This is an optimization exercise on Yosys and OpenROAD, whose aim is small area and a short achievable clock period, not a production implementation.
Function was checked by simulation only, so behaviour that the tests miss may differ from the original.
The series may have gaps, and a smaller design here may also do less where the tests do not look.

--- flow/design.v ---
module fp32flo (
    input  [31:0] X,
    output [33:0] R
);
   wire [7:0]  expX = X[30:23];
   wire [22:0] fracX = X[22:0];
   wire        sX = X[31];
   wire expZero = (expX == 8'h00);
   wire expInfty = (expX == 8'hFF);
   wire fracZero = (fracX == 23'd0);
   wire reprSubNormal = fracX[22];
   wire [22:0] sfracX = (expZero && reprSubNormal) ? {fracX[21:0], 1'b0} : fracX;
   wire [22:0] fracR = sfracX;
   wire [7:0]  expR = expX;
   wire infinity = expInfty & fracZero;
   wire zero = expZero & ~reprSubNormal;
   wire NaN = expInfty & ~fracZero;
   wire [1:0] exnR = zero ? 2'b00 : infinity ? 2'b10 : NaN ? 2'b11 : 2'b01;
   assign R = {exnR, sX, expR, fracR};
endmodule
module flo2fp32 (
    input  [33:0] X,
    output [31:0] R
);
   wire [22:0] fracX = X[22:0];
   wire [1:0]  exnX = X[33:32];
   wire [7:0]  expX = X[30:23];
   wire sX = (exnX == 2'b01 || exnX == 2'b10 || exnX == 2'b00) ? X[31] : 1'b0;
   wire expZero = (expX == 8'h00);
   wire [22:0] fracR = (exnX == 2'b00) ? 23'd0 :
                       (expZero && exnX == 2'b01) ? {1'b1, fracX[22:1]} :
                       (exnX == 2'b01) ? fracX :
                       {22'd0, exnX[0]};
   wire [7:0] expR = (exnX == 2'b00) ? 8'h00 :
                     (exnX == 2'b01) ? expX : 8'hFF;
   assign R = {sX, expR, fracR};
endmodule
module fp32_add #(
	parameter SIZE = 32,
	parameter EXP_SIZE = 8,
	parameter MANT_SIZE = 23
) (
	input      [SIZE-1:0] A, B,
    output reg [SIZE-1:0] out
);
	reg                 sign_A, sign_B, sign_res;
	reg [EXP_SIZE-1:0]  exp_A, exp_B, exp_res;
	reg [MANT_SIZE:0]   mant_A, mant_B, mant_res;
	reg [EXP_SIZE-1:0] exp_diff;
	reg [MANT_SIZE+1:0] mant_sum;
	reg [MANT_SIZE:0] temp;
	wire [4:0] shift_amount;
	integer i;
    leading_zeros_counter lzc_0 (temp, shift_amount);
    always @(*) begin
        { sign_A, exp_A, mant_A } = { A[SIZE-1], A[SIZE-2:MANT_SIZE], {1'b1, A[MANT_SIZE-1:0]} };
        { sign_B, exp_B, mant_B } = { B[SIZE-1], B[SIZE-2:MANT_SIZE], {1'b1, B[MANT_SIZE-1:0]} };
        if (exp_A > exp_B) begin
            exp_diff = exp_A - exp_B;
            exp_res = exp_A;
            mant_B = mant_B >> exp_diff;
        end else begin
            exp_diff = exp_B - exp_A;
            exp_res = exp_B;
            mant_A = mant_A >> exp_diff;
        end
        if (sign_A == sign_B) begin
            mant_sum = mant_A + mant_B;
            sign_res = sign_A;
        end else begin
            if (mant_A > mant_B) begin
                mant_sum = mant_A - mant_B;
                sign_res = sign_A;
            end else begin
                mant_sum = mant_B - mant_A;
                sign_res = sign_B;
            end
        end
        if (mant_sum[MANT_SIZE+1]) begin
            mant_sum = mant_sum >> 1;
            exp_res = exp_res + 1;
        end
        temp = mant_sum[MANT_SIZE:0];
        mant_res = temp << shift_amount;
        exp_res = exp_res - shift_amount;
        if (mant_res == 0 || exp_res == 'b1 && mant_res == 'h800000) begin
            out = 0;
        end else begin
            out = {sign_res, exp_res, mant_res[MANT_SIZE-1:0]};
        end
    end
endmodule
module leading_zeros_counter (
    input  [23:0] in,
    output [4:0]  lz
);
    wire [5:0] A;
    wire [5:0] Q1;
    wire [5:0] Q0;
    wire [2:0] Q_msb;
    wire [1:0] Q_lsb;
    lzc_4 lzc_4_0 (in[3:0],   A[0], Q1[0], Q0[0]);
    lzc_4 lzc_4_1 (in[7:4],   A[1], Q1[1], Q0[1]);
    lzc_4 lzc_4_2 (in[11:8],  A[2], Q1[2], Q0[2]);
    lzc_4 lzc_4_3 (in[15:12], A[3], Q1[3], Q0[3]);
    lzc_4 lzc_4_4 (in[19:16], A[4], Q1[4], Q0[4]);
    lzc_4 lzc_4_5 (in[23:20], A[5], Q1[5], Q0[5]);
    lze lze_0 (A, Q_msb);
    assign Q_lsb = (Q_msb == 6) ? 2'b0 : { Q1[5-Q_msb], Q0[5-Q_msb] };
    assign lz = { Q_msb, Q_lsb };
endmodule
module lzc_4 (
    input      [3:0] in,
    output           A,
    output reg       Q1, Q0
);
    assign A = ~(|in);
    always @(in) begin
        casez (in)
            4'b1???: { Q1, Q0 } = 0;
            4'b01??: { Q1, Q0 } = 1;
            4'b001?: { Q1, Q0 } = 2;
            4'b0001: { Q1, Q0 } = 3;
            4'b0000: { Q1, Q0 } = 4;
            default: { Q1, Q0 } = 0; 
        endcase
    end
endmodule
module lze (
    input      [5:0] A,
    output reg [2:0] Q_msb
);
    always @(A) begin
        casez (A)
            6'b0?????: Q_msb = 0;
            6'b10????: Q_msb = 1;
            6'b110???: Q_msb = 2;
            6'b1110??: Q_msb = 3;
            6'b11110?: Q_msb = 4;
            6'b111110: Q_msb = 5;
            default:   Q_msb = 6;
        endcase
    end
endmodule
module IntMultiplier_24x24_48_Freq50_uid5 (
    input  [23:0] X,
    input  [23:0] Y,
    output [47:0] R
);
   assign R = X * Y;
endmodule
module IntAdder_33_Freq50_uid9 (
    input  [32:0] X,
    input  [32:0] Y,
    input         Cin,
    output [32:0] R
);
   assign R = X + Y + {32'd0, Cin};
endmodule
module fp32_mult (
    input  [33:0] X,
    input  [33:0] Y,
    output [33:0] R
);
   wire sign = X[31] ^ Y[31];
   wire [7:0] expX = X[30:23];
   wire [7:0] expY = Y[30:23];
   wire [9:0] expSumPreSub = {2'b00, expX} + {2'b00, expY};
   wire [9:0] bias = 10'd127;
   wire [9:0] expSum = expSumPreSub - bias;
   wire [23:0] sigX = {1'b1, X[22:0]};
   wire [23:0] sigY = {1'b1, Y[22:0]};
   wire [47:0] sigProd;
   IntMultiplier_24x24_48_Freq50_uid5 SignificandMultiplication (.X(sigX), .Y(sigY), .R(sigProd));
   wire [3:0] excSel = {X[33:32], Y[33:32]};
   reg  [1:0] exc;
   always @(*) begin
      case (excSel)
         4'b0000, 4'b0001, 4'b0100: exc = 2'b00;
         4'b0101: exc = 2'b01;
         4'b0110, 4'b1001, 4'b1010: exc = 2'b10;
         default: exc = 2'b11;
      endcase
   end
   wire norm = sigProd[47];
   wire [9:0] expPostNorm = expSum + {9'd0, norm};
   wire [47:0] sigProdExt = norm ? {sigProd[46:0], 1'b0} : {sigProd[45:0], 2'b00};
   wire [32:0] expSig = {expPostNorm, sigProdExt[47:25]};
   wire sticky = sigProdExt[24];
   wire guard = (sigProdExt[23:0] != 24'd0);
   wire round = sticky & ((guard & ~sigProdExt[25]) | sigProdExt[25]);
   wire [32:0] expSigPostRound;
   IntAdder_33_Freq50_uid9 RoundingAdder (.X(expSig), .Y(33'd0), .Cin(round), .R(expSigPostRound));
   reg [1:0] excPostNorm;
   always @(*) begin
      case (expSigPostRound[32:31])
         2'b00: excPostNorm = 2'b01;
         2'b01: excPostNorm = 2'b10;
         default: excPostNorm = 2'b00;
      endcase
   end
   wire [1:0] finalExc = (exc == 2'b11 || exc == 2'b10 || exc == 2'b00) ? exc : excPostNorm;
   assign R = {finalExc, sign, expSigPostRound[30:0]};
endmodule
module selFunction7_4_Freq50_uid4 (
    input  [6:0] X,
    output reg [3:0] Y
);
   always @(*) begin
      case (X)
         7'b0000000: Y = 4'b0000;
         7'b0000001: Y = 4'b0000;
         7'b0000010: Y = 4'b0000;
         7'b0000011: Y = 4'b0000;
         7'b0000100: Y = 4'b0001;
         7'b0000101: Y = 4'b0001;
         7'b0000110: Y = 4'b0001;
         7'b0000111: Y = 4'b0001;
         7'b0001000: Y = 4'b0001;
         7'b0001001: Y = 4'b0001;
         7'b0001010: Y = 4'b0001;
         7'b0001011: Y = 4'b0001;
         7'b0001100: Y = 4'b0010;
         7'b0001101: Y = 4'b0010;
         7'b0001110: Y = 4'b0010;
         7'b0001111: Y = 4'b0010;
         7'b0010000: Y = 4'b0011;
         7'b0010001: Y = 4'b0011;
         7'b0010010: Y = 4'b0010;
         7'b0010011: Y = 4'b0010;
         7'b0010100: Y = 4'b0011;
         7'b0010101: Y = 4'b0011;
         7'b0010110: Y = 4'b0011;
         7'b0010111: Y = 4'b0011;
         7'b0011000: Y = 4'b0100;
         7'b0011001: Y = 4'b0100;
         7'b0011010: Y = 4'b0011;
         7'b0011011: Y = 4'b0011;
         7'b0011100: Y = 4'b0101;
         7'b0011101: Y = 4'b0100;
         7'b0011110: Y = 4'b0100;
         7'b0011111: Y = 4'b0100;
         7'b0100000: Y = 4'b0101;
         7'b0100001: Y = 4'b0101;
         7'b0100010: Y = 4'b0101;
         7'b0100011: Y = 4'b0100;
         7'b0100100: Y = 4'b0110;
         7'b0100101: Y = 4'b0110;
         7'b0100110: Y = 4'b0101;
         7'b0100111: Y = 4'b0101;
         7'b0101000: Y = 4'b0111;
         7'b0101001: Y = 4'b0110;
         7'b0101010: Y = 4'b0110;
         7'b0101011: Y = 4'b0101;
         7'b0101100: Y = 4'b0111;
         7'b0101101: Y = 4'b0111;
         7'b0101110: Y = 4'b0110;
         7'b0101111: Y = 4'b0110;
         7'b0110000: Y = 4'b0111;
         7'b0110001: Y = 4'b0111;
         7'b0110010: Y = 4'b0111;
         7'b0110011: Y = 4'b0110;
         7'b0110100: Y = 4'b0111;
         7'b0110101: Y = 4'b0111;
         7'b0110110: Y = 4'b0111;
         7'b0110111: Y = 4'b0111;
         7'b0111000: Y = 4'b0111;
         7'b0111001: Y = 4'b0111;
         7'b0111010: Y = 4'b0111;
         7'b0111011: Y = 4'b0111;
         7'b0111100: Y = 4'b0111;
         7'b0111101: Y = 4'b0111;
         7'b0111110: Y = 4'b0111;
         7'b0111111: Y = 4'b0111;
         7'b1000000: Y = 4'b1001;
         7'b1000001: Y = 4'b1001;
         7'b1000010: Y = 4'b1001;
         7'b1000011: Y = 4'b1001;
         7'b1000100: Y = 4'b1001;
         7'b1000101: Y = 4'b1001;
         7'b1000110: Y = 4'b1001;
         7'b1000111: Y = 4'b1001;
         7'b1001000: Y = 4'b1001;
         7'b1001001: Y = 4'b1001;
         7'b1001010: Y = 4'b1001;
         7'b1001011: Y = 4'b1001;
         7'b1001100: Y = 4'b1001;
         7'b1001101: Y = 4'b1001;
         7'b1001110: Y = 4'b1001;
         7'b1001111: Y = 4'b1001;
         7'b1010000: Y = 4'b1001;
         7'b1010001: Y = 4'b1001;
         7'b1010010: Y = 4'b1010;
         7'b1010011: Y = 4'b1010;
         7'b1010100: Y = 4'b1001;
         7'b1010101: Y = 4'b1010;
         7'b1010110: Y = 4'b1010;
         7'b1010111: Y = 4'b1010;
         7'b1011000: Y = 4'b1010;
         7'b1011001: Y = 4'b1010;
         7'b1011010: Y = 4'b1011;
         7'b1011011: Y = 4'b1011;
         7'b1011100: Y = 4'b1011;
         7'b1011101: Y = 4'b1011;
         7'b1011110: Y = 4'b1011;
         7'b1011111: Y = 4'b1011;
         7'b1100000: Y = 4'b1011;
         7'b1100001: Y = 4'b1011;
         7'b1100010: Y = 4'b1100;
         7'b1100011: Y = 4'b1100;
         7'b1100100: Y = 4'b1100;
         7'b1100101: Y = 4'b1100;
         7'b1100110: Y = 4'b1100;
         7'b1100111: Y = 4'b1100;
         7'b1101000: Y = 4'b1100;
         7'b1101001: Y = 4'b1101;
         7'b1101010: Y = 4'b1101;
         7'b1101011: Y = 4'b1101;
         7'b1101100: Y = 4'b1101;
         7'b1101101: Y = 4'b1101;
         7'b1101110: Y = 4'b1101;
         7'b1101111: Y = 4'b1101;
         7'b1110000: Y = 4'b1110;
         7'b1110001: Y = 4'b1110;
         7'b1110010: Y = 4'b1110;
         7'b1110011: Y = 4'b1110;
         7'b1110100: Y = 4'b1110;
         7'b1110101: Y = 4'b1110;
         7'b1110110: Y = 4'b1110;
         7'b1110111: Y = 4'b1110;
         7'b1111000: Y = 4'b1111;
         7'b1111001: Y = 4'b1111;
         7'b1111010: Y = 4'b1111;
         7'b1111011: Y = 4'b1111;
         7'b1111100: Y = 4'b1111;
         7'b1111101: Y = 4'b1111;
         7'b1111110: Y = 4'b1111;
         7'b1111111: Y = 4'b1111;
         default: Y = 4'b0000;
      endcase
   end
endmodule
module fp32_div (
    input         clk,
    input  [33:0] X,
    input  [33:0] Y,
    output [33:0] R
);
   wire [23:0] fX = {1'b1, X[22:0]};
   wire [23:0] fY = {1'b1, Y[22:0]};
   wire [9:0] expR0 = {2'b00, X[30:23]} - {2'b00, Y[30:23]};
   wire sR = X[31] ^ Y[31];
   wire [3:0] exnXY = {X[33:32], Y[33:32]};
   reg  [1:0] exnR0;
   always @(*) begin
      case (exnXY)
         4'b0101: exnR0 = 2'b01;
         4'b0001, 4'b0010, 4'b0110: exnR0 = 2'b00;
         4'b0100, 4'b1000, 4'b1001: exnR0 = 2'b10;
         default: exnR0 = 2'b11;
      endcase
   end
   reg [25:0] prescaledfY;
   reg [26:0] prescaledfX;
   always @(*) begin
      case (fY[22:21])
         2'b00: prescaledfY = {1'b0, fY, 1'b0} + {fY, 2'b00};
         2'b01: prescaledfY = {2'b00, fY} + {fY, 2'b00};
         default: prescaledfY = {fY, 2'b00};
      endcase
      case (fY[22:21])
         2'b00: prescaledfX = {2'b00, fX, 1'b0} + {1'b0, fX, 2'b00};
         2'b01: prescaledfX = {3'b000, fX} + {1'b0, fX, 2'b00};
         default: prescaledfX = {1'b0, fX, 2'b00};
      endcase
   end
   reg [9:0]  expR0_d1, expR0_d2;
   reg        sR_d1, sR_d2;
   reg [1:0]  exnR0_d1, exnR0_d2;
   reg [25:0] prescaledfY_d1, prescaledfY_d2;
   reg [3:0]  q6_copy8_d1, q3_d1;
   reg [29:0] w6pad_d1, w3pad_d1, fYdec2_d1;
   reg [2:0]  qP9_d1, qP9_d2, qM9_d1, qM9_d2, qP8_d1, qP8_d2, qM8_d1, qM8_d2;
   reg [2:0]  qP7_d1, qP7_d2, qM7_d1, qM7_d2;
   reg [2:0]  qP6_d1, qM6_d1, qP5_d1, qM5_d1, qP4_d1, qM4_d1, qP3_d1, qM3_d1;
   wire [28:0] w9 = {2'b00, prescaledfX};
   wire [6:0] sel9 = {w9[28:24], prescaledfY[23:22]};
   wire [3:0] q9_copy; 
   selFunction7_4_Freq50_uid4 SelFunctionTable9 (.X(sel9), .Y(q9_copy));
   wire [3:0] q9 = q9_copy;
   wire [29:0] w9pad = {w9, 1'b0};
   reg [29:0] w8fulla, fYdec8;
   always @(*) begin
      case (q9[1:0])
         2'b01: w8fulla = w9pad - {4'b0000, prescaledfY};
         2'b11: w8fulla = w9pad + {4'b0000, prescaledfY};
         2'b10: w8fulla = w9pad + {3'b000, prescaledfY, 1'b0};
         default: w8fulla = w9pad;
      endcase
      case (q9[3:1])
         3'b001, 3'b010, 3'b110, 3'b101: fYdec8 = {2'b00, prescaledfY, 2'b00};
         3'b011, 3'b100: fYdec8 = {1'b0, prescaledfY, 3'b000};
         default: fYdec8 = 30'd0;
      endcase
   end
   wire [29:0] w8full = (q9[3] == 1'b0) ? (w8fulla - fYdec8) : (w8fulla + fYdec8);
   wire [28:0] w8 = {w8full[26:0], 2'b00};
   wire [6:0] sel8 = {w8[28:24], prescaledfY[23:22]};
   wire [3:0] q8_copy; 
   selFunction7_4_Freq50_uid4 SelFunctionTable8 (.X(sel8), .Y(q8_copy));
   wire [3:0] q8 = q8_copy;
   wire [29:0] w8pad = {w8, 1'b0};
   reg [29:0] w7fulla, fYdec7;
   always @(*) begin
      case (q8[1:0])
         2'b01: w7fulla = w8pad - {4'b0000, prescaledfY};
         2'b11: w7fulla = w8pad + {4'b0000, prescaledfY};
         2'b10: w7fulla = w8pad + {3'b000, prescaledfY, 1'b0};
         default: w7fulla = w8pad;
      endcase
      case (q8[3:1])
         3'b001, 3'b010, 3'b110, 3'b101: fYdec7 = {2'b00, prescaledfY, 2'b00};
         3'b011, 3'b100: fYdec7 = {1'b0, prescaledfY, 3'b000};
         default: fYdec7 = 30'd0;
      endcase
   end
   wire [29:0] w7full = (q8[3] == 1'b0) ? (w7fulla - fYdec7) : (w7fulla + fYdec7);
   wire [28:0] w7 = {w7full[26:0], 2'b00};
   wire [6:0] sel7 = {w7[28:24], prescaledfY[23:22]};
   wire [3:0] q7_copy; 
   selFunction7_4_Freq50_uid4 SelFunctionTable7 (.X(sel7), .Y(q7_copy));
   wire [3:0] q7 = q7_copy;
   wire [29:0] w7pad = {w7, 1'b0};
   reg [29:0] w6fulla, fYdec6;
   always @(*) begin
      case (q7[1:0])
         2'b01: w6fulla = w7pad - {4'b0000, prescaledfY};
         2'b11: w6fulla = w7pad + {4'b0000, prescaledfY};
         2'b10: w6fulla = w7pad + {3'b000, prescaledfY, 1'b0};
         default: w6fulla = w7pad;
      endcase
      case (q7[3:1])
         3'b001, 3'b010, 3'b110, 3'b101: fYdec6 = {2'b00, prescaledfY, 2'b00};
         3'b011, 3'b100: fYdec6 = {1'b0, prescaledfY, 3'b000};
         default: fYdec6 = 30'd0;
      endcase
   end
   wire [29:0] w6full = (q7[3] == 1'b0) ? (w6fulla - fYdec6) : (w6fulla + fYdec6);
   wire [28:0] w6 = {w6full[26:0], 2'b00};
   wire [6:0] sel6 = {w6[28:24], prescaledfY[23:22]};
   wire [3:0] q6_copy; 
   selFunction7_4_Freq50_uid4 SelFunctionTable6 (.X(sel6), .Y(q6_copy));
   wire [3:0] q6 = q6_copy8_d1;
   wire [29:0] w6pad = {w6, 1'b0};
   reg [29:0] w5fulla, fYdec5;
   always @(*) begin
      case (q6[1:0])
         2'b01: w5fulla = w6pad_d1 - {4'b0000, prescaledfY_d1};
         2'b11: w5fulla = w6pad_d1 + {4'b0000, prescaledfY_d1};
         2'b10: w5fulla = w6pad_d1 + {3'b000, prescaledfY_d1, 1'b0};
         default: w5fulla = w6pad_d1;
      endcase
      case (q6[3:1])
         3'b001, 3'b010, 3'b110, 3'b101: fYdec5 = {2'b00, prescaledfY_d1, 2'b00};
         3'b011, 3'b100: fYdec5 = {1'b0, prescaledfY_d1, 3'b000};
         default: fYdec5 = 30'd0;
      endcase
   end
   wire [29:0] w5full = (q6[3] == 1'b0) ? (w5fulla - fYdec5) : (w5fulla + fYdec5);
   wire [28:0] w5 = {w5full[26:0], 2'b00};
   wire [6:0] sel5 = {w5[28:24], prescaledfY_d1[23:22]};
   wire [3:0] q5_copy; 
   selFunction7_4_Freq50_uid4 SelFunctionTable5 (.X(sel5), .Y(q5_copy));
   wire [3:0] q5 = q5_copy;
   wire [29:0] w5pad = {w5, 1'b0};
   reg [29:0] w4fulla, fYdec4;
   always @(*) begin
      case (q5[1:0])
         2'b01: w4fulla = w5pad - {4'b0000, prescaledfY_d1};
         2'b11: w4fulla = w5pad + {4'b0000, prescaledfY_d1};
         2'b10: w4fulla = w5pad + {3'b000, prescaledfY_d1, 1'b0};
         default: w4fulla = w5pad;
      endcase
      case (q5[3:1])
         3'b001, 3'b010, 3'b110, 3'b101: fYdec4 = {2'b00, prescaledfY_d1, 2'b00};
         3'b011, 3'b100: fYdec4 = {1'b0, prescaledfY_d1, 3'b000};
         default: fYdec4 = 30'd0;
      endcase
   end
   wire [29:0] w4full = (q5[3] == 1'b0) ? (w4fulla - fYdec4) : (w4fulla + fYdec4);
   wire [28:0] w4 = {w4full[26:0], 2'b00};
   wire [6:0] sel4 = {w4[28:24], prescaledfY_d1[23:22]};
   wire [3:0] q4_copy; 
   selFunction7_4_Freq50_uid4 SelFunctionTable4 (.X(sel4), .Y(q4_copy));
   wire [3:0] q4 = q4_copy;
   wire [29:0] w4pad = {w4, 1'b0};
   reg [29:0] w3fulla, fYdec3;
   always @(*) begin
      case (q4[1:0])
         2'b01: w3fulla = w4pad - {4'b0000, prescaledfY_d1};
         2'b11: w3fulla = w4pad + {4'b0000, prescaledfY_d1};
         2'b10: w3fulla = w4pad + {3'b000, prescaledfY_d1, 1'b0};
         default: w3fulla = w4pad;
      endcase
      case (q4[3:1])
         3'b001, 3'b010, 3'b110, 3'b101: fYdec3 = {2'b00, prescaledfY_d1, 2'b00};
         3'b011, 3'b100: fYdec3 = {1'b0, prescaledfY_d1, 3'b000};
         default: fYdec3 = 30'd0;
      endcase
   end
   wire [29:0] w3full = (q4[3] == 1'b0) ? (w3fulla - fYdec3) : (w3fulla + fYdec3);
   wire [28:0] w3 = {w3full[26:0], 2'b00};
   wire [6:0] sel3 = {w3[28:24], prescaledfY_d1[23:22]};
   wire [3:0] q3_copy; 
   selFunction7_4_Freq50_uid4 SelFunctionTable3 (.X(sel3), .Y(q3_copy));
   wire [3:0] q3 = q3_copy;
   wire [29:0] w3pad = {w3, 1'b0};
   reg [29:0] w2fulla, fYdec2;
   always @(*) begin
      case (q3_d1[1:0])
         2'b01: w2fulla = w3pad_d1 - {4'b0000, prescaledfY_d2};
         2'b11: w2fulla = w3pad_d1 + {4'b0000, prescaledfY_d2};
         2'b10: w2fulla = w3pad_d1 + {3'b000, prescaledfY_d2, 1'b0};
         default: w2fulla = w3pad_d1;
      endcase
      case (q3[3:1])
         3'b001, 3'b010, 3'b110, 3'b101: fYdec2 = {2'b00, prescaledfY_d1, 2'b00};
         3'b011, 3'b100: fYdec2 = {1'b0, prescaledfY_d1, 3'b000};
         default: fYdec2 = 30'd0;
      endcase
   end
   wire [29:0] w2full = (q3_d1[3] == 1'b0) ? (w2fulla - fYdec2_d1) : (w2fulla + fYdec2_d1);
   wire [28:0] w2 = {w2full[26:0], 2'b00};
   wire [6:0] sel2 = {w2[28:24], prescaledfY_d2[23:22]};
   wire [3:0] q2_copy; 
   selFunction7_4_Freq50_uid4 SelFunctionTable2 (.X(sel2), .Y(q2_copy));
   wire [3:0] q2 = q2_copy;
   wire [29:0] w2pad = {w2, 1'b0};
   reg [29:0] w1fulla, fYdec1;
   always @(*) begin
      case (q2[1:0])
         2'b01: w1fulla = w2pad - {4'b0000, prescaledfY_d2};
         2'b11: w1fulla = w2pad + {4'b0000, prescaledfY_d2};
         2'b10: w1fulla = w2pad + {3'b000, prescaledfY_d2, 1'b0};
         default: w1fulla = w2pad;
      endcase
      case (q2[3:1])
         3'b001, 3'b010, 3'b110, 3'b101: fYdec1 = {2'b00, prescaledfY_d2, 2'b00};
         3'b011, 3'b100: fYdec1 = {1'b0, prescaledfY_d2, 3'b000};
         default: fYdec1 = 30'd0;
      endcase
   end
   wire [29:0] w1full = (q2[3] == 1'b0) ? (w1fulla - fYdec1) : (w1fulla + fYdec1);
   wire [28:0] w1 = {w1full[26:0], 2'b00};
   wire [6:0] sel1 = {w1[28:24], prescaledfY_d2[23:22]};
   wire [3:0] q1_copy; 
   selFunction7_4_Freq50_uid4 SelFunctionTable1 (.X(sel1), .Y(q1_copy));
   wire [3:0] q1 = q1_copy;
   wire [29:0] w1pad = {w1, 1'b0};
   reg [29:0] w0fulla, fYdec0;
   always @(*) begin
      case (q1[1:0])
         2'b01: w0fulla = w1pad - {4'b0000, prescaledfY_d2};
         2'b11: w0fulla = w1pad + {4'b0000, prescaledfY_d2};
         2'b10: w0fulla = w1pad + {3'b000, prescaledfY_d2, 1'b0};
         default: w0fulla = w1pad;
      endcase
      case (q1[3:1])
         3'b001, 3'b010, 3'b110, 3'b101: fYdec0 = {2'b00, prescaledfY_d2, 2'b00};
         3'b011, 3'b100: fYdec0 = {1'b0, prescaledfY_d2, 3'b000};
         default: fYdec0 = 30'd0;
      endcase
   end
   wire [29:0] w0full = (q1[3] == 1'b0) ? (w0fulla - fYdec0) : (w0fulla + fYdec0);
   wire [28:0] w0 = {w0full[26:0], 2'b00};
   wire [3:0] q0 = (w0 == 29'd0) ? 4'b0000 : {w0[28], 3'b010};
   wire [2:0] qP9 = q9[2:0];
   wire [2:0] qM9 = {q9[3], 2'b00};
   wire [2:0] qP8 = q8[2:0];
   wire [2:0] qM8 = {q8[3], 2'b00};
   wire [2:0] qP7 = q7[2:0];
   wire [2:0] qM7 = {q7[3], 2'b00};
   wire [2:0] qP6 = q6[2:0];
   wire [2:0] qM6 = {q6[3], 2'b00};
   wire [2:0] qP5 = q5[2:0];
   wire [2:0] qM5 = {q5[3], 2'b00};
   wire [2:0] qP4 = q4[2:0];
   wire [2:0] qM4 = {q4[3], 2'b00};
   wire [2:0] qP3 = q3[2:0];
   wire [2:0] qM3 = {q3[3], 2'b00};
   wire [2:0] qP2 = q2[2:0];
   wire [2:0] qM2 = {q2[3], 2'b00};
   wire [2:0] qP1 = q1[2:0];
   wire [2:0] qM1 = {q1[3], 2'b00};
   wire [2:0] qP0 = q0[2:0];
   wire [2:0] qM0 = {q0[3], 2'b00};
   always @(posedge clk) begin
      expR0_d1 <= expR0;
      expR0_d2 <= expR0_d1;
      sR_d1 <= sR;
      sR_d2 <= sR_d1;
      exnR0_d1 <= exnR0;
      exnR0_d2 <= exnR0_d1;
      prescaledfY_d1 <= prescaledfY;
      prescaledfY_d2 <= prescaledfY_d1;
      q6_copy8_d1 <= q6_copy;
      w6pad_d1 <= w6pad;
      q3_d1 <= q3;
      w3pad_d1 <= w3pad;
      fYdec2_d1 <= fYdec2;
      qP9_d1 <= qP9;
      qP9_d2 <= qP9_d1;
      qM9_d1 <= qM9;
      qM9_d2 <= qM9_d1;
      qP8_d1 <= qP8;
      qP8_d2 <= qP8_d1;
      qM8_d1 <= qM8;
      qM8_d2 <= qM8_d1;
      qP7_d1 <= qP7;
      qP7_d2 <= qP7_d1;
      qM7_d1 <= qM7;
      qM7_d2 <= qM7_d1;
      qP6_d1 <= qP6;
      qM6_d1 <= qM6;
      qP5_d1 <= qP5;
      qM5_d1 <= qM5;
      qP4_d1 <= qP4;
      qM4_d1 <= qM4;
      qP3_d1 <= qP3;
      qM3_d1 <= qM3;
   end
   wire [29:0] qP = {qP9_d2, qP8_d2, qP7_d2, qP6_d1, qP5_d1, qP4_d1, qP3_d1, qP2, qP1, qP0};
   wire [29:0] qM = {qM9_d2[1:0], qM8_d2, qM7_d2, qM6_d1, qM5_d1, qM4_d1, qM3_d1, qM2, qM1, qM0, 1'b0};
   wire [29:0] quotient = qP - qM;
   wire [25:0] mR = quotient[28:3];
   wire [23:0] fRnorm = mR[25] ? mR[24:1] : mR[23:0];
   wire round = fRnorm[0];
   wire [9:0] expR1 = expR0_d2 + {3'b000, 6'b111111, mR[25]};
   wire [32:0] expfrac = {expR1, fRnorm[23:1]};
   wire [32:0] expfracR = expfrac + {32'd0, round};
   wire [1:0] exnR = expfracR[32] ? 2'b00 : (expfracR[32:31] == 2'b01) ? 2'b10 : 2'b01;
   wire [1:0] exnRfinal = (exnR0_d2 == 2'b01) ? exnR : exnR0_d2;
   assign R = {exnRfinal, sR_d2, expfracR[30:0]};
endmodule
module fp32_sqrt (
    input         clk,
    input  [33:0] X,
    output [33:0] R
);
   wire [22:0] fracX = X[22:0];
   wire [7:0]  eRn0 = {1'b0, X[30:24]};
   wire [2:0]  xsX = X[33:31];
   wire [7:0]  eRn1 = eRn0 + {2'b00, 6'b111111} + {7'd0, X[23]};
   wire [26:0] fracXnorm = (X[23] == 1'b0) ? {1'b1, fracX, 3'b000} : {2'b01, fracX, 2'b00};
   wire [1:0]  S0 = 2'b01;
   wire [3:0]  T1_top = 4'b0111 + fracXnorm[26:23];
   wire [26:0] T1 = {T1_top, fracXnorm[22:0]};
   reg [7:0]  eRn1_d1;
   reg        d14_d1;
   reg [18:0] T14s_h_d1;
   reg [8:0]  T14s_l_d1;
   reg [18:0] U14_d1;
   reg [15:0] S14_d1;
   reg [2:0]  xsR_d1;
   wire d1 = ~T1[26];
   wire [27:0] T1s = {T1, 1'b0};
   wire [5:0] T1s_h = T1s[27:22];
   wire [21:0] T1s_l = T1s[21:0];
   wire [5:0] U1 = {1'b0, S0, d1, ~d1, 1'b1};
   wire [5:0] T3_h = d1 ? (T1s_h - U1) : (T1s_h + U1);
   wire [26:0] T2 = {T3_h[4:0], T1s_l};
   wire [2:0] S1 = {S0, d1};
   wire d2 = ~T2[26];
   wire [27:0] T2s = {T2, 1'b0};
   wire [6:0] T2s_h = T2s[27:21];
   wire [20:0] T2s_l = T2s[20:0];
   wire [6:0] U2 = {1'b0, S1, d2, ~d2, 1'b1};
   wire [6:0] T4_h = d2 ? (T2s_h - U2) : (T2s_h + U2);
   wire [26:0] T3 = {T4_h[5:0], T2s_l};
   wire [3:0] S2 = {S1, d2};
   wire d3 = ~T3[26];
   wire [27:0] T3s = {T3, 1'b0};
   wire [7:0] T3s_h = T3s[27:20];
   wire [19:0] T3s_l = T3s[19:0];
   wire [7:0] U3 = {1'b0, S2, d3, ~d3, 1'b1};
   wire [7:0] T5_h = d3 ? (T3s_h - U3) : (T3s_h + U3);
   wire [26:0] T4 = {T5_h[6:0], T3s_l};
   wire [4:0] S3 = {S2, d3};
   wire d4 = ~T4[26];
   wire [27:0] T4s = {T4, 1'b0};
   wire [8:0] T4s_h = T4s[27:19];
   wire [18:0] T4s_l = T4s[18:0];
   wire [8:0] U4 = {1'b0, S3, d4, ~d4, 1'b1};
   wire [8:0] T6_h = d4 ? (T4s_h - U4) : (T4s_h + U4);
   wire [26:0] T5 = {T6_h[7:0], T4s_l};
   wire [5:0] S4 = {S3, d4};
   wire d5 = ~T5[26];
   wire [27:0] T5s = {T5, 1'b0};
   wire [9:0] T5s_h = T5s[27:18];
   wire [17:0] T5s_l = T5s[17:0];
   wire [9:0] U5 = {1'b0, S4, d5, ~d5, 1'b1};
   wire [9:0] T7_h = d5 ? (T5s_h - U5) : (T5s_h + U5);
   wire [26:0] T6 = {T7_h[8:0], T5s_l};
   wire [6:0] S5 = {S4, d5};
   wire d6 = ~T6[26];
   wire [27:0] T6s = {T6, 1'b0};
   wire [10:0] T6s_h = T6s[27:17];
   wire [16:0] T6s_l = T6s[16:0];
   wire [10:0] U6 = {1'b0, S5, d6, ~d6, 1'b1};
   wire [10:0] T8_h = d6 ? (T6s_h - U6) : (T6s_h + U6);
   wire [26:0] T7 = {T8_h[9:0], T6s_l};
   wire [7:0] S6 = {S5, d6};
   wire d7 = ~T7[26];
   wire [27:0] T7s = {T7, 1'b0};
   wire [11:0] T7s_h = T7s[27:16];
   wire [15:0] T7s_l = T7s[15:0];
   wire [11:0] U7 = {1'b0, S6, d7, ~d7, 1'b1};
   wire [11:0] T9_h = d7 ? (T7s_h - U7) : (T7s_h + U7);
   wire [26:0] T8 = {T9_h[10:0], T7s_l};
   wire [8:0] S7 = {S6, d7};
   wire d8 = ~T8[26];
   wire [27:0] T8s = {T8, 1'b0};
   wire [12:0] T8s_h = T8s[27:15];
   wire [14:0] T8s_l = T8s[14:0];
   wire [12:0] U8 = {1'b0, S7, d8, ~d8, 1'b1};
   wire [12:0] T10_h = d8 ? (T8s_h - U8) : (T8s_h + U8);
   wire [26:0] T9 = {T10_h[11:0], T8s_l};
   wire [9:0] S8 = {S7, d8};
   wire d9 = ~T9[26];
   wire [27:0] T9s = {T9, 1'b0};
   wire [13:0] T9s_h = T9s[27:14];
   wire [13:0] T9s_l = T9s[13:0];
   wire [13:0] U9 = {1'b0, S8, d9, ~d9, 1'b1};
   wire [13:0] T11_h = d9 ? (T9s_h - U9) : (T9s_h + U9);
   wire [26:0] T10 = {T11_h[12:0], T9s_l};
   wire [10:0] S9 = {S8, d9};
   wire d10 = ~T10[26];
   wire [27:0] T10s = {T10, 1'b0};
   wire [14:0] T10s_h = T10s[27:13];
   wire [12:0] T10s_l = T10s[12:0];
   wire [14:0] U10 = {1'b0, S9, d10, ~d10, 1'b1};
   wire [14:0] T12_h = d10 ? (T10s_h - U10) : (T10s_h + U10);
   wire [26:0] T11 = {T12_h[13:0], T10s_l};
   wire [11:0] S10 = {S9, d10};
   wire d11 = ~T11[26];
   wire [27:0] T11s = {T11, 1'b0};
   wire [15:0] T11s_h = T11s[27:12];
   wire [11:0] T11s_l = T11s[11:0];
   wire [15:0] U11 = {1'b0, S10, d11, ~d11, 1'b1};
   wire [15:0] T13_h = d11 ? (T11s_h - U11) : (T11s_h + U11);
   wire [26:0] T12 = {T13_h[14:0], T11s_l};
   wire [12:0] S11 = {S10, d11};
   wire d12 = ~T12[26];
   wire [27:0] T12s = {T12, 1'b0};
   wire [16:0] T12s_h = T12s[27:11];
   wire [10:0] T12s_l = T12s[10:0];
   wire [16:0] U12 = {1'b0, S11, d12, ~d12, 1'b1};
   wire [16:0] T14_h = d12 ? (T12s_h - U12) : (T12s_h + U12);
   wire [26:0] T13 = {T14_h[15:0], T12s_l};
   wire [13:0] S12 = {S11, d12};
   wire d13 = ~T13[26];
   wire [27:0] T13s = {T13, 1'b0};
   wire [17:0] T13s_h = T13s[27:10];
   wire [9:0] T13s_l = T13s[9:0];
   wire [17:0] U13 = {1'b0, S12, d13, ~d13, 1'b1};
   wire [17:0] T15_h = d13 ? (T13s_h - U13) : (T13s_h + U13);
   wire [26:0] T14 = {T15_h[16:0], T13s_l};
   wire [14:0] S13 = {S12, d13};
   wire d14 = ~T14[26];
   wire [27:0] T14s = {T14, 1'b0};
   wire [18:0] T14s_h = T14s[27:9];
   wire [8:0] T14s_l = T14s[8:0];
   wire [18:0] U14 = {1'b0, S13, d14, ~d14, 1'b1};
   wire [18:0] T16_h = d14_d1 ? (T14s_h_d1 - U14_d1) : (T14s_h_d1 + U14_d1);
   wire [26:0] T15 = {T16_h[17:0], T14s_l_d1};
   wire [15:0] S14 = {S13, d14};
   wire d15 = ~T15[26];
   wire [27:0] T15s = {T15, 1'b0};
   wire [19:0] T15s_h = T15s[27:8];
   wire [7:0] T15s_l = T15s[7:0];
   wire [19:0] U15 = {1'b0, S14_d1, d15, ~d15, 1'b1};
   wire [19:0] T17_h = d15 ? (T15s_h - U15) : (T15s_h + U15);
   wire [26:0] T16 = {T17_h[18:0], T15s_l};
   wire [16:0] S15 = {S14_d1, d15};
   wire d16 = ~T16[26];
   wire [27:0] T16s = {T16, 1'b0};
   wire [20:0] T16s_h = T16s[27:7];
   wire [6:0] T16s_l = T16s[6:0];
   wire [20:0] U16 = {1'b0, S15, d16, ~d16, 1'b1};
   wire [20:0] T18_h = d16 ? (T16s_h - U16) : (T16s_h + U16);
   wire [26:0] T17 = {T18_h[19:0], T16s_l};
   wire [17:0] S16 = {S15, d16};
   wire d17 = ~T17[26];
   wire [27:0] T17s = {T17, 1'b0};
   wire [21:0] T17s_h = T17s[27:6];
   wire [5:0] T17s_l = T17s[5:0];
   wire [21:0] U17 = {1'b0, S16, d17, ~d17, 1'b1};
   wire [21:0] T19_h = d17 ? (T17s_h - U17) : (T17s_h + U17);
   wire [26:0] T18 = {T19_h[20:0], T17s_l};
   wire [18:0] S17 = {S16, d17};
   wire d18 = ~T18[26];
   wire [27:0] T18s = {T18, 1'b0};
   wire [22:0] T18s_h = T18s[27:5];
   wire [4:0] T18s_l = T18s[4:0];
   wire [22:0] U18 = {1'b0, S17, d18, ~d18, 1'b1};
   wire [22:0] T20_h = d18 ? (T18s_h - U18) : (T18s_h + U18);
   wire [26:0] T19 = {T20_h[21:0], T18s_l};
   wire [19:0] S18 = {S17, d18};
   wire d19 = ~T19[26];
   wire [27:0] T19s = {T19, 1'b0};
   wire [23:0] T19s_h = T19s[27:4];
   wire [3:0] T19s_l = T19s[3:0];
   wire [23:0] U19 = {1'b0, S18, d19, ~d19, 1'b1};
   wire [23:0] T21_h = d19 ? (T19s_h - U19) : (T19s_h + U19);
   wire [26:0] T20 = {T21_h[22:0], T19s_l};
   wire [20:0] S19 = {S18, d19};
   wire d20 = ~T20[26];
   wire [27:0] T20s = {T20, 1'b0};
   wire [24:0] T20s_h = T20s[27:3];
   wire [2:0] T20s_l = T20s[2:0];
   wire [24:0] U20 = {1'b0, S19, d20, ~d20, 1'b1};
   wire [24:0] T22_h = d20 ? (T20s_h - U20) : (T20s_h + U20);
   wire [26:0] T21 = {T22_h[23:0], T20s_l};
   wire [21:0] S20 = {S19, d20};
   wire d21 = ~T21[26];
   wire [27:0] T21s = {T21, 1'b0};
   wire [25:0] T21s_h = T21s[27:2];
   wire [1:0] T21s_l = T21s[1:0];
   wire [25:0] U21 = {1'b0, S20, d21, ~d21, 1'b1};
   wire [25:0] T23_h = d21 ? (T21s_h - U21) : (T21s_h + U21);
   wire [26:0] T22 = {T23_h[24:0], T21s_l};
   wire [22:0] S21 = {S20, d21};
   wire d22 = ~T22[26];
   wire [27:0] T22s = {T22, 1'b0};
   wire [26:0] T22s_h = T22s[27:1];
   wire [0:0] T22s_l = T22s[0:0];
   wire [26:0] U22 = {1'b0, S21, d22, ~d22, 1'b1};
   wire [26:0] T24_h = d22 ? (T22s_h - U22) : (T22s_h + U22);
   wire [26:0] T23 = {T24_h[25:0], T22s_l};
   wire [23:0] S22 = {S21, d22};
   wire d23 = ~T23[26];
   wire [27:0] T23s = {T23, 1'b0};
   wire [27:0] T23s_h = T23s[27:0];
   wire [27:0] U23 = {1'b0, S22, d23, ~d23, 1'b1};
   wire [27:0] T25_h = d23 ? (T23s_h - U23) : (T23s_h + U23);
   wire [26:0] T24 = T25_h[26:0];
   wire [24:0] S23 = {S22, d23};
   wire d25 = ~T24[26];
   wire [25:0] mR = {S23, d25};
   wire [22:0] fR = mR[23:1];
   wire round = mR[0];
   wire [22:0] fRrnd = fR + {22'd0, round};
   wire [30:0] Rn2 = {eRn1_d1, fRrnd};
   reg  [2:0] xsR;
   always @(*) begin
      case (xsX)
         3'b010: xsR = 3'b010;
         3'b100: xsR = 3'b100;
         3'b000: xsR = 3'b000;
         3'b001: xsR = 3'b001;
         default: xsR = 3'b110;
      endcase
   end
   always @(posedge clk) begin
      eRn1_d1 <= eRn1;
      d14_d1 <= d14;
      T14s_h_d1 <= T14s_h;
      T14s_l_d1 <= T14s_l;
      U14_d1 <= U14;
      S14_d1 <= S14;
      xsR_d1 <= xsR;
   end
   assign R = {xsR_d1, Rn2};
endmodule
module fp32_comp (
    input  [31:0] a,
    input  [31:0] b,
    output        is_eq,
    output        is_lt,
    output	      is_ne,
    output	      is_le,
    output	      is_gt,
    output	      is_ge,
    output        is_nan
);
	wire sign_a     = a[31];
	wire sign_b     = b[31];
	wire [7:0] exp_a = a[30:23];
	wire [7:0] exp_b = b[30:23];
	wire [22:0] frac_a = a[22:0];
	wire [22:0] frac_b = b[22:0];
	wire a_is_nan = (exp_a == 8'hFF) && (frac_a != 0);
	wire b_is_nan = (exp_b == 8'hFF) && (frac_b != 0);
	assign is_nan = a_is_nan | b_is_nan;
	wire a_is_zero = (exp_a == 0) && (frac_a == 0);
	wire b_is_zero = (exp_b == 0) && (frac_b == 0);
	assign is_eq = (~is_nan) && (
		      (a_is_zero && b_is_zero) ||
		      (a == b)
		  );
	reg lt;
	always @(*) begin
		if (is_nan) begin
			lt = 1'b0;  
		end else if (a_is_zero && b_is_zero) begin
			lt = 1'b0;
		end else if (sign_a != sign_b) begin
			lt = sign_a;  
		end else if (sign_a == 0) begin
			if (exp_a < exp_b)
				lt = 1'b1;
			else if (exp_a > exp_b)
				lt = 1'b0;
			else  
				lt = frac_a < frac_b;
			end else begin
				if (exp_a > exp_b)
					lt = 1'b1;
				else if (exp_a < exp_b)
					lt = 1'b0;
				else
					lt = frac_a > frac_b;
		end
	end
	assign is_lt = lt;
	assign is_ne  = ~is_eq || is_nan;
	assign is_le  = is_lt || is_eq;
	assign is_gt  = ~is_lt & ~is_eq & ~is_nan;
	assign is_ge  = ~is_lt || is_eq;
endmodule
module i2fp (
    input [31:0] in_num,
    output reg [31:0] out_num
);
    reg [7:0] exponent;
    reg [22:0] mantissa;
    reg [31:0] input_adj, mantissa_temp, out_temp;
    integer j;
    reg [4:0] leading_zeros;
    reg first_bit;
    reg [4:0] count;
    always @(*) begin
        out_temp = 32'b0;
        mantissa_temp = 0;
        exponent = 0;
        mantissa = 0;
        input_adj = 0;
        leading_zeros = 5'd31;
        count = 0;
        if (in_num == 32'hFF800000)
            out_temp = 32'hFF800000;
        else if (in_num == 32'h7F800000)
            out_temp = 32'h7F800000;
        else if (in_num == 32'h7FC00000)
            out_temp = 32'h7FC00000;
        else if (in_num == 32'h00000000)
            out_temp = 32'h00000000;
        else begin
            input_adj = in_num[31] ? (~in_num + 1'b1) : in_num;
            first_bit = 0;
            for (j = 31; j >= 0; j = j - 1) begin
                if (input_adj[j] == 1'b1 && !first_bit) begin
                    leading_zeros = 5'd31 - j;
                    first_bit = 1'b1;
                end
            end
            count = leading_zeros + 1;
            mantissa_temp = input_adj << count;
            mantissa = (mantissa_temp[8] == 1'b1) ? mantissa_temp[31:9] + 1 : mantissa_temp[31:9];
            exponent = 159 - count;
            out_temp = {in_num[31], exponent, mantissa};
        end
        out_num = out_temp;
    end
endmodule
module fp2i (
    input wire [31:0] in_num,
    output reg [31:0] out_num
);
	localparam BIAS = 127;
	reg [7:0] exponent;
	reg [22:0] mantissa;
	reg [7:0] adjusted_exponent;
	reg [22:0] shifted_mantissa;
	reg [31:0] out_temp;
	reg sign;
	always @(*) begin
		sign = in_num [31];
		exponent = in_num[30:23];
		mantissa = in_num[22:0];
		shifted_mantissa = 'd0;
		adjusted_exponent = exponent - BIAS;
        if (in_num == 32'hFF800000)   
            out_temp = 32'hFF800000;		
		else if (in_num == 32'h7F800000)   
            out_temp = 32'h7F800000;
    	else if (in_num[30:23] == 8'hFF)   
			out_temp = 32'hFFC00000;
		else if (in_num == 32'h00000000)   
			out_temp = 32'h00000000;
		else if ( exponent <='d 125)   
			out_temp = 32'h00000000;
		else if (exponent == 'd 126 ) begin 
    			out_temp = 'd1;
			if (sign)
				out_temp=~out_temp+1'b1;
			else
				out_temp=out_temp+1'b0;
		    end else begin
                if (adjusted_exponent > 'd22 ) begin 
				    if (sign) 
					   out_temp = 32'hFF800000;
				    else 
					   out_temp = 32'h7F800000;
				    end else begin
					   out_temp = {8'd0, 1'b1, mantissa} >> (5'd23 - adjusted_exponent[4:0]);
					   shifted_mantissa = mantissa << adjusted_exponent;
					   if (sign)
						  out_temp=~out_temp+1'b1;
					   else
					       out_temp=out_temp+1'b0;
                end
          end
		  out_num=out_temp;
	end
endmodule
module fpu (clk, rst, in_valid, op_sel, rsA, rsB, out_valid, rd, exc2fsr);
	input clk, rst;
	input in_valid;
	input [3:0] op_sel;
	input [31:0] rsA, rsB;
	output reg out_valid;
	output reg [4:0] exc2fsr;
	output reg [31:0] rd;
	reg        v1, v2;
	reg [3:0]  op1, op2;
	reg [31:0] a1, b1, a2, b2;
	always @(posedge clk) begin
		if (rst) begin
			v1 <= 1'b0;
			v2 <= 1'b0;
		end else begin
			v1 <= in_valid;
			v2 <= v1;
		end
		op1 <= op_sel;
		a1  <= rsA;
		b1  <= rsB;
		op2 <= op1;
		a2  <= a1;
		b2  <= b1;
	end
	wire [33:0] a_flo, b_flo, a1_flo, a2_flo, b2_flo, r_mul, r_div, r_sqrt;
	wire [31:0] i2f_float_out, f2i_result, tmp, r_add;
	wire [33:0] selected_result;
	wire is_zero, is_subnorm, is_inf, is_nan,
	     is_snan, sign, is_eq, is_lt, is_ne, is_le, is_gt, is_ge, is_nan_cmp;
	wire [7:0] exponent;
	wire [22:0] fraction;
	wire [31:0] rd_n;
	wire [4:0] exc_n;
	fp32flo conv_a  (.X(rsA), .R(a_flo));
	fp32flo conv_b  (.X(rsB), .R(b_flo));
	fp32flo conv_a1 (.X(a1),  .R(a1_flo));
	fp32flo conv_a2 (.X(a2),  .R(a2_flo));
	fp32flo conv_b2 (.X(b2),  .R(b2_flo));
	fp32_add u_add (.A(a2), .B((op2 == 4'b0001) ? {~b2[31], b2[30:0]} : b2), .out(r_add));
	fp32_mult u_mul (.X(a2_flo), .Y(b2_flo), .R(r_mul));
	fp32_div u_div (.clk(clk), .X(a_flo), .Y(b_flo), .R(r_div));
	fp32_sqrt u_sqrt (.clk(clk), .X(a1_flo), .R(r_sqrt));
	fp32_comp u_comp (.a(a2), .b(b2), .is_eq(is_eq), .is_lt(is_lt),
	        .is_ne(is_ne), .is_le(is_le), .is_gt(is_gt), .is_ge(is_ge), .is_nan(is_nan_cmp));
	i2fp i2f (.in_num(a2), .out_num(i2f_float_out));
	fp2i f2i (.in_num(a2), .out_num(f2i_result));
	flo2fp32 conv_out (.X(selected_result), .R(tmp));
	assign selected_result = (op2 == 4'b0010) ? r_mul :
	                         (op2 == 4'b0011) ? r_div : r_sqrt;
	assign rd_n = (op2 == 4'b0000 || op2 == 4'b0001) ? r_add :
	              (op2 == 4'b0110) ?  i2f_float_out :
	              (op2 == 4'b0101) ? f2i_result :
	              (op2 == 4'b0111) ? {31'd0, is_eq} :
	              (op2 == 4'b1000) ? {31'd0, is_ne} :
	              (op2 == 4'b1001) ? {31'd0, is_lt} :
	              (op2 == 4'b1010) ? {31'd0, is_le} :
	              (op2 == 4'b1011) ? {31'd0, is_gt} :
	              (op2 == 4'b1100) ? {31'd0, is_ge} :
	              tmp;
	assign sign     = rd_n[31];
	assign exponent = rd_n[30:23];
	assign fraction = rd_n[22:0];
	assign is_zero     = (exponent == 8'b00000000) && (fraction == 0);
	assign is_subnorm  = (exponent == 8'b00000000) && (fraction != 0);
	assign is_inf      = (exponent == 8'b11111111) && (fraction == 0);
	assign is_nan      = is_nan_cmp || (exponent == 8'b11111111) && (fraction != 0);
	assign is_snan     = is_nan_cmp || is_nan && (fraction[22] == 0);
	assign exc_n[4] = is_snan || ((op2 == 4'b0100) && a2[31]) || ((op2 == 4'b0011) && (b2 == 0)); 	 
	assign exc_n[3] = (op2 == 4'b0011) && (b2 == 0);		 												 
	assign exc_n[2] = is_inf;				 								                                 
	assign exc_n[1] = is_subnorm;	 																		 
	assign exc_n[0] = is_subnorm || is_snan; 																 
	always @(posedge clk) begin
		if (rst)
			out_valid <= 1'b0;
		else
			out_valid <= v2;
		rd      <= rd_n;
		exc2fsr <= exc_n;
	end
endmodule
--- flow/run.sh ---
#!/bin/bash
# synth_recipe.tcl (not shown) runs the flow's synth.tcl, then flattens the netlist and writes it again
# the make line also repeats each setting of config.mk as NAME=value (left out here)
make -C /OpenROAD-flow-scripts/flow DESIGN_CONFIG=/design/flow/config.mk WORK_HOME=/design/flow/orfs CLKGATE_MAP_FILE= SYNTH_SCRIPT=/design/flow/synth_recipe.tcl finish
--- flow/config.mk ---
export PLATFORM = sky130hd
export DESIGN_NAME = fpu
export DESIGN_NICKNAME = fpu
export VERILOG_FILES = /design/flow/design.v
export SDC_FILE = /design/flow/constraint.sdc
export NUM_CORES = 4
export LEC_CHECK = 0
export CAP_MARGIN = 20
export CORE_MARGIN = 2
export CORE_UTILIZATION = 40
export SLEW_MARGIN = 20
--- flow/constraint.sdc ---
create_clock -name core_clock -period 30.0 [get_ports {clk}]
set_input_delay 6.0000 -clock core_clock [delete_from_list [all_inputs] [get_ports {clk}]]
set_output_delay 6.0000 -clock core_clock [all_outputs]
set_load 0.01 [all_outputs]
==> impl_metrics.yaml, run 1 <==
placed_design:
  io_buffers: 108
  place_hpwl_mm: 362
  gp_congestion: 1.01
setup_path:
  rr_startpoint: "a1[24]$_DFF_P_"
  critPathKind: "in -> reg"
  r2r_cells: 144
  cp_top_family: "compound AO/OA/AOI/OAI gates"
  worst-path-buf-inv: 11
  cpMaxStageDelayCell: "or4_1"
  end_kind: "flop"
  critPathLaunch: "rsA[30]"
  cp.required_ns: 30.59
  path_common_cell: "o21bai_1"
  r2r_end: "u_sqrt.S14_d1[0]$_DFF_P_"
  cp.arrival_ns: 28.91
  cp_slowest_stage_delay_ns: 0.49
  ff2ff_setup_slack_ns: 1.93
  cp-start-kind: "primary input"
  cp_max_fo: 15
timing:
  setup-tns-final_ns: 0
  rsz0062_at_grt: "yes"
  fin_crit_ns: 28.32
  timing_hold_violations_final: 0
  post-route-period-util_pct: 94.4
  setup_viol: 0
  fmax_mhz: 35.3
  fin_skew_ns: 0.0785
  slew_viol_final: 0
  tightest_slew_ns: 1.34
  slew-limit-headroom_pct: 9.51
worst_hold_path:
  min_from: "b1[30]$_DFF_P_"
  min_path_type: "reg -> reg"
  holdPathStages: 0
  hold_end: "b2[30]$_DFF_P_"
clocking:
  insertion_delay_ns: 0.71
  cts_made_buffers: 47
  root_buffer: "clkbuf_16"
  clockBufferDepth: 3
  htree_levels: 2
  clock-sinks: 405
  clkTransAtPathRegs_ns: 0.07
  cts_tree: "built"
route:
  post_drt_via_cell_ratio: 5.95
  firstDrtPassIters: 7
  route.detailed.drc: 0
  first_iter_violations: 12300
  wl_per_cell_um: 21.9
  ant_nets: 0
flow_run:
  maxCapViolCount: 0
finish:
  fill_cells: 30800
  fin_nets: 19000
  mostFrequentLayoutCell: "nand2_1"
  regArea_mm2: 0.00812
  utilization_pct: 44.0
  multi_input_area_mm2: 0.104
  synthToLayoutAreaGrowth_pct: 9.23
  layout_common_cells: "1,640 x nand2_1, 1,607 x nor2_1, 1,488 x a21oi_1"
  layout-drive-gt1-share_pct: 8.05
yosys:
  synth.largest_area_cell: "ha_1"
  ys_seq_elements: 405
  ys_async_sr_fraction_pct: 0
  synth-edff-count: 0
  netlist_area_mm2: 0.120
  yosysWarningCount: 11
  synthDominantCellAreaShare_pct: 15.4
  yosysUniqueCellTypes: 145
  synthTopCellsByArea: "ha_1 15%, fa_1 8.5%, dfxtp_1 6.8%, xnor2_1 6.7%, a21oi_1 6.5%"
  synthCells: 16900
  synth-main-ff-cell: "dfxtp_1"
  syn_avg_cell_area_um2: 7.08
  seq_area_frac_synth_pct: 6.77
floorplanning:
  io_pins: 109
  die_w_um: 551
  die_h_um: 551
  start_util_pct: 40.3
  rows: 200
  core_mm2: 0.297
  die_area_mm2: 0.304
global_route:
  grt_pass1_wl_mm: 699
  antenna_found_initial: 15
  grt_overflow: 0
  grt_start_max_net_pins: 73
  grt_pass1_vias: 116000
run_status:
  status: "finished clean"
==> run 1: state kept, by name, indices dropped and copies added, names as in the netlist, 5 cells and up <==
name	flops
b1	32
u_sqrt.T14s_h_d1	14
u_div.prescaledfY_d1	26
a2	32
b2	32
u_sqrt.eRn1_d1	8
u_div.prescaledfY_d2	26
rd	32
u_div.w6pad_d1	24
u_div.expR0_d1	9
a1	32
exc2fsr	5
u_div.expR0_d2	9
u_div.w3pad_d1	24
u_div.fYdec2_d1	25
u_sqrt.S14_d1	14
==> run 1: cell families (layout without fill, tap and decap cells) <==
family	Yosys count	after routing	share of synthesized area, %
compound gates	5286	5286	28.3
xor+xnor	1253	1254	9.41
fa+ha+maj	1988	1988	24.0
buf+inv	2398	2445	7.58
flops	405	405	6.77
mux	482	482	4.37
other cells	2	26	0.00627
simple gates	5094	5094	19.6
==> run 1: worst max path at each step <==
stage,endpoint,cells past startpoint
after floorplan,u_div.q6_copy8_d1[1]$_DFF_P_,153
after global placement,u_div.q6_copy8_d1[1]$_DFF_P_,134
after detailed placement,u_div.q6_copy8_d1[1]$_DFF_P_,134
after CTS,u_div.q6_copy8_d1[1]$_DFF_P_,134
after global routing,u_div.q6_copy8_d1[1]$_DFF_P_,141
final,u_div.q6_copy8_d1[1]$_DFF_P_,133
==> run 1: routing by layer <==
| layer | share of wire, % | global-route usage, % | vias to the layer above |
|---|---|---|---|
| met5 | 0.020 | 0 | - |
| met4 | 4.3 | 10.8 | 14 |
| met3 | 8.8 | 5.17 | 784 |
| met2 | 43 | 45.0 | 5161 |
| met1 | 44 | 40.0 | 58700 |
| li1 | - | - | 59800 |
==> run 1: synth_stat cells, types with 39 or more instances <==
cell type and n:
mux2_2 82, o21a_1 132, nor3b_1 40, a2111oi_0 43, inv_1 1486, or3_1 131
buf_2 45, o21bai_1 293, nand2_1 1642, a221oi_1 52, a21boi_0 115, buf_1 93
o211ai_1 99, or4_1 51, a31o_2 39, nor2_1 1618, a22o_1 63, a211oi_1 246
dfxtp_1 405, fa_1 510, xnor2_1 923, nand4_1 116, o31ai_1 114, o21ai_0 1144
nor3_1 343, xor2_1 308, a21o_1 378, nor4_1 114, clkbuf_1 722, nand2b_1 161
ha_1 1478, o22ai_1 110, a31oi_1 150, or2_2 60, and2_1 120, nor2b_1 178
o21ai_1 49, a21oi_1 1555, nand3_1 301, a22oi_1 149, and3_1 72, a211o_1 43
mux2i_1 371
==> run 1: final cells by class <==
cell class / count / share of cell area, %
clock inverters: 34 / 0.332
multi-input cells: 14100 / 79.3
well taps: 3939 / 3.77
inverters: 1535 / 4.41
diodes: 14 / 0.0268
clock buffers: 53 / 0.924
flip-flops and latches: 405 / 6.20
repair buffers: 823 / 4.99
==> run 1: stage by stage <==
step | worst slack [ns] | area (µm²) | cells | hold slack, ns
2_1_floorplan | 0.000881 | 120000 | 16900 | 0.310
3_3_place_gp | -0.332 | 128000 | 20800 | 0.310
3_5_place_dp | -0.319 | 128000 | 20800 | 0.312
4_1_cts | 0.297 | 130000 | 20900 | 0.322
5_1_grt | -0.139 | 131000 | 20900 | 0.330
6_report | 1.68 | 131000 | 20900 | 0.320
==> run 1: repair_timing <==
action                                  4_1_cts  5_1_grt
setup buffers                                 0       41
hold buffers                                  0        0
endpoints found under the setup margin        0       50
gates resized for setup                       0      160
### Signal routing as the flow saved it, run 1

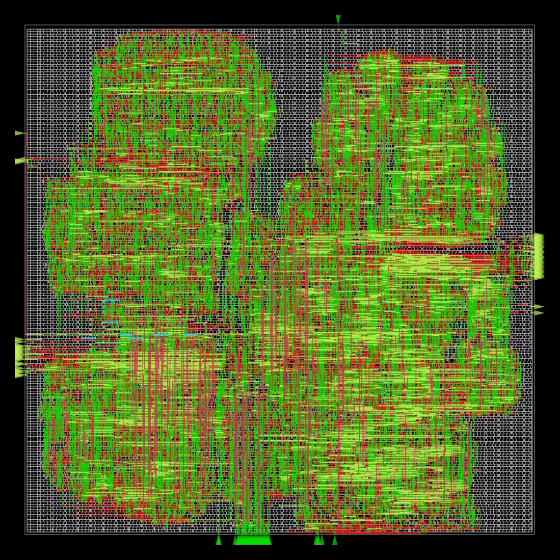
WL final: 458 mm
M1 wire length: 203 mm
vias: 124,000
GRT Overall Usage: 29.1%
met2 wire len: 195 mm

### Sequential cells grouped by signal name, run 1

Scale bar: 200 µm. Other sequential cells in the stronger grey, the rest of the logic in the fainter grey.
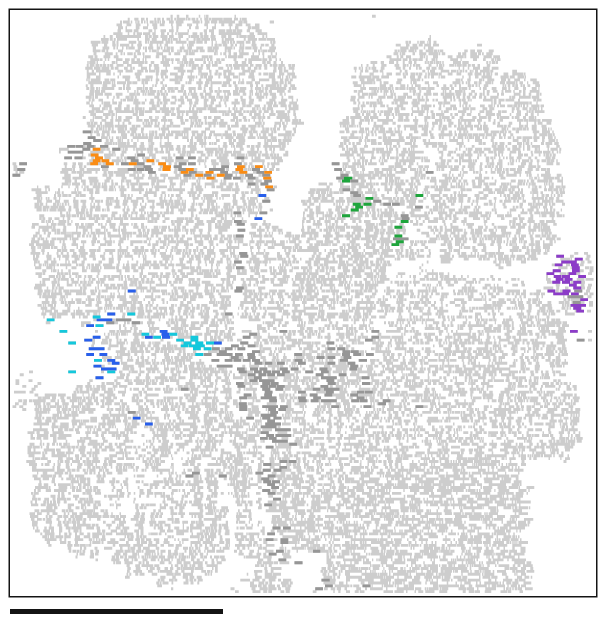
Key: orange = u_div.fYdec2_d1 [placed flops 25]; cyan = u_div.w6pad_d1 [placed flops 24]; blue = u_div.prescaledfY_d1 [placed flops 26, where left middle]; purple = rd [placed flops 32, where right middle]; green = u_sqrt.S14_d1 [placed flops 14]
Another 284 sequential cells are not coloured.

### M1 wires, run 1

Scale bar: 200 µm. Supply wires on this layer in grey.
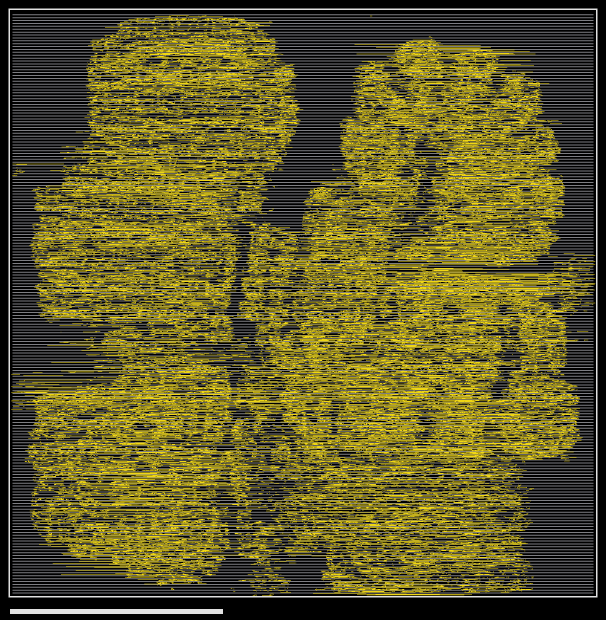
The layer carries 203 mm of wire. 17,836 nets have wire on it. The layer holds 44% of the routed length. The wires run mostly horizontal.
met1 GRT Util: 40.0%

### Sizing map, run 1

Scale bar: 200 µm.
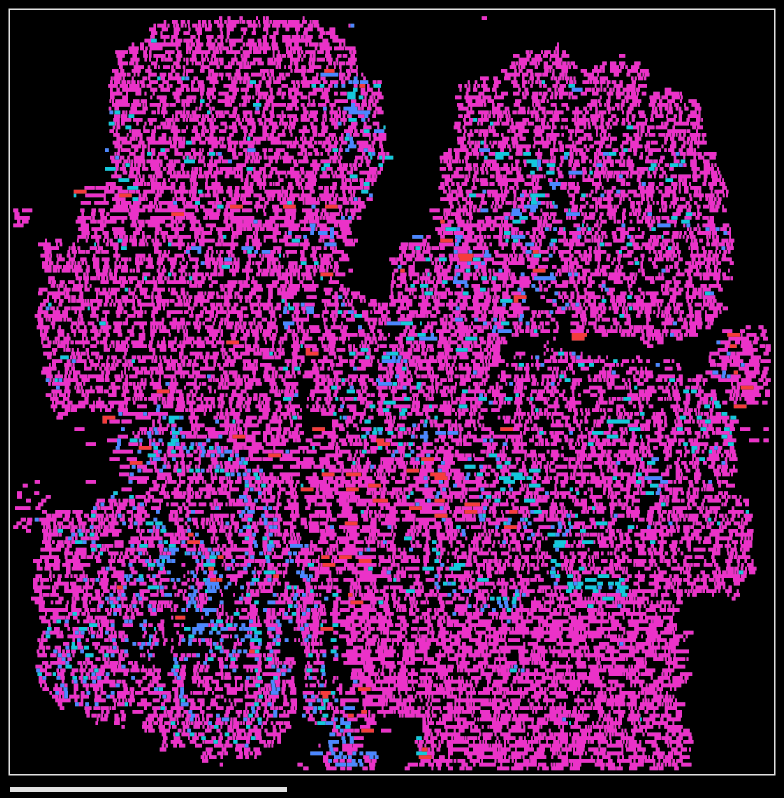

## Run 2: files that changed since run 1, shown whole
==> flow/design.v <==
module fpu (clk, rst, in_valid, op_sel, rsA, rsB, out_valid, rd, exc2fsr);
	input clk, rst;
	input in_valid;
	input [3:0] op_sel;
	input [31:0] rsA, rsB;
	output reg out_valid;
	output reg [4:0] exc2fsr;
	output reg [31:0] rd;
	function [3:0] srtsel(input [6:0] x);
		begin
			srtsel[0] = (x == 7'd4) | (x == 7'd5) | (x == 7'd6) | (x == 7'd7) | (x == 7'd8) | (x == 7'd9) | (x == 7'd10) | (x == 7'd11) | (x == 7'd16) | (x == 7'd17) | (x == 7'd20) | (x == 7'd21) | (x == 7'd22) | (x == 7'd23) | (x == 7'd26) | (x == 7'd27) | (x == 7'd28) | (x == 7'd32) | (x == 7'd33) | (x == 7'd34) | (x == 7'd38) | (x == 7'd39) | (x == 7'd40) | (x == 7'd43) | (x == 7'd44) | (x == 7'd45) | (x == 7'd48) | (x == 7'd49) | (x == 7'd50) | (x == 7'd52) | (x == 7'd53) | (x == 7'd54) | (x == 7'd55) | (x == 7'd56) | (x == 7'd57) | (x == 7'd58) | (x == 7'd59) | (x == 7'd60) | (x == 7'd61) | (x == 7'd62) | (x == 7'd63) | (x == 7'd64) | (x == 7'd65) | (x == 7'd66) | (x == 7'd67) | (x == 7'd68) | (x == 7'd69) | (x == 7'd70) | (x == 7'd71) | (x == 7'd72) | (x == 7'd73) | (x == 7'd74) | (x == 7'd75) | (x == 7'd76) | (x == 7'd77) | (x == 7'd78) | (x == 7'd79) | (x == 7'd80) | (x == 7'd81) | (x == 7'd84) | (x == 7'd90) | (x == 7'd91) | (x == 7'd92) | (x == 7'd93) | (x == 7'd94) | (x == 7'd95) | (x == 7'd96) | (x == 7'd97) | (x == 7'd105) | (x == 7'd106) | (x == 7'd107) | (x == 7'd108) | (x == 7'd109) | (x == 7'd110) | (x == 7'd111) | (x == 7'd120) | (x == 7'd121) | (x == 7'd122) | (x == 7'd123) | (x == 7'd124) | (x == 7'd125) | (x == 7'd126) | (x == 7'd127);
			srtsel[1] = (x == 7'd12) | (x == 7'd13) | (x == 7'd14) | (x == 7'd15) | (x == 7'd16) | (x == 7'd17) | (x == 7'd18) | (x == 7'd19) | (x == 7'd20) | (x == 7'd21) | (x == 7'd22) | (x == 7'd23) | (x == 7'd26) | (x == 7'd27) | (x == 7'd36) | (x == 7'd37) | (x == 7'd40) | (x == 7'd41) | (x == 7'd42) | (x == 7'd44) | (x == 7'd45) | (x == 7'd46) | (x == 7'd47) | (x == 7'd48) | (x == 7'd49) | (x == 7'd50) | (x == 7'd51) | (x == 7'd52) | (x == 7'd53) | (x == 7'd54) | (x == 7'd55) | (x == 7'd56) | (x == 7'd57) | (x == 7'd58) | (x == 7'd59) | (x == 7'd60) | (x == 7'd61) | (x == 7'd62) | (x == 7'd63) | (x == 7'd82) | (x == 7'd83) | (x == 7'd85) | (x == 7'd86) | (x == 7'd87) | (x == 7'd88) | (x == 7'd89) | (x == 7'd90) | (x == 7'd91) | (x == 7'd92) | (x == 7'd93) | (x == 7'd94) | (x == 7'd95) | (x == 7'd96) | (x == 7'd97) | (x == 7'd112) | (x == 7'd113) | (x == 7'd114) | (x == 7'd115) | (x == 7'd116) | (x == 7'd117) | (x == 7'd118) | (x == 7'd119) | (x == 7'd120) | (x == 7'd121) | (x == 7'd122) | (x == 7'd123) | (x == 7'd124) | (x == 7'd125) | (x == 7'd126) | (x == 7'd127);
			srtsel[2] = (x == 7'd24) | (x == 7'd25) | (x == 7'd28) | (x == 7'd29) | (x == 7'd30) | (x == 7'd31) | (x == 7'd32) | (x == 7'd33) | (x == 7'd34) | (x == 7'd35) | (x == 7'd36) | (x == 7'd37) | (x == 7'd38) | (x == 7'd39) | (x == 7'd40) | (x == 7'd41) | (x == 7'd42) | (x == 7'd43) | (x == 7'd44) | (x == 7'd45) | (x == 7'd46) | (x == 7'd47) | (x == 7'd48) | (x == 7'd49) | (x == 7'd50) | (x == 7'd51) | (x == 7'd52) | (x == 7'd53) | (x == 7'd54) | (x == 7'd55) | (x == 7'd56) | (x == 7'd57) | (x == 7'd58) | (x == 7'd59) | (x == 7'd60) | (x == 7'd61) | (x == 7'd62) | (x == 7'd63) | (x == 7'd98) | (x == 7'd99) | (x == 7'd100) | (x == 7'd101) | (x == 7'd102) | (x == 7'd103) | (x == 7'd104) | (x == 7'd105) | (x == 7'd106) | (x == 7'd107) | (x == 7'd108) | (x == 7'd109) | (x == 7'd110) | (x == 7'd111) | (x == 7'd112) | (x == 7'd113) | (x == 7'd114) | (x == 7'd115) | (x == 7'd116) | (x == 7'd117) | (x == 7'd118) | (x == 7'd119) | (x == 7'd120) | (x == 7'd121) | (x == 7'd122) | (x == 7'd123) | (x == 7'd124) | (x == 7'd125) | (x == 7'd126) | (x == 7'd127);
			srtsel[3] = (x == 7'd64) | (x == 7'd65) | (x == 7'd66) | (x == 7'd67) | (x == 7'd68) | (x == 7'd69) | (x == 7'd70) | (x == 7'd71) | (x == 7'd72) | (x == 7'd73) | (x == 7'd74) | (x == 7'd75) | (x == 7'd76) | (x == 7'd77) | (x == 7'd78) | (x == 7'd79) | (x == 7'd80) | (x == 7'd81) | (x == 7'd82) | (x == 7'd83) | (x == 7'd84) | (x == 7'd85) | (x == 7'd86) | (x == 7'd87) | (x == 7'd88) | (x == 7'd89) | (x == 7'd90) | (x == 7'd91) | (x == 7'd92) | (x == 7'd93) | (x == 7'd94) | (x == 7'd95) | (x == 7'd96) | (x == 7'd97) | (x == 7'd98) | (x == 7'd99) | (x == 7'd100) | (x == 7'd101) | (x == 7'd102) | (x == 7'd103) | (x == 7'd104) | (x == 7'd105) | (x == 7'd106) | (x == 7'd107) | (x == 7'd108) | (x == 7'd109) | (x == 7'd110) | (x == 7'd111) | (x == 7'd112) | (x == 7'd113) | (x == 7'd114) | (x == 7'd115) | (x == 7'd116) | (x == 7'd117) | (x == 7'd118) | (x == 7'd119) | (x == 7'd120) | (x == 7'd121) | (x == 7'd122) | (x == 7'd123) | (x == 7'd124) | (x == 7'd125) | (x == 7'd126) | (x == 7'd127);
		end
	endfunction
	function [33:0] fp32flo(input [31:0] X);
		reg expZero, expInfty, fracZero;
		reg [1:0] exnR;
		begin
			expZero = (X[30:23] == 8'h00);
			expInfty = (X[30:23] == 8'hFF);
			fracZero = (X[22:0] == 23'd0);
			exnR = (expZero & ~X[22]) ? 2'b00 : (expInfty & fracZero) ? 2'b10 :
			       (expInfty & ~fracZero) ? 2'b11 : 2'b01;
			fp32flo = {exnR, X[31], X[30:23], (expZero & X[22]) ? {X[21:0], 1'b0} : X[22:0]};
		end
	endfunction
	function [31:0] flo2fp32(input [33:0] X);
		reg sX;
		reg [22:0] fracR;
		reg [7:0] expR;
		begin
			sX = (X[33:32] != 2'b11) ? X[31] : 1'b0;
			fracR = (X[33:32] == 2'b00) ? 23'd0 :
			        ((X[30:23] == 8'h00) && X[33:32] == 2'b01) ? {1'b1, X[22:1]} :
			        (X[33:32] == 2'b01) ? X[22:0] : {22'd0, X[32]};
			expR = (X[33:32] == 2'b00) ? 8'h00 : (X[33:32] == 2'b01) ? X[30:23] : 8'hFF;
			flo2fp32 = {sX, expR, fracR};
		end
	endfunction
	function [1:0] mulexc(input [3:0] s);
		begin
			mulexc = (s == 4'b0000 || s == 4'b0001 || s == 4'b0100) ? 2'b00 :
			         (s == 4'b0101) ? 2'b01 :
			         (s == 4'b0110 || s == 4'b1001 || s == 4'b1010) ? 2'b10 : 2'b11;
		end
	endfunction
	function [1:0] divexn(input [3:0] s);
		begin
			divexn = (s == 4'b0101) ? 2'b01 :
			         (s == 4'b0001 || s == 4'b0010 || s == 4'b0110) ? 2'b00 :
			         (s == 4'b0100 || s == 4'b1000 || s == 4'b1001) ? 2'b10 : 2'b11;
		end
	endfunction
	function [4:0] lzc32(input [31:0] x);
		integer j;
		reg found;
		begin
			lzc32 = 5'd31;
			found = 1'b0;
			for (j = 31; j >= 0; j = j - 1)
				if (x[j] && !found) begin
					lzc32 = 31 - j;
					found = 1'b1;
				end
		end
	endfunction
	function [4:0] lzc24(input [23:0] x);
		integer j;
		reg found;
		begin
			lzc24 = 5'd24;
			found = 1'b0;
			for (j = 23; j >= 0; j = j - 1)
				if (x[j] && !found) begin
					lzc24 = 23 - j;
					found = 1'b1;
				end
		end
	endfunction
	reg [31:0] a0, b0;
	reg [3:0] op0;
	reg [10:0] vp;
	wire [0:0] isdiv;
	wire [0:0] issqrt;
	wire [0:0] ismul;
	wire [0:0] isadd;
	wire [0:0] isi2f;
	wire [0:0] bzero;
	wire [0:0] a_nan;
	wire [0:0] b_nan;
	wire [0:0] nancmp;
	wire [0:0] nvx;
	wire [0:0] dvx;
	wire [33:0] xa;
	wire [33:0] xb;
	wire [0:0] a_zero;
	wire [0:0] b_zero;
	wire [0:0] c_eq;
	wire [0:0] mag_lt;
	wire [0:0] mag_gt;
	wire [0:0] c_lt;
	wire [0:0] cmpbit;
	wire [7:0] f2i_adj;
	wire [31:0] f2i_sh;
	wire [31:0] f2i_shs;
	wire [31:0] f2i_res;
	wire [31:0] i2f_abs;
	wire [4:0] i2f_lz;
	wire [4:0] i2f_cnt;
	wire [31:0] i2f_mt;
	wire [2:0] i2f_spc;
	wire [31:0] ad_b;
	wire [0:0] ad_agtb;
	wire [7:0] ad_dab;
	wire [7:0] ad_dba;
	wire [7:0] ad_sh;
	wire [7:0] ad_er;
	wire [23:0] ad_big;
	wire [23:0] ad_sml;
	wire [23:0] ad_smls;
	wire [0:0] ad_same;
	wire [0:0] ad_sgnb;
	wire [9:0] m_esum;
	wire [1:0] m_exc;
	wire [0:0] m_sgn;
	wire [58:0] misc1;
	wire [23:0] ad2_big;
	wire [23:0] ad2_sml;
	wire [24:0] ad2_d;
	wire [23:0] ad2_mag;
	wire [24:0] ad2_sum;
	wire [0:0] ad2_sgn;
	wire [23:0] m_fX;
	wire [23:0] m_fY;
	wire [35:0] m_lo;
	wire [35:0] m_hi;
	wire [23:0] i2_mt;
	wire [22:0] i2_man;
	wire [7:0] i2_exp;
	wire [31:0] i2_res;
	wire [73:0] misc2;
	wire [24:0] ad3_ms;
	wire [7:0] ad3_er;
	wire [4:0] ad3_lz;
	wire [23:0] ad3_mr;
	wire [7:0] ad3_e2;
	wire [31:0] ad3_res;
	wire [35:0] mu3_ps;
	wire [0:0] mu3_or21;
	wire [39:0] misc3;
	wire [25:0] mu_p;
	wire [0:0] mu_or21;
	wire [9:0] mu_es;
	wire [0:0] mu_norm;
	wire [9:0] mu_epn;
	wire [22:0] mu_f;
	wire [0:0] mu_stk;
	wire [0:0] mu_grd;
	wire [0:0] mu_b25;
	wire [0:0] mu_rnd;
	wire [32:0] mu_esr;
	wire [1:0] mu_epx;
	wire [1:0] mu_fx;
	wire [31:0] mu_res;
	wire [31:0] rdp4;
	wire [23:0] dv_fX;
	wire [23:0] dv_fY;
	wire [9:0] dv_exp;
	wire [0:0] dv_sR;
	wire [1:0] dv_exn;
	wire [25:0] dv_d;
	wire [26:0] dv_pX;
	wire [3:0] dv_q9;
	wire [28:0] dv_w9x;
	wire [26:0] dv_A9;
	wire [26:0] dv_Bm9;
	wire [26:0] dv_B9;
	wire [26:0] dv_P9;
	wire [26:0] dv_cs9;
	wire [26:0] dv_cc9;
	wire [26:0] dv_wf9;
	wire [3:0] dv_q8;
	wire [28:0] dv_w8x;
	wire [26:0] dv_A8;
	wire [26:0] dv_Bm8;
	wire [26:0] dv_B8;
	wire [26:0] dv_P8;
	wire [26:0] dv_cs8;
	wire [26:0] dv_cc8;
	wire [26:0] dv_wf8;
	wire [3:0] dv_q7;
	wire [28:0] dv_w7x;
	wire [26:0] dv_A7;
	wire [26:0] dv_Bm7;
	wire [26:0] dv_B7;
	wire [26:0] dv_P7;
	wire [26:0] dv_cs7;
	wire [26:0] dv_cc7;
	wire [26:0] dv_wf7;
	wire [3:0] dv_q6;
	wire [28:0] dv_w6x;
	wire [26:0] dv_A6;
	wire [26:0] dv_Bm6;
	wire [26:0] dv_B6;
	wire [26:0] dv_P6;
	wire [26:0] dv_cs6;
	wire [26:0] dv_cc6;
	wire [26:0] dv_wf6;
	wire [3:0] dv_q5;
	wire [28:0] dv_w5x;
	wire [26:0] dv_A5;
	wire [26:0] dv_Bm5;
	wire [26:0] dv_B5;
	wire [26:0] dv_P5;
	wire [26:0] dv_cs5;
	wire [26:0] dv_cc5;
	wire [26:0] dv_wf5;
	wire [3:0] dv_q4;
	wire [28:0] dv_w4x;
	wire [26:0] dv_A4;
	wire [26:0] dv_Bm4;
	wire [26:0] dv_B4;
	wire [26:0] dv_P4;
	wire [26:0] dv_cs4;
	wire [26:0] dv_cc4;
	wire [26:0] dv_wf4;
	wire [3:0] dv_q3;
	wire [28:0] dv_w3x;
	wire [26:0] dv_A3;
	wire [26:0] dv_Bm3;
	wire [26:0] dv_B3;
	wire [26:0] dv_P3;
	wire [26:0] dv_cs3;
	wire [26:0] dv_cc3;
	wire [26:0] dv_wf3;
	wire [3:0] dv_q2;
	wire [28:0] dv_w2x;
	wire [26:0] dv_A2;
	wire [26:0] dv_Bm2;
	wire [26:0] dv_B2;
	wire [26:0] dv_P2;
	wire [26:0] dv_cs2;
	wire [26:0] dv_cc2;
	wire [26:0] dv_wf2;
	wire [3:0] dv_q1;
	wire [28:0] dv_w1x;
	wire [26:0] dv_A1;
	wire [26:0] dv_Bm1;
	wire [26:0] dv_B1;
	wire [26:0] dv_P1;
	wire [26:0] dv_cs1;
	wire [26:0] dv_cc1;
	wire [26:0] dv_wf1;
	wire [29:0] dv_qP;
	wire [29:0] dv_qM;
	wire [29:0] dv_quo;
	wire [25:0] dv_qa;
	wire [25:0] dv_qb;
	wire [0:0] dv_neg;
	wire [25:0] dv_mR;
	wire [23:0] dv_fRn;
	wire [0:0] dv_mR25;
	wire [9:0] dv_expR1;
	wire [32:0] dv_efR;
	wire [1:0] dv_exnR;
	wire [1:0] dv_exnF;
	wire [33:0] dv_R;
	wire [7:0] sq_eRn1;
	wire [26:0] sq_fxn;
	wire [26:0] sq_T1;
	wire [2:0] sq_xsR;
	wire [0:0] sq_d1;
	wire [27:0] sq_Ts1;
	wire [5:0] sq_U1;
	wire [5:0] sq_R1;
	wire [26:0] sq_T2;
	wire [0:0] sq_Sd1;
	wire [0:0] sq_d2;
	wire [27:0] sq_Ts2;
	wire [6:0] sq_U2;
	wire [6:0] sq_R2;
	wire [26:0] sq_T3;
	wire [1:0] sq_Sd2;
	wire [0:0] sq_d3;
	wire [27:0] sq_Ts3;
	wire [7:0] sq_U3;
	wire [7:0] sq_R3;
	wire [26:0] sq_T4;
	wire [2:0] sq_Sd3;
	wire [0:0] sq_d4;
	wire [27:0] sq_Ts4;
	wire [8:0] sq_U4;
	wire [8:0] sq_R4;
	wire [26:0] sq_T5;
	wire [3:0] sq_Sd4;
	wire [0:0] sq_d5;
	wire [27:0] sq_Ts5;
	wire [9:0] sq_U5;
	wire [9:0] sq_R5;
	wire [26:0] sq_T6;
	wire [4:0] sq_Sd5;
	wire [0:0] sq_d6;
	wire [27:0] sq_Ts6;
	wire [10:0] sq_U6;
	wire [10:0] sq_R6;
	wire [26:0] sq_T7;
	wire [5:0] sq_Sd6;
	wire [0:0] sq_d7;
	wire [27:0] sq_Ts7;
	wire [11:0] sq_U7;
	wire [11:0] sq_R7;
	wire [26:0] sq_T8;
	wire [6:0] sq_Sd7;
	wire [0:0] sq_d8;
	wire [27:0] sq_Ts8;
	wire [12:0] sq_U8;
	wire [12:0] sq_R8;
	wire [26:0] sq_T9;
	wire [7:0] sq_Sd8;
	wire [0:0] sq_d9;
	wire [27:0] sq_Ts9;
	wire [13:0] sq_U9;
	wire [13:0] sq_R9;
	wire [26:0] sq_T10;
	wire [8:0] sq_Sd9;
	wire [0:0] sq_d10;
	wire [27:0] sq_Ts10;
	wire [14:0] sq_U10;
	wire [14:0] sq_R10;
	wire [26:0] sq_T11;
	wire [9:0] sq_Sd10;
	wire [0:0] sq_d11;
	wire [27:0] sq_Ts11;
	wire [15:0] sq_U11;
	wire [15:0] sq_R11;
	wire [26:0] sq_T12;
	wire [10:0] sq_Sd11;
	wire [0:0] sq_d12;
	wire [27:0] sq_Ts12;
	wire [16:0] sq_U12;
	wire [16:0] sq_R12;
	wire [26:0] sq_T13;
	wire [11:0] sq_Sd12;
	wire [0:0] sq_d13;
	wire [27:0] sq_Ts13;
	wire [17:0] sq_U13;
	wire [17:0] sq_R13;
	wire [26:0] sq_T14;
	wire [12:0] sq_Sd13;
	wire [0:0] sq_d14;
	wire [27:0] sq_Ts14;
	wire [18:0] sq_U14;
	wire [18:0] sq_R14;
	wire [26:0] sq_T15;
	wire [13:0] sq_Sd14;
	wire [0:0] sq_d15;
	wire [27:0] sq_Ts15;
	wire [19:0] sq_U15;
	wire [19:0] sq_R15;
	wire [26:0] sq_T16;
	wire [14:0] sq_Sd15;
	wire [0:0] sq_d16;
	wire [27:0] sq_Ts16;
	wire [20:0] sq_U16;
	wire [20:0] sq_R16;
	wire [26:0] sq_T17;
	wire [15:0] sq_Sd16;
	wire [0:0] sq_d17;
	wire [27:0] sq_Ts17;
	wire [21:0] sq_U17;
	wire [21:0] sq_R17;
	wire [26:0] sq_T18;
	wire [16:0] sq_Sd17;
	wire [0:0] sq_d18;
	wire [27:0] sq_Ts18;
	wire [22:0] sq_U18;
	wire [22:0] sq_R18;
	wire [26:0] sq_T19;
	wire [17:0] sq_Sd18;
	wire [0:0] sq_d19;
	wire [27:0] sq_Ts19;
	wire [23:0] sq_U19;
	wire [23:0] sq_R19;
	wire [26:0] sq_T20;
	wire [18:0] sq_Sd19;
	wire [0:0] sq_d20;
	wire [27:0] sq_Ts20;
	wire [24:0] sq_U20;
	wire [24:0] sq_R20;
	wire [26:0] sq_T21;
	wire [19:0] sq_Sd20;
	wire [0:0] sq_d21;
	wire [27:0] sq_Ts21;
	wire [25:0] sq_U21;
	wire [25:0] sq_R21;
	wire [26:0] sq_T22;
	wire [20:0] sq_Sd21;
	wire [0:0] sq_d22;
	wire [27:0] sq_Ts22;
	wire [26:0] sq_U22;
	wire [26:0] sq_R22;
	wire [26:0] sq_T23;
	wire [21:0] sq_Sd22;
	wire [0:0] sq_d23;
	wire [27:0] sq_Ts23;
	wire [27:0] sq_U23;
	wire [27:0] sq_R23;
	wire [26:0] sq_T24;
	wire [22:0] sq_Sd23;
	wire [0:0] sq_d25;
	wire [21:0] sq_inc;
	wire [22:0] sq_fR;
	wire [33:0] sq_R;
	wire [33:0] fl_in;
	wire [31:0] fl_out;
	wire [31:0] rd_n;
	wire [7:0] f_e;
	wire [0:0] f_fz;
	wire [0:0] f_snan;
	wire [0:0] f_sub;
	wire [4:0] exc_n;
	reg [0:0] isadd_r1;
	reg [0:0] ismul_r1;
	reg [0:0] isi2f_r1;
	reg [0:0] ismul_r2;
	reg [0:0] isadd_r2;
	reg [0:0] ismul_r3;
	reg [0:0] isdiv_r1;
	reg [0:0] isdiv_r2;
	reg [0:0] isdiv_r3;
	reg [0:0] isdiv_r4;
	reg [0:0] isdiv_r5;
	reg [0:0] isdiv_r6;
	reg [0:0] isdiv_r7;
	reg [0:0] isdiv_r8;
	reg [0:0] isdiv_r9;
	reg [0:0] isdiv_r10;
	reg [0:0] issqrt_r1;
	reg [0:0] issqrt_r2;
	reg [0:0] issqrt_r3;
	reg [0:0] issqrt_r4;
	reg [0:0] issqrt_r5;
	reg [0:0] issqrt_r6;
	reg [0:0] issqrt_r7;
	reg [0:0] issqrt_r8;
	reg [0:0] issqrt_r9;
	reg [0:0] issqrt_r10;
	reg [0:0] nancmp_r1;
	reg [0:0] nancmp_r2;
	reg [0:0] nancmp_r3;
	reg [0:0] nancmp_r4;
	reg [0:0] nancmp_r5;
	reg [0:0] nancmp_r6;
	reg [0:0] nancmp_r7;
	reg [0:0] nancmp_r8;
	reg [0:0] nancmp_r9;
	reg [0:0] nancmp_r10;
	reg [0:0] nvx_r1;
	reg [0:0] nvx_r2;
	reg [0:0] nvx_r3;
	reg [0:0] nvx_r4;
	reg [0:0] nvx_r5;
	reg [0:0] nvx_r6;
	reg [0:0] nvx_r7;
	reg [0:0] nvx_r8;
	reg [0:0] nvx_r9;
	reg [0:0] nvx_r10;
	reg [0:0] dvx_r1;
	reg [0:0] dvx_r2;
	reg [0:0] dvx_r3;
	reg [0:0] dvx_r4;
	reg [0:0] dvx_r5;
	reg [0:0] dvx_r6;
	reg [0:0] dvx_r7;
	reg [0:0] dvx_r8;
	reg [0:0] dvx_r9;
	reg [0:0] dvx_r10;
	reg [69:0] st1;
	wire [58:0] misc1_r1 = st1[58:0];
	wire [26:0] dv_pX_r1 = st1[26:0];
	wire [25:0] dv_d_r1 = st1[52:27];
	wire [3:0] dv_q9_r1 = st1[56:53];
	wire [9:0] dv_exp_r1 = st1[66:57];
	wire [1:0] dv_exn_r1 = st1[68:67];
	wire [0:0] dv_sR_r1 = st1[69:69];
	wire [26:0] sq_T4_r1 = st1[26:0];
	wire [2:0] sq_Sd3_r1 = st1[29:27];
	wire [2:0] sq_xsR_r1 = st1[32:30];
	wire [7:0] sq_eRn1_r1 = st1[40:33];
	reg [73:0] st2;
	wire [73:0] misc2_r2 = st2[73:0];
	wire [26:0] dv_wf9_r2 = st2[26:0];
	wire [25:0] dv_d_r2 = st2[52:27];
	wire [3:0] dv_q8_r2 = st2[56:53];
	wire [3:0] dv_q9_r2 = st2[60:57];
	wire [9:0] dv_exp_r2 = st2[70:61];
	wire [1:0] dv_exn_r2 = st2[72:71];
	wire [0:0] dv_sR_r2 = st2[73:73];
	wire [26:0] sq_T7_r2 = st2[26:0];
	wire [5:0] sq_Sd6_r2 = st2[32:27];
	wire [2:0] sq_xsR_r2 = st2[35:33];
	wire [7:0] sq_eRn1_r2 = st2[43:36];
	reg [77:0] st3;
	wire [39:0] misc3_r3 = st3[39:0];
	wire [26:0] dv_wf8_r3 = st3[26:0];
	wire [25:0] dv_d_r3 = st3[52:27];
	wire [3:0] dv_q7_r3 = st3[56:53];
	wire [3:0] dv_q9_r3 = st3[60:57];
	wire [3:0] dv_q8_r3 = st3[64:61];
	wire [9:0] dv_exp_r3 = st3[74:65];
	wire [1:0] dv_exn_r3 = st3[76:75];
	wire [0:0] dv_sR_r3 = st3[77:77];
	wire [26:0] sq_T10_r3 = st3[26:0];
	wire [8:0] sq_Sd9_r3 = st3[35:27];
	wire [2:0] sq_xsR_r3 = st3[38:36];
	wire [7:0] sq_eRn1_r3 = st3[46:39];
	reg [81:0] st4;
	wire [26:0] dv_wf7_r4 = st4[26:0];
	wire [25:0] dv_d_r4 = st4[52:27];
	wire [3:0] dv_q6_r4 = st4[56:53];
	wire [3:0] dv_q9_r4 = st4[60:57];
	wire [3:0] dv_q8_r4 = st4[64:61];
	wire [3:0] dv_q7_r4 = st4[68:65];
	wire [9:0] dv_exp_r4 = st4[78:69];
	wire [1:0] dv_exn_r4 = st4[80:79];
	wire [0:0] dv_sR_r4 = st4[81:81];
	wire [26:0] sq_T12_r4 = st4[26:0];
	wire [10:0] sq_Sd11_r4 = st4[37:27];
	wire [2:0] sq_xsR_r4 = st4[40:38];
	wire [7:0] sq_eRn1_r4 = st4[48:41];
	wire [31:0] rdp4_r4 = st4[31:0];
	reg [85:0] st5;
	wire [26:0] dv_wf6_r5 = st5[26:0];
	wire [25:0] dv_d_r5 = st5[52:27];
	wire [3:0] dv_q5_r5 = st5[56:53];
	wire [3:0] dv_q9_r5 = st5[60:57];
	wire [3:0] dv_q8_r5 = st5[64:61];
	wire [3:0] dv_q7_r5 = st5[68:65];
	wire [3:0] dv_q6_r5 = st5[72:69];
	wire [9:0] dv_exp_r5 = st5[82:73];
	wire [1:0] dv_exn_r5 = st5[84:83];
	wire [0:0] dv_sR_r5 = st5[85:85];
	wire [26:0] sq_T14_r5 = st5[26:0];
	wire [12:0] sq_Sd13_r5 = st5[39:27];
	wire [2:0] sq_xsR_r5 = st5[42:40];
	wire [7:0] sq_eRn1_r5 = st5[50:43];
	wire [31:0] rdp4_r5 = st5[31:0];
	reg [89:0] st6;
	wire [26:0] dv_wf5_r6 = st6[26:0];
	wire [25:0] dv_d_r6 = st6[52:27];
	wire [3:0] dv_q4_r6 = st6[56:53];
	wire [3:0] dv_q9_r6 = st6[60:57];
	wire [3:0] dv_q8_r6 = st6[64:61];
	wire [3:0] dv_q7_r6 = st6[68:65];
	wire [3:0] dv_q6_r6 = st6[72:69];
	wire [3:0] dv_q5_r6 = st6[76:73];
	wire [9:0] dv_exp_r6 = st6[86:77];
	wire [1:0] dv_exn_r6 = st6[88:87];
	wire [0:0] dv_sR_r6 = st6[89:89];
	wire [26:0] sq_T16_r6 = st6[26:0];
	wire [14:0] sq_Sd15_r6 = st6[41:27];
	wire [2:0] sq_xsR_r6 = st6[44:42];
	wire [7:0] sq_eRn1_r6 = st6[52:45];
	wire [31:0] rdp4_r6 = st6[31:0];
	reg [93:0] st7;
	wire [26:0] dv_wf4_r7 = st7[26:0];
	wire [25:0] dv_d_r7 = st7[52:27];
	wire [3:0] dv_q3_r7 = st7[56:53];
	wire [3:0] dv_q9_r7 = st7[60:57];
	wire [3:0] dv_q8_r7 = st7[64:61];
	wire [3:0] dv_q7_r7 = st7[68:65];
	wire [3:0] dv_q6_r7 = st7[72:69];
	wire [3:0] dv_q5_r7 = st7[76:73];
	wire [3:0] dv_q4_r7 = st7[80:77];
	wire [9:0] dv_exp_r7 = st7[90:81];
	wire [1:0] dv_exn_r7 = st7[92:91];
	wire [0:0] dv_sR_r7 = st7[93:93];
	wire [26:0] sq_T18_r7 = st7[26:0];
	wire [16:0] sq_Sd17_r7 = st7[43:27];
	wire [2:0] sq_xsR_r7 = st7[46:44];
	wire [7:0] sq_eRn1_r7 = st7[54:47];
	wire [31:0] rdp4_r7 = st7[31:0];
	reg [97:0] st8;
	wire [26:0] dv_wf3_r8 = st8[26:0];
	wire [25:0] dv_d_r8 = st8[52:27];
	wire [3:0] dv_q2_r8 = st8[56:53];
	wire [3:0] dv_q9_r8 = st8[60:57];
	wire [3:0] dv_q8_r8 = st8[64:61];
	wire [3:0] dv_q7_r8 = st8[68:65];
	wire [3:0] dv_q6_r8 = st8[72:69];
	wire [3:0] dv_q5_r8 = st8[76:73];
	wire [3:0] dv_q4_r8 = st8[80:77];
	wire [3:0] dv_q3_r8 = st8[84:81];
	wire [9:0] dv_exp_r8 = st8[94:85];
	wire [1:0] dv_exn_r8 = st8[96:95];
	wire [0:0] dv_sR_r8 = st8[97:97];
	wire [26:0] sq_T20_r8 = st8[26:0];
	wire [18:0] sq_Sd19_r8 = st8[45:27];
	wire [2:0] sq_xsR_r8 = st8[48:46];
	wire [7:0] sq_eRn1_r8 = st8[56:49];
	wire [31:0] rdp4_r8 = st8[31:0];
	reg [101:0] st9;
	wire [26:0] dv_wf2_r9 = st9[26:0];
	wire [25:0] dv_d_r9 = st9[52:27];
	wire [3:0] dv_q1_r9 = st9[56:53];
	wire [3:0] dv_q9_r9 = st9[60:57];
	wire [3:0] dv_q8_r9 = st9[64:61];
	wire [3:0] dv_q7_r9 = st9[68:65];
	wire [3:0] dv_q6_r9 = st9[72:69];
	wire [3:0] dv_q5_r9 = st9[76:73];
	wire [3:0] dv_q4_r9 = st9[80:77];
	wire [3:0] dv_q3_r9 = st9[84:81];
	wire [3:0] dv_q2_r9 = st9[88:85];
	wire [9:0] dv_exp_r9 = st9[98:89];
	wire [1:0] dv_exn_r9 = st9[100:99];
	wire [0:0] dv_sR_r9 = st9[101:101];
	wire [26:0] sq_T22_r9 = st9[26:0];
	wire [20:0] sq_Sd21_r9 = st9[47:27];
	wire [2:0] sq_xsR_r9 = st9[50:48];
	wire [7:0] sq_eRn1_r9 = st9[58:51];
	wire [31:0] rdp4_r9 = st9[31:0];
	reg [59:0] st10;
	wire [9:0] dv_exp_r10 = st10[9:0];
	wire [0:0] dv_mR25_r10 = st10[10:10];
	wire [23:0] dv_fRn_r10 = st10[34:11];
	wire [1:0] dv_exn_r10 = st10[36:35];
	wire [0:0] dv_sR_r10 = st10[37:37];
	wire [26:0] sq_T23_r10 = st10[26:0];
	wire [21:0] sq_Sd22_r10 = st10[48:27];
	wire [2:0] sq_xsR_r10 = st10[51:49];
	wire [7:0] sq_eRn1_r10 = st10[59:52];
	wire [31:0] rdp4_r10 = st10[31:0];
	assign isdiv = op0 == 4'd3;
	assign issqrt = op0 == 4'd4 || op0 >= 4'd13;
	assign ismul = op0 == 4'd2;
	assign isadd = op0 == 4'd0 || op0 == 4'd1;
	assign isi2f = op0 == 4'd6;
	assign bzero = b0 == 32'd0;
	assign a_nan = (a0[30:23] == 8'hFF) && (a0[22:0] != 23'd0);
	assign b_nan = (b0[30:23] == 8'hFF) && (b0[22:0] != 23'd0);
	assign nancmp = a_nan | b_nan;
	assign nvx = ((op0 == 4'd4) & a0[31]) | (isdiv & bzero);
	assign dvx = isdiv & bzero;
	assign xa = fp32flo(a0);
	assign xb = fp32flo(b0);
	assign a_zero = a0[30:0] == 31'd0;
	assign b_zero = b0[30:0] == 31'd0;
	assign c_eq = ~nancmp & ((a_zero & b_zero) | (a0 == b0));
	assign mag_lt = a0[30:0] < b0[30:0];
	assign mag_gt = a0[30:0] > b0[30:0];
	assign c_lt = nancmp ? 1'b0 : (a_zero & b_zero) ? 1'b0 : (a0[31] != b0[31]) ? a0[31] : (~a0[31]) ? mag_lt : mag_gt;
	assign cmpbit = (op0 == 4'd7) ? c_eq : (op0 == 4'd8) ? (~c_eq | nancmp) : (op0 == 4'd9) ? c_lt : (op0 == 4'd10) ? (c_lt | c_eq) : (op0 == 4'd11) ? (~c_lt & ~c_eq & ~nancmp) : (~c_lt | c_eq);
	assign f2i_adj = a0[30:23] - 8'd127;
	assign f2i_sh = {8'd0, 1'b1, a0[22:0]} >> (5'd23 - f2i_adj[4:0]);
	assign f2i_shs = a0[31] ? (~f2i_sh + 32'd1) : f2i_sh;
	assign f2i_res = (a0 == 32'hFF800000) ? 32'hFF800000 : (a0 == 32'h7F800000) ? 32'h7F800000 : (a0[30:23] == 8'hFF) ? 32'hFFC00000 : (a0 == 32'd0) ? 32'd0 : (a0[30:23] <= 8'd125) ? 32'd0 : (a0[30:23] == 8'd126) ? (a0[31] ? 32'hFFFFFFFF : 32'd1) : (f2i_adj > 8'd22) ? (a0[31] ? 32'hFF800000 : 32'h7F800000) : f2i_shs;
	assign i2f_abs = a0[31] ? (~a0 + 32'd1) : a0;
	assign i2f_lz = lzc32(i2f_abs);
	assign i2f_cnt = i2f_lz + 5'd1;
	assign i2f_mt = i2f_abs << i2f_cnt;
	assign i2f_spc = (a0 == 32'hFF800000) ? 3'd1 : (a0 == 32'h7F800000) ? 3'd2 : (a0 == 32'h7FC00000) ? 3'd3 : (a0 == 32'd0) ? 3'd4 : 3'd0;
	assign ad_b = (op0 == 4'd1) ? {~b0[31], b0[30:0]} : b0;
	assign ad_agtb = a0[30:23] > ad_b[30:23];
	assign ad_dab = a0[30:23] - ad_b[30:23];
	assign ad_dba = ad_b[30:23] - a0[30:23];
	assign ad_sh = ad_agtb ? ad_dab : ad_dba;
	assign ad_er = ad_agtb ? a0[30:23] : ad_b[30:23];
	assign ad_big = ad_agtb ? {1'b1, a0[22:0]} : {1'b1, ad_b[22:0]};
	assign ad_sml = ad_agtb ? {1'b1, ad_b[22:0]} : {1'b1, a0[22:0]};
	assign ad_smls = ad_sml >> ad_sh;
	assign ad_same = a0[31] == ad_b[31];
	assign ad_sgnb = ad_agtb ? a0[31] : ad_b[31];
	assign m_esum = {2'b00, xa[30:23]} + {2'b00, xb[30:23]} - 10'd127;
	assign m_exc = mulexc({xa[33:32], xb[33:32]});
	assign m_sgn = xa[31] ^ xb[31];
	assign misc1 = isadd ? {2'd0, a0[31], ad_sgnb, ad_same, ad_er, ad_big, ad_smls} : ismul ? {xa[22:0], xb[22:0], m_esum, m_sgn, m_exc} : isi2f ? {19'd0, i2f_spc, a0[31], i2f_cnt, i2f_mt[31:8]} : {27'd0, (op0 == 4'd5) ? f2i_res : {31'd0, cmpbit}};
	assign ad2_big = misc1_r1[47:24];
	assign ad2_sml = misc1_r1[23:0];
	assign ad2_d = {1'b0, ad2_big} - {1'b0, ad2_sml};
	assign ad2_mag = ad2_d[24] ? (~ad2_d[23:0] + 24'd1) : ad2_d[23:0];
	assign ad2_sum = misc1_r1[56] ? ({1'b0, ad2_big} + {1'b0, ad2_sml}) : {1'b0, ad2_mag};
	assign ad2_sgn = (misc1_r1[56] | ad2_d[24]) ? misc1_r1[58] : misc1_r1[57];
	assign m_fX = {1'b1, misc1_r1[58:36]};
	assign m_fY = {1'b1, misc1_r1[35:13]};
	assign m_lo = m_fX * m_fY[11:0];
	assign m_hi = m_fX * m_fY[23:12];
	assign i2_mt = misc1_r1[23:0];
	assign i2_man = i2_mt[23:1] + {22'd0, i2_mt[0]};
	assign i2_exp = 8'd159 - {3'd0, misc1_r1[28:24]};
	assign i2_res = (misc1_r1[32:30] == 3'd1) ? 32'hFF800000 : (misc1_r1[32:30] == 3'd2) ? 32'h7F800000 : (misc1_r1[32:30] == 3'd3) ? 32'h7FC00000 : (misc1_r1[32:30] == 3'd4) ? 32'd0 : {misc1_r1[29], i2_exp, i2_man};
	assign misc2 = isadd_r1 ? {40'd0, ad2_sgn, misc1_r1[55:48], ad2_sum} : ismul_r1 ? {m_hi, m_lo[35:12], m_lo[11:0] != 12'd0, misc1_r1[12:0]} : {42'd0, isi2f_r1 ? i2_res : misc1_r1[31:0]};
	assign ad3_ms = misc2_r2[24] ? {1'b0, misc2_r2[24:1]} : misc2_r2[24:0];
	assign ad3_er = misc2_r2[24] ? (misc2_r2[32:25] + 8'd1) : misc2_r2[32:25];
	assign ad3_lz = lzc24(ad3_ms[23:0]);
	assign ad3_mr = ad3_ms[23:0] << ad3_lz;
	assign ad3_e2 = ad3_er - {3'd0, ad3_lz};
	assign ad3_res = ((ad3_ms[23:0] == 24'd0) || (ad3_e2 == 8'd1 && ad3_mr == 24'h800000)) ? 32'd0 : {misc2_r2[33], ad3_e2, ad3_mr[22:0]};
	assign mu3_ps = {12'd0, misc2_r2[37:14]} + misc2_r2[73:38];
	assign mu3_or21 = misc2_r2[13] | (mu3_ps[9:0] != 10'd0);
	assign misc3 = ismul_r2 ? {mu3_ps[35:10], mu3_or21, misc2_r2[12:0]} : {8'd0, isadd_r2 ? ad3_res : misc2_r2[31:0]};
	assign mu_p = misc3_r3[39:14];
	assign mu_or21 = misc3_r3[13];
	assign mu_es = misc3_r3[12:3];
	assign mu_norm = mu_p[25];
	assign mu_epn = mu_es + {9'd0, mu_norm};
	assign mu_f = mu_norm ? mu_p[24:2] : mu_p[23:1];
	assign mu_stk = mu_norm ? mu_p[1] : mu_p[0];
	assign mu_grd = mu_norm ? (mu_p[0] | mu_or21) : mu_or21;
	assign mu_b25 = mu_norm ? mu_p[2] : mu_p[1];
	assign mu_rnd = mu_stk & (mu_grd | mu_b25);
	assign mu_esr = {mu_epn, mu_f} + {32'd0, mu_rnd};
	assign mu_epx = (mu_esr[32:31] == 2'b00) ? 2'b01 : (mu_esr[32:31] == 2'b01) ? 2'b10 : 2'b00;
	assign mu_fx = (misc3_r3[1:0] == 2'b11 || misc3_r3[1:0] == 2'b10 || misc3_r3[1:0] == 2'b00) ? misc3_r3[1:0] : mu_epx;
	assign mu_res = flo2fp32({mu_fx, misc3_r3[2], mu_esr[30:0]});
	assign rdp4 = ismul_r3 ? mu_res : misc3_r3[31:0];
	assign dv_fX = {1'b1, xa[22:0]};
	assign dv_fY = {1'b1, xb[22:0]};
	assign dv_exp = {2'b00, xa[30:23]} - {2'b00, xb[30:23]};
	assign dv_sR = xa[31] ^ xb[31];
	assign dv_exn = divexn({xa[33:32], xb[33:32]});
	assign dv_d = (dv_fY[22:21] == 2'b00) ? ({1'b0, dv_fY, 1'b0} + {dv_fY, 2'b00}) : (dv_fY[22:21] == 2'b01) ? ({2'b00, dv_fY} + {dv_fY, 2'b00}) : {dv_fY, 2'b00};
	assign dv_pX = (dv_fY[22:21] == 2'b00) ? ({2'b00, dv_fX, 1'b0} + {1'b0, dv_fX, 2'b00}) : (dv_fY[22:21] == 2'b01) ? ({3'b000, dv_fX} + {1'b0, dv_fX, 2'b00}) : {1'b0, dv_fX, 2'b00};
	assign dv_q9 = srtsel({2'b00, dv_pX[26:24], dv_d[23:22]});
	assign dv_w9x = {2'b00, dv_pX_r1};
	assign dv_A9 = (dv_q9_r1[1:0] == 2'b01) ? ~{1'b0, dv_d_r1} : (dv_q9_r1[1:0] == 2'b11) ? {1'b0, dv_d_r1} : (dv_q9_r1[1:0] == 2'b10) ? {dv_d_r1, 1'b0} : 27'd0;
	assign dv_Bm9 = (dv_q9_r1[3:1] == 3'b001 || dv_q9_r1[3:1] == 3'b010 || dv_q9_r1[3:1] == 3'b110 || dv_q9_r1[3:1] == 3'b101) ? {dv_d_r1[24:0], 2'b00} : (dv_q9_r1[3:1] == 3'b011 || dv_q9_r1[3:1] == 3'b100) ? {dv_d_r1[23:0], 3'b000} : 27'd0;
	assign dv_B9 = dv_q9_r1[3] ? dv_Bm9 : ~dv_Bm9;
	assign dv_P9 = {dv_w9x[25:0], 1'b0};
	assign dv_cs9 = dv_P9 ^ dv_A9 ^ dv_B9;
	assign dv_cc9 = {(dv_P9[25:0] & dv_A9[25:0]) | (dv_P9[25:0] & dv_B9[25:0]) | (dv_A9[25:0] & dv_B9[25:0]), (dv_q9_r1[1:0] == 2'b01)};
	assign dv_wf9 = dv_cs9 + dv_cc9 + {26'd0, ~dv_q9_r1[3]};
	assign dv_q8 = srtsel({dv_wf9[26:22], dv_d_r1[23:22]});
	assign dv_w8x = {dv_wf9_r2, 2'b00};
	assign dv_A8 = (dv_q8_r2[1:0] == 2'b01) ? ~{1'b0, dv_d_r2} : (dv_q8_r2[1:0] == 2'b11) ? {1'b0, dv_d_r2} : (dv_q8_r2[1:0] == 2'b10) ? {dv_d_r2, 1'b0} : 27'd0;
	assign dv_Bm8 = (dv_q8_r2[3:1] == 3'b001 || dv_q8_r2[3:1] == 3'b010 || dv_q8_r2[3:1] == 3'b110 || dv_q8_r2[3:1] == 3'b101) ? {dv_d_r2[24:0], 2'b00} : (dv_q8_r2[3:1] == 3'b011 || dv_q8_r2[3:1] == 3'b100) ? {dv_d_r2[23:0], 3'b000} : 27'd0;
	assign dv_B8 = dv_q8_r2[3] ? dv_Bm8 : ~dv_Bm8;
	assign dv_P8 = {dv_w8x[25:0], 1'b0};
	assign dv_cs8 = dv_P8 ^ dv_A8 ^ dv_B8;
	assign dv_cc8 = {(dv_P8[25:0] & dv_A8[25:0]) | (dv_P8[25:0] & dv_B8[25:0]) | (dv_A8[25:0] & dv_B8[25:0]), (dv_q8_r2[1:0] == 2'b01)};
	assign dv_wf8 = dv_cs8 + dv_cc8 + {26'd0, ~dv_q8_r2[3]};
	assign dv_q7 = srtsel({dv_wf8[26:22], dv_d_r2[23:22]});
	assign dv_w7x = {dv_wf8_r3, 2'b00};
	assign dv_A7 = (dv_q7_r3[1:0] == 2'b01) ? ~{1'b0, dv_d_r3} : (dv_q7_r3[1:0] == 2'b11) ? {1'b0, dv_d_r3} : (dv_q7_r3[1:0] == 2'b10) ? {dv_d_r3, 1'b0} : 27'd0;
	assign dv_Bm7 = (dv_q7_r3[3:1] == 3'b001 || dv_q7_r3[3:1] == 3'b010 || dv_q7_r3[3:1] == 3'b110 || dv_q7_r3[3:1] == 3'b101) ? {dv_d_r3[24:0], 2'b00} : (dv_q7_r3[3:1] == 3'b011 || dv_q7_r3[3:1] == 3'b100) ? {dv_d_r3[23:0], 3'b000} : 27'd0;
	assign dv_B7 = dv_q7_r3[3] ? dv_Bm7 : ~dv_Bm7;
	assign dv_P7 = {dv_w7x[25:0], 1'b0};
	assign dv_cs7 = dv_P7 ^ dv_A7 ^ dv_B7;
	assign dv_cc7 = {(dv_P7[25:0] & dv_A7[25:0]) | (dv_P7[25:0] & dv_B7[25:0]) | (dv_A7[25:0] & dv_B7[25:0]), (dv_q7_r3[1:0] == 2'b01)};
	assign dv_wf7 = dv_cs7 + dv_cc7 + {26'd0, ~dv_q7_r3[3]};
	assign dv_q6 = srtsel({dv_wf7[26:22], dv_d_r3[23:22]});
	assign dv_w6x = {dv_wf7_r4, 2'b00};
	assign dv_A6 = (dv_q6_r4[1:0] == 2'b01) ? ~{1'b0, dv_d_r4} : (dv_q6_r4[1:0] == 2'b11) ? {1'b0, dv_d_r4} : (dv_q6_r4[1:0] == 2'b10) ? {dv_d_r4, 1'b0} : 27'd0;
	assign dv_Bm6 = (dv_q6_r4[3:1] == 3'b001 || dv_q6_r4[3:1] == 3'b010 || dv_q6_r4[3:1] == 3'b110 || dv_q6_r4[3:1] == 3'b101) ? {dv_d_r4[24:0], 2'b00} : (dv_q6_r4[3:1] == 3'b011 || dv_q6_r4[3:1] == 3'b100) ? {dv_d_r4[23:0], 3'b000} : 27'd0;
	assign dv_B6 = dv_q6_r4[3] ? dv_Bm6 : ~dv_Bm6;
	assign dv_P6 = {dv_w6x[25:0], 1'b0};
	assign dv_cs6 = dv_P6 ^ dv_A6 ^ dv_B6;
	assign dv_cc6 = {(dv_P6[25:0] & dv_A6[25:0]) | (dv_P6[25:0] & dv_B6[25:0]) | (dv_A6[25:0] & dv_B6[25:0]), (dv_q6_r4[1:0] == 2'b01)};
	assign dv_wf6 = dv_cs6 + dv_cc6 + {26'd0, ~dv_q6_r4[3]};
	assign dv_q5 = srtsel({dv_wf6[26:22], dv_d_r4[23:22]});
	assign dv_w5x = {dv_wf6_r5, 2'b00};
	assign dv_A5 = (dv_q5_r5[1:0] == 2'b01) ? ~{1'b0, dv_d_r5} : (dv_q5_r5[1:0] == 2'b11) ? {1'b0, dv_d_r5} : (dv_q5_r5[1:0] == 2'b10) ? {dv_d_r5, 1'b0} : 27'd0;
	assign dv_Bm5 = (dv_q5_r5[3:1] == 3'b001 || dv_q5_r5[3:1] == 3'b010 || dv_q5_r5[3:1] == 3'b110 || dv_q5_r5[3:1] == 3'b101) ? {dv_d_r5[24:0], 2'b00} : (dv_q5_r5[3:1] == 3'b011 || dv_q5_r5[3:1] == 3'b100) ? {dv_d_r5[23:0], 3'b000} : 27'd0;
	assign dv_B5 = dv_q5_r5[3] ? dv_Bm5 : ~dv_Bm5;
	assign dv_P5 = {dv_w5x[25:0], 1'b0};
	assign dv_cs5 = dv_P5 ^ dv_A5 ^ dv_B5;
	assign dv_cc5 = {(dv_P5[25:0] & dv_A5[25:0]) | (dv_P5[25:0] & dv_B5[25:0]) | (dv_A5[25:0] & dv_B5[25:0]), (dv_q5_r5[1:0] == 2'b01)};
	assign dv_wf5 = dv_cs5 + dv_cc5 + {26'd0, ~dv_q5_r5[3]};
	assign dv_q4 = srtsel({dv_wf5[26:22], dv_d_r5[23:22]});
	assign dv_w4x = {dv_wf5_r6, 2'b00};
	assign dv_A4 = (dv_q4_r6[1:0] == 2'b01) ? ~{1'b0, dv_d_r6} : (dv_q4_r6[1:0] == 2'b11) ? {1'b0, dv_d_r6} : (dv_q4_r6[1:0] == 2'b10) ? {dv_d_r6, 1'b0} : 27'd0;
	assign dv_Bm4 = (dv_q4_r6[3:1] == 3'b001 || dv_q4_r6[3:1] == 3'b010 || dv_q4_r6[3:1] == 3'b110 || dv_q4_r6[3:1] == 3'b101) ? {dv_d_r6[24:0], 2'b00} : (dv_q4_r6[3:1] == 3'b011 || dv_q4_r6[3:1] == 3'b100) ? {dv_d_r6[23:0], 3'b000} : 27'd0;
	assign dv_B4 = dv_q4_r6[3] ? dv_Bm4 : ~dv_Bm4;
	assign dv_P4 = {dv_w4x[25:0], 1'b0};
	assign dv_cs4 = dv_P4 ^ dv_A4 ^ dv_B4;
	assign dv_cc4 = {(dv_P4[25:0] & dv_A4[25:0]) | (dv_P4[25:0] & dv_B4[25:0]) | (dv_A4[25:0] & dv_B4[25:0]), (dv_q4_r6[1:0] == 2'b01)};
	assign dv_wf4 = dv_cs4 + dv_cc4 + {26'd0, ~dv_q4_r6[3]};
	assign dv_q3 = srtsel({dv_wf4[26:22], dv_d_r6[23:22]});
	assign dv_w3x = {dv_wf4_r7, 2'b00};
	assign dv_A3 = (dv_q3_r7[1:0] == 2'b01) ? ~{1'b0, dv_d_r7} : (dv_q3_r7[1:0] == 2'b11) ? {1'b0, dv_d_r7} : (dv_q3_r7[1:0] == 2'b10) ? {dv_d_r7, 1'b0} : 27'd0;
	assign dv_Bm3 = (dv_q3_r7[3:1] == 3'b001 || dv_q3_r7[3:1] == 3'b010 || dv_q3_r7[3:1] == 3'b110 || dv_q3_r7[3:1] == 3'b101) ? {dv_d_r7[24:0], 2'b00} : (dv_q3_r7[3:1] == 3'b011 || dv_q3_r7[3:1] == 3'b100) ? {dv_d_r7[23:0], 3'b000} : 27'd0;
	assign dv_B3 = dv_q3_r7[3] ? dv_Bm3 : ~dv_Bm3;
	assign dv_P3 = {dv_w3x[25:0], 1'b0};
	assign dv_cs3 = dv_P3 ^ dv_A3 ^ dv_B3;
	assign dv_cc3 = {(dv_P3[25:0] & dv_A3[25:0]) | (dv_P3[25:0] & dv_B3[25:0]) | (dv_A3[25:0] & dv_B3[25:0]), (dv_q3_r7[1:0] == 2'b01)};
	assign dv_wf3 = dv_cs3 + dv_cc3 + {26'd0, ~dv_q3_r7[3]};
	assign dv_q2 = srtsel({dv_wf3[26:22], dv_d_r7[23:22]});
	assign dv_w2x = {dv_wf3_r8, 2'b00};
	assign dv_A2 = (dv_q2_r8[1:0] == 2'b01) ? ~{1'b0, dv_d_r8} : (dv_q2_r8[1:0] == 2'b11) ? {1'b0, dv_d_r8} : (dv_q2_r8[1:0] == 2'b10) ? {dv_d_r8, 1'b0} : 27'd0;
	assign dv_Bm2 = (dv_q2_r8[3:1] == 3'b001 || dv_q2_r8[3:1] == 3'b010 || dv_q2_r8[3:1] == 3'b110 || dv_q2_r8[3:1] == 3'b101) ? {dv_d_r8[24:0], 2'b00} : (dv_q2_r8[3:1] == 3'b011 || dv_q2_r8[3:1] == 3'b100) ? {dv_d_r8[23:0], 3'b000} : 27'd0;
	assign dv_B2 = dv_q2_r8[3] ? dv_Bm2 : ~dv_Bm2;
	assign dv_P2 = {dv_w2x[25:0], 1'b0};
	assign dv_cs2 = dv_P2 ^ dv_A2 ^ dv_B2;
	assign dv_cc2 = {(dv_P2[25:0] & dv_A2[25:0]) | (dv_P2[25:0] & dv_B2[25:0]) | (dv_A2[25:0] & dv_B2[25:0]), (dv_q2_r8[1:0] == 2'b01)};
	assign dv_wf2 = dv_cs2 + dv_cc2 + {26'd0, ~dv_q2_r8[3]};
	assign dv_q1 = srtsel({dv_wf2[26:22], dv_d_r8[23:22]});
	assign dv_w1x = {dv_wf2_r9, 2'b00};
	assign dv_A1 = (dv_q1_r9[1:0] == 2'b01) ? ~{1'b0, dv_d_r9} : (dv_q1_r9[1:0] == 2'b11) ? {1'b0, dv_d_r9} : (dv_q1_r9[1:0] == 2'b10) ? {dv_d_r9, 1'b0} : 27'd0;
	assign dv_Bm1 = (dv_q1_r9[3:1] == 3'b001 || dv_q1_r9[3:1] == 3'b010 || dv_q1_r9[3:1] == 3'b110 || dv_q1_r9[3:1] == 3'b101) ? {dv_d_r9[24:0], 2'b00} : (dv_q1_r9[3:1] == 3'b011 || dv_q1_r9[3:1] == 3'b100) ? {dv_d_r9[23:0], 3'b000} : 27'd0;
	assign dv_B1 = dv_q1_r9[3] ? dv_Bm1 : ~dv_Bm1;
	assign dv_P1 = {dv_w1x[25:0], 1'b0};
	assign dv_cs1 = dv_P1 ^ dv_A1 ^ dv_B1;
	assign dv_cc1 = {(dv_P1[25:0] & dv_A1[25:0]) | (dv_P1[25:0] & dv_B1[25:0]) | (dv_A1[25:0] & dv_B1[25:0]), (dv_q1_r9[1:0] == 2'b01)};
	assign dv_wf1 = dv_cs1 + dv_cc1 + {26'd0, ~dv_q1_r9[3]};
	assign dv_qP = {dv_q9_r9[2:0], dv_q8_r9[2:0], dv_q7_r9[2:0], dv_q6_r9[2:0], dv_q5_r9[2:0], dv_q4_r9[2:0], dv_q3_r9[2:0], dv_q2_r9[2:0], dv_q1_r9[2:0], 3'b000};
	assign dv_qM = {2'b00, dv_q8_r9[3], 2'b00, dv_q7_r9[3], 2'b00, dv_q6_r9[3], 2'b00, dv_q5_r9[3], 2'b00, dv_q4_r9[3], 2'b00, dv_q3_r9[3], 2'b00, dv_q2_r9[3], 2'b00, dv_q1_r9[3], 2'b00, 4'b0000};
	assign dv_quo = dv_qP - dv_qM;
	assign dv_qa = dv_quo[28:3];
	assign dv_qb = dv_quo[28:3] - 26'd1;
	assign dv_neg = dv_wf1[26];
	assign dv_mR = dv_neg ? dv_qb : dv_qa;
	assign dv_fRn = dv_mR[25] ? dv_mR[24:1] : dv_mR[23:0];
	assign dv_mR25 = dv_mR[25];
	assign dv_expR1 = dv_exp_r10 + {3'b000, 6'b111111, dv_mR25_r10};
	assign dv_efR = {dv_expR1, dv_fRn_r10[23:1]} + {32'd0, dv_fRn_r10[0]};
	assign dv_exnR = dv_efR[32] ? 2'b00 : (dv_efR[32:31] == 2'b01) ? 2'b10 : 2'b01;
	assign dv_exnF = (dv_exn_r10 == 2'b01) ? dv_exnR : dv_exn_r10;
	assign dv_R = {dv_exnF, dv_sR_r10, dv_efR[30:0]};
	assign sq_eRn1 = {1'b0, xa[30:24]} + 8'd63 + {7'd0, xa[23]};
	assign sq_fxn = (xa[23] == 1'b0) ? {1'b1, xa[22:0], 3'b000} : {2'b01, xa[22:0], 2'b00};
	assign sq_T1 = {4'b0111 + sq_fxn[26:23], sq_fxn[22:0]};
	assign sq_xsR = (xa[33:31] == 3'b010) ? 3'b010 : (xa[33:31] == 3'b100) ? 3'b100 : (xa[33:31] == 3'b000) ? 3'b000 : (xa[33:31] == 3'b001) ? 3'b001 : 3'b110;
	assign sq_d1 = ~sq_T1[26];
	assign sq_Ts1 = {sq_T1, 1'b0};
	assign sq_U1 = {1'b0, 2'b01, sq_d1, ~sq_d1, 1'b1};
	assign sq_R1 = sq_Ts1[27:22] + (sq_U1 ^ {6{sq_d1}}) + {5'd0, sq_d1};
	assign sq_T2 = {sq_R1[4:0], sq_Ts1[21:0]};
	assign sq_Sd1 = sq_d1;
	assign sq_d2 = ~sq_T2[26];
	assign sq_Ts2 = {sq_T2, 1'b0};
	assign sq_U2 = {1'b0, {2'b01, sq_Sd1}, sq_d2, ~sq_d2, 1'b1};
	assign sq_R2 = sq_Ts2[27:21] + (sq_U2 ^ {7{sq_d2}}) + {6'd0, sq_d2};
	assign sq_T3 = {sq_R2[5:0], sq_Ts2[20:0]};
	assign sq_Sd2 = {sq_Sd1, sq_d2};
	assign sq_d3 = ~sq_T3[26];
	assign sq_Ts3 = {sq_T3, 1'b0};
	assign sq_U3 = {1'b0, {2'b01, sq_Sd2}, sq_d3, ~sq_d3, 1'b1};
	assign sq_R3 = sq_Ts3[27:20] + (sq_U3 ^ {8{sq_d3}}) + {7'd0, sq_d3};
	assign sq_T4 = {sq_R3[6:0], sq_Ts3[19:0]};
	assign sq_Sd3 = {sq_Sd2, sq_d3};
	assign sq_d4 = ~sq_T4_r1[26];
	assign sq_Ts4 = {sq_T4_r1, 1'b0};
	assign sq_U4 = {1'b0, {2'b01, sq_Sd3_r1}, sq_d4, ~sq_d4, 1'b1};
	assign sq_R4 = sq_Ts4[27:19] + (sq_U4 ^ {9{sq_d4}}) + {8'd0, sq_d4};
	assign sq_T5 = {sq_R4[7:0], sq_Ts4[18:0]};
	assign sq_Sd4 = {sq_Sd3_r1, sq_d4};
	assign sq_d5 = ~sq_T5[26];
	assign sq_Ts5 = {sq_T5, 1'b0};
	assign sq_U5 = {1'b0, {2'b01, sq_Sd4}, sq_d5, ~sq_d5, 1'b1};
	assign sq_R5 = sq_Ts5[27:18] + (sq_U5 ^ {10{sq_d5}}) + {9'd0, sq_d5};
	assign sq_T6 = {sq_R5[8:0], sq_Ts5[17:0]};
	assign sq_Sd5 = {sq_Sd4, sq_d5};
	assign sq_d6 = ~sq_T6[26];
	assign sq_Ts6 = {sq_T6, 1'b0};
	assign sq_U6 = {1'b0, {2'b01, sq_Sd5}, sq_d6, ~sq_d6, 1'b1};
	assign sq_R6 = sq_Ts6[27:17] + (sq_U6 ^ {11{sq_d6}}) + {10'd0, sq_d6};
	assign sq_T7 = {sq_R6[9:0], sq_Ts6[16:0]};
	assign sq_Sd6 = {sq_Sd5, sq_d6};
	assign sq_d7 = ~sq_T7_r2[26];
	assign sq_Ts7 = {sq_T7_r2, 1'b0};
	assign sq_U7 = {1'b0, {2'b01, sq_Sd6_r2}, sq_d7, ~sq_d7, 1'b1};
	assign sq_R7 = sq_Ts7[27:16] + (sq_U7 ^ {12{sq_d7}}) + {11'd0, sq_d7};
	assign sq_T8 = {sq_R7[10:0], sq_Ts7[15:0]};
	assign sq_Sd7 = {sq_Sd6_r2, sq_d7};
	assign sq_d8 = ~sq_T8[26];
	assign sq_Ts8 = {sq_T8, 1'b0};
	assign sq_U8 = {1'b0, {2'b01, sq_Sd7}, sq_d8, ~sq_d8, 1'b1};
	assign sq_R8 = sq_Ts8[27:15] + (sq_U8 ^ {13{sq_d8}}) + {12'd0, sq_d8};
	assign sq_T9 = {sq_R8[11:0], sq_Ts8[14:0]};
	assign sq_Sd8 = {sq_Sd7, sq_d8};
	assign sq_d9 = ~sq_T9[26];
	assign sq_Ts9 = {sq_T9, 1'b0};
	assign sq_U9 = {1'b0, {2'b01, sq_Sd8}, sq_d9, ~sq_d9, 1'b1};
	assign sq_R9 = sq_Ts9[27:14] + (sq_U9 ^ {14{sq_d9}}) + {13'd0, sq_d9};
	assign sq_T10 = {sq_R9[12:0], sq_Ts9[13:0]};
	assign sq_Sd9 = {sq_Sd8, sq_d9};
	assign sq_d10 = ~sq_T10_r3[26];
	assign sq_Ts10 = {sq_T10_r3, 1'b0};
	assign sq_U10 = {1'b0, {2'b01, sq_Sd9_r3}, sq_d10, ~sq_d10, 1'b1};
	assign sq_R10 = sq_Ts10[27:13] + (sq_U10 ^ {15{sq_d10}}) + {14'd0, sq_d10};
	assign sq_T11 = {sq_R10[13:0], sq_Ts10[12:0]};
	assign sq_Sd10 = {sq_Sd9_r3, sq_d10};
	assign sq_d11 = ~sq_T11[26];
	assign sq_Ts11 = {sq_T11, 1'b0};
	assign sq_U11 = {1'b0, {2'b01, sq_Sd10}, sq_d11, ~sq_d11, 1'b1};
	assign sq_R11 = sq_Ts11[27:12] + (sq_U11 ^ {16{sq_d11}}) + {15'd0, sq_d11};
	assign sq_T12 = {sq_R11[14:0], sq_Ts11[11:0]};
	assign sq_Sd11 = {sq_Sd10, sq_d11};
	assign sq_d12 = ~sq_T12_r4[26];
	assign sq_Ts12 = {sq_T12_r4, 1'b0};
	assign sq_U12 = {1'b0, {2'b01, sq_Sd11_r4}, sq_d12, ~sq_d12, 1'b1};
	assign sq_R12 = sq_Ts12[27:11] + (sq_U12 ^ {17{sq_d12}}) + {16'd0, sq_d12};
	assign sq_T13 = {sq_R12[15:0], sq_Ts12[10:0]};
	assign sq_Sd12 = {sq_Sd11_r4, sq_d12};
	assign sq_d13 = ~sq_T13[26];
	assign sq_Ts13 = {sq_T13, 1'b0};
	assign sq_U13 = {1'b0, {2'b01, sq_Sd12}, sq_d13, ~sq_d13, 1'b1};
	assign sq_R13 = sq_Ts13[27:10] + (sq_U13 ^ {18{sq_d13}}) + {17'd0, sq_d13};
	assign sq_T14 = {sq_R13[16:0], sq_Ts13[9:0]};
	assign sq_Sd13 = {sq_Sd12, sq_d13};
	assign sq_d14 = ~sq_T14_r5[26];
	assign sq_Ts14 = {sq_T14_r5, 1'b0};
	assign sq_U14 = {1'b0, {2'b01, sq_Sd13_r5}, sq_d14, ~sq_d14, 1'b1};
	assign sq_R14 = sq_Ts14[27:9] + (sq_U14 ^ {19{sq_d14}}) + {18'd0, sq_d14};
	assign sq_T15 = {sq_R14[17:0], sq_Ts14[8:0]};
	assign sq_Sd14 = {sq_Sd13_r5, sq_d14};
	assign sq_d15 = ~sq_T15[26];
	assign sq_Ts15 = {sq_T15, 1'b0};
	assign sq_U15 = {1'b0, {2'b01, sq_Sd14}, sq_d15, ~sq_d15, 1'b1};
	assign sq_R15 = sq_Ts15[27:8] + (sq_U15 ^ {20{sq_d15}}) + {19'd0, sq_d15};
	assign sq_T16 = {sq_R15[18:0], sq_Ts15[7:0]};
	assign sq_Sd15 = {sq_Sd14, sq_d15};
	assign sq_d16 = ~sq_T16_r6[26];
	assign sq_Ts16 = {sq_T16_r6, 1'b0};
	assign sq_U16 = {1'b0, {2'b01, sq_Sd15_r6}, sq_d16, ~sq_d16, 1'b1};
	assign sq_R16 = sq_Ts16[27:7] + (sq_U16 ^ {21{sq_d16}}) + {20'd0, sq_d16};
	assign sq_T17 = {sq_R16[19:0], sq_Ts16[6:0]};
	assign sq_Sd16 = {sq_Sd15_r6, sq_d16};
	assign sq_d17 = ~sq_T17[26];
	assign sq_Ts17 = {sq_T17, 1'b0};
	assign sq_U17 = {1'b0, {2'b01, sq_Sd16}, sq_d17, ~sq_d17, 1'b1};
	assign sq_R17 = sq_Ts17[27:6] + (sq_U17 ^ {22{sq_d17}}) + {21'd0, sq_d17};
	assign sq_T18 = {sq_R17[20:0], sq_Ts17[5:0]};
	assign sq_Sd17 = {sq_Sd16, sq_d17};
	assign sq_d18 = ~sq_T18_r7[26];
	assign sq_Ts18 = {sq_T18_r7, 1'b0};
	assign sq_U18 = {1'b0, {2'b01, sq_Sd17_r7}, sq_d18, ~sq_d18, 1'b1};
	assign sq_R18 = sq_Ts18[27:5] + (sq_U18 ^ {23{sq_d18}}) + {22'd0, sq_d18};
	assign sq_T19 = {sq_R18[21:0], sq_Ts18[4:0]};
	assign sq_Sd18 = {sq_Sd17_r7, sq_d18};
	assign sq_d19 = ~sq_T19[26];
	assign sq_Ts19 = {sq_T19, 1'b0};
	assign sq_U19 = {1'b0, {2'b01, sq_Sd18}, sq_d19, ~sq_d19, 1'b1};
	assign sq_R19 = sq_Ts19[27:4] + (sq_U19 ^ {24{sq_d19}}) + {23'd0, sq_d19};
	assign sq_T20 = {sq_R19[22:0], sq_Ts19[3:0]};
	assign sq_Sd19 = {sq_Sd18, sq_d19};
	assign sq_d20 = ~sq_T20_r8[26];
	assign sq_Ts20 = {sq_T20_r8, 1'b0};
	assign sq_U20 = {1'b0, {2'b01, sq_Sd19_r8}, sq_d20, ~sq_d20, 1'b1};
	assign sq_R20 = sq_Ts20[27:3] + (sq_U20 ^ {25{sq_d20}}) + {24'd0, sq_d20};
	assign sq_T21 = {sq_R20[23:0], sq_Ts20[2:0]};
	assign sq_Sd20 = {sq_Sd19_r8, sq_d20};
	assign sq_d21 = ~sq_T21[26];
	assign sq_Ts21 = {sq_T21, 1'b0};
	assign sq_U21 = {1'b0, {2'b01, sq_Sd20}, sq_d21, ~sq_d21, 1'b1};
	assign sq_R21 = sq_Ts21[27:2] + (sq_U21 ^ {26{sq_d21}}) + {25'd0, sq_d21};
	assign sq_T22 = {sq_R21[24:0], sq_Ts21[1:0]};
	assign sq_Sd21 = {sq_Sd20, sq_d21};
	assign sq_d22 = ~sq_T22_r9[26];
	assign sq_Ts22 = {sq_T22_r9, 1'b0};
	assign sq_U22 = {1'b0, {2'b01, sq_Sd21_r9}, sq_d22, ~sq_d22, 1'b1};
	assign sq_R22 = sq_Ts22[27:1] + (sq_U22 ^ {27{sq_d22}}) + {26'd0, sq_d22};
	assign sq_T23 = {sq_R22[25:0], sq_Ts22[0:0]};
	assign sq_Sd22 = {sq_Sd21_r9, sq_d22};
	assign sq_d23 = ~sq_T23_r10[26];
	assign sq_Ts23 = {sq_T23_r10, 1'b0};
	assign sq_U23 = {1'b0, {2'b01, sq_Sd22_r10}, sq_d23, ~sq_d23, 1'b1};
	assign sq_R23 = sq_Ts23[27:0] + (sq_U23 ^ {28{sq_d23}}) + {27'd0, sq_d23};
	assign sq_T24 = sq_R23[26:0];
	assign sq_Sd23 = {sq_Sd22_r10, sq_d23};
	assign sq_d25 = ~sq_T24[26];
	assign sq_inc = sq_Sd22_r10 + 22'd1;
	assign sq_fR = ~sq_d25 ? sq_Sd23 : sq_d23 ? {sq_inc, 1'b0} : {sq_Sd22_r10, 1'b1};
	assign sq_R = {sq_xsR_r10, sq_eRn1_r10, sq_fR};
	assign fl_in = isdiv_r10 ? dv_R : sq_R;
	assign fl_out = flo2fp32(fl_in);
	assign rd_n = (isdiv_r10 | issqrt_r10) ? fl_out : rdp4_r10;
	assign f_e = rd_n[30:23];
	assign f_fz = rd_n[22:0] == 23'd0;
	assign f_snan = nancmp_r10 | ((f_e == 8'hFF) & ~f_fz & ~rd_n[22]);
	assign f_sub = (f_e == 8'h00) & ~f_fz;
	assign exc_n = {f_snan | nvx_r10, dvx_r10, (f_e == 8'hFF) & f_fz, f_sub, f_sub | f_snan};
	always @(posedge clk) begin
		a0 <= rsA;
		b0 <= rsB;
		op0 <= op_sel;
		if (rst) begin
			vp <= 11'd0;
			out_valid <= 1'b0;
		end else begin
			vp <= {vp[9:0], in_valid};
			out_valid <= vp[10];
		end
		rd <= rd_n;
		exc2fsr <= exc_n;
	end
	always @(posedge clk) begin
		isadd_r1 <= isadd;
		ismul_r1 <= ismul;
		isi2f_r1 <= isi2f;
		ismul_r2 <= ismul_r1;
		isadd_r2 <= isadd_r1;
		ismul_r3 <= ismul_r2;
		isdiv_r1 <= isdiv;
		isdiv_r2 <= isdiv_r1;
		isdiv_r3 <= isdiv_r2;
		isdiv_r4 <= isdiv_r3;
		isdiv_r5 <= isdiv_r4;
		isdiv_r6 <= isdiv_r5;
		isdiv_r7 <= isdiv_r6;
		isdiv_r8 <= isdiv_r7;
		isdiv_r9 <= isdiv_r8;
		isdiv_r10 <= isdiv_r9;
		issqrt_r1 <= issqrt;
		issqrt_r2 <= issqrt_r1;
		issqrt_r3 <= issqrt_r2;
		issqrt_r4 <= issqrt_r3;
		issqrt_r5 <= issqrt_r4;
		issqrt_r6 <= issqrt_r5;
		issqrt_r7 <= issqrt_r6;
		issqrt_r8 <= issqrt_r7;
		issqrt_r9 <= issqrt_r8;
		issqrt_r10 <= issqrt_r9;
		nancmp_r1 <= nancmp;
		nancmp_r2 <= nancmp_r1;
		nancmp_r3 <= nancmp_r2;
		nancmp_r4 <= nancmp_r3;
		nancmp_r5 <= nancmp_r4;
		nancmp_r6 <= nancmp_r5;
		nancmp_r7 <= nancmp_r6;
		nancmp_r8 <= nancmp_r7;
		nancmp_r9 <= nancmp_r8;
		nancmp_r10 <= nancmp_r9;
		nvx_r1 <= nvx;
		nvx_r2 <= nvx_r1;
		nvx_r3 <= nvx_r2;
		nvx_r4 <= nvx_r3;
		nvx_r5 <= nvx_r4;
		nvx_r6 <= nvx_r5;
		nvx_r7 <= nvx_r6;
		nvx_r8 <= nvx_r7;
		nvx_r9 <= nvx_r8;
		nvx_r10 <= nvx_r9;
		dvx_r1 <= dvx;
		dvx_r2 <= dvx_r1;
		dvx_r3 <= dvx_r2;
		dvx_r4 <= dvx_r3;
		dvx_r5 <= dvx_r4;
		dvx_r6 <= dvx_r5;
		dvx_r7 <= dvx_r6;
		dvx_r8 <= dvx_r7;
		dvx_r9 <= dvx_r8;
		dvx_r10 <= dvx_r9;
		st1 <= isdiv ? {dv_sR, dv_exn, dv_exp, dv_q9, dv_d, dv_pX} : issqrt ? {29'd0, sq_eRn1, sq_xsR, sq_Sd3, sq_T4} : {11'd0, misc1};
		st2 <= isdiv_r1 ? {dv_sR_r1, dv_exn_r1, dv_exp_r1, dv_q9_r1, dv_q8, dv_d_r1, dv_wf9} : issqrt_r1 ? {30'd0, sq_eRn1_r1, sq_xsR_r1, sq_Sd6, sq_T7} : {misc2};
		st3 <= isdiv_r2 ? {dv_sR_r2, dv_exn_r2, dv_exp_r2, dv_q8_r2, dv_q9_r2, dv_q7, dv_d_r2, dv_wf8} : issqrt_r2 ? {31'd0, sq_eRn1_r2, sq_xsR_r2, sq_Sd9, sq_T10} : {38'd0, misc3};
		st4 <= isdiv_r3 ? {dv_sR_r3, dv_exn_r3, dv_exp_r3, dv_q7_r3, dv_q8_r3, dv_q9_r3, dv_q6, dv_d_r3, dv_wf7} : issqrt_r3 ? {33'd0, sq_eRn1_r3, sq_xsR_r3, sq_Sd11, sq_T12} : {50'd0, rdp4};
		st5 <= isdiv_r4 ? {dv_sR_r4, dv_exn_r4, dv_exp_r4, dv_q6_r4, dv_q7_r4, dv_q8_r4, dv_q9_r4, dv_q5, dv_d_r4, dv_wf6} : issqrt_r4 ? {35'd0, sq_eRn1_r4, sq_xsR_r4, sq_Sd13, sq_T14} : {54'd0, rdp4_r4};
		st6 <= isdiv_r5 ? {dv_sR_r5, dv_exn_r5, dv_exp_r5, dv_q5_r5, dv_q6_r5, dv_q7_r5, dv_q8_r5, dv_q9_r5, dv_q4, dv_d_r5, dv_wf5} : issqrt_r5 ? {37'd0, sq_eRn1_r5, sq_xsR_r5, sq_Sd15, sq_T16} : {58'd0, rdp4_r5};
		st7 <= isdiv_r6 ? {dv_sR_r6, dv_exn_r6, dv_exp_r6, dv_q4_r6, dv_q5_r6, dv_q6_r6, dv_q7_r6, dv_q8_r6, dv_q9_r6, dv_q3, dv_d_r6, dv_wf4} : issqrt_r6 ? {39'd0, sq_eRn1_r6, sq_xsR_r6, sq_Sd17, sq_T18} : {62'd0, rdp4_r6};
		st8 <= isdiv_r7 ? {dv_sR_r7, dv_exn_r7, dv_exp_r7, dv_q3_r7, dv_q4_r7, dv_q5_r7, dv_q6_r7, dv_q7_r7, dv_q8_r7, dv_q9_r7, dv_q2, dv_d_r7, dv_wf3} : issqrt_r7 ? {41'd0, sq_eRn1_r7, sq_xsR_r7, sq_Sd19, sq_T20} : {66'd0, rdp4_r7};
		st9 <= isdiv_r8 ? {dv_sR_r8, dv_exn_r8, dv_exp_r8, dv_q2_r8, dv_q3_r8, dv_q4_r8, dv_q5_r8, dv_q6_r8, dv_q7_r8, dv_q8_r8, dv_q9_r8, dv_q1, dv_d_r8, dv_wf2} : issqrt_r8 ? {43'd0, sq_eRn1_r8, sq_xsR_r8, sq_Sd21, sq_T22} : {70'd0, rdp4_r8};
		st10 <= isdiv_r9 ? {22'd0, dv_sR_r9, dv_exn_r9, dv_fRn, dv_mR25, dv_exp_r9} : issqrt_r9 ? {sq_eRn1_r9, sq_xsR_r9, sq_Sd22, sq_T23} : {28'd0, rdp4_r9};
	end
endmodule
### Sizing map, run 2

Scale bar: 200 µm.
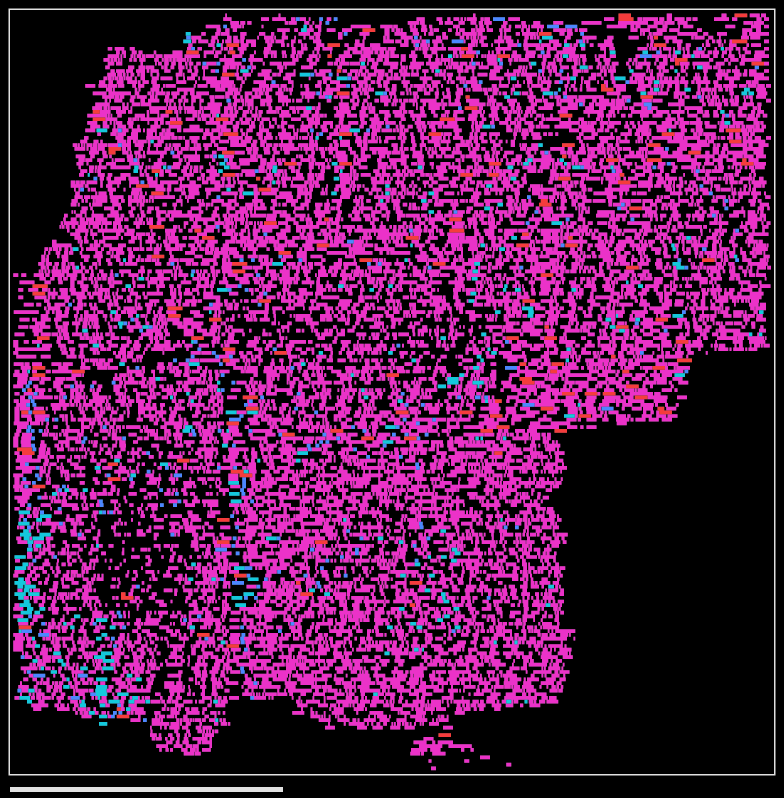
Key: magenta = drive 1 or less [cells 14,944]; blue = drive 3 to 4 [cells 339]; red = drive 6 and up [cells 172]; cyan = drive 2 [cells 339]

### M1 wires, run 2

Scale bar: 200 µm. Supply wires on this layer in grey.
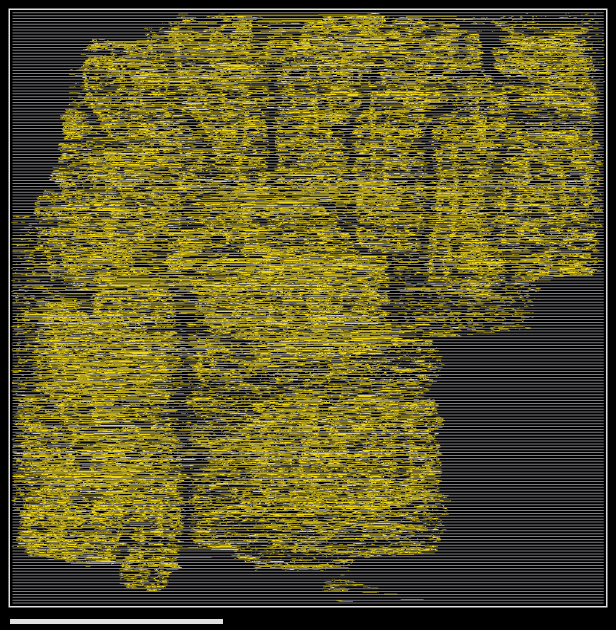
The longest straight run is 172 µm. The layer holds 44% of the routed length. 16,376 nets have wire on it. The wires run mostly horizontal.

==> run 2 against run 1 <==
Net effect:
- hold slack about the same
- clock skew rose by 0.048 ns
- fmax increased to 3.4 times the previous value
- largest cell class unchanged
- count of clock-buffer cells in the layout increased by 96
- critical path type is now reg -> reg
- via count shrank 6.0%
==> impl_metrics.yaml, run 2 <==
finish:
  fill_cells: 31800
  mostFrequentLayoutCell: "nand2_1"
  fin_nets: 17400
  postLayoutCellArea_mm2: 0.132
  largest_register_ffs: 100
  synthToLayoutAreaGrowth_pct: 6.94
  fin_cells: 19900
  top_register: "st9"
  layout-drive-gt1-share_pct: 5.38
  top_regs: "st9 x100, st8 x96, st7 x92"
  layout_common_cells: "1,792 x nand2_1, 1,302 x inv_1, 1,222 x nor2_1"
timing:
  timing_hold_violations_final: 0
  tightest_slew_ns: 1.16
  setup-tns-final_ns: 0
  slew_viol_final: 0
  setup_viol: 0
  post-route-period-util_pct: 28.1
  slew-limit-headroom_pct: 20.9
  fin_crit_ns: 8.44
  fmax_mhz: 118
  rsz0062_at_grt: "no"
floorplanning:
  start_util_pct: 40.1
  io_pins: 109
  core_mm2: 0.308
  rows: 204
  die_w_um: 560
  die_h_um: 560
  die_area_mm2: 0.314
setup_path:
  critPathKind: "reg -> reg"
  cp.arrival_ns: 9.21
  cp-start-kind: "flop"
  worst-path-buf-inv: 3
  cp.required_ns: 30.77
  cp_max_fo: 27
  cp_top_family: "compound AO/OA/AOI/OAI gates"
  cp_slowest_stage_delay_ns: 0.62
  end_kind: "flop"
  cpMaxStageDelayCell: "o41ai_1"
placed_design:
  place_inst: 19700
  io_buffers: 108
  gp_congestion: 1.01
  post_dp_cell_area_mm2: 0.128
  place_hpwl_mm: 347
clocking:
  root_buffer: "clkbuf_16"
  clkTransAtPathRegs_ns: 0.07
  cts_tree: "built"
  cts_made_buffers: 119
  insertion_delay_ns: 0.92
  htree_levels: 3
  cts_hold_buf: 0
  clockBufferDepth: 4
  clock-sinks: 992
  cts_setup_buffers: 0
  cts_resized: 0
yosys:
  synth.largest_area_cell: "dfxtp_1"
  syn_avg_cell_area_um2: 7.59
  synthCells: 16300
  ys_seq_elements: 992
  synthTopCellsByCount: "1,793 x nand2_1, 1,302 x inv_1, 1,228 x nor2_1"
  synthDominantCellAreaShare_pct: 16.0
  synthTopCellsByArea: "dfxtp_1 16%, fa_1 11%, ha_1 9.9%, xnor2_1 7.1%, nand2_1 5.4%"
  yosysMostFrequentCell: "nand2_1"
  yosysWarningCount: 1
  ys_async_sr_fraction_pct: 0
  synth-main-ff-cell: "dfxtp_1"
  netlist_area_mm2: 0.124
  synth-edff-count: 0
  seq_area_frac_synth_pct: 16.0
  yosysUniqueCellTypes: 116
global_route:
  grt_pass1_vias: 110000
  grt_start_max_net_pins: 97
  antenna_found_initial: 13
  grt_pass1_wl_mm: 686
  grt_overflow: 0
worst_hold_path:
  min_path_type: "reg -> reg"
route:
  post_drt_via_cell_ratio: 5.87
  first_iter_violations: 11600
  firstDrtPassIters: 8
  routed_wl_mm: 453
  route.detailed.drc: 0
  ant_nets: 0
flow_run:
  maxCapViolCount: 0
run_status:
  status: "finished clean"
### Clock routing, run 2

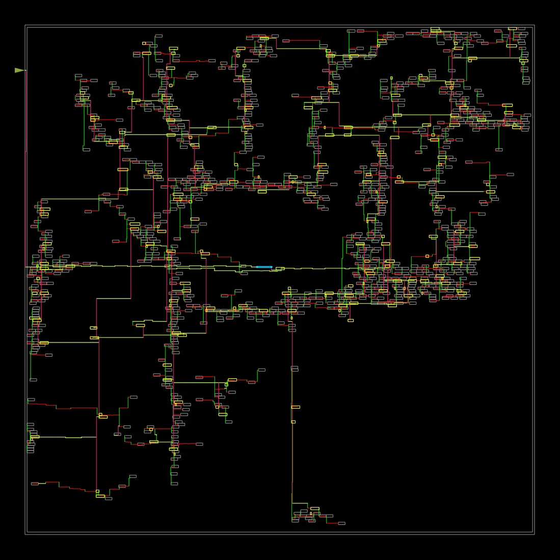
FF+latch count: 992
clk_skew: 0.127 ns

### Signal routing as the flow saved it, run 2

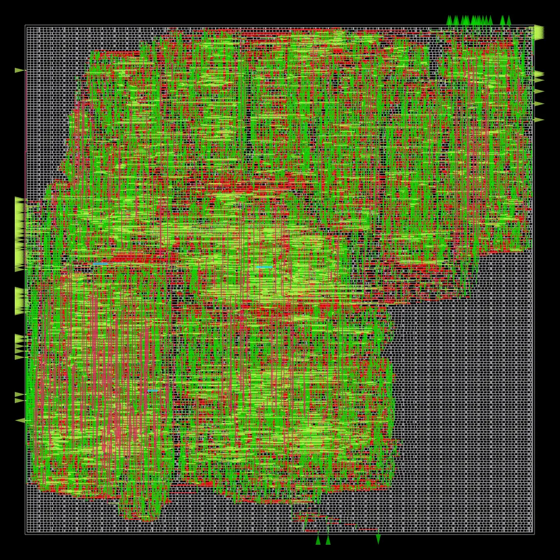
GRT Overall Usage: 27.8%
Avg WL per Cell: 22.7 µm
vias: 117,000

[run 2: cell count changes after synthesis, moves of 115 or more]
cell	previous run	this run
clkbuf_1	722	944
inv_1	1486	1302
and2_1	120	457
a221oi_1	52	167
a21oi_1	1555	1155
dfxtp_1	405	992
a21o_1	378	214
ha_1	1478	980
nor2_1	1618	1228
nand2_1	1642	1793
o21bai_1	293	83
fa_1	510	668
[run 2: metrics by stage]
step	utilization [%]	setup WS, ns	hold WS (ns)
4_1_cts	42.9	21.59	0.314
2_1_floorplan	-	22.36	0.310
6_report	42.9	21.56	0.320
3_5_place_dp	41.6	21.60	0.312
3_3_place_gp	41.6	21.57	0.313
5_1_grt	42.9	20.76	0.331
[run 2: final cells by class]
cell class	instances	area, µm²	share of cell area, %
Sequential cell	992	19900	15.1
Timing Repair Buffer	414	3380	2.55
Inverter	1327	4980	3.77
Multi-Input combinational cell	12800	94700	71.6
Tap cell	4120	5150	3.90
Antenna cell	4	10.0	0.00757
Clock inverter	68	866	0.654
Clock buffer	149	3250	2.46
[run 2: worst register-to-register path: cells and delay by family, from the launching register on]
family	cells	cell delay [ns]
compound gates	18	4.74
simple gates	7	1.36
buf+inv	3	0.88
fa+ha+maj	2	0.53
xor+xnor	3	0.48
flops	1	0.31
[run 2: kinds of logic after synthesis]
| logic type | Yosys count | synth area share (%) |
|---|---|---|
| multiplexers | 438 | 3.92 |
| AND/OR/NAND/NOR | 4888 | 18.4 |
| flip-flops | 992 | 16.0 |
| adder cells (fa/ha/maj) | 1697 | 21.1 |
| XOR/XNOR | 1405 | 9.96 |
| AO/OA/AOI/OAI | 4416 | 23.1 |
| buffers and inverters | 2458 | 7.50 |
[run 2: final timing paths]
path,from,endpoint,slack [ns],cells after the start
hold / removal,st8[82]$_SDFF_PN0_,st9[82]$_SDFF_PN0_,0.32,1
hold reg to reg,st8[82]$_SDFF_PN0_,st9[82]$_SDFF_PN0_,0.32,1
setup / recovery,st8[26]$_DFF_P_,st9[25]$_DFF_P_,21.56,33
setup reg to reg,st8[26]$_DFF_P_,st9[25]$_DFF_P_,21.56,33
[run 2: per-layer routing]
layer	global-route usage, %	wire length (µm)	vias up
li1	-	-	55300
met1	38.0	197000	55900
met2	42.9	196000	4896
met3	4.27	37000	915
met4	12.7	23300	6
met5	0	38	-
### Sequential cells grouped by signal name, run 2

Scale bar: 200 µm. Other sequential cells in the stronger grey, the rest of the logic in the fainter grey.
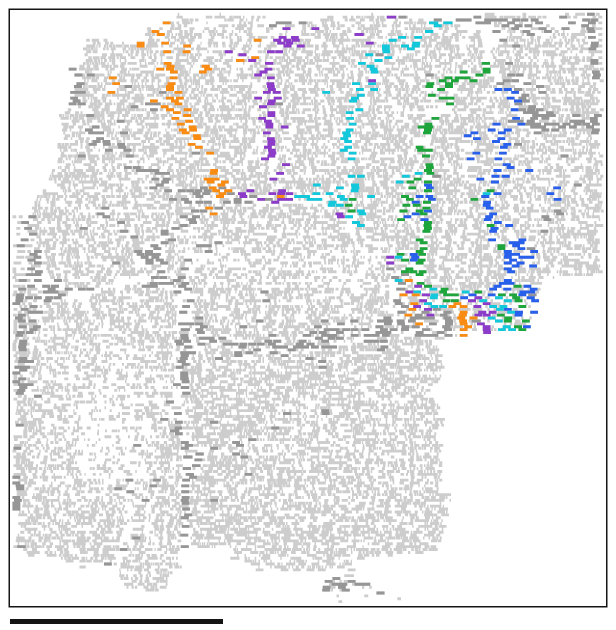

==> run 3: too many edits to list; what changed since run 2 <==
flow/design.v: 1056 -> 1254 lines; modules unchanged: 0
  fpu: edited, 1056 -> 1254 lines
### Sequential cells grouped by signal name, run 3

Scale bar: 200 µm. Other sequential cells in the stronger grey, the rest of the logic in the fainter grey.
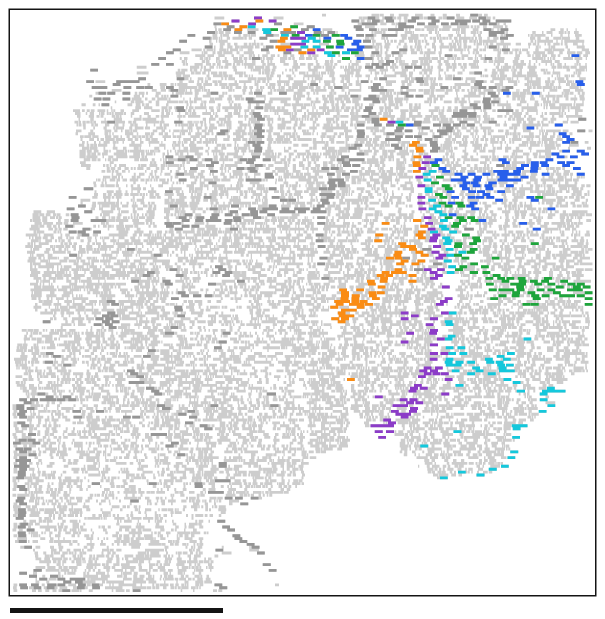
Key: blue = st9 [placed flops 100]; orange = st5 [placed flops 86]; purple = st6 [placed flops 90]; cyan = st7 [placed flops 94]; green = st8 [placed flops 97]

### M1 wires, run 3

Scale bar: 200 µm. Supply wires on this layer in grey.
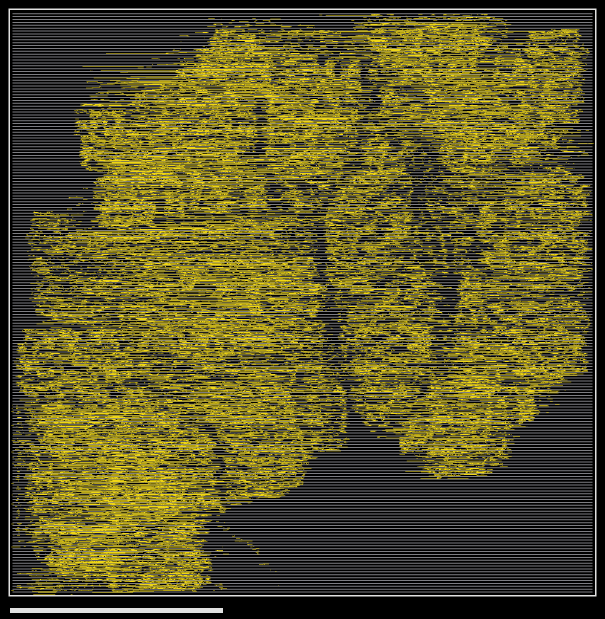
The longest straight run is 152 µm. The layer holds 42% of the routed length. 15,399 nets have wire on it. The layer carries 184 mm of wire. The wires run mostly horizontal.

### Sizing map, run 3

Scale bar: 200 µm.
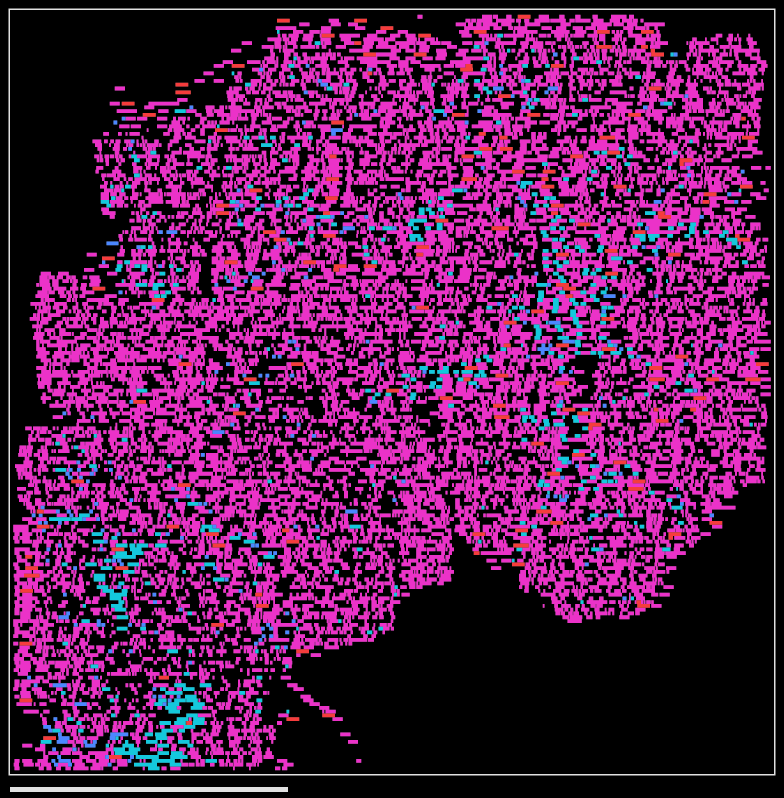
Key: magenta = drive 1 or less [cells 13,623]; cyan = drive 2 [cells 565]; blue = drive 3 to 4 [cells 314]; red = drive 6 and up [cells 171]
Final Cell Area: 0.128 mm²
Final WS setup: 21.81 ns
Area Growth Syn to Fin: 7.55%
Non-clock buffers: 379

### Clock routing, run 3

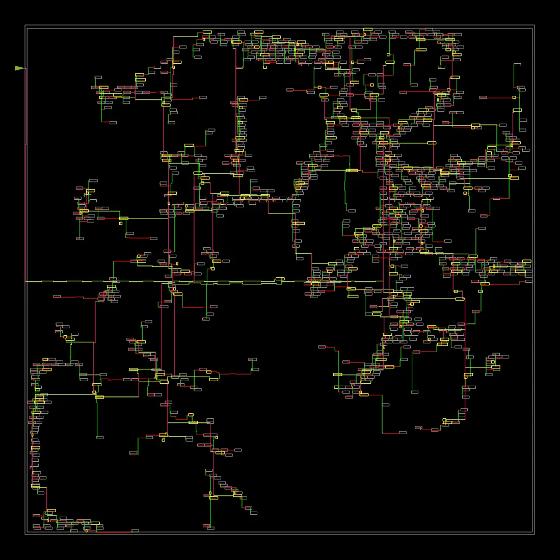
clock latency on the worst-skew pair: 0.92 ns
CTS sink count: 1,019
FF+latch count: 1,019
TritonCTS buffer count: 125
clk_skew: 0.109 ns

==> run 3 against run 2 <==
Net effect:
- flip-flop and latch count is 27 higher
- still clean
- first-iteration DRC count is 0.59% lower
- count of clock-buffer cells in the layout is 15 higher
- synthesized cell count is 7.9% lower
- largest cell class unchanged
- critical path depth is 4 higher
- routed wire length is 2.8% lower
- clock skew is 0.018 ns lower
- non-clock buffer count is 35 lower
- global-route usage is 0.45 points higher
==> impl_metrics.yaml, run 3 <==
run_status:
  status: "finished clean"
finish:
  fin_nets: 16300
  layout-drive-gt1-share_pct: 7.16
  mostFrequentLayoutCell: "nand2_1"
  top_register: "st9"
  largest_register_ffs: 100
  layout_common_cells: "1,476 x nand2_1, 1,317 x inv_1, 1,005 x xnor2_1"
  top_regs: "st9 x100, st8 x97, st7 x94"
yosys:
  yosysMostFrequentCell: "nand2_1"
  synthDominantCellAreaShare_pct: 17.1
  synth-edff-count: 0
  synthTopCellsByArea: "dfxtp_1 17%, fa_1 11%, ha_1 10%, xnor2_1 7.4%, nand2_1 4.6%"
  ys_async_sr_fraction_pct: 0
  syn_avg_cell_area_um2: 7.95
  synth-main-ff-cell: "dfxtp_1"
  synthTopCellsByCount: "1,477 x nand2_1, 1,317 x inv_1, 1,019 x dfxtp_1"
  yosysWarningCount: 1
  yosysUniqueCellTypes: 109
  ys_seq_elements: 1019
  seq_area_frac_synth_pct: 17.1
  synth.largest_area_cell: "dfxtp_1"
  synthCells: 15000
  netlist_area_mm2: 0.119
worst_hold_path:
  holdPathStages: 0
  min_path_type: "reg -> reg"
global_route:
  antenna_found_initial: 27
  track_usage_pct: 28.3
  grt_pass1_wl_mm: 661
  grt_start_max_net_pins: 93
  grt_overflow: 0
  grt_pass1_vias: 105000
floorplanning:
  die_w_um: 550
  core_mm2: 0.297
  io_pins: 109
  die_h_um: 550
  rows: 200
  die_area_mm2: 0.303
  start_util_pct: 40.2
timing:
  post-route-period-util_pct: 27.3
  setup_viol: 0
  fmax_mhz: 122
  timing_hold_violations_final: 0
  slew-limit-headroom_pct: 12.7
  fin_crit_ns: 8.19
  slew_viol_final: 0
  setup-tns-final_ns: 0
  whs_ns: 0.256
  tightest_slew_ns: 1.30
  rsz0062_at_grt: "no"
route:
  ant_nets: 0
  routed_wl_mm: 440
  firstDrtPassIters: 7
  post_drt_via_cell_ratio: 5.91
  route.detailed.drc: 0
  num_vias: 110000
  wl_per_cell_um: 23.6
  first_iter_violations: 11500
clocking:
  cts_resized: 0
  clkTransAtPathRegs_ns: 0.06
  htree_levels: 3
  clockBufferDepth: 4
  root_buffer: "clkbuf_16"
  cts_setup_buffers: 0
  cts_tree: "built"
  cts_hold_buf: 0
placed_design:
  gp_congestion: 1.02
  place_hpwl_mm: 336
  post_dp_cell_area_mm2: 0.124
  io_buffers: 108
setup_path:
  end_kind: "flop"
  cp.required_ns: 30.72
  ff2ff_setup_slack_ns: 21.81
  r2r_cells: 37
  critPathKind: "reg -> reg"
  cpMaxStageDelayCell: "dfxtp_1"
  cp-start-kind: "flop"
  cp_max_fo: 13
  cp_slowest_stage_delay_ns: 0.77
  cp.arrival_ns: 8.91
  path_common_cell: "o21ai_0"
flow_run:
  maxCapViolCount: 0
-- run 3: area by class of cell --
type                            count  area (µm²)
Clock buffer                      164        3480
Antenna cell                       31        77.6
Timing Repair Buffer              379        3120
Inverter                         1347        5060
Multi-Input combinational cell  11700       90500
Sequential cell                  1019       20500
Tap cell                         3939        4930
Clock inverter                     63         728
Fill cell                       30200      168000
-- run 3: stage by stage --
step / std cells / setup WS, ns / utilization (%)
after floorplan: 15000 / 22.79 / -
after global placement: 18400 / 21.81 / 41.8
after detailed placement: 18400 / 21.88 / 41.8
after CTS: 18600 / 21.83 / 43.2
after global routing: 18600 / 20.87 / 43.2
final: 18600 / 21.81 / 43.2
-- run 3: worst paths after layout --
kind / startpoint / to
hold reg to reg: st7[90]$_DFF_P_ / st8[94]$_DFF_P_
setup / recovery: st2[26]$_DFF_P_ / st3[9]$_DFF_P_
setup reg to reg: st2[26]$_DFF_P_ / st3[9]$_DFF_P_
hold / removal: st7[90]$_DFF_P_ / st8[94]$_DFF_P_
-- run 3: cell families (layout without fill, tap and decap cells) --
group                    count (synthesis)  count (layout)  synth area share (%)
buffers and inverters                 2285            1953                  7.24
multiplexers                           648             648                  6.48
adder cells (fa/ha/maj)               1675            1675                  21.8
other                                    0              31                     0
XOR/XNOR                              1406            1406                  10.4
AND/OR/NAND/NOR                       4080            4080                  16.0
flip-flops                            1019            1019                  17.1
AO/OA/AOI/OAI                         3892            3892                  21.1
-- run 3: per-layer routing --
metal  global-route usage, %  wire length, µm  vias up
met5                       0               32        -
met4                    13.9            24700        4
met3                    4.19            36300     1009
met2                    45.0           196000     4968
met1                    37.3           184000    52800
li1                        -                -    51400
-- run 3: worst max-delay path, delay by kind of cell, from the launching register on --
family / cells / cell delay [ns]
buffers and inverters: 2 / 0.49
flip-flops: 1 / 0.77
AO/OA/AOI/OAI: 18 / 3.17
XOR/XNOR: 4 / 1.50
adder cells (fa/ha/maj): 4 / 1.08
AND/OR/NAND/NOR: 9 / 1.00
### Pin placement, run 3

Scale bar: 200 µm. Pins as bars across the die edge, other pins in grey.
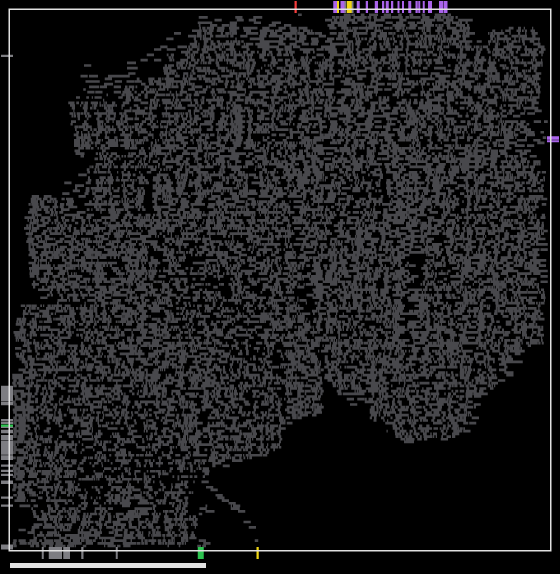

--- run 4 (diff from run 3) ---
--- a/flow/config.mk
+++ b/flow/config.mk
@@ -5,6 +5,7 @@
 export SDC_FILE = /design/flow/constraint.sdc
 export NUM_CORES = 4
 export LEC_CHECK = 0
+export ABC_AREA = 1
 export CAP_MARGIN = 20
 export CORE_MARGIN = 2
 export CORE_UTILIZATION = 40
### Pin placement, run 4

Scale bar: 200 µm. Pins as bars across the die edge, other pins in grey.
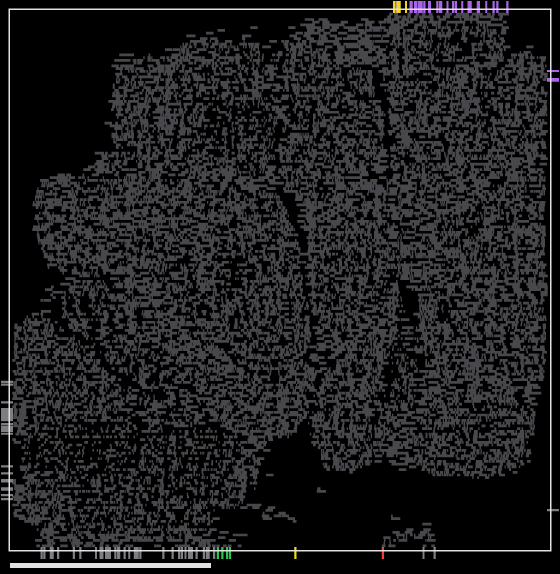
Key: red = in_valid [pins 1, direction input, edge bottom]; purple = rd [pins 32, direction output, edge 29 top, 3 right]; yellow = exc2fsr [pins 5, direction output, edge 4 top, 1 bottom]; green = op_sel [pins 4, direction input, edge bottom]
die width: 539 µm
Die Ht: 539 µm

### Sizing map, run 4

Scale bar: 200 µm.
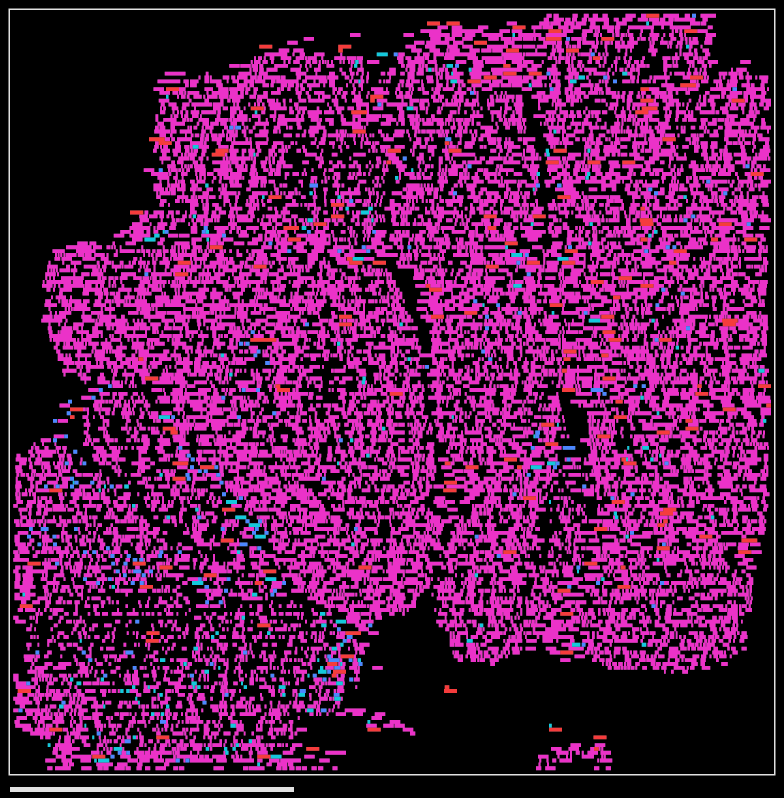
Key: red = drive 6 and up [cells 187]; magenta = drive 1 or less [cells 15,916]; blue = drive 3 to 4 [cells 231]; cyan = drive 2 [cells 189]
Non-clock buffers: 307
Area Growth Syn to Fin: 7.95%
Final WS setup: 21.55 ns
Final Cell Area: 0.123 mm²

### Sequential cells grouped by signal name, run 4

Scale bar: 200 µm. Other sequential cells in the stronger grey, the rest of the logic in the fainter grey.
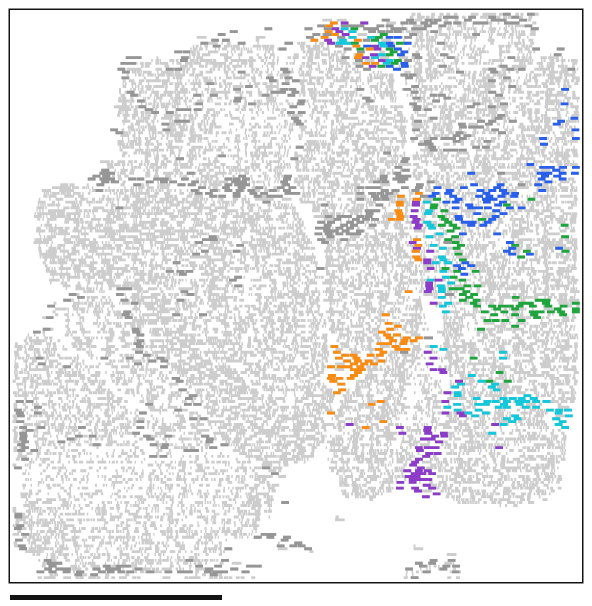
Key: purple = st6 [placed flops 90, where a vertical strip on the right]; blue = st9 [placed flops 100]; orange = st5 [placed flops 86]; green = st8 [placed flops 97]; cyan = st7 [placed flops 94]

### Signal routing as the flow saved it, run 4

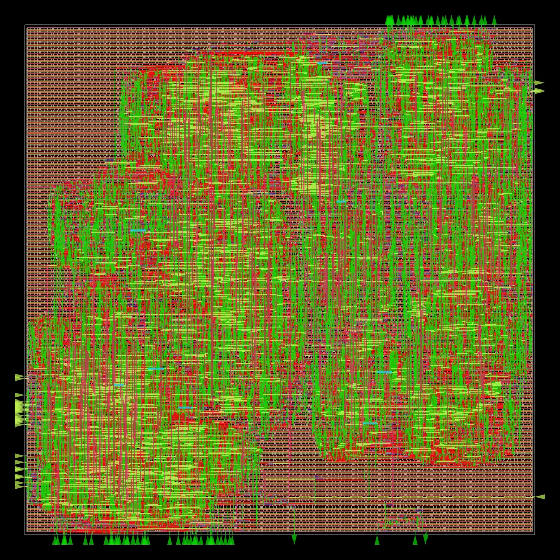
Avg WL per Cell: 22.0 µm
vias: 113,000
WL final: 447 mm
max layer used: met5
M1 wire length: 184 mm

==> run 4 against run 3 <==
Net effect:
- via count up 2.5%
- synthesized cell count up 11%
- sequential share of layout area up 0.60 points
- critical path type unchanged
- still clean on timing, DRC and antenna
- routed wire length up 1.6%
- global-route usage up 1.7 points
- critical path depth up 6
- final area down 3.9%
==> impl_metrics.yaml, run 4 <==
run_status:
  status: "finished clean"
setup_path:
  cp_num_cells: 43
  cp-start-kind: "flop"
  critPathKind: "reg -> reg"
  r2r_end: "st1[53]$_DFF_P_"
  cp_slowest_stage_delay_ns: 0.71
  ff2ff_setup_slack_ns: 21.55
  worst-path-buf-inv: 10
  cp.required_ns: 30.66
  cpMaxStageDelayCell: "o21ai_0"
  critPathLaunch: "a0[23]$_DFF_P_"
  r2r_cells: 43
  cp_top_family: "compound AO/OA/AOI/OAI gates"
route:
  post_drt_via_cell_ratio: 5.56
  ant_nets: 0
  first_iter_violations: 12000
  route.detailed.drc: 0
yosys:
  synthDominantCellAreaShare_pct: 17.8
  synthCells: 16700
  synth_compound_area_share_pct: 20.7
  synth-main-ff-cell: "dfxtp_1"
  synth-edff-count: 0
  synth_mux_area_share_pct: 0.187
  netlist_area_mm2: 0.114
  syn_avg_cell_area_um2: 6.85
  yosysUniqueCellTypes: 79
  synth.largest_area_cell: "dfxtp_1"
  yosysMostFrequentCell: "nand2_1"
  yosys.area_share.simple_pct: 18.7
  seq_area_frac_synth_pct: 17.8
  synth_adder_area_share_pct: 22.6
global_route:
  track_usage_pct: 29.9
  grt_start_max_net_pins: 96
  grt_pass1_wl_mm: 669
  antenna_found_initial: 26
  grt_overflow: 0
  grt_pass1_vias: 106000
clocking:
  root_buffer: "clkbuf_16"
  cts_tree: "built"
  cts_setup_buffers: 0
  htree_levels: 4
  clockBufferDepth: 4
  insertion_delay_ns: 0.87
  cts_made_buffers: 135
  cts_resized: 0
timing:
  post-route-period-util_pct: 28.2
  timing_hold_violations_final: 0
  fmax_mhz: 118
  rsz0062_at_grt: "no"
  setup-tns-final_ns: 0
  slew-limit-headroom_pct: 11.3
  setup_viol: 0
  slew_viol_final: 0
  tightest_slew_ns: 1.32
  whs_ns: 0.311
  fin_crit_ns: 8.45
finish:
  fin_nets: 18100
  top_register: "st9"
  largest_register_ffs: 100
  layout-drive-gt1-share_pct: 3.67
  fill_cells: 29800
  regArea_mm2: 0.0204
  mostFrequentLayoutCell: "nand2_1"
  layout_common_cells: "3,047 x nand2_1, 2,831 x inv_1, 1,699 x o21ai_0"
floorplanning:
  die_area_mm2: 0.290
  start_util_pct: 40.1
  rows: 196
  io_pins: 109
placed_design:
  place_hpwl_mm: 355
  io_buffers: 108
  gp_congestion: 1.04
flow_run:
  maxCapViolCount: 0
[run 4: cell count changes in the layout (fill, tap and decap cells not counted), moves of 186 or more]
cell | previous run | this run
a21oi_1 | 973 | 1268
nand2_1 | 1476 | 3047
a22oi_1 | 245 | 57
a21o_1 | 200 | 14
nand3_1 | 256 | 625
mux2i_1 | 261 | 18
and2_1 | 267 | 16
xnor2_1 | 1005 | 256
xor2_1 | 386 | 781
inv_1 | 1317 | 2831
o21ai_0 | 889 | 1699
mux2_2 | 320 | 3
[run 4: final cells by class]
class	instances	area share, %
multi-input combinational	12000	65.0
antenna	15	0.0304
timing repair buffer	307	2.10
clock inverter	74	0.636
sequential	1019	16.6
clock buffer	164	3.00
tap	3762	3.82
inverter	2911	8.86
[run 4: metrics by stage]
stage / cells / worst slack (ns) / area (µm²)
6_report: 20300 / 21.55 / 123000
5_1_grt: 20300 / 20.70 / 123000
4_1_cts: 20300 / 21.66 / 123000
3_5_place_dp: 20000 / 21.69 / 119000
3_3_place_gp: 20000 / 21.74 / 119000
2_1_floorplan: 16700 / 22.66 / 114000
[run 4: kinds of logic (layout without fill, tap and decap cells)]
| logic type | Yosys count | count (layout) |
|---|---|---|
| buffers and inverters | 3623 | 3456 |
| adder cells (fa/ha/maj) | 1656 | 1656 |
| flip-flops | 1019 | 1019 |
| XOR/XNOR | 1042 | 1042 |
| AO/OA/AOI/OAI | 4191 | 4191 |
| multiplexers | 21 | 21 |
| AND/OR/NAND/NOR | 5138 | 5138 |
| other | 0 | 15 |
[run 4: routing by layer]
layer	global-route usage, %	part of all wire [%]	vias to the layer above
met5	0	0.020	-
met1	38.4	41	52700
met3	4.64	8.1	1161
li1	-	-	54100
met4	17.3	6.5	16
met2	47.7	44	4958
[run 4: worst reg2reg max path, delay by kind of cell, from the launching register on]
family,cells,cell delay [ns]
compound gates,13,3.13
xor+xnor,1,0.33
fa+ha+maj,2,0.72
buf+inv,10,1.50
flops,1,0.30
simple gates,17,2.35
[run 4: worst min path at each step]
stage | startpoint | end | slack [ns] | depth (start not counted)
3_3_place_gp | st5[85]$_DFF_P_ | st6[89]$_DFF_P_ | 0.31 | 0
4_1_cts | dvx_r9$_DFF_P_ | dvx_r10$_DFF_P_ | 0.31 | 0
2_1_floorplan | dvx_r9$_DFF_P_ | dvx_r10$_DFF_P_ | 0.31 | 0
5_1_grt | st6[86]$_DFF_P_ | st7[90]$_DFF_P_ | 0.33 | 0
3_5_place_dp | nancmp_r4$_DFF_P_ | nancmp_r5$_DFF_P_ | 0.31 | 0
6_report | dvx_r9$_DFF_P_ | dvx_r10$_DFF_P_ | 0.31 | 0
### Clock routing, run 4

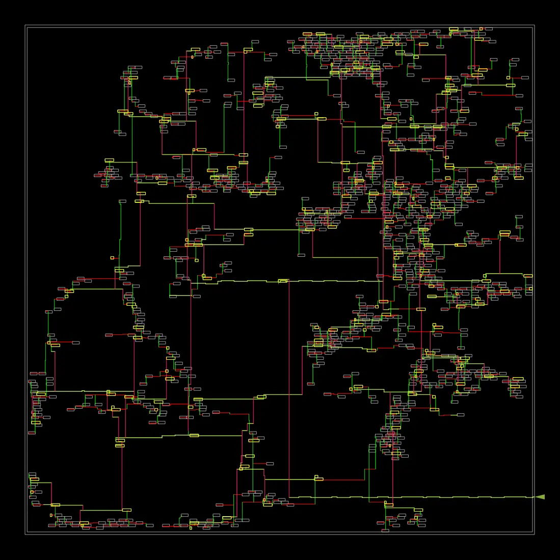

--- run 5: outline of the changes from run 4 ---
flow/design.v: 1254 -> 2609 lines; modules unchanged: 0
  fpu: edited, 1254 -> 2609 lines
### Clock routing, run 5

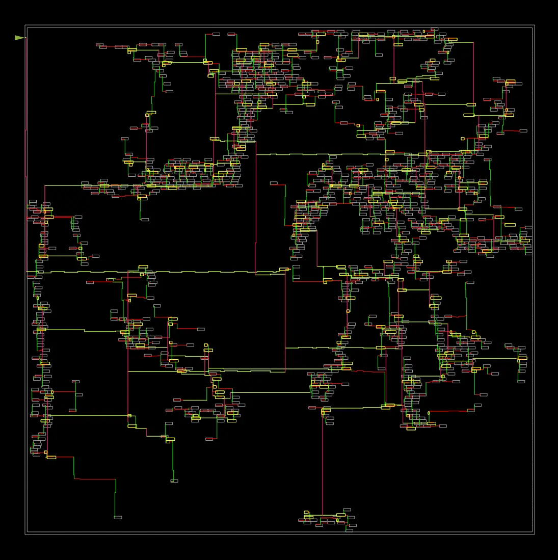
FF+latch count: 1,075
clock latency on the worst-skew pair: 0.86 ns
clk_skew: 0.0807 ns
CTS sink count: 1,075

### Sequential cells grouped by signal name, run 5

Scale bar: 200 µm. Other sequential cells in the stronger grey, the rest of the logic in the fainter grey.
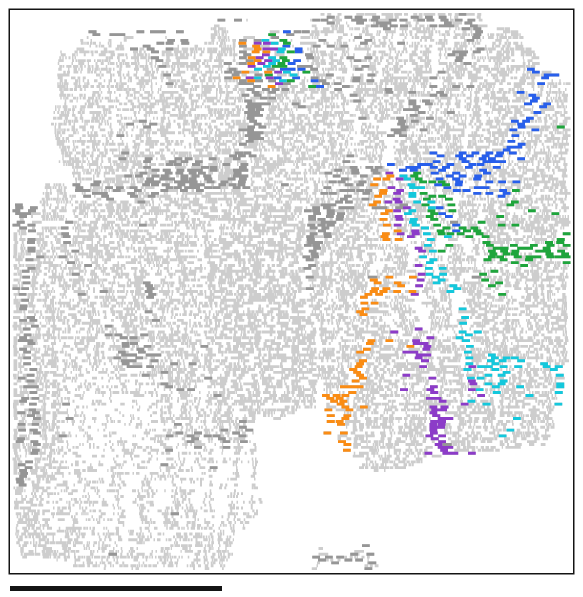
Key: cyan = st7 [placed flops 100]; green = st8 [placed flops 103]; orange = st5 [placed flops 92]; blue = st9 [placed flops 106, where top right]; purple = st6 [placed flops 95]
Another 579 sequential cells are not coloured.
Seq/total area: 18.0%
Sequential Area: 0.0215 mm²

==> run 5 against run 4 <==
Net effect:
- area after synthesis shrank 3.0%
- cell count shrank 3.4%
- critical path type unchanged
- critical endpoint is now st1[18]$_DFF_P_
==> impl_metrics.yaml, run 5 <==
clocking:
  htree_levels: 4
  cts_resized: 0
  clockBufferDepth: 4
  cts_setup_buffers: 0
  cts_hold_buf: 0
  cts_made_buffers: 135
  clkTransAtPathRegs_ns: 0.06
  cts_tree: "built"
  root_buffer: "clkbuf_16"
timing:
  fmax_mhz: 108
  tightest_slew_ns: 1.19
  rsz0062_at_grt: "no"
  setup_viol: 0
  setup-tns-final_ns: 0
  timing_hold_violations_final: 0
  fin_crit_ns: 9.22
  slew_viol_final: 0
  slew-limit-headroom_pct: 20.4
  post-route-period-util_pct: 30.7
setup_path:
  cp_slowest_stage_delay_ns: 0.69
  critPathKind: "reg -> reg"
  cp.required_ns: 30.68
  cp.arrival_ns: 9.89
  path_common_cell: "nor2_2"
  cp_max_fo: 41
  end_kind: "flop"
  cpMaxStageDelayCell: "inv_2"
  cp-start-kind: "flop"
global_route:
  grt_start_max_net_pins: 103
  grt_overflow: 0
  grt_pass1_wl_mm: 657
  track_usage_pct: 30.7
  gr-usage-met2_pct: 48.4
  grt_pass1_vias: 103000
  antenna_found_initial: 15
  globalRoute.busiestLayer: "met2"
  grtUsageMet3_pct: 5.40
yosys:
  yosys.area_share.simple_pct: 18.8
  ys_seq_elements: 1075
  synth.largest_area_cell: "dfxtp_1"
  netlist_area_mm2: 0.111
  synthTopCellsByArea: "dfxtp_1 19%, ha_1 9.9%, nand2_1 9.7%, fa_1 8.6%, xor2_1 8.2%"
  synth-main-ff-cell: "dfxtp_1"
  yosysWarningCount: 1
  syn_avg_cell_area_um2: 6.88
  synth_top_family_by_area: "compound AO/OA/AOI/OAI gates"
  seq_area_frac_synth_pct: 19.4
  synth-edff-count: 0
  synthCells: 16100
  yosysMostFrequentCell: "nand2_1"
  synth_compound_area_share_pct: 21.6
  ys_async_sr_fraction_pct: 0
  synth_mux_area_share_pct: 0.157
  yosys.area_share.xor_xnor_pct: 10.6
  synthTopCellsByCount: "2,855 x nand2_1, 2,308 x inv_1, 1,593 x o21ai_0"
  synth_adder_area_share_pct: 18.6
  synthDominantCellAreaShare_pct: 19.4
  yosysUniqueCellTypes: 89
placed_design:
  io_buffers: 108
  post_dp_cell_area_mm2: 0.115
  gp_congestion: 1.02
  place_inst: 19400
  place_ws_ns: 20.99
  place_hpwl_mm: 350
floorplanning:
  die_w_um: 530
  die_area_mm2: 0.281
  core_mm2: 0.276
  start_util_pct: 40.2
  io_pins: 109
  die_h_um: 530
  rows: 193
route:
  route.detailed.drc: 0
  ant_nets: 0
  firstDrtPassIters: 10
  first_iter_violations: 11600
  post_drt_via_cell_ratio: 5.63
  wl_per_cell_um: 22.7
finish:
  largest_register_ffs: 106
  top_register: "st9"
  layout_common_cells: "2,854 x nand2_1, 2,306 x inv_1, 1,588 x o21ai_0"
  top_regs: "st9 x106, st8 x103, st7 x100"
  fill_cells: 28900
  mostFrequentLayoutCell: "nand2_1"
  fin_nets: 17200
  layout-drive-gt1-share_pct: 4.07
  fin_cells: 19600
flow_run:
  maxCapViolCount: 0
run_status:
  status: "finished clean"
worst_hold_path:
  min_path_type: "reg -> reg"
### M1 wires, run 5

Scale bar: 200 µm. Supply wires on this layer in grey.
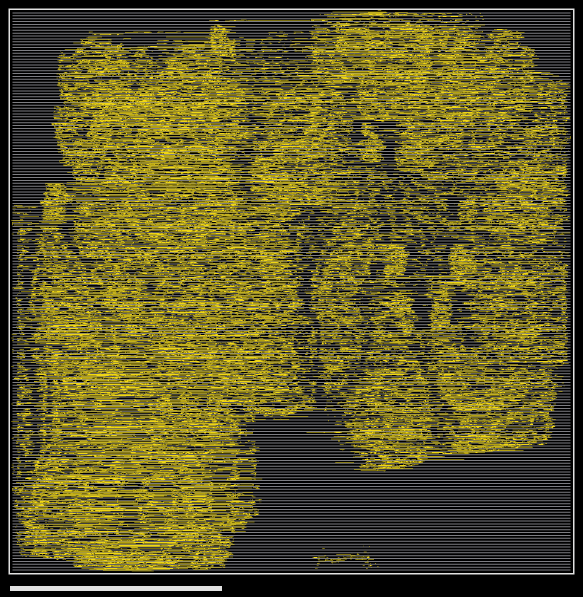
The layer holds 41% of the routed length. The longest straight run is 109 µm. The layer carries 184 mm of wire. 16,383 nets have wire on it.
met1 GRT Util: 39.9%
vias: 110,000
WL final: 445 mm

### Sizing map, run 5

Scale bar: 200 µm.
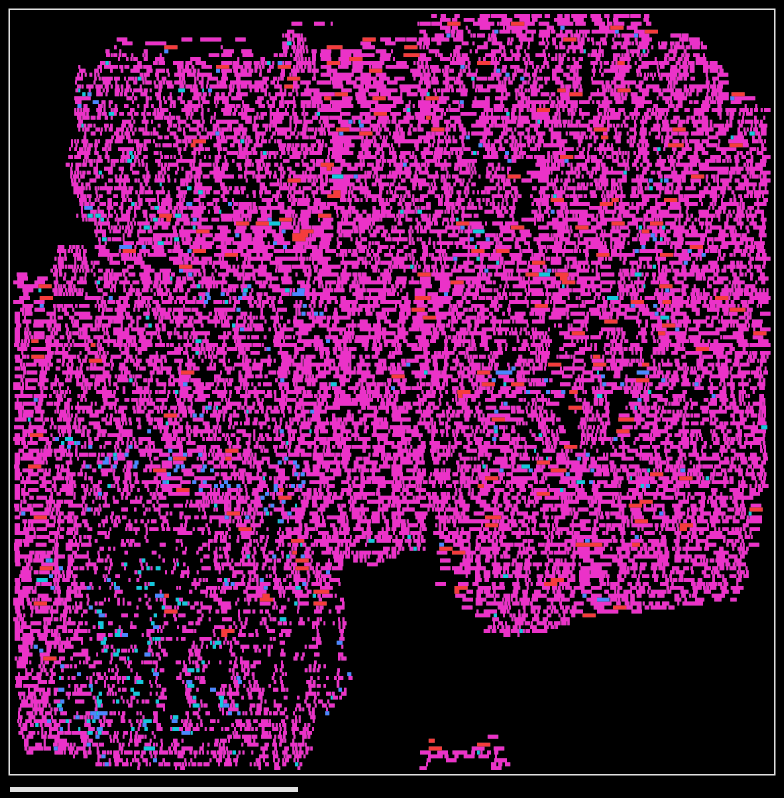
Key: cyan = drive 2 [cells 219]; magenta = drive 1 or less [cells 15,240]; red = drive 6 and up [cells 180]; blue = drive 3 to 4 [cells 247]
Non-clock buffers: 304
Final WS setup: 20.78 ns
Final Cell Area: 0.120 mm²
Area Growth Syn to Fin: 7.87%

## run 5: metal layers
metal / share of wire, % / wire, µm / up-vias
met2: 44 / 195000 / 5188
met1: 41 / 184000 / 51300
met5: 0.013 / 57 / -
met4: 6.1 / 27200 / 12
met3: 8.8 / 39300 / 1129
li1: - / - / 52800
## run 5: logic make-up (layout without fill, tap and decap cells)
group,after synthesis,after routing
muxes,17,17
and+or+nand+nor,4968,4968
AOI/OAI and AO/OA,4186,4186
xor gates and xnor gates,1342,1342
buffers and inverters,3168,2940
adders and majority gates,1358,1358
DFF,1075,1075
other,0,10
## run 5: area by class of cell
type | count | area [µm²] | area share, %
clock inverters | 69 | 769 | 0.643
well taps | 3705 | 4640 | 3.88
diodes | 10 | 25.0 | 0.0209
inverters | 2400 | 9020 | 7.54
repair buffers | 304 | 2560 | 2.14
clock buffers | 167 | 3690 | 3.09
flip-flops and latches | 1075 | 21500 | 18.0
multi-input cells | 11900 | 77300 | 64.7
## run 5: per-stage QoR
step / util (%) / hold slack [ns]
2_1_floorplan: - / 0.310
3_3_place_gp: 41.7 / 0.311
3_5_place_dp: 41.7 / 0.312
4_1_cts: 43.3 / 0.306
5_1_grt: 43.3 / 0.307
6_report: 43.3 / 0.302
## run 5: path summary, 6_finish.rpt
kind,start,endpoint,slack [ns],depth (start not counted)
setup / recovery,xa0[23]$_DFF_P_,st1[18]$_DFF_P_,20.78,42
hold / removal,st5[91]$_DFF_P_,st6[95]$_DFF_P_,0.30,0
setup reg to reg,xa0[23]$_DFF_P_,st1[18]$_DFF_P_,20.78,42
hold reg to reg,st5[91]$_DFF_P_,st6[95]$_DFF_P_,0.30,0
## run 5: critical path, delay by kind of cell, from the launching register on
kind            cells  cell delay [ns]
compound gates      3             0.87
flops               1             0.33
xor+xnor            1             0.31
buf+inv             6             1.57
fa+ha+maj           3             0.77
simple gates       29             5.12
### Pin placement, run 5

Scale bar: 200 µm. Pins as bars across the die edge, other pins in grey.
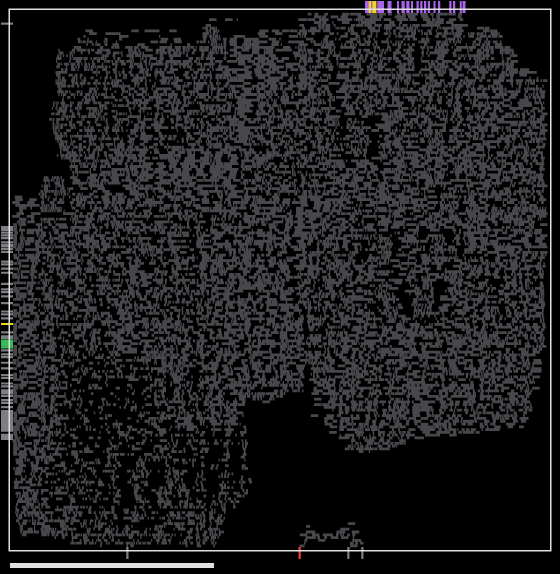

--- run 6 (diff from run 5) ---
--- a/flow/design.v
+++ b/flow/design.v
@@ -109,9 +109,6 @@
 	wire [31:0] f2i_shs;
 	wire [31:0] f2i_res;
 	wire [31:0] i2f_abs;
-	wire [4:0] i2f_lz;
-	wire [4:0] i2f_cnt;
-	wire [31:0] i2f_mt;
 	wire [2:0] i2f_spc;
 	wire [31:0] ad_b;
 	wire [0:0] ad_agtb;
@@ -119,21 +116,17 @@
 	wire [7:0] ad_dba;
 	wire [7:0] ad_sh;
 	wire [7:0] ad_er;
-	wire [23:0] ad_big;
-	wire [23:0] ad_sml;
-	wire [23:0] ad_smls;
+	wire [22:0] ad_big;
+	wire [22:0] ad_sml;
 	wire [0:0] ad_same;
 	wire [0:0] ad_sgnb;
 	wire [9:0] m_esum;
 	wire [1:0] m_exc;
 	wire [0:0] m_sgn;
-	wire [58:0] misc1;
+	wire [72:0] misc1;
 	wire [23:0] ad2_big;
 	wire [23:0] ad2_sml;
 	wire [24:0] ad2_T;
-	wire [23:0] ad2_mag;
-	wire [24:0] ad2_sum;
-	wire [0:0] ad2_sgn;
 	wire [23:0] m_fX;
 	wire [23:0] m_fY;
 	wire [26:0] bm_y;
@@ -803,17 +796,14 @@
 	wire [47:0] bm_ra;
 	wire [47:0] bm_rb;
 	wire [22:0] m_low;
-	wire [23:0] i2_mt;
-	wire [22:0] i2_man;
-	wire [7:0] i2_exp;
-	wire [31:0] i2_res;
+	wire [4:0] i2_lz;
+	wire [4:0] i2_cnt;
+	wire [31:0] i2_mt;
 	wire [66:0] misc2;
-	wire [24:0] ad3_ms;
-	wire [7:0] ad3_er;
-	wire [4:0] ad3_lz;
-	wire [23:0] ad3_mr;
-	wire [7:0] ad3_e2;
-	wire [31:0] ad3_res;
+	wire [24:0] ad3_T;
+	wire [23:0] ad3_mag;
+	wire [24:0] ad3_sum;
+	wire [0:0] ad3_sgn;
 	wire [25:0] mu_p;
 	wire [0:0] mu_or21;
 	wire [9:0] mu_es;
@@ -828,6 +818,17 @@
 	wire [1:0] mu_epx;
 	wire [1:0] mu_fx;
 	wire [31:0] mu_res;
+	wire [23:0] i2_mt3;
+	wire [22:0] i2_man;
+	wire [7:0] i2_exp;
+	wire [31:0] i2_res;
+	wire [33:0] misc3;
+	wire [24:0] ad4_ms;
+	wire [7:0] ad4_er;
+	wire [4:0] ad4_lz;
+	wire [23:0] ad4_mr;
+	wire [7:0] ad4_e2;
+	wire [31:0] ad4_res;
 	wire [31:0] rdp4;
 	wire [23:0] dv_fX;
 	wire [23:0] dv_fY;
@@ -1168,6 +1169,8 @@
 	reg [0:0] isi2f_r1;
 	reg [0:0] isadd_r2;
 	reg [0:0] ismul_r2;
+	reg [0:0] isi2f_r2;
+	reg [0:0] isadd_r3;
 	reg [0:0] nancmp_r1;
 	reg [0:0] nancmp_r2;
 	reg [0:0] nancmp_r3;
@@ -1219,8 +1222,8 @@
 	reg [0:0] issqrt_r9;
 	reg [0:0] issqrt_r10;
 	reg [75:0] st1;
-	wire [58:0] misc1_r1 = st1[75:17];
-	wire [58:0] st1_misc = {misc1};
+	wire [72:0] misc1_r1 = st1[75:3];
+	wire [72:0] st1_misc = {misc1};
 	wire [26:0] dv_pX_r1 = st1[26:0];
 	wire [25:0] dv_d_r1 = st1[52:27];
 	wire [3:0] dv_q9_r1 = st1[56:53];
@@ -1252,6 +1255,8 @@
 	wire [7:0] sq_eRn1_r2 = st2[43:36];
 	wire [43:0] st2_sqrt = {sq_eRn1_r1, sq_xsR_r1, sq_Sd6, sq_T7};
 	reg [83:0] st3;
+	wire [33:0] misc3_r3 = st3[83:50];
+	wire [33:0] st3_misc = {misc3};
 	wire [26:0] dv_wf8_r3 = st3[26:0];
 	wire [25:0] dv_d_r3 = st3[52:27];
 	wire [3:0] dv_q7_r3 = st3[56:53];
@@ -1270,8 +1275,6 @@
 	wire [2:0] sq_xsR_r3 = st3[49:47];
 	wire [7:0] sq_eRn1_r3 = st3[57:50];
 	wire [57:0] st3_sqrt = {sq_eRn1_r2, sq_xsR_r2, sq_Sd9, sq_Tl9, sq_Xh9, sq_Th9, sq_Rl9};
-	wire [31:0] rdp4_r3 = st3[83:52];
-	wire [31:0] st3_misc = {rdp4};
 	reg [87:0] st4;
 	wire [26:0] dv_wf7_r4 = st4[26:0];
 	wire [25:0] dv_d_r4 = st4[52:27];
@@ -1290,7 +1293,7 @@
 	wire [7:0] sq_eRn1_r4 = st4[48:41];
 	wire [48:0] st4_sqrt = {sq_eRn1_r3, sq_xsR_r3, sq_Sd11, sq_T12};
 	wire [31:0] rdp4_r4 = st4[87:56];
-	wire [31:0] st4_misc = {rdp4_r3};
+	wire [31:0] st4_misc = {rdp4};
 	reg [91:0] st5;
 	wire [26:0] dv_wf6_r5 = st5[26:0];
 	wire [25:0] dv_d_r5 = st5[52:27];
@@ -1451,9 +1454,6 @@
 	assign f2i_shs = a0[31] ? (~f2i_sh + 32'd1) : f2i_sh;
 	assign f2i_res = (a0 == 32'hFF800000) ? 32'hFF800000 : (a0 == 32'h7F800000) ? 32'h7F800000 : (a0[30:23] == 8'hFF) ? 32'hFFC00000 : (a0 == 32'd0) ? 32'd0 : (a0[30:23] <= 8'd125) ? 32'd0 : (a0[30:23] == 8'd126) ? (a0[31] ? 32'hFFFFFFFF : 32'd1) : (f2i_adj > 8'd22) ? (a0[31] ? 32'hFF800000 : 32'h7F800000) : f2i_shs;
 	assign i2f_abs = a0[31] ? (~a0 + 32'd1) : a0;
-	assign i2f_lz = lzc32(i2f_abs);
-	assign i2f_cnt = i2f_lz + 5'd1;
-	assign i2f_mt = i2f_abs << i2f_cnt;
 	assign i2f_spc = (a0 == 32'hFF800000) ? 3'd1 : (a0 == 32'h7F800000) ? 3'd2 : (a0 == 32'h7FC00000) ? 3'd3 : (a0 == 32'd0) ? 3'd4 : 3'd0;
 	assign ad_b = (op0 == 4'd1) ? {~b0[31], b0[30:0]} : b0;
 	assign ad_agtb = a0[30:23] > ad_b[30:23];
@@ -1461,21 +1461,17 @@
 	assign ad_dba = ad_b[30:23] - a0[30:23];
 	assign ad_sh = ad_agtb ? ad_dab : ad_dba;
 	assign ad_er = ad_agtb ? a0[30:23] : ad_b[30:23];
-	assign ad_big = ad_agtb ? {1'b1, a0[22:0]} : {1'b1, ad_b[22:0]};
-	assign ad_sml = ad_agtb ? {1'b1, ad_b[22:0]} : {1'b1, a0[22:0]};
-	assign ad_smls = ad_sml >> ad_sh;
+	assign ad_big = ad_agtb ? a0[22:0] : ad_b[22:0];
+	assign ad_sml = ad_agtb ? ad_b[22:0] : a0[22:0];
 	assign ad_same = a0[31] == ad_b[31];
 	assign ad_sgnb = ad_agtb ? a0[31] : ad_b[31];
 	assign m_esum = {2'b00, xa[30:23]} + {2'b00, xb[30:23]} - 10'd127;
 	assign m_exc = mulexc({xa[33:32], xb[33:32]});
 	assign m_sgn = xa[31] ^ xb[31];
-	assign misc1 = isadd ? {2'd0, a0[31], ad_sgnb, ad_same, ad_er, ad_big, ad_smls} : ismul ? {xa[22:0], xb[22:0], m_esum, m_sgn, m_exc} : isi2f ? {19'd0, i2f_spc, a0[31], i2f_cnt, i2f_mt[31:8]} : {27'd0, (op0 == 4'd5) ? f2i_res : {31'd0, cmpbit}};
-	assign ad2_big = misc1_r1[47:24];
-	assign ad2_sml = misc1_r1[23:0];
-	assign ad2_T = {1'b0, ad2_big} + ({1'b0, ad2_sml} ^ {25{~misc1_r1[56]}}) + {24'd0, ~misc1_r1[56]};
-	assign ad2_mag = ad2_T[24] ? (~ad2_T[23:0] + 24'd1) : ad2_T[23:0];
-	assign ad2_sum = misc1_r1[56] ? ad2_T : {1'b0, ad2_mag};
-	assign ad2_sgn = (misc1_r1[56] | ad2_T[24]) ? misc1_r1[58] : misc1_r1[57];
+	assign misc1 = isadd ? {8'd0, a0[31], ad_sgnb, ad_same, ad_er, ad_sh, ad_big, ad_sml} : ismul ? {14'd0, xa[22:0], xb[22:0], m_esum, m_sgn, m_exc} : isi2f ? {37'd0, i2f_spc, a0[31], i2f_abs} : {41'd0, (op0 == 4'd5) ? f2i_res : {31'd0, cmpbit}};
+	assign ad2_big = {1'b1, misc1_r1[45:23]};
+	assign ad2_sml = {1'b1, misc1_r1[22:0]} >> misc1_r1[53:46];
+	assign ad2_T = {1'b0, ad2_big} + ({1'b0, ad2_sml} ^ {25{~misc1_r1[62]}}) + {24'd0, ~misc1_r1[62]};
 	assign m_fX = {1'b1, misc1_r1[58:36]};
 	assign m_fY = {1'b1, misc1_r1[35:13]};
 	assign bm_y = {2'b00, m_fY, 1'b0};
@@ -2145,17 +2141,14 @@
 	assign bm_ra = {bm_fc297, bm_fc296, bm_fc295, bm_fc294, bm_fc293, bm_fc292, bm_fc291, bm_fc290, bm_fc289, bm_fc288, bm_fc287, bm_fc286, bm_fc285, bm_fc284, bm_fc283, bm_fc282, bm_fc281, bm_fc280, bm_fc279, bm_fc278, bm_fc277, bm_fc276, bm_fc275, bm_fc274, bm_fc273, bm_fc272, bm_fc271, bm_fc270, bm_fc269, bm_fc268, bm_fc267, bm_fc266, bm_fc265, bm_fc264, bm_fc263, bm_fc262, bm_fc261, bm_fc260, bm_fc259, bm_fc258, bm_fc257, bm_fc256, bm_fc255, bm_hc254, bm_hc253, bm_hs253, bm_pp0[1], bm_pp0[0]};
 	assign bm_rb = {bm_fs298, bm_fs297, bm_fs296, bm_fs295, bm_fs294, bm_fs293, bm_fs292, bm_fs291, bm_fs290, bm_fs289, bm_fs288, bm_fs287, bm_fs286, bm_fs285, bm_fs284, bm_fs283, bm_fs282, bm_fs281, bm_fs280, bm_fs279, bm_fs278, bm_fs277, bm_fs276, bm_fs275, bm_fs274, bm_fs273, bm_fs272, bm_fs271, bm_fs270, bm_fs269, bm_fs268, bm_fs267, bm_fs266, bm_fs265, bm_fs264, bm_fs263, bm_fs262, bm_fs261, bm_fs260, bm_fs259, bm_fs258, bm_fs257, bm_fs256, bm_fs255, bm_hs254, bm_ng_1, 1'b0, bm_ng_0};
 	assign m_low = {1'b0, bm_ra[21:0]} + {1'b0, bm_rb[21:0]};
-	assign i2_mt = misc1_r1[23:0];
-	assign i2_man = i2_mt[23:1] + {22'd0, i2_mt[0]};
-	assign i2_exp = 8'd159 - {3'd0, misc1_r1[28:24]};
-	assign i2_res = (misc1_r1[32:30] == 3'd1) ? 32'hFF800000 : (misc1_r1[32:30] == 3'd2) ? 32'h7F800000 : (misc1_r1[32:30] == 3'd3) ? 32'h7FC00000 : (misc1_r1[32:30] == 3'd4) ? 32'd0 : {misc1_r1[29], i2_exp, i2_man};
-	assign misc2 = isadd_r1 ? {33'd0, ad2_sgn, misc1_r1[55:48], ad2_sum} : ismul_r1 ? {bm_ra[47:22], bm_rb[47:22], m_low[22], m_low[21:0] != 22'd0, misc1_r1[12:0]} : {35'd0, isi2f_r1 ? i2_res : misc1_r1[31:0]};
-	assign ad3_ms = misc2_r2[24] ? {1'b0, misc2_r2[24:1]} : misc2_r2[24:0];
-	assign ad3_er = misc2_r2[24] ? (misc2_r2[32:25] + 8'd1) : misc2_r2[32:25];
-	assign ad3_lz = lzc24(ad3_ms[23:0]);
-	assign ad3_mr = ad3_ms[23:0] << ad3_lz;
-	assign ad3_e2 = ad3_er - {3'd0, ad3_lz};
-	assign ad3_res = ((ad3_ms[23:0] == 24'd0) || (ad3_e2 == 8'd1 && ad3_mr == 24'h800000)) ? 32'd0 : {misc2_r2[33], ad3_e2, ad3_mr[22:0]};
+	assign i2_lz = lzc32(misc1_r1[31:0]);
+	assign i2_cnt = i2_lz + 5'd1;
+	assign i2_mt = misc1_r1[31:0] << i2_cnt;
+	assign misc2 = isadd_r1 ? {31'd0, misc1_r1[64:62], misc1_r1[61:54], ad2_T} : ismul_r1 ? {bm_ra[47:22], bm_rb[47:22], m_low[22], m_low[21:0] != 22'd0, misc1_r1[12:0]} : isi2f_r1 ? {34'd0, misc1_r1[35:32], i2_cnt, i2_mt[31:8]} : {35'd0, misc1_r1[31:0]};
+	assign ad3_T = misc2_r2[24:0];
+	assign ad3_mag = ad3_T[24] ? (~ad3_T[23:0] + 24'd1) : ad3_T[23:0];
+	assign ad3_sum = misc2_r2[33] ? ad3_T : {1'b0, ad3_mag};
+	assign ad3_sgn = (misc2_r2[33] | ad3_T[24]) ? misc2_r2[35] : misc2_r2[34];
 	assign mu_p = misc2_r2[66:41] + misc2_r2[40:15] + {25'd0, misc2_r2[14]};
 	assign mu_or21 = misc2_r2[13];
 	assign mu_es = misc2_r2[12:3];
@@ -2170,7 +2163,18 @@
 	assign mu_epx = (mu_esr[32:31] == 2'b00) ? 2'b01 : (mu_esr[32:31] == 2'b01) ? 2'b10 : 2'b00;
 	assign mu_fx = (misc2_r2[1:0] == 2'b11 || misc2_r2[1:0] == 2'b10 || misc2_r2[1:0] == 2'b00) ? misc2_r2[1:0] : mu_epx;
 	assign mu_res = flo2fp32({mu_fx, misc2_r2[2], mu_esr[30:0]});
-	assign rdp4 = isadd_r2 ? ad3_res : ismul_r2 ? mu_res : misc2_r2[31:0];
+	assign i2_mt3 = misc2_r2[23:0];
+	assign i2_man = i2_mt3[23:1] + {22'd0, i2_mt3[0]};
+	assign i2_exp = 8'd159 - {3'd0, misc2_r2[28:24]};
+	assign i2_res = (misc2_r2[32:30] == 3'd1) ? 32'hFF800000 : (misc2_r2[32:30] == 3'd2) ? 32'h7F800000 : (misc2_r2[32:30] == 3'd3) ? 32'h7FC00000 : (misc2_r2[32:30] == 3'd4) ? 32'd0 : {misc2_r2[29], i2_exp, i2_man};
+	assign misc3 = isadd_r2 ? {ad3_sgn, misc2_r2[32:25], ad3_sum} : {2'd0, ismul_r2 ? mu_res : isi2f_r2 ? i2_res : misc2_r2[31:0]};
+	assign ad4_ms = misc3_r3[24] ? {1'b0, misc3_r3[24:1]} : misc3_r3[24:0];
+	assign ad4_er = misc3_r3[24] ? (misc3_r3[32:25] + 8'd1) : misc3_r3[32:25];
+	assign ad4_lz = lzc24(ad4_ms[23:0]);
+	assign ad4_mr = ad4_ms[23:0] << ad4_lz;
+	assign ad4_e2 = ad4_er - {3'd0, ad4_lz};
+	assign ad4_res = ((ad4_ms[23:0] == 24'd0) || (ad4_e2 == 8'd1 && ad4_mr == 24'h800000)) ? 32'd0 : {misc3_r3[33], ad4_e2, ad4_mr[22:0]};
+	assign rdp4 = isadd_r3 ? ad4_res : misc3_r3[31:0];
 	assign dv_fX = {1'b1, xa[22:0]};
 	assign dv_fY = {1'b1, xb[22:0]};
 	assign dv_exp = {2'b00, xa[30:23]} - {2'b00, xb[30:23]};
@@ -2525,6 +2529,8 @@
 		isi2f_r1 <= isi2f;
 		isadd_r2 <= isadd_r1;
 		ismul_r2 <= ismul_r1;
+		isi2f_r2 <= isi2f_r1;
+		isadd_r3 <= isadd_r2;
 		nancmp_r1 <= nancmp;
 		nancmp_r2 <= nancmp_r1;
 		nancmp_r3 <= nancmp_r2;
@@ -2575,15 +2581,15 @@
 		issqrt_r8 <= issqrt_r7;
 		issqrt_r9 <= issqrt_r8;
 		issqrt_r10 <= issqrt_r9;
-		st1[16:0] <= isdiv ? st1_div[16:0] : st1_sqrt[16:0];
-		st1[40:17] <= isdiv ? st1_div[40:17] : issqrt ? st1_sqrt[40:17] : st1_misc[23:0];
-		st1[75:41] <= isdiv ? st1_div[75:41] : st1_misc[58:24];
+		st1[2:0] <= isdiv ? st1_div[2:0] : st1_sqrt[2:0];
+		st1[40:3] <= isdiv ? st1_div[40:3] : issqrt ? st1_sqrt[40:3] : st1_misc[37:0];
+		st1[75:41] <= isdiv ? st1_div[75:41] : st1_misc[72:38];
 		st2[12:0] <= isdiv_r1 ? st2_div[12:0] : st2_sqrt[12:0];
 		st2[43:13] <= isdiv_r1 ? st2_div[43:13] : issqrt_r1 ? st2_sqrt[43:13] : st2_misc[30:0];
 		st2[79:44] <= isdiv_r1 ? st2_div[79:44] : st2_misc[66:31];
-		st3[51:0] <= isdiv_r2 ? st3_div[51:0] : st3_sqrt[51:0];
-		st3[57:52] <= isdiv_r2 ? st3_div[57:52] : issqrt_r2 ? st3_sqrt[57:52] : st3_misc[5:0];
-		st3[83:58] <= isdiv_r2 ? st3_div[83:58] : st3_misc[31:6];
+		st3[49:0] <= isdiv_r2 ? st3_div[49:0] : st3_sqrt[49:0];
+		st3[57:50] <= isdiv_r2 ? st3_div[57:50] : issqrt_r2 ? st3_sqrt[57:50] : st3_misc[7:0];
+		st3[83:58] <= isdiv_r2 ? st3_div[83:58] : st3_misc[33:8];
 		st4[48:0] <= isdiv_r3 ? st4_div[48:0] : st4_sqrt[48:0];
 		st4[55:49] <= st4_div[55:49];
 		st4[87:56] <= isdiv_r3 ? st4_div[87:56] : st4_misc[31:0];
### Pin placement, run 6

Scale bar: 200 µm. Pins as bars across the die edge, other pins in grey.
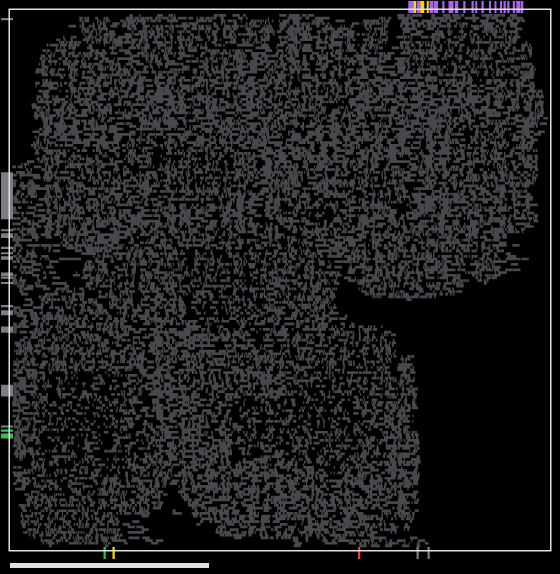
Key: purple = rd [pins 32, direction output, edge top]; yellow = exc2fsr [pins 5, direction output, edge 4 top, 1 bottom]; red = in_valid [pins 1, direction input, edge bottom]; green = op_sel [pins 4, direction input, edge 3 left, 1 bottom]
All pins by edge: 68 left, 36 top, 5 bottom.

### M1 wires, run 6

Scale bar: 200 µm. Supply wires on this layer in grey.
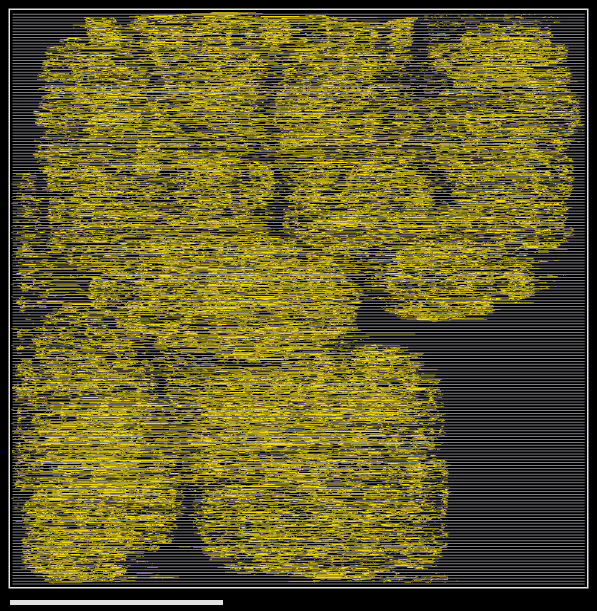
17,495 nets have wire on it. The wires run mostly horizontal. The layer holds 43% of the routed length. The layer carries 207 mm of wire.
vias: 120,000
met1 GRT Util: 43.2%

### Sequential cells grouped by signal name, run 6

Scale bar: 200 µm. Other sequential cells in the stronger grey, the rest of the logic in the fainter grey.
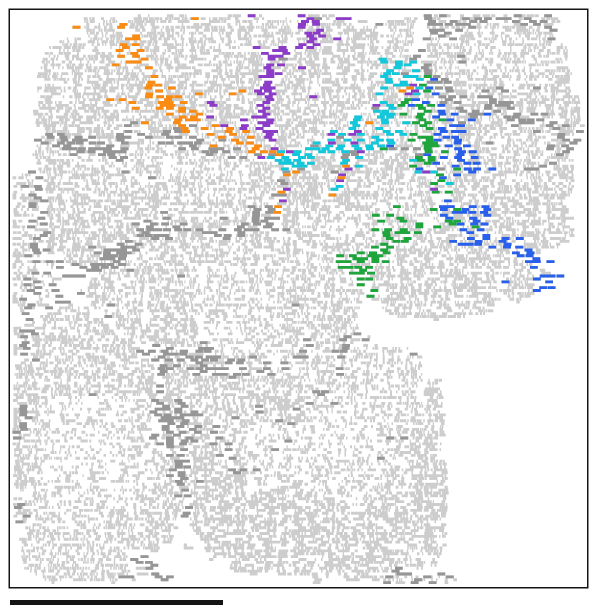
Key: blue = st9 [placed flops 106]; orange = st5 [placed flops 92]; cyan = st7 [placed flops 100]; green = st8 [placed flops 103]; purple = st6 [placed flops 95, where top middle]
Sequential Area: 0.0216 mm²
Seq/total area: 17.3%
Post-Route Utilization: 43.2%

### Sizing map, run 6

Scale bar: 200 µm.
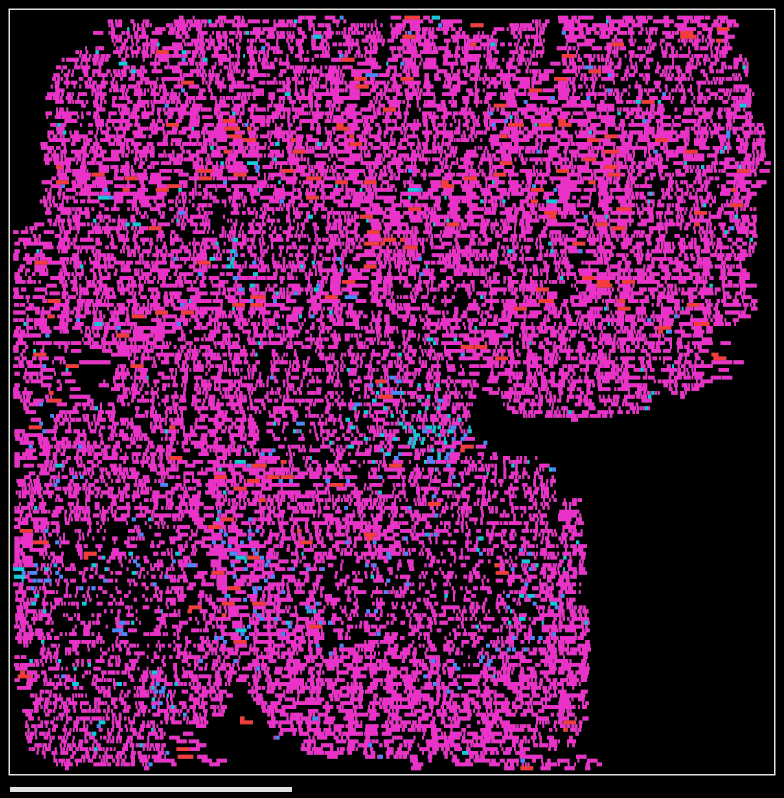
Key: magenta = drive 1 or less [cells 16,362]; red = drive 6 and up [cells 179]; blue = drive 3 to 4 [cells 265]; cyan = drive 2 [cells 265]
Final WS setup: 21.87 ns
Final Cell Area: 0.125 mm²
Area Growth Syn to Fin: 7.40%

==> run 6 against run 5 <==
Net effect:
- still clean on timing, DRC and antenna
- die area up 4.6%
- critical path depth decreased by 35
- register-to-register slack better by 1.2 ns
- via count grew 8.6%
- largest cell class unchanged
==> impl_metrics.yaml, run 6 <==
timing:
  fmax_mhz: 123
  tightest_slew_ns: 1.15
  setup-tns-final_ns: 0
  post-route-period-util_pct: 27.1
  timing_hold_violations_final: 0
  setup_viol: 0
  rsz0062_at_grt: "no"
  fin_crit_ns: 8.13
  slew-limit-headroom_pct: 23.2
  slew_viol_final: 0
  fin_skew_ns: 0.162
finish:
  mostFrequentLayoutCell: "nand2_1"
  fin_cells: 20900
  top_regs: "st9 x106, st8 x103, st7 x100"
  layout_common_cells: "3,614 x nand2_1, 2,170 x inv_1, 1,505 x o21ai_0"
  layout-drive-gt1-share_pct: 4.15
  fill_cells: 30500
  largest_register_ffs: 106
  fin_nets: 18400
  top_register: "st9"
placed_design:
  place_hpwl_mm: 373
  gp_congestion: 1.03
  io_buffers: 108
  place_inst: 20600
clocking:
  htree_levels: 3
  clkTransAtPathRegs_ns: 0.06
  cts_tree: "built"
  insertion_delay_ns: 0.98
  cts_resized: 0
  cts_setup_buffers: 0
  cts_hold_buf: 0
  root_buffer: "clkbuf_16"
  clockBufferDepth: 4
  cts_made_buffers: 124
  clock-sinks: 1076
setup_path:
  path_cells: "clkdlybuf4s50_1, nor4_1, nand2_1, nor3_1, nand2_1, inv_1, o21ai_0"
  critPathKind: "in -> reg"
  cp_max_fo: 23
  end_kind: "flop"
  cpMaxStageDelayCell: "inv_1"
  cp.required_ns: 30.67
  r2r_cells: 28
  cp.arrival_ns: 8.80
  path_common_cell: "nand2_1"
  cp_slowest_stage_delay_ns: 0.67
  cp-start-kind: "primary input"
yosys:
  synth-main-ff-cell: "dfxtp_1"
  synth.largest_area_cell: "dfxtp_1"
  synth-edff-count: 0
  synthDominantCellAreaShare_pct: 18.6
  synthTopCellsByCount: "3,616 x nand2_1, 2,178 x inv_1, 1,506 x o21ai_0"
  ys_seq_elements: 1076
  seq_area_frac_synth_pct: 18.6
  ys_async_sr_fraction_pct: 0
  yosysWarningCount: 1
  synthTopCellsByArea: "dfxtp_1 19%, nand2_1 12%, ha_1 9.5%, fa_1 8.2%, xor2_1 8.0%"
  netlist_area_mm2: 0.116
  yosysUniqueCellTypes: 86
  syn_avg_cell_area_um2: 6.69
  synthCells: 17300
  yosysMostFrequentCell: "nand2_1"
route:
  wl_per_cell_um: 23.1
  routed_wl_mm: 481
  firstDrtPassIters: 7
  post_drt_via_cell_ratio: 5.75
  route.detailed.drc: 0
  first_iter_violations: 13500
  ant_nets: 0
floorplanning:
  die_w_um: 543
  die_h_um: 543
  rows: 197
  io_pins: 109
  core_mm2: 0.288
  die_area_mm2: 0.294
  start_util_pct: 40.2
global_route:
  antenna_found_initial: 26
  grt_overflow: 0
  grt_pass1_vias: 110000
  grt_pass1_wl_mm: 711
  grt_start_max_net_pins: 102
  track_usage_pct: 31.6
flow_run:
  maxCapViolCount: 0
run_status:
  status: "finished clean"
worst_hold_path:
  holdPathStages: 0
  min_path_type: "reg -> reg"
==> run 6: changes by cell type in the layout (fill, tap and decap cells not counted), moves of 26 or more <==
cell | before | now
o21ai_0 | 1588 | 1505
inv_1 | 2306 | 2170
nand2_1 | 2854 | 3614
nand3_1 | 600 | 851
a21oi_1 | 1157 | 1283
o21ai_1 | 76 | 108
nand4_1 | 135 | 193
nor2_1 | 951 | 1057
buf_4 | 195 | 224
nor3_1 | 170 | 196
==> run 6: cell type report <==
type	instances	area (µm²)	share of cell area, %
Clock buffer	147	3340	2.68
Timing Repair Buffer	332	2760	2.22
Multi-Input combinational cell	13200	82700	66.3
Clock inverter	82	988	0.793
Tap cell	3781	4730	3.80
Sequential cell	1076	21600	17.3
Inverter	2278	8550	6.86
Antenna cell	10	25.0	0.0201
==> run 6: cell families (layout without fill, tap and decap cells) <==
group | count (synthesis) | after routing | synth area share (%)
AO/OA/AOI/OAI | 4251 | 4251 | 20.9
XOR/XNOR | 1342 | 1342 | 10.1
adder cells (fa/ha/maj) | 1356 | 1356 | 17.7
buffers and inverters | 3103 | 2839 | 10.2
flip-flops | 1076 | 1076 | 18.6
multiplexers | 8 | 8 | 0.0712
other | 0 | 10 | 0
AND/OR/NAND/NOR | 6199 | 6199 | 22.4
==> run 6: worst max-delay path: cells and delay by family <==
family,cells,cell delay (ns)
buf+inv,2,1.12
simple gates,4,1.48
compound gates,1,0.19
==> run 6: worst paths after layout <==
path                    from              end  slack [ns]
max                  rsA[28]   xa0[2]$_DFF_P_       21.87
min          st5[80]$_DFF_P_  st6[84]$_DFF_P_        0.25
max reg2reg  st1[17]$_DFF_P_  st2[26]$_DFF_P_       21.98
min reg2reg  st5[80]$_DFF_P_  st6[84]$_DFF_P_        0.25
==> run 6: metrics by stage <==
step | cell area (µm²) | hold WS, ns | setup slack, ns | util [%]
floorplan | 116000 | 0.310 | 22.77 | -
global placement | 120000 | 0.310 | 20.92 | 41.7
detailed placement | 120000 | 0.312 | 20.96 | 41.7
CTS | 125000 | 0.249 | 21.84 | 43.2
global route | 125000 | 0.244 | 21.51 | 43.2
finish | 125000 | 0.252 | 21.87 | 43.2
==> run 6: layer usage <==
layer	global-route usage, %	vias up	share of wire [%]
met1	43.2	56100	43
met2	48.2	5806	43
met5	0	-	0.023
li1	-	56900	-
met3	6.27	1062	9.6
met4	12.9	16	4.7
### Clock routing, run 6

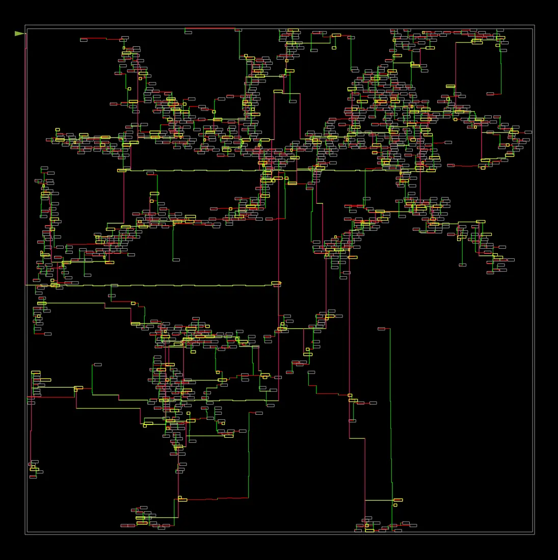

==> run 7: too many edits to list; what changed since run 6 <==
flow/design.v: 2615 -> 2648 lines; modules unchanged: 0
  fpu: edited, 2615 -> 2648 lines
==> flow/flow/run.sh (new file) <==
#!/bin/bash
# The standard layout, with one change: the buffers that global placement
# puts on every input and output port get a buf_2 cell instead of the
# clkdlybuf4s50_1 delay cell the resizer picks. Every port still has its buffer.
set -euo pipefail
export POST_GLOBAL_PLACE_TCL="$PWD/flow/port_buffers.tcl"
bash standard.sh > standard.log 2>&1
==> flow/flow/port_buffers.tcl (new file) <==
# Sourced by ORFS after global placement (POST_GLOBAL_PLACE_TCL): give the port
# buffers inserted by buffer_ports a buf_2 cell.
set n 0
foreach inst [[ord::get_db_block] getInsts] {
  if {[regexp {^(input|output)[0-9]+$} [$inst getName]] &&
      [[$inst getMaster] getName] eq "sky130_fd_sc_hd__clkdlybuf4s50_1"} {
    replace_cell [$inst getName] sky130_fd_sc_hd__buf_2
    incr n
  }
}
puts "port_buffers.tcl: $n port buffers now sky130_fd_sc_hd__buf_2"
==> flow/standard.sh (new file) <==
#!/bin/bash
# synth_recipe.tcl (not shown) runs the flow's synth.tcl, then flattens the netlist and writes it again
# the make line also repeats each setting of config.mk as NAME=value (left out here)
make -C /OpenROAD-flow-scripts/flow DESIGN_CONFIG=/design/flow/config.mk WORK_HOME=/design/flow/orfs CLKGATE_MAP_FILE= SYNTH_SCRIPT=/design/flow/synth_recipe.tcl "${@:-finish}"
removed: flow/run.sh
### Clock routing, run 7

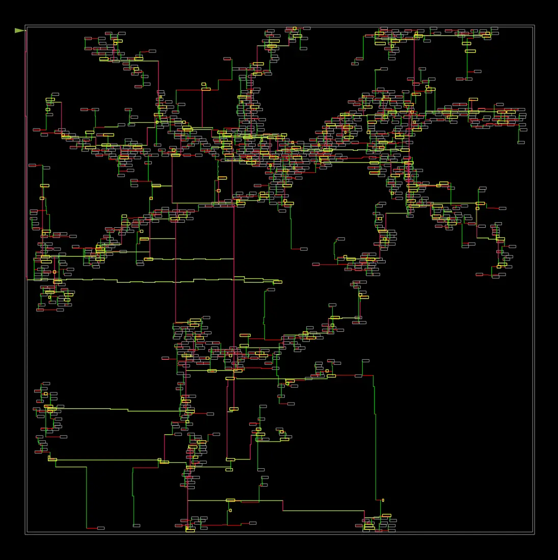
number of clock-tree buffers in the layout: 145
TritonCTS buffer count: 122

### Pin placement, run 7

Scale bar: 200 µm. Pins as bars across the die edge, other pins in grey.
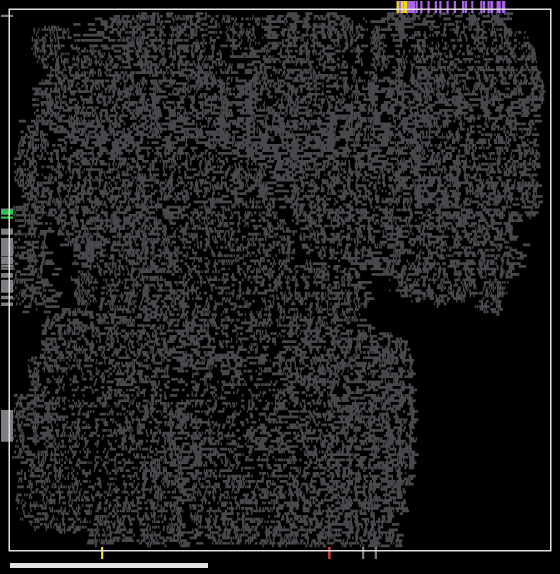
Key: purple = rd [pins 32, direction output, edge top]; green = op_sel [pins 4, direction input, edge left]; yellow = exc2fsr [pins 5, direction output, edge 4 top, 1 bottom]; red = in_valid [pins 1, direction input, edge bottom]
All pins by edge: 69 left, 36 top, 4 bottom.

### Signal routing as the flow saved it, run 7

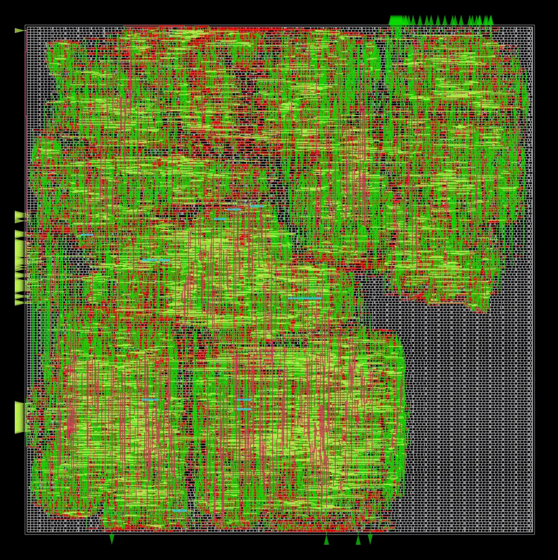
met2 wire len: 210 mm
Avg WL per Cell: 23.1 µm
met3 wire len: 47.5 mm

### M1 wires, run 7

Scale bar: 200 µm. Supply wires on this layer in grey.
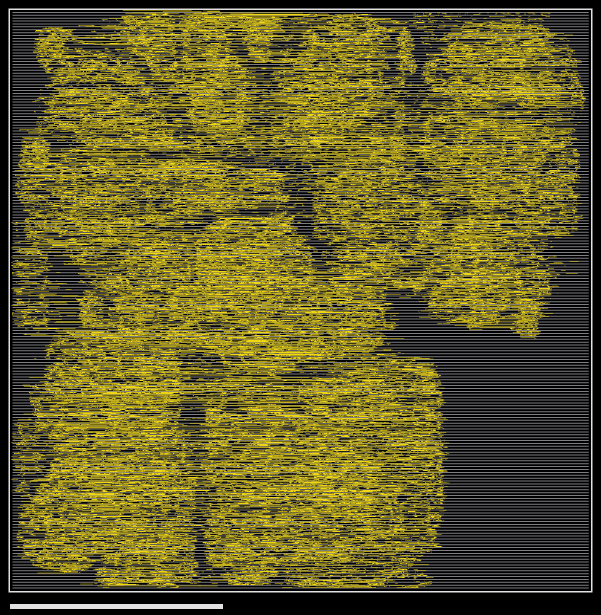
18,037 nets have wire on it. The layer holds 44% of the routed length. The wires run mostly horizontal. The layer carries 217 mm of wire. The longest straight run is 144 µm.

==> run 7 against run 6 <==
Net effect:
- critical endpoint is now xb0[20]$_DFF_P_
- routed wire length is 3.2% higher
- core utilization is 0.23 points lower
- area after synthesis is 1.4% higher
- flip-flop and latch count is 31 lower
- clock skew is 0.022 ns lower
- final area is 1.2% higher
- global-route usage is 0.32 points higher
==> impl_metrics.yaml, run 7 <==
finish:
  postLayoutCellArea_mm2: 0.126
  top_register: "st9"
  fill_cells: 31600
  mostFrequentLayoutCell: "nand2_1"
  utilization_pct: 43.0
  top_regs: "st9 x102, st8 x99, st7 x96"
  fin_cells: 21500
  multi_input_area_mm2: 0.0847
  layout-drive-gt1-share_pct: 4.23
  fin_nets: 18900
  synthToLayoutAreaGrowth_pct: 7.20
  layout_common_cells: "3,888 x nand2_1, 2,244 x inv_1, 1,620 x o21ai_0"
  regArea_mm2: 0.0209
  largest_register_ffs: 102
timing:
  setup_viol: 0
  slew_viol_final: 0
  slew-limit-headroom_pct: 19.3
  timing_hold_violations_final: 0
  rsz0062_at_grt: "no"
  whs_ns: 0.236
  fmax_mhz: 134
  setup-tns-final_ns: 0
  fin_skew_ns: 0.141
  tightest_slew_ns: 1.20
  post-route-period-util_pct: 24.9
  fin_crit_ns: 7.47
clocking:
  htree_levels: 3
  root_buffer: "clkbuf_16"
  cts_hold_buf: 0
  cts_setup_buffers: 0
  clkTransAtPathRegs_ns: 0.06
  cts_tree: "built"
  insertion_delay_ns: 0.90
  clock-sinks: 1045
  cts_resized: 0
  clockBufferDepth: 4
global_route:
  grt_start_max_net_pins: 97
  grt_pass1_vias: 113000
  grt_pass1_wl_mm: 731
  antenna_found_initial: 21
  grt_overflow: 0
  track_usage_pct: 31.9
floorplanning:
  start_util_pct: 40.1
  rows: 199
  die_area_mm2: 0.298
  die_h_um: 546
  io_pins: 109
  core_mm2: 0.293
  die_w_um: 546
route:
  num_vias: 123000
  firstDrtPassIters: 8
  route.detailed.drc: 0
  ant_nets: 0
  routed_wl_mm: 496
  post_drt_via_cell_ratio: 5.73
  first_iter_violations: 15700
yosys:
  yosysMostFrequentCell: "nand2_1"
  yosysWarningCount: 1
  synth-edff-count: 0
  synthCells: 17800
  netlist_area_mm2: 0.118
  synthDominantCellAreaShare_pct: 17.8
  synth-main-ff-cell: "dfxtp_1"
  synthTopCellsByCount: "3,890 x nand2_1, 2,248 x inv_1, 1,620 x o21ai_0"
  seq_area_frac_synth_pct: 17.8
  synthTopCellsByArea: "dfxtp_1 18%, nand2_1 12%, ha_1 9.4%, fa_1 8.2%, xor2_1 8.1%"
  syn_avg_cell_area_um2: 6.60
  ys_async_sr_fraction_pct: 0
  synth.largest_area_cell: "dfxtp_1"
  yosysUniqueCellTypes: 80
  ys_seq_elements: 1045
setup_path:
  cp-start-kind: "primary input"
  end_kind: "flop"
  critPathKind: "in -> reg"
  cp.required_ns: 30.63
  cp_max_fo: 24
  cp.arrival_ns: 8.10
  critPathLaunch: "rsB[27]"
  rr_startpoint: "st1[62]$_DFF_P_"
flow_run:
  maxCapViolCount: 0
placed_design:
  post_dp_cell_area_mm2: 0.122
  place_hpwl_mm: 388
  io_buffers: 108
  place_inst: 21300
run_status:
  status: "finished clean"
worst_hold_path:
  min_path_type: "reg -> reg"
  min_from: "nvx_r1$_DFF_P_"
==> run 7: changes by cell type after synthesis, sizes merged, moves of 20 or more <==
cell	change
clkinv	+20
nor2	+49
o21ai	+54
dfxtp	-31
nand2	+264
a21oi	+31
inv	+58
xor2	+24
==> run 7: per-layer routing <==
| layer | vias up | part of all wire, % | GRT usage, % | wire length, µm |
|---|---|---|---|---|
| met1 | 57400 | 44 | 44.8 | 217000 |
| met2 | 6196 | 42 | 48.4 | 210000 |
| met4 | 22 | 4.4 | 12.2 | 21800 |
| met3 | 1148 | 9.6 | 5.43 | 47500 |
| li1 | 58400 | - | - | - |
| met5 | - | 0.032 | 0 | 158 |
==> run 7: critical path, stage by stage <==
cell	delay [ns]
buf_2	0.11
nor4_1	0.29
nand2_1	0.09
nor3_1	0.27
nand2_1	0.51
inv_1	0.61
o21ai_0	0.19
==> run 7: logic make-up (layout without fill, tap and decap cells) <==
logic type | Yosys count | in the layout | synth area share [%]
AND/OR/NAND/NOR | 6494 | 6494 | 22.9
AO/OA/AOI/OAI | 4352 | 4352 | 21.0
buffers and inverters | 3163 | 2912 | 10.2
XOR/XNOR | 1384 | 1384 | 10.3
adder cells (fa/ha/maj) | 1364 | 1364 | 17.6
flip-flops | 1045 | 1045 | 17.8
multiplexers | 27 | 27 | 0.237
other | 0 | 12 | 0
==> run 7: path summary, 6_finish.rpt <==
check | depth (start not counted) | end | slack (ns)
hold / removal | 0 | nvx_r2$_DFF_P_ | 0.24
setup reg to reg | 24 | st2[23]$_DFF_P_ | 23.06
setup / recovery | 7 | xb0[20]$_DFF_P_ | 22.53
hold reg to reg | 0 | nvx_r2$_DFF_P_ | 0.24
==> run 7: final cells by class <==
type / count / share of cell area [%]
Tap cell: 3919 / 3.89
Clock inverter: 76 / 0.834
Sequential cell: 1045 / 16.6
Timing Repair Buffer: 335 / 1.80
Inverter: 2356 / 7.01
Multi-Input combinational cell: 13600 / 67.2
Clock buffer: 145 / 2.63
Antenna cell: 12 / 0.0238
==> run 7: metrics by stage <==
step | setup WS, ns
floorplan | 22.76
global placement | 20.90
detailed placement | 21.37
CTS | 22.31
global route | 22.13
finish | 22.53
### Sequential cells grouped by signal name, run 7

Scale bar: 200 µm. Other sequential cells in the stronger grey, the rest of the logic in the fainter grey.
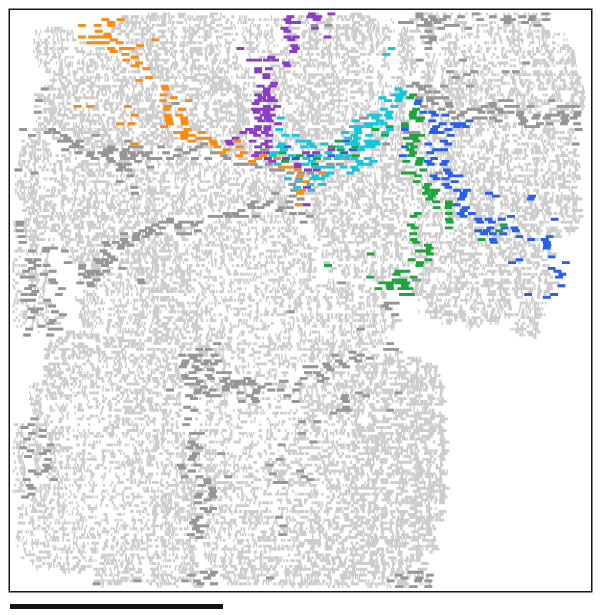

--- run 8 (diff from run 7) ---
--- a/flow/config.mk
+++ b/flow/config.mk
@@ -9,4 +9,6 @@
 export CAP_MARGIN = 20
 export CORE_MARGIN = 2
 export CORE_UTILIZATION = 40
+export CTS_CLUSTER_DIAMETER = 100
+export CTS_CLUSTER_SIZE = 20
 export SLEW_MARGIN = 20
### Sequential cells grouped by signal name, run 8

Scale bar: 200 µm. Other sequential cells in the stronger grey, the rest of the logic in the fainter grey.
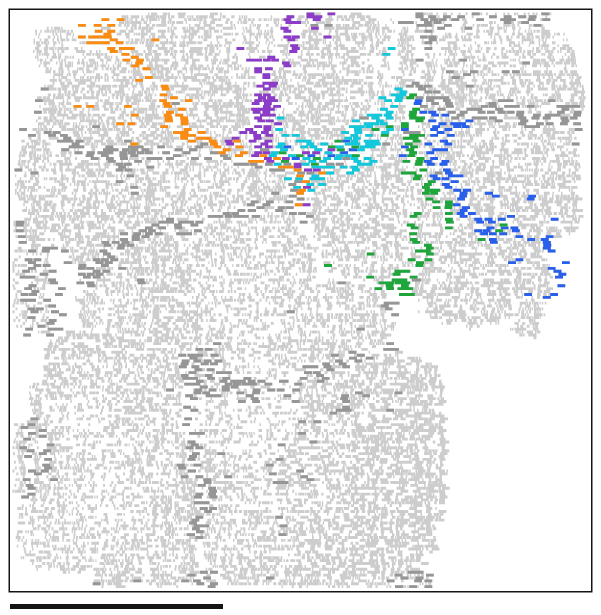
Key: blue = st9 [placed flops 102]; cyan = st7 [placed flops 96, where top middle]; purple = st6 [placed flops 92, where top middle]; green = st8 [placed flops 99]; orange = st5 [placed flops 88]
Another 568 sequential cells are not coloured.
Sequential Area: 0.0209 mm²
Post-Route Utilization: 42.3%
Seq/total area: 16.9%

### Sizing map, run 8

Scale bar: 200 µm.
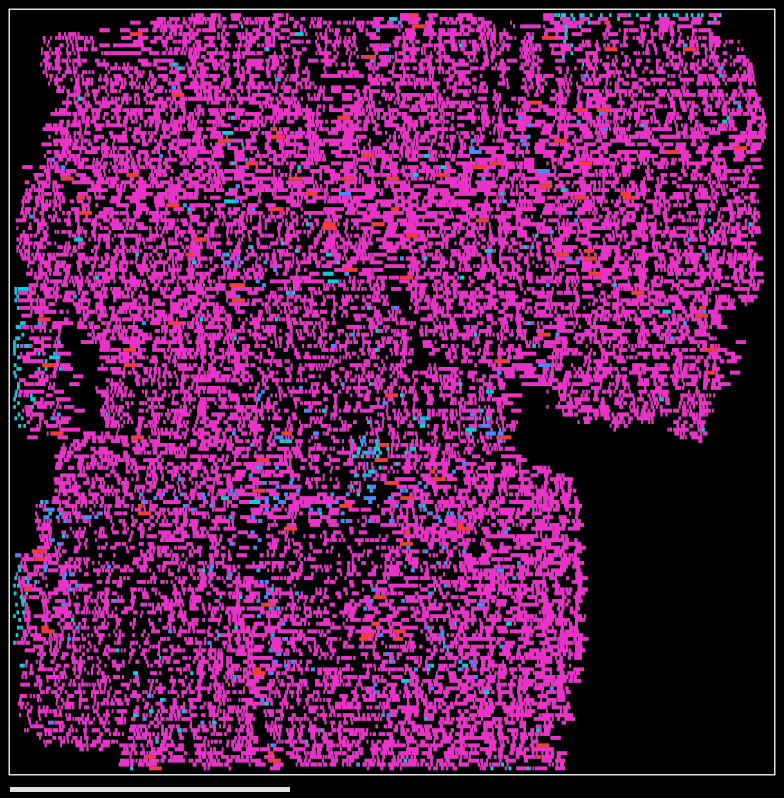
Key: blue = drive 3 to 4 [cells 256]; cyan = drive 2 [cells 283]; red = drive 6 and up [cells 108]; magenta = drive 1 or less [cells 16,832]
Area Growth Syn to Fin: 5.61%
Final Cell Area: 0.124 mm²
Final WS setup: 22.50 ns
Non-clock buffers: 335

### Clock routing, run 8

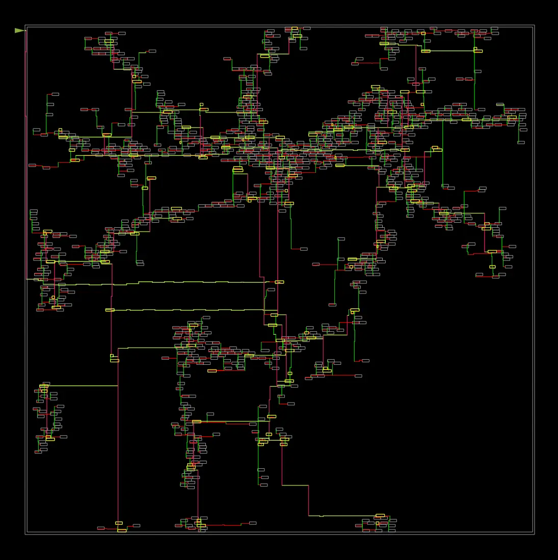
number of clock-tree buffers in the layout: 88
clk_skew: 0.0858 ns
TritonCTS buffer count: 80

### M1 wires, run 8

Scale bar: 200 µm. Supply wires on this layer in grey.
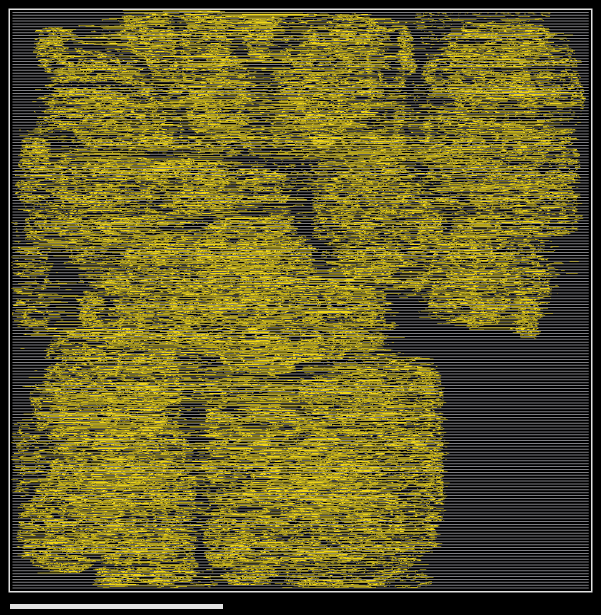
The wires run mostly horizontal. 17,926 nets have wire on it. The layer holds 44% of the routed length. The longest straight run is 141 µm.
met1 GRT Util: 45.0%
WL final: 494 mm
vias: 123,000

==> run 8 against run 7 <==
Net effect:
- count of clock-buffer cells in the layout decreased by 57
- routed wire length decreased by 0.35%
- global-route usage decreased by 0.095 points
- fmax decreased by 0.43%
- via count decreased by 0.29%
- final area decreased by 1.5%
- register-to-register slack got worse by 0.13 ns
- critical path depth unchanged
- worst setup slack got worse by 0.032 ns
- clock skew decreased by 0.055 ns
- flip-flop and latch count unchanged
- critical path type unchanged
==> impl_metrics.yaml, run 8 <==
route:
  ant_nets: 0
  post_drt_via_cell_ratio: 5.74
  route.detailed.drc: 0
  wl_per_cell_um: 23.1
clocking:
  root_buffer: "clkbuf_16"
  cts_resized: 0
  htree_levels: 3
  clkTransAtPathRegs_ns: 0.08
  clock-sinks: 1045
  clockBufferDepth: 4
  cts_hold_buf: 0
setup_path:
  path_common_cell: "nand2_1"
  cp-start-kind: "primary input"
  cp.required_ns: 30.62
  cp_slowest_stage_delay_ns: 0.61
  path_cells: "buf_2, nor4_1, nand2_1, nor3_1, nand2_1, inv_1, o21ai_0"
  end_kind: "flop"
  cp.arrival_ns: 8.12
  critPathKind: "in -> reg"
  cp_max_fo: 24
yosys:
  synthDominantCellAreaShare_pct: 17.8
  yosysUniqueCellTypes: 80
  synthCells: 17800
  yosysMostFrequentCell: "nand2_1"
  syn_avg_cell_area_um2: 6.60
  synth.largest_area_cell: "dfxtp_1"
  synthTopCellsByCount: "3,890 x nand2_1, 2,248 x inv_1, 1,620 x o21ai_0"
  synthTopCellsByArea: "dfxtp_1 18%, nand2_1 12%, ha_1 9.4%, fa_1 8.2%, xor2_1 8.1%"
  seq_area_frac_synth_pct: 17.8
  synth-edff-count: 0
  ys_async_sr_fraction_pct: 0
  yosysWarningCount: 1
run_status:
  status: "finished clean"
timing:
  post-route-period-util_pct: 25.0
  setup_viol: 0
  timing_hold_violations_final: 0
  fmax_mhz: 133
  tightest_slew_ns: 1.35
  fin_crit_ns: 7.50
  rsz0062_at_grt: "no"
  whs_ns: 0.273
  slew-limit-headroom_pct: 9.02
  setup-tns-final_ns: 0
global_route:
  grt_pass1_vias: 112000
  grt_start_max_net_pins: 97
  grt_pass1_wl_mm: 729
  track_usage_pct: 31.8
  grt_overflow: 0
  antenna_found_initial: 16
finish:
  top_register: "st9"
  multi_input_area_mm2: 0.0847
  layout_common_cells: "3,888 x nand2_1, 2,244 x inv_1, 1,620 x o21ai_0"
  fin_nets: 18900
  fill_cells: 31800
  top_regs: "st9 x102, st8 x99, st7 x96"
  largest_register_ffs: 102
  layout-drive-gt1-share_pct: 3.70
floorplanning:
  start_util_pct: 40.1
  die_w_um: 546
  io_pins: 109
  rows: 199
  core_mm2: 0.293
  die_area_mm2: 0.298
  die_h_um: 546
flow_run:
  maxCapViolCount: 0
placed_design:
  place_ws_ns: 21.37
  place_inst: 21300
  post_dp_cell_area_mm2: 0.122
  place_hpwl_mm: 388
  io_buffers: 108
worst_hold_path:
  min_path_type: "reg -> reg"
==> run 8: path summary, 6_finish.rpt <==
kind                   start  depth (start not counted)         endpoint
max                  rsB[27]                          7  xb0[20]$_DFF_P_
min          st6[88]$_DFF_P_                          0  st7[92]$_DFF_P_
min reg2reg  st6[88]$_DFF_P_                          0  st7[92]$_DFF_P_
max reg2reg  st1[29]$_DFF_P_                         28  st2[56]$_DFF_P_
==> run 8: kinds of logic after synthesis <==
family / share of synthesized area (%)
and+or+nand+nor: 22.9
AOI/OAI and AO/OA: 21.0
muxes: 0.237
buffers and inverters: 10.2
xor gates and xnor gates: 10.3
DFF: 17.8
adders and majority gates: 17.6
==> run 8: cell type report <==
type                       instances  share of cell area (%)
timing repair buffer             335                    1.81
tap                             3919                    3.95
sequential                      1045                    16.9
multi-input combinational      13600                    68.2
clock buffer                      88                    1.66
inverter                        2356                    7.12
clock inverter                    34                   0.368
antenna                            9                  0.0181
==> run 8: critical path, delay by kind of cell <==
kind                   cells  cell delay, ns
AOI/OAI and AO/OA          1            0.20
and+or+nand+nor            4            1.19
buffers and inverters      2            0.72
==> run 8: layer usage <==
layer  GRT usage (%)  up-vias  wire (µm)
met2            48.3     6251     210000
li1                -    58300          -
met3            4.93     1061      47200
met4            11.9       10      21500
met5               0        -         64
met1            45.0    57300     216000
### Signal routing as the flow saved it, run 8

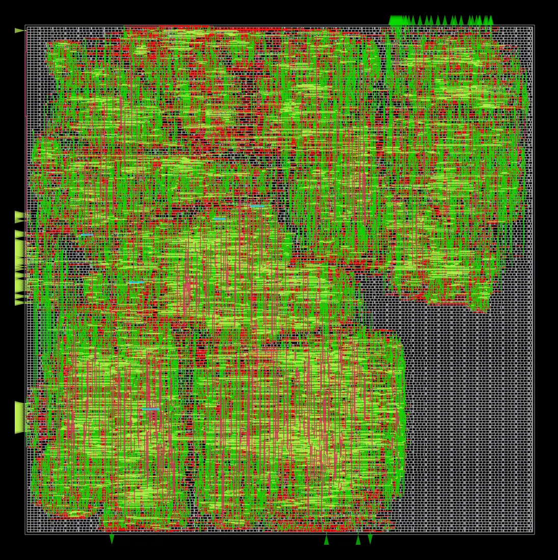

--- run 9 (diff from run 8) ---
--- a/flow/design.v
+++ b/flow/design.v
@@ -26,6 +26,13 @@
 			fp32flo = {exnR, X[31], X[30:23], (expZero & X[22]) ? {X[21:0], 1'b0} : X[22:0]};
 		end
 	endfunction
+	function [2:0] floflags(input [31:0] X);
+		reg [33:0] r;
+		begin
+			r = fp32flo(X);
+			floflags = {r[33:32], (X[30:23] == 8'h00) & X[22]};
+		end
+	endfunction
 	function [31:0] flo2fp32(input [33:0] X);
 		reg sX;
 		reg [22:0] fracR;
@@ -105,11 +112,10 @@
 				end
 		end
 	endfunction
-	reg [33:0] xa0, xb0;
+	reg [31:0] a0, b0;
+	reg [2:0] fa0, fb0;
 	reg [3:0] op0;
 	reg [10:0] vp;
-	wire [31:0] a0;
-	wire [31:0] b0;
 	wire [0:0] isdiv;
 	wire [0:0] issqrt;
 	wire [0:0] ismul;
@@ -824,6 +830,7 @@
 	wire [47:0] bm_rb;
 	wire [22:0] m_low;
 	wire [4:0] i2_cnt;
+	wire [31:0] i2_mt;
 	wire [66:0] misc2;
 	wire [24:0] ad3_T;
 	wire [23:0] ad3_mag;
@@ -843,7 +850,7 @@
 	wire [1:0] mu_epx;
 	wire [1:0] mu_fx;
 	wire [31:0] mu_res;
-	wire [31:0] i2_mt;
+	wire [23:0] i2_mt3;
 	wire [22:0] i2_man;
 	wire [7:0] i2_exp;
 	wire [31:0] i2_res;
@@ -1452,8 +1459,6 @@
 	wire [77:0] st10_sqrt = {sq_eRn1_r9, sq_xsR_r9, sq_Sd22, sq_Tl22, sq_Xh22, sq_Th22, sq_Rl22};
 	wire [31:0] rdp4_r10 = st10[77:46];
 	wire [31:0] st10_misc = {rdp4_r9};
-	assign a0 = {xa0[31:23], (xa0[30:23] == 8'd0 && xa0[33:32] == 2'b01) ? {1'b1, xa0[22:1]} : xa0[22:0]};
-	assign b0 = {xb0[31:23], (xb0[30:23] == 8'd0 && xb0[33:32] == 2'b01) ? {1'b1, xb0[22:1]} : xb0[22:0]};
 	assign isdiv = op0 == 4'd3;
 	assign issqrt = op0 == 4'd4 || op0 >= 4'd13;
 	assign ismul = op0 == 4'd2;
@@ -1465,8 +1470,8 @@
 	assign nancmp = a_nan | b_nan;
 	assign nvx = ((op0 == 4'd4) & a0[31]) | (isdiv & bzero);
 	assign dvx = isdiv & bzero;
-	assign xa = xa0;
-	assign xb = xb0;
+	assign xa = {fa0[2:1], a0[31:23], fa0[0] ? {a0[21:0], 1'b0} : a0[22:0]};
+	assign xb = {fb0[2:1], b0[31:23], fb0[0] ? {b0[21:0], 1'b0} : b0[22:0]};
 	assign a_zero = a0[30:0] == 31'd0;
 	assign b_zero = b0[30:0] == 31'd0;
 	assign c_eq = ~nancmp & ((a_zero & b_zero) | (a0 == b0));
@@ -2168,7 +2173,8 @@
 	assign bm_rb = {bm_fs298, bm_fs297, bm_fs296, bm_fs295, bm_fs294, bm_fs293, bm_fs292, bm_fs291, bm_fs290, bm_fs289, bm_fs288, bm_fs287, bm_fs286, bm_fs285, bm_fs284, bm_fs283, bm_fs282, bm_fs281, bm_fs280, bm_fs279, bm_fs278, bm_fs277, bm_fs276, bm_fs275, bm_fs274, bm_fs273, bm_fs272, bm_fs271, bm_fs270, bm_fs269, bm_fs268, bm_fs267, bm_fs266, bm_fs265, bm_fs264, bm_fs263, bm_fs262, bm_fs261, bm_fs260, bm_fs259, bm_fs258, bm_fs257, bm_fs256, bm_fs255, bm_hs254, bm_ng_1, 1'b0, bm_ng_0};
 	assign m_low = {1'b0, bm_ra[21:0]} + {1'b0, bm_rb[21:0]};
 	assign i2_cnt = lzct(misc1_r1[31:0]) + 5'd1;
-	assign misc2 = isadd_r1 ? {31'd0, misc1_r1[64:62], misc1_r1[61:54], ad2_T} : ismul_r1 ? {bm_ra[47:22], bm_rb[47:22], m_low[22], m_low[21:0] != 22'd0, misc1_r1[12:0]} : isi2f_r1 ? {26'd0, misc1_r1[35:32], i2_cnt, misc1_r1[31:0]} : {35'd0, misc1_r1[31:0]};
+	assign i2_mt = misc1_r1[31:0] << i2_cnt;
+	assign misc2 = isadd_r1 ? {31'd0, misc1_r1[64:62], misc1_r1[61:54], ad2_T} : ismul_r1 ? {bm_ra[47:22], bm_rb[47:22], m_low[22], m_low[21:0] != 22'd0, misc1_r1[12:0]} : isi2f_r1 ? {34'd0, misc1_r1[35:32], i2_cnt, i2_mt[31:8]} : {35'd0, misc1_r1[31:0]};
 	assign ad3_T = misc2_r2[24:0];
 	assign ad3_mag = ad3_T[24] ? (~ad3_T[23:0] + 24'd1) : ad3_T[23:0];
 	assign ad3_sum = misc2_r2[33] ? ad3_T : {1'b0, ad3_mag};
@@ -2187,10 +2193,10 @@
 	assign mu_epx = (mu_esr[32:31] == 2'b00) ? 2'b01 : (mu_esr[32:31] == 2'b01) ? 2'b10 : 2'b00;
 	assign mu_fx = (misc2_r2[1:0] == 2'b11 || misc2_r2[1:0] == 2'b10 || misc2_r2[1:0] == 2'b00) ? misc2_r2[1:0] : mu_epx;
 	assign mu_res = flo2fp32({mu_fx, misc2_r2[2], mu_esr[30:0]});
-	assign i2_mt = misc2_r2[31:0] << misc2_r2[36:32];
-	assign i2_man = i2_mt[31:9] + {22'd0, i2_mt[8]};
-	assign i2_exp = 8'd159 - {3'd0, misc2_r2[36:32]};
-	assign i2_res = (misc2_r2[40:38] == 3'd1) ? 32'hFF800000 : (misc2_r2[40:38] == 3'd2) ? 32'h7F800000 : (misc2_r2[40:38] == 3'd3) ? 32'h7FC00000 : (misc2_r2[40:38] == 3'd4) ? 32'd0 : {misc2_r2[37], i2_exp, i2_man};
+	assign i2_mt3 = misc2_r2[23:0];
+	assign i2_man = i2_mt3[23:1] + {22'd0, i2_mt3[0]};
+	assign i2_exp = 8'd159 - {3'd0, misc2_r2[28:24]};
+	assign i2_res = (misc2_r2[32:30] == 3'd1) ? 32'hFF800000 : (misc2_r2[32:30] == 3'd2) ? 32'h7F800000 : (misc2_r2[32:30] == 3'd3) ? 32'h7FC00000 : (misc2_r2[32:30] == 3'd4) ? 32'd0 : {misc2_r2[29], i2_exp, i2_man};
 	assign misc3 = isadd_r2 ? {ad3_sgn, misc2_r2[32:25], ad3_sum} : {2'd0, ismul_r2 ? mu_res : isi2f_r2 ? i2_res : misc2_r2[31:0]};
 	assign ad4_ms = misc3_r3[24] ? {1'b0, misc3_r3[24:1]} : misc3_r3[24:0];
 	assign ad4_er = misc3_r3[24] ? (misc3_r3[32:25] + 8'd1) : misc3_r3[32:25];
@@ -2543,8 +2549,10 @@
 	assign rd_n = issqrt_r10 ? sq_rd : rdx;
 	assign exc_n = issqrt_r10 ? sq_exc : {f_snan | nvx_r10, dvx_r10, (f_e == 8'hFF) & f_fz, f_sub, f_sub | f_snan};
 	always @(posedge clk) begin
-		xa0 <= fp32flo(rsA);
-		xb0 <= fp32flo(rsB);
+		a0 <= rsA;
+		b0 <= rsB;
+		fa0 <= floflags(rsA);
+		fb0 <= floflags(rsB);
 		op0 <= op_sel;
 		if (rst) begin
 			vp <= 11'd0;
### Signal routing as the flow saved it, run 9

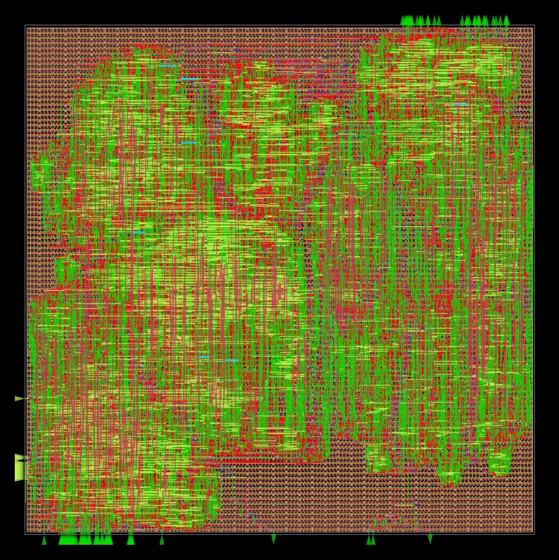
GRT Overall Usage: 33.3%
M1 wire length: 206 mm

### Sequential cells grouped by signal name, run 9

Scale bar: 200 µm. Other sequential cells in the stronger grey, the rest of the logic in the fainter grey.
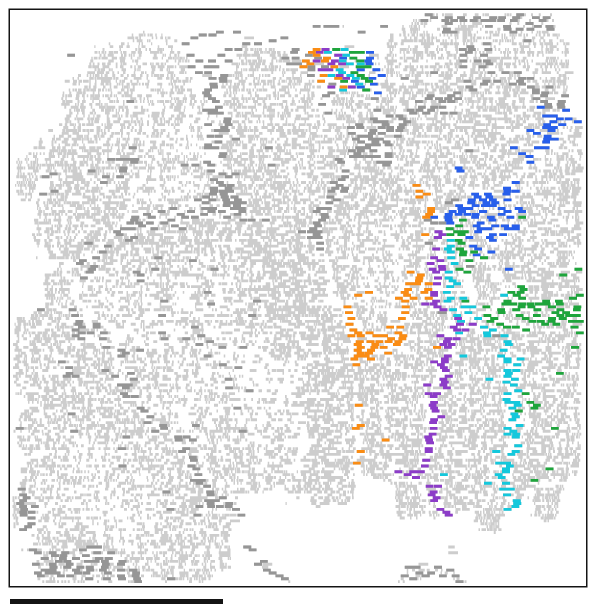
Key: blue = st9 [placed flops 102]; orange = st5 [placed flops 88]; cyan = st7 [placed flops 96]; purple = st6 [placed flops 92, where a vertical strip on the right]; green = st8 [placed flops 99, where right middle]
Another 570 sequential cells are not coloured.
Sequential Area: 0.0210 mm²
Post-Route Utilization: 42.6%
Seq/total area: 17.1%

==> run 9 against run 8 <==
Net effect:
- area after synthesis is 1.7% lower
- fmax is 3.2% lower
- flip-flop and latch count is 2 higher
- final area is 1.3% lower
- critical path type is now reg -> reg
- critical endpoint is now st2[26]$_DFF_P_
==> impl_metrics.yaml, run 9 <==
finish:
  layout-drive-gt1-share_pct: 3.92
  top_register: "st9"
  fin_nets: 18400
  largest_register_ffs: 102
  layout_common_cells: "3,426 x nand2_1, 2,251 x inv_1, 1,684 x o21ai_0"
  fill_cells: 30700
  synthToLayoutAreaGrowth_pct: 6.03
  top_regs: "st9 x102, st8 x99, st7 x96"
  mostFrequentLayoutCell: "nand2_1"
worst_hold_path:
  min_path_type: "reg -> reg"
route:
  route.detailed.drc: 0
  first_iter_violations: 14400
  post_drt_via_cell_ratio: 5.81
  firstDrtPassIters: 7
  wl_met2_mm: 217
  wl_met3_mm: 47.0
  wl_per_cell_um: 24.4
global_route:
  antenna_found_initial: 24
  grt_pass1_wl_mm: 740
  grt_start_max_net_pins: 102
  grt_overflow: 0
run_status:
  status: "finished clean"
setup_path:
  cp_max_fo: 16
  path_common_cell: "a21oi_1"
  end_kind: "flop"
  cp_slowest_stage_delay_ns: 0.74
  cpMaxStageDelayCell: "dfxtp_1"
  worst-path-buf-inv: 6
  cp.required_ns: 30.73
  rr_startpoint: "st1[26]$_DFF_P_"
  cp-start-kind: "flop"
  critPathKind: "reg -> reg"
  cp.arrival_ns: 8.48
clocking:
  insertion_delay_ns: 0.88
  cts_hold_buf: 0
  root_buffer: "clkbuf_16"
  htree_levels: 3
  cts_tree: "built"
floorplanning:
  io_pins: 109
  start_util_pct: 40.2
  core_mm2: 0.288
timing:
  slew_viol_final: 0
  fin_skew_ns: 0.110
  rsz0062_at_grt: "no"
  slew-limit-headroom_pct: 17.0
  tightest_slew_ns: 1.21
  fin_crit_ns: 7.75
  setup-tns-final_ns: 0
  timing_hold_violations_final: 0
  fmax_mhz: 129
flow_run:
  maxCapViolCount: 0
yosys:
  ys_async_sr_fraction_pct: 0
  synthTopCellsByArea: "dfxtp_1 18%, nand2_1 11%, ha_1 9.6%, fa_1 8.3%, xor2_1 8.2%"
  syn_avg_cell_area_um2: 6.70
  synth-edff-count: 0
  synthDominantCellAreaShare_pct: 18.1
  synth.largest_area_cell: "dfxtp_1"
  yosysWarningCount: 1
  yosysUniqueCellTypes: 83
  seq_area_frac_synth_pct: 18.1
### Pin placement, run 9

Scale bar: 200 µm. Pins as bars across the die edge, other pins in grey.
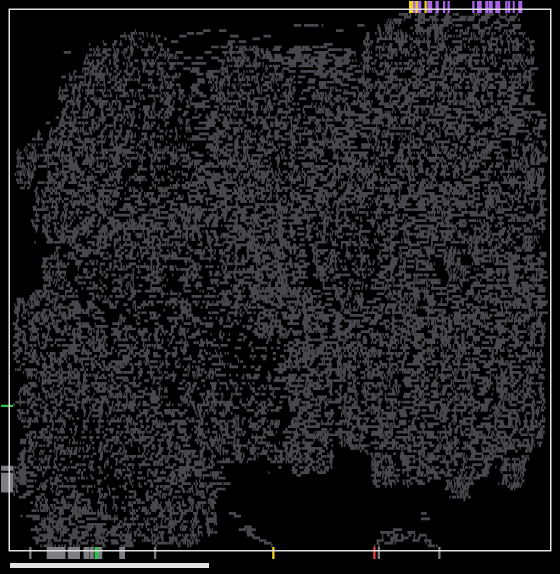
Key: red = in_valid [pins 1, direction input, edge bottom]; green = op_sel [pins 4, direction input, edge 3 bottom, 1 left]; yellow = exc2fsr [pins 5, direction output, edge 4 top, 1 bottom]; purple = rd [pins 32, direction output, edge top]
Die Ht: 542 µm
number of I/O port buffers: 108

### M1 wires, run 9

Scale bar: 200 µm. Supply wires on this layer in grey.
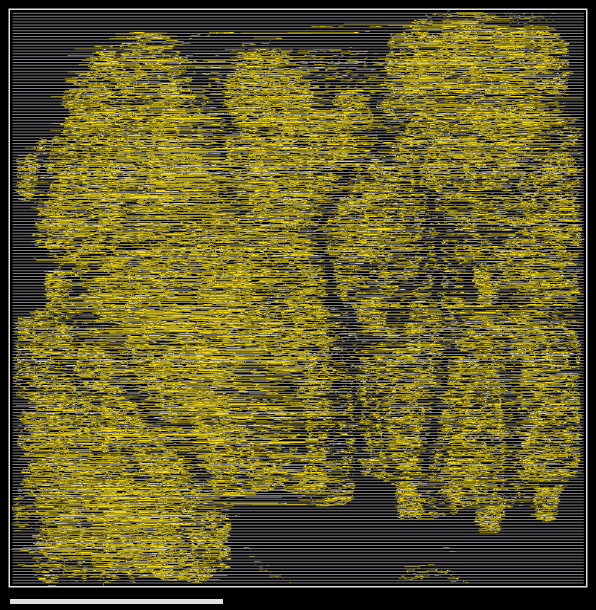
The layer holds 41% of the routed length. The wires run mostly horizontal.
vias: 121,000
WL final: 506 mm
met1 GRT Util: 42.9%

[run 9: per-stage QoR]
step / hold WS, ns / cells / setup WS (ns) / instance area, µm² / utilization, %
detailed placement: 0.312 / 20600 / 22.32 / 120000 / 41.6
global placement: 0.310 / 20600 / 22.42 / 120000 / 41.8
CTS: 0.292 / 20800 / 22.30 / 123000 / 42.6
global route: 0.296 / 20800 / 21.49 / 123000 / 42.6
floorplan: 0.310 / 17300 / 23.02 / 116000 / -
finish: 0.281 / 20800 / 22.25 / 123000 / 42.6
[run 9: kinds of logic (layout without fill, tap and decap cells)]
logic type	Yosys count	after routing	synth area share (%)
compound gates	4519	4519	22.2
flops	1047	1047	18.1
mux	31	31	0.273
buf+inv	3140	2847	10.3
simple gates	5798	5798	20.8
fa+ha+maj	1372	1372	18.0
other cells	0	14	0
xor+xnor	1363	1363	10.3
[run 9: layout make-up]
cell class                 count  area (µm²)  area share, %
multi-input combinational  13100       82800           67.5
sequential                  1047       21000           17.1
inverter                    2362        8870           7.23
tap                         3781        4730           3.86
timing repair buffer         353        2380           1.94
clock buffer                  96        2280           1.86
clock inverter                36         552          0.450
antenna                       14        35.0         0.0286
[run 9: worst paths after layout]
| kind | end | slack (ns) | cells after the start |
|---|---|---|---|
| setup / recovery | st2[26]$_DFF_P_ | 22.25 | 36 |
| setup reg to reg | st2[26]$_DFF_P_ | 22.25 | 36 |
| hold / removal | st5[84]$_DFF_P_ | 0.28 | 0 |
| hold reg to reg | st5[84]$_DFF_P_ | 0.28 | 0 |
[run 9: metal layers]
layer  track usage [%]  up-vias
li1                  -    56800
met3              6.23     1348
met1              42.9    56300
met5                 0        -
met2              51.7     6179
met4              19.5       14

==> gallery <==
Signal routing as the flow saved it.
Plate I
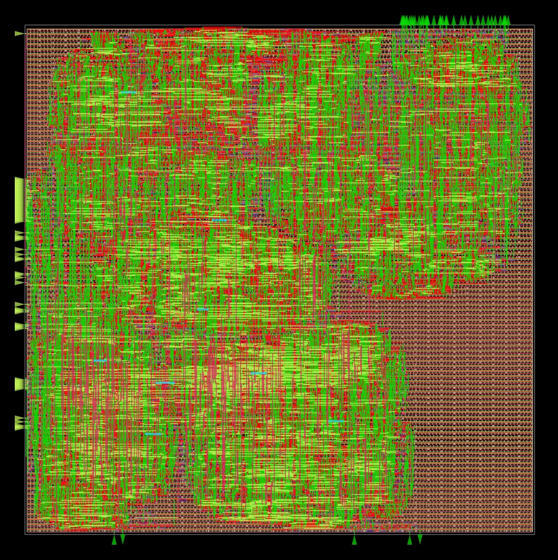
Plate II
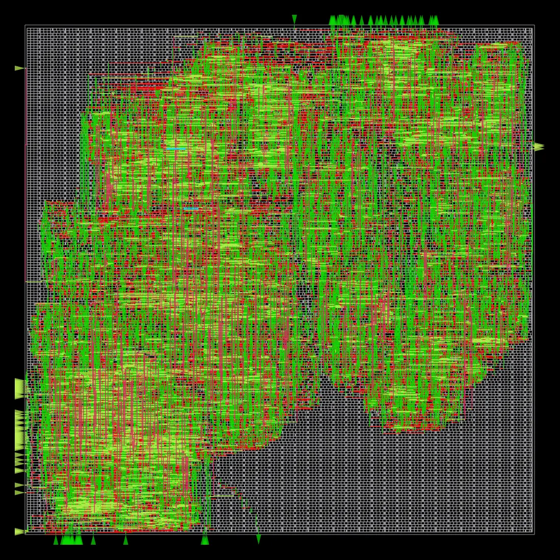
Plate II: run 3
Plate I: run 6

==> what the ideal ports hide <==
Ports are ideal in the flow. The routed layouts listed here were re-timed in OpenROAD. Step 1 (the two cells are an assumption about what drives the block):
set clk [get_ports {clk}]
set_driving_cell -lib_cell sky130_fd_sc_hd__clkbuf_16 $clk
set_driving_cell -lib_cell sky130_fd_sc_hd__buf_2 [delete_from_list [all_inputs] $clk]
Step 2 moves the port delays by t, midway between the first and last clock arrival at a register: inputs arrive t later, outputs are due t later. That takes back most of the time a late clock gives input paths. Slacks: ideal / step 1 / step 2; pairs: ideal / step 1.
run | t, ns | slack for setup (ns) | clock arrival spread, ns | worst data-port slew with drivers (ns)
run 1 | 0.756 | 1.680 / 1.751 / 0.994 | 0.081 / 0.081 | 0.09
run 2 | 0.955 | 21.557 / 21.557 / 21.557 | 0.131 / 0.130 | 0.08
run 3 | 0.969 | 21.808 / 21.808 / 21.808 | 0.132 / 0.131 | 0.06
run 4 | 0.916 | 21.545 / 21.545 / 21.545 | 0.087 / 0.087 | 0.11
run 5 | 0.924 | 20.781 / 20.781 / 20.781 | 0.091 / 0.091 | 0.05
run 6 | 0.997 | 21.871 / 21.953 / 20.956 | 0.166 / 0.167 | 0.06
run 7 | 0.949 | 22.533 / 22.533 / 21.668 | 0.170 / 0.170 | 0.04
run 8 | 0.909 | 22.500 / 22.584 / 21.675 | 0.096 / 0.096 | 0.04
run 9 | 0.947 | 22.249 / 22.249 / 22.249 | 0.112 / 0.112 | 0.05
After both steps every run listed still meets setup and hold. For run 6, which loses most, drivers alone change the setup slack by +0.082 ns; drivers and shift together by -0.915 ns.
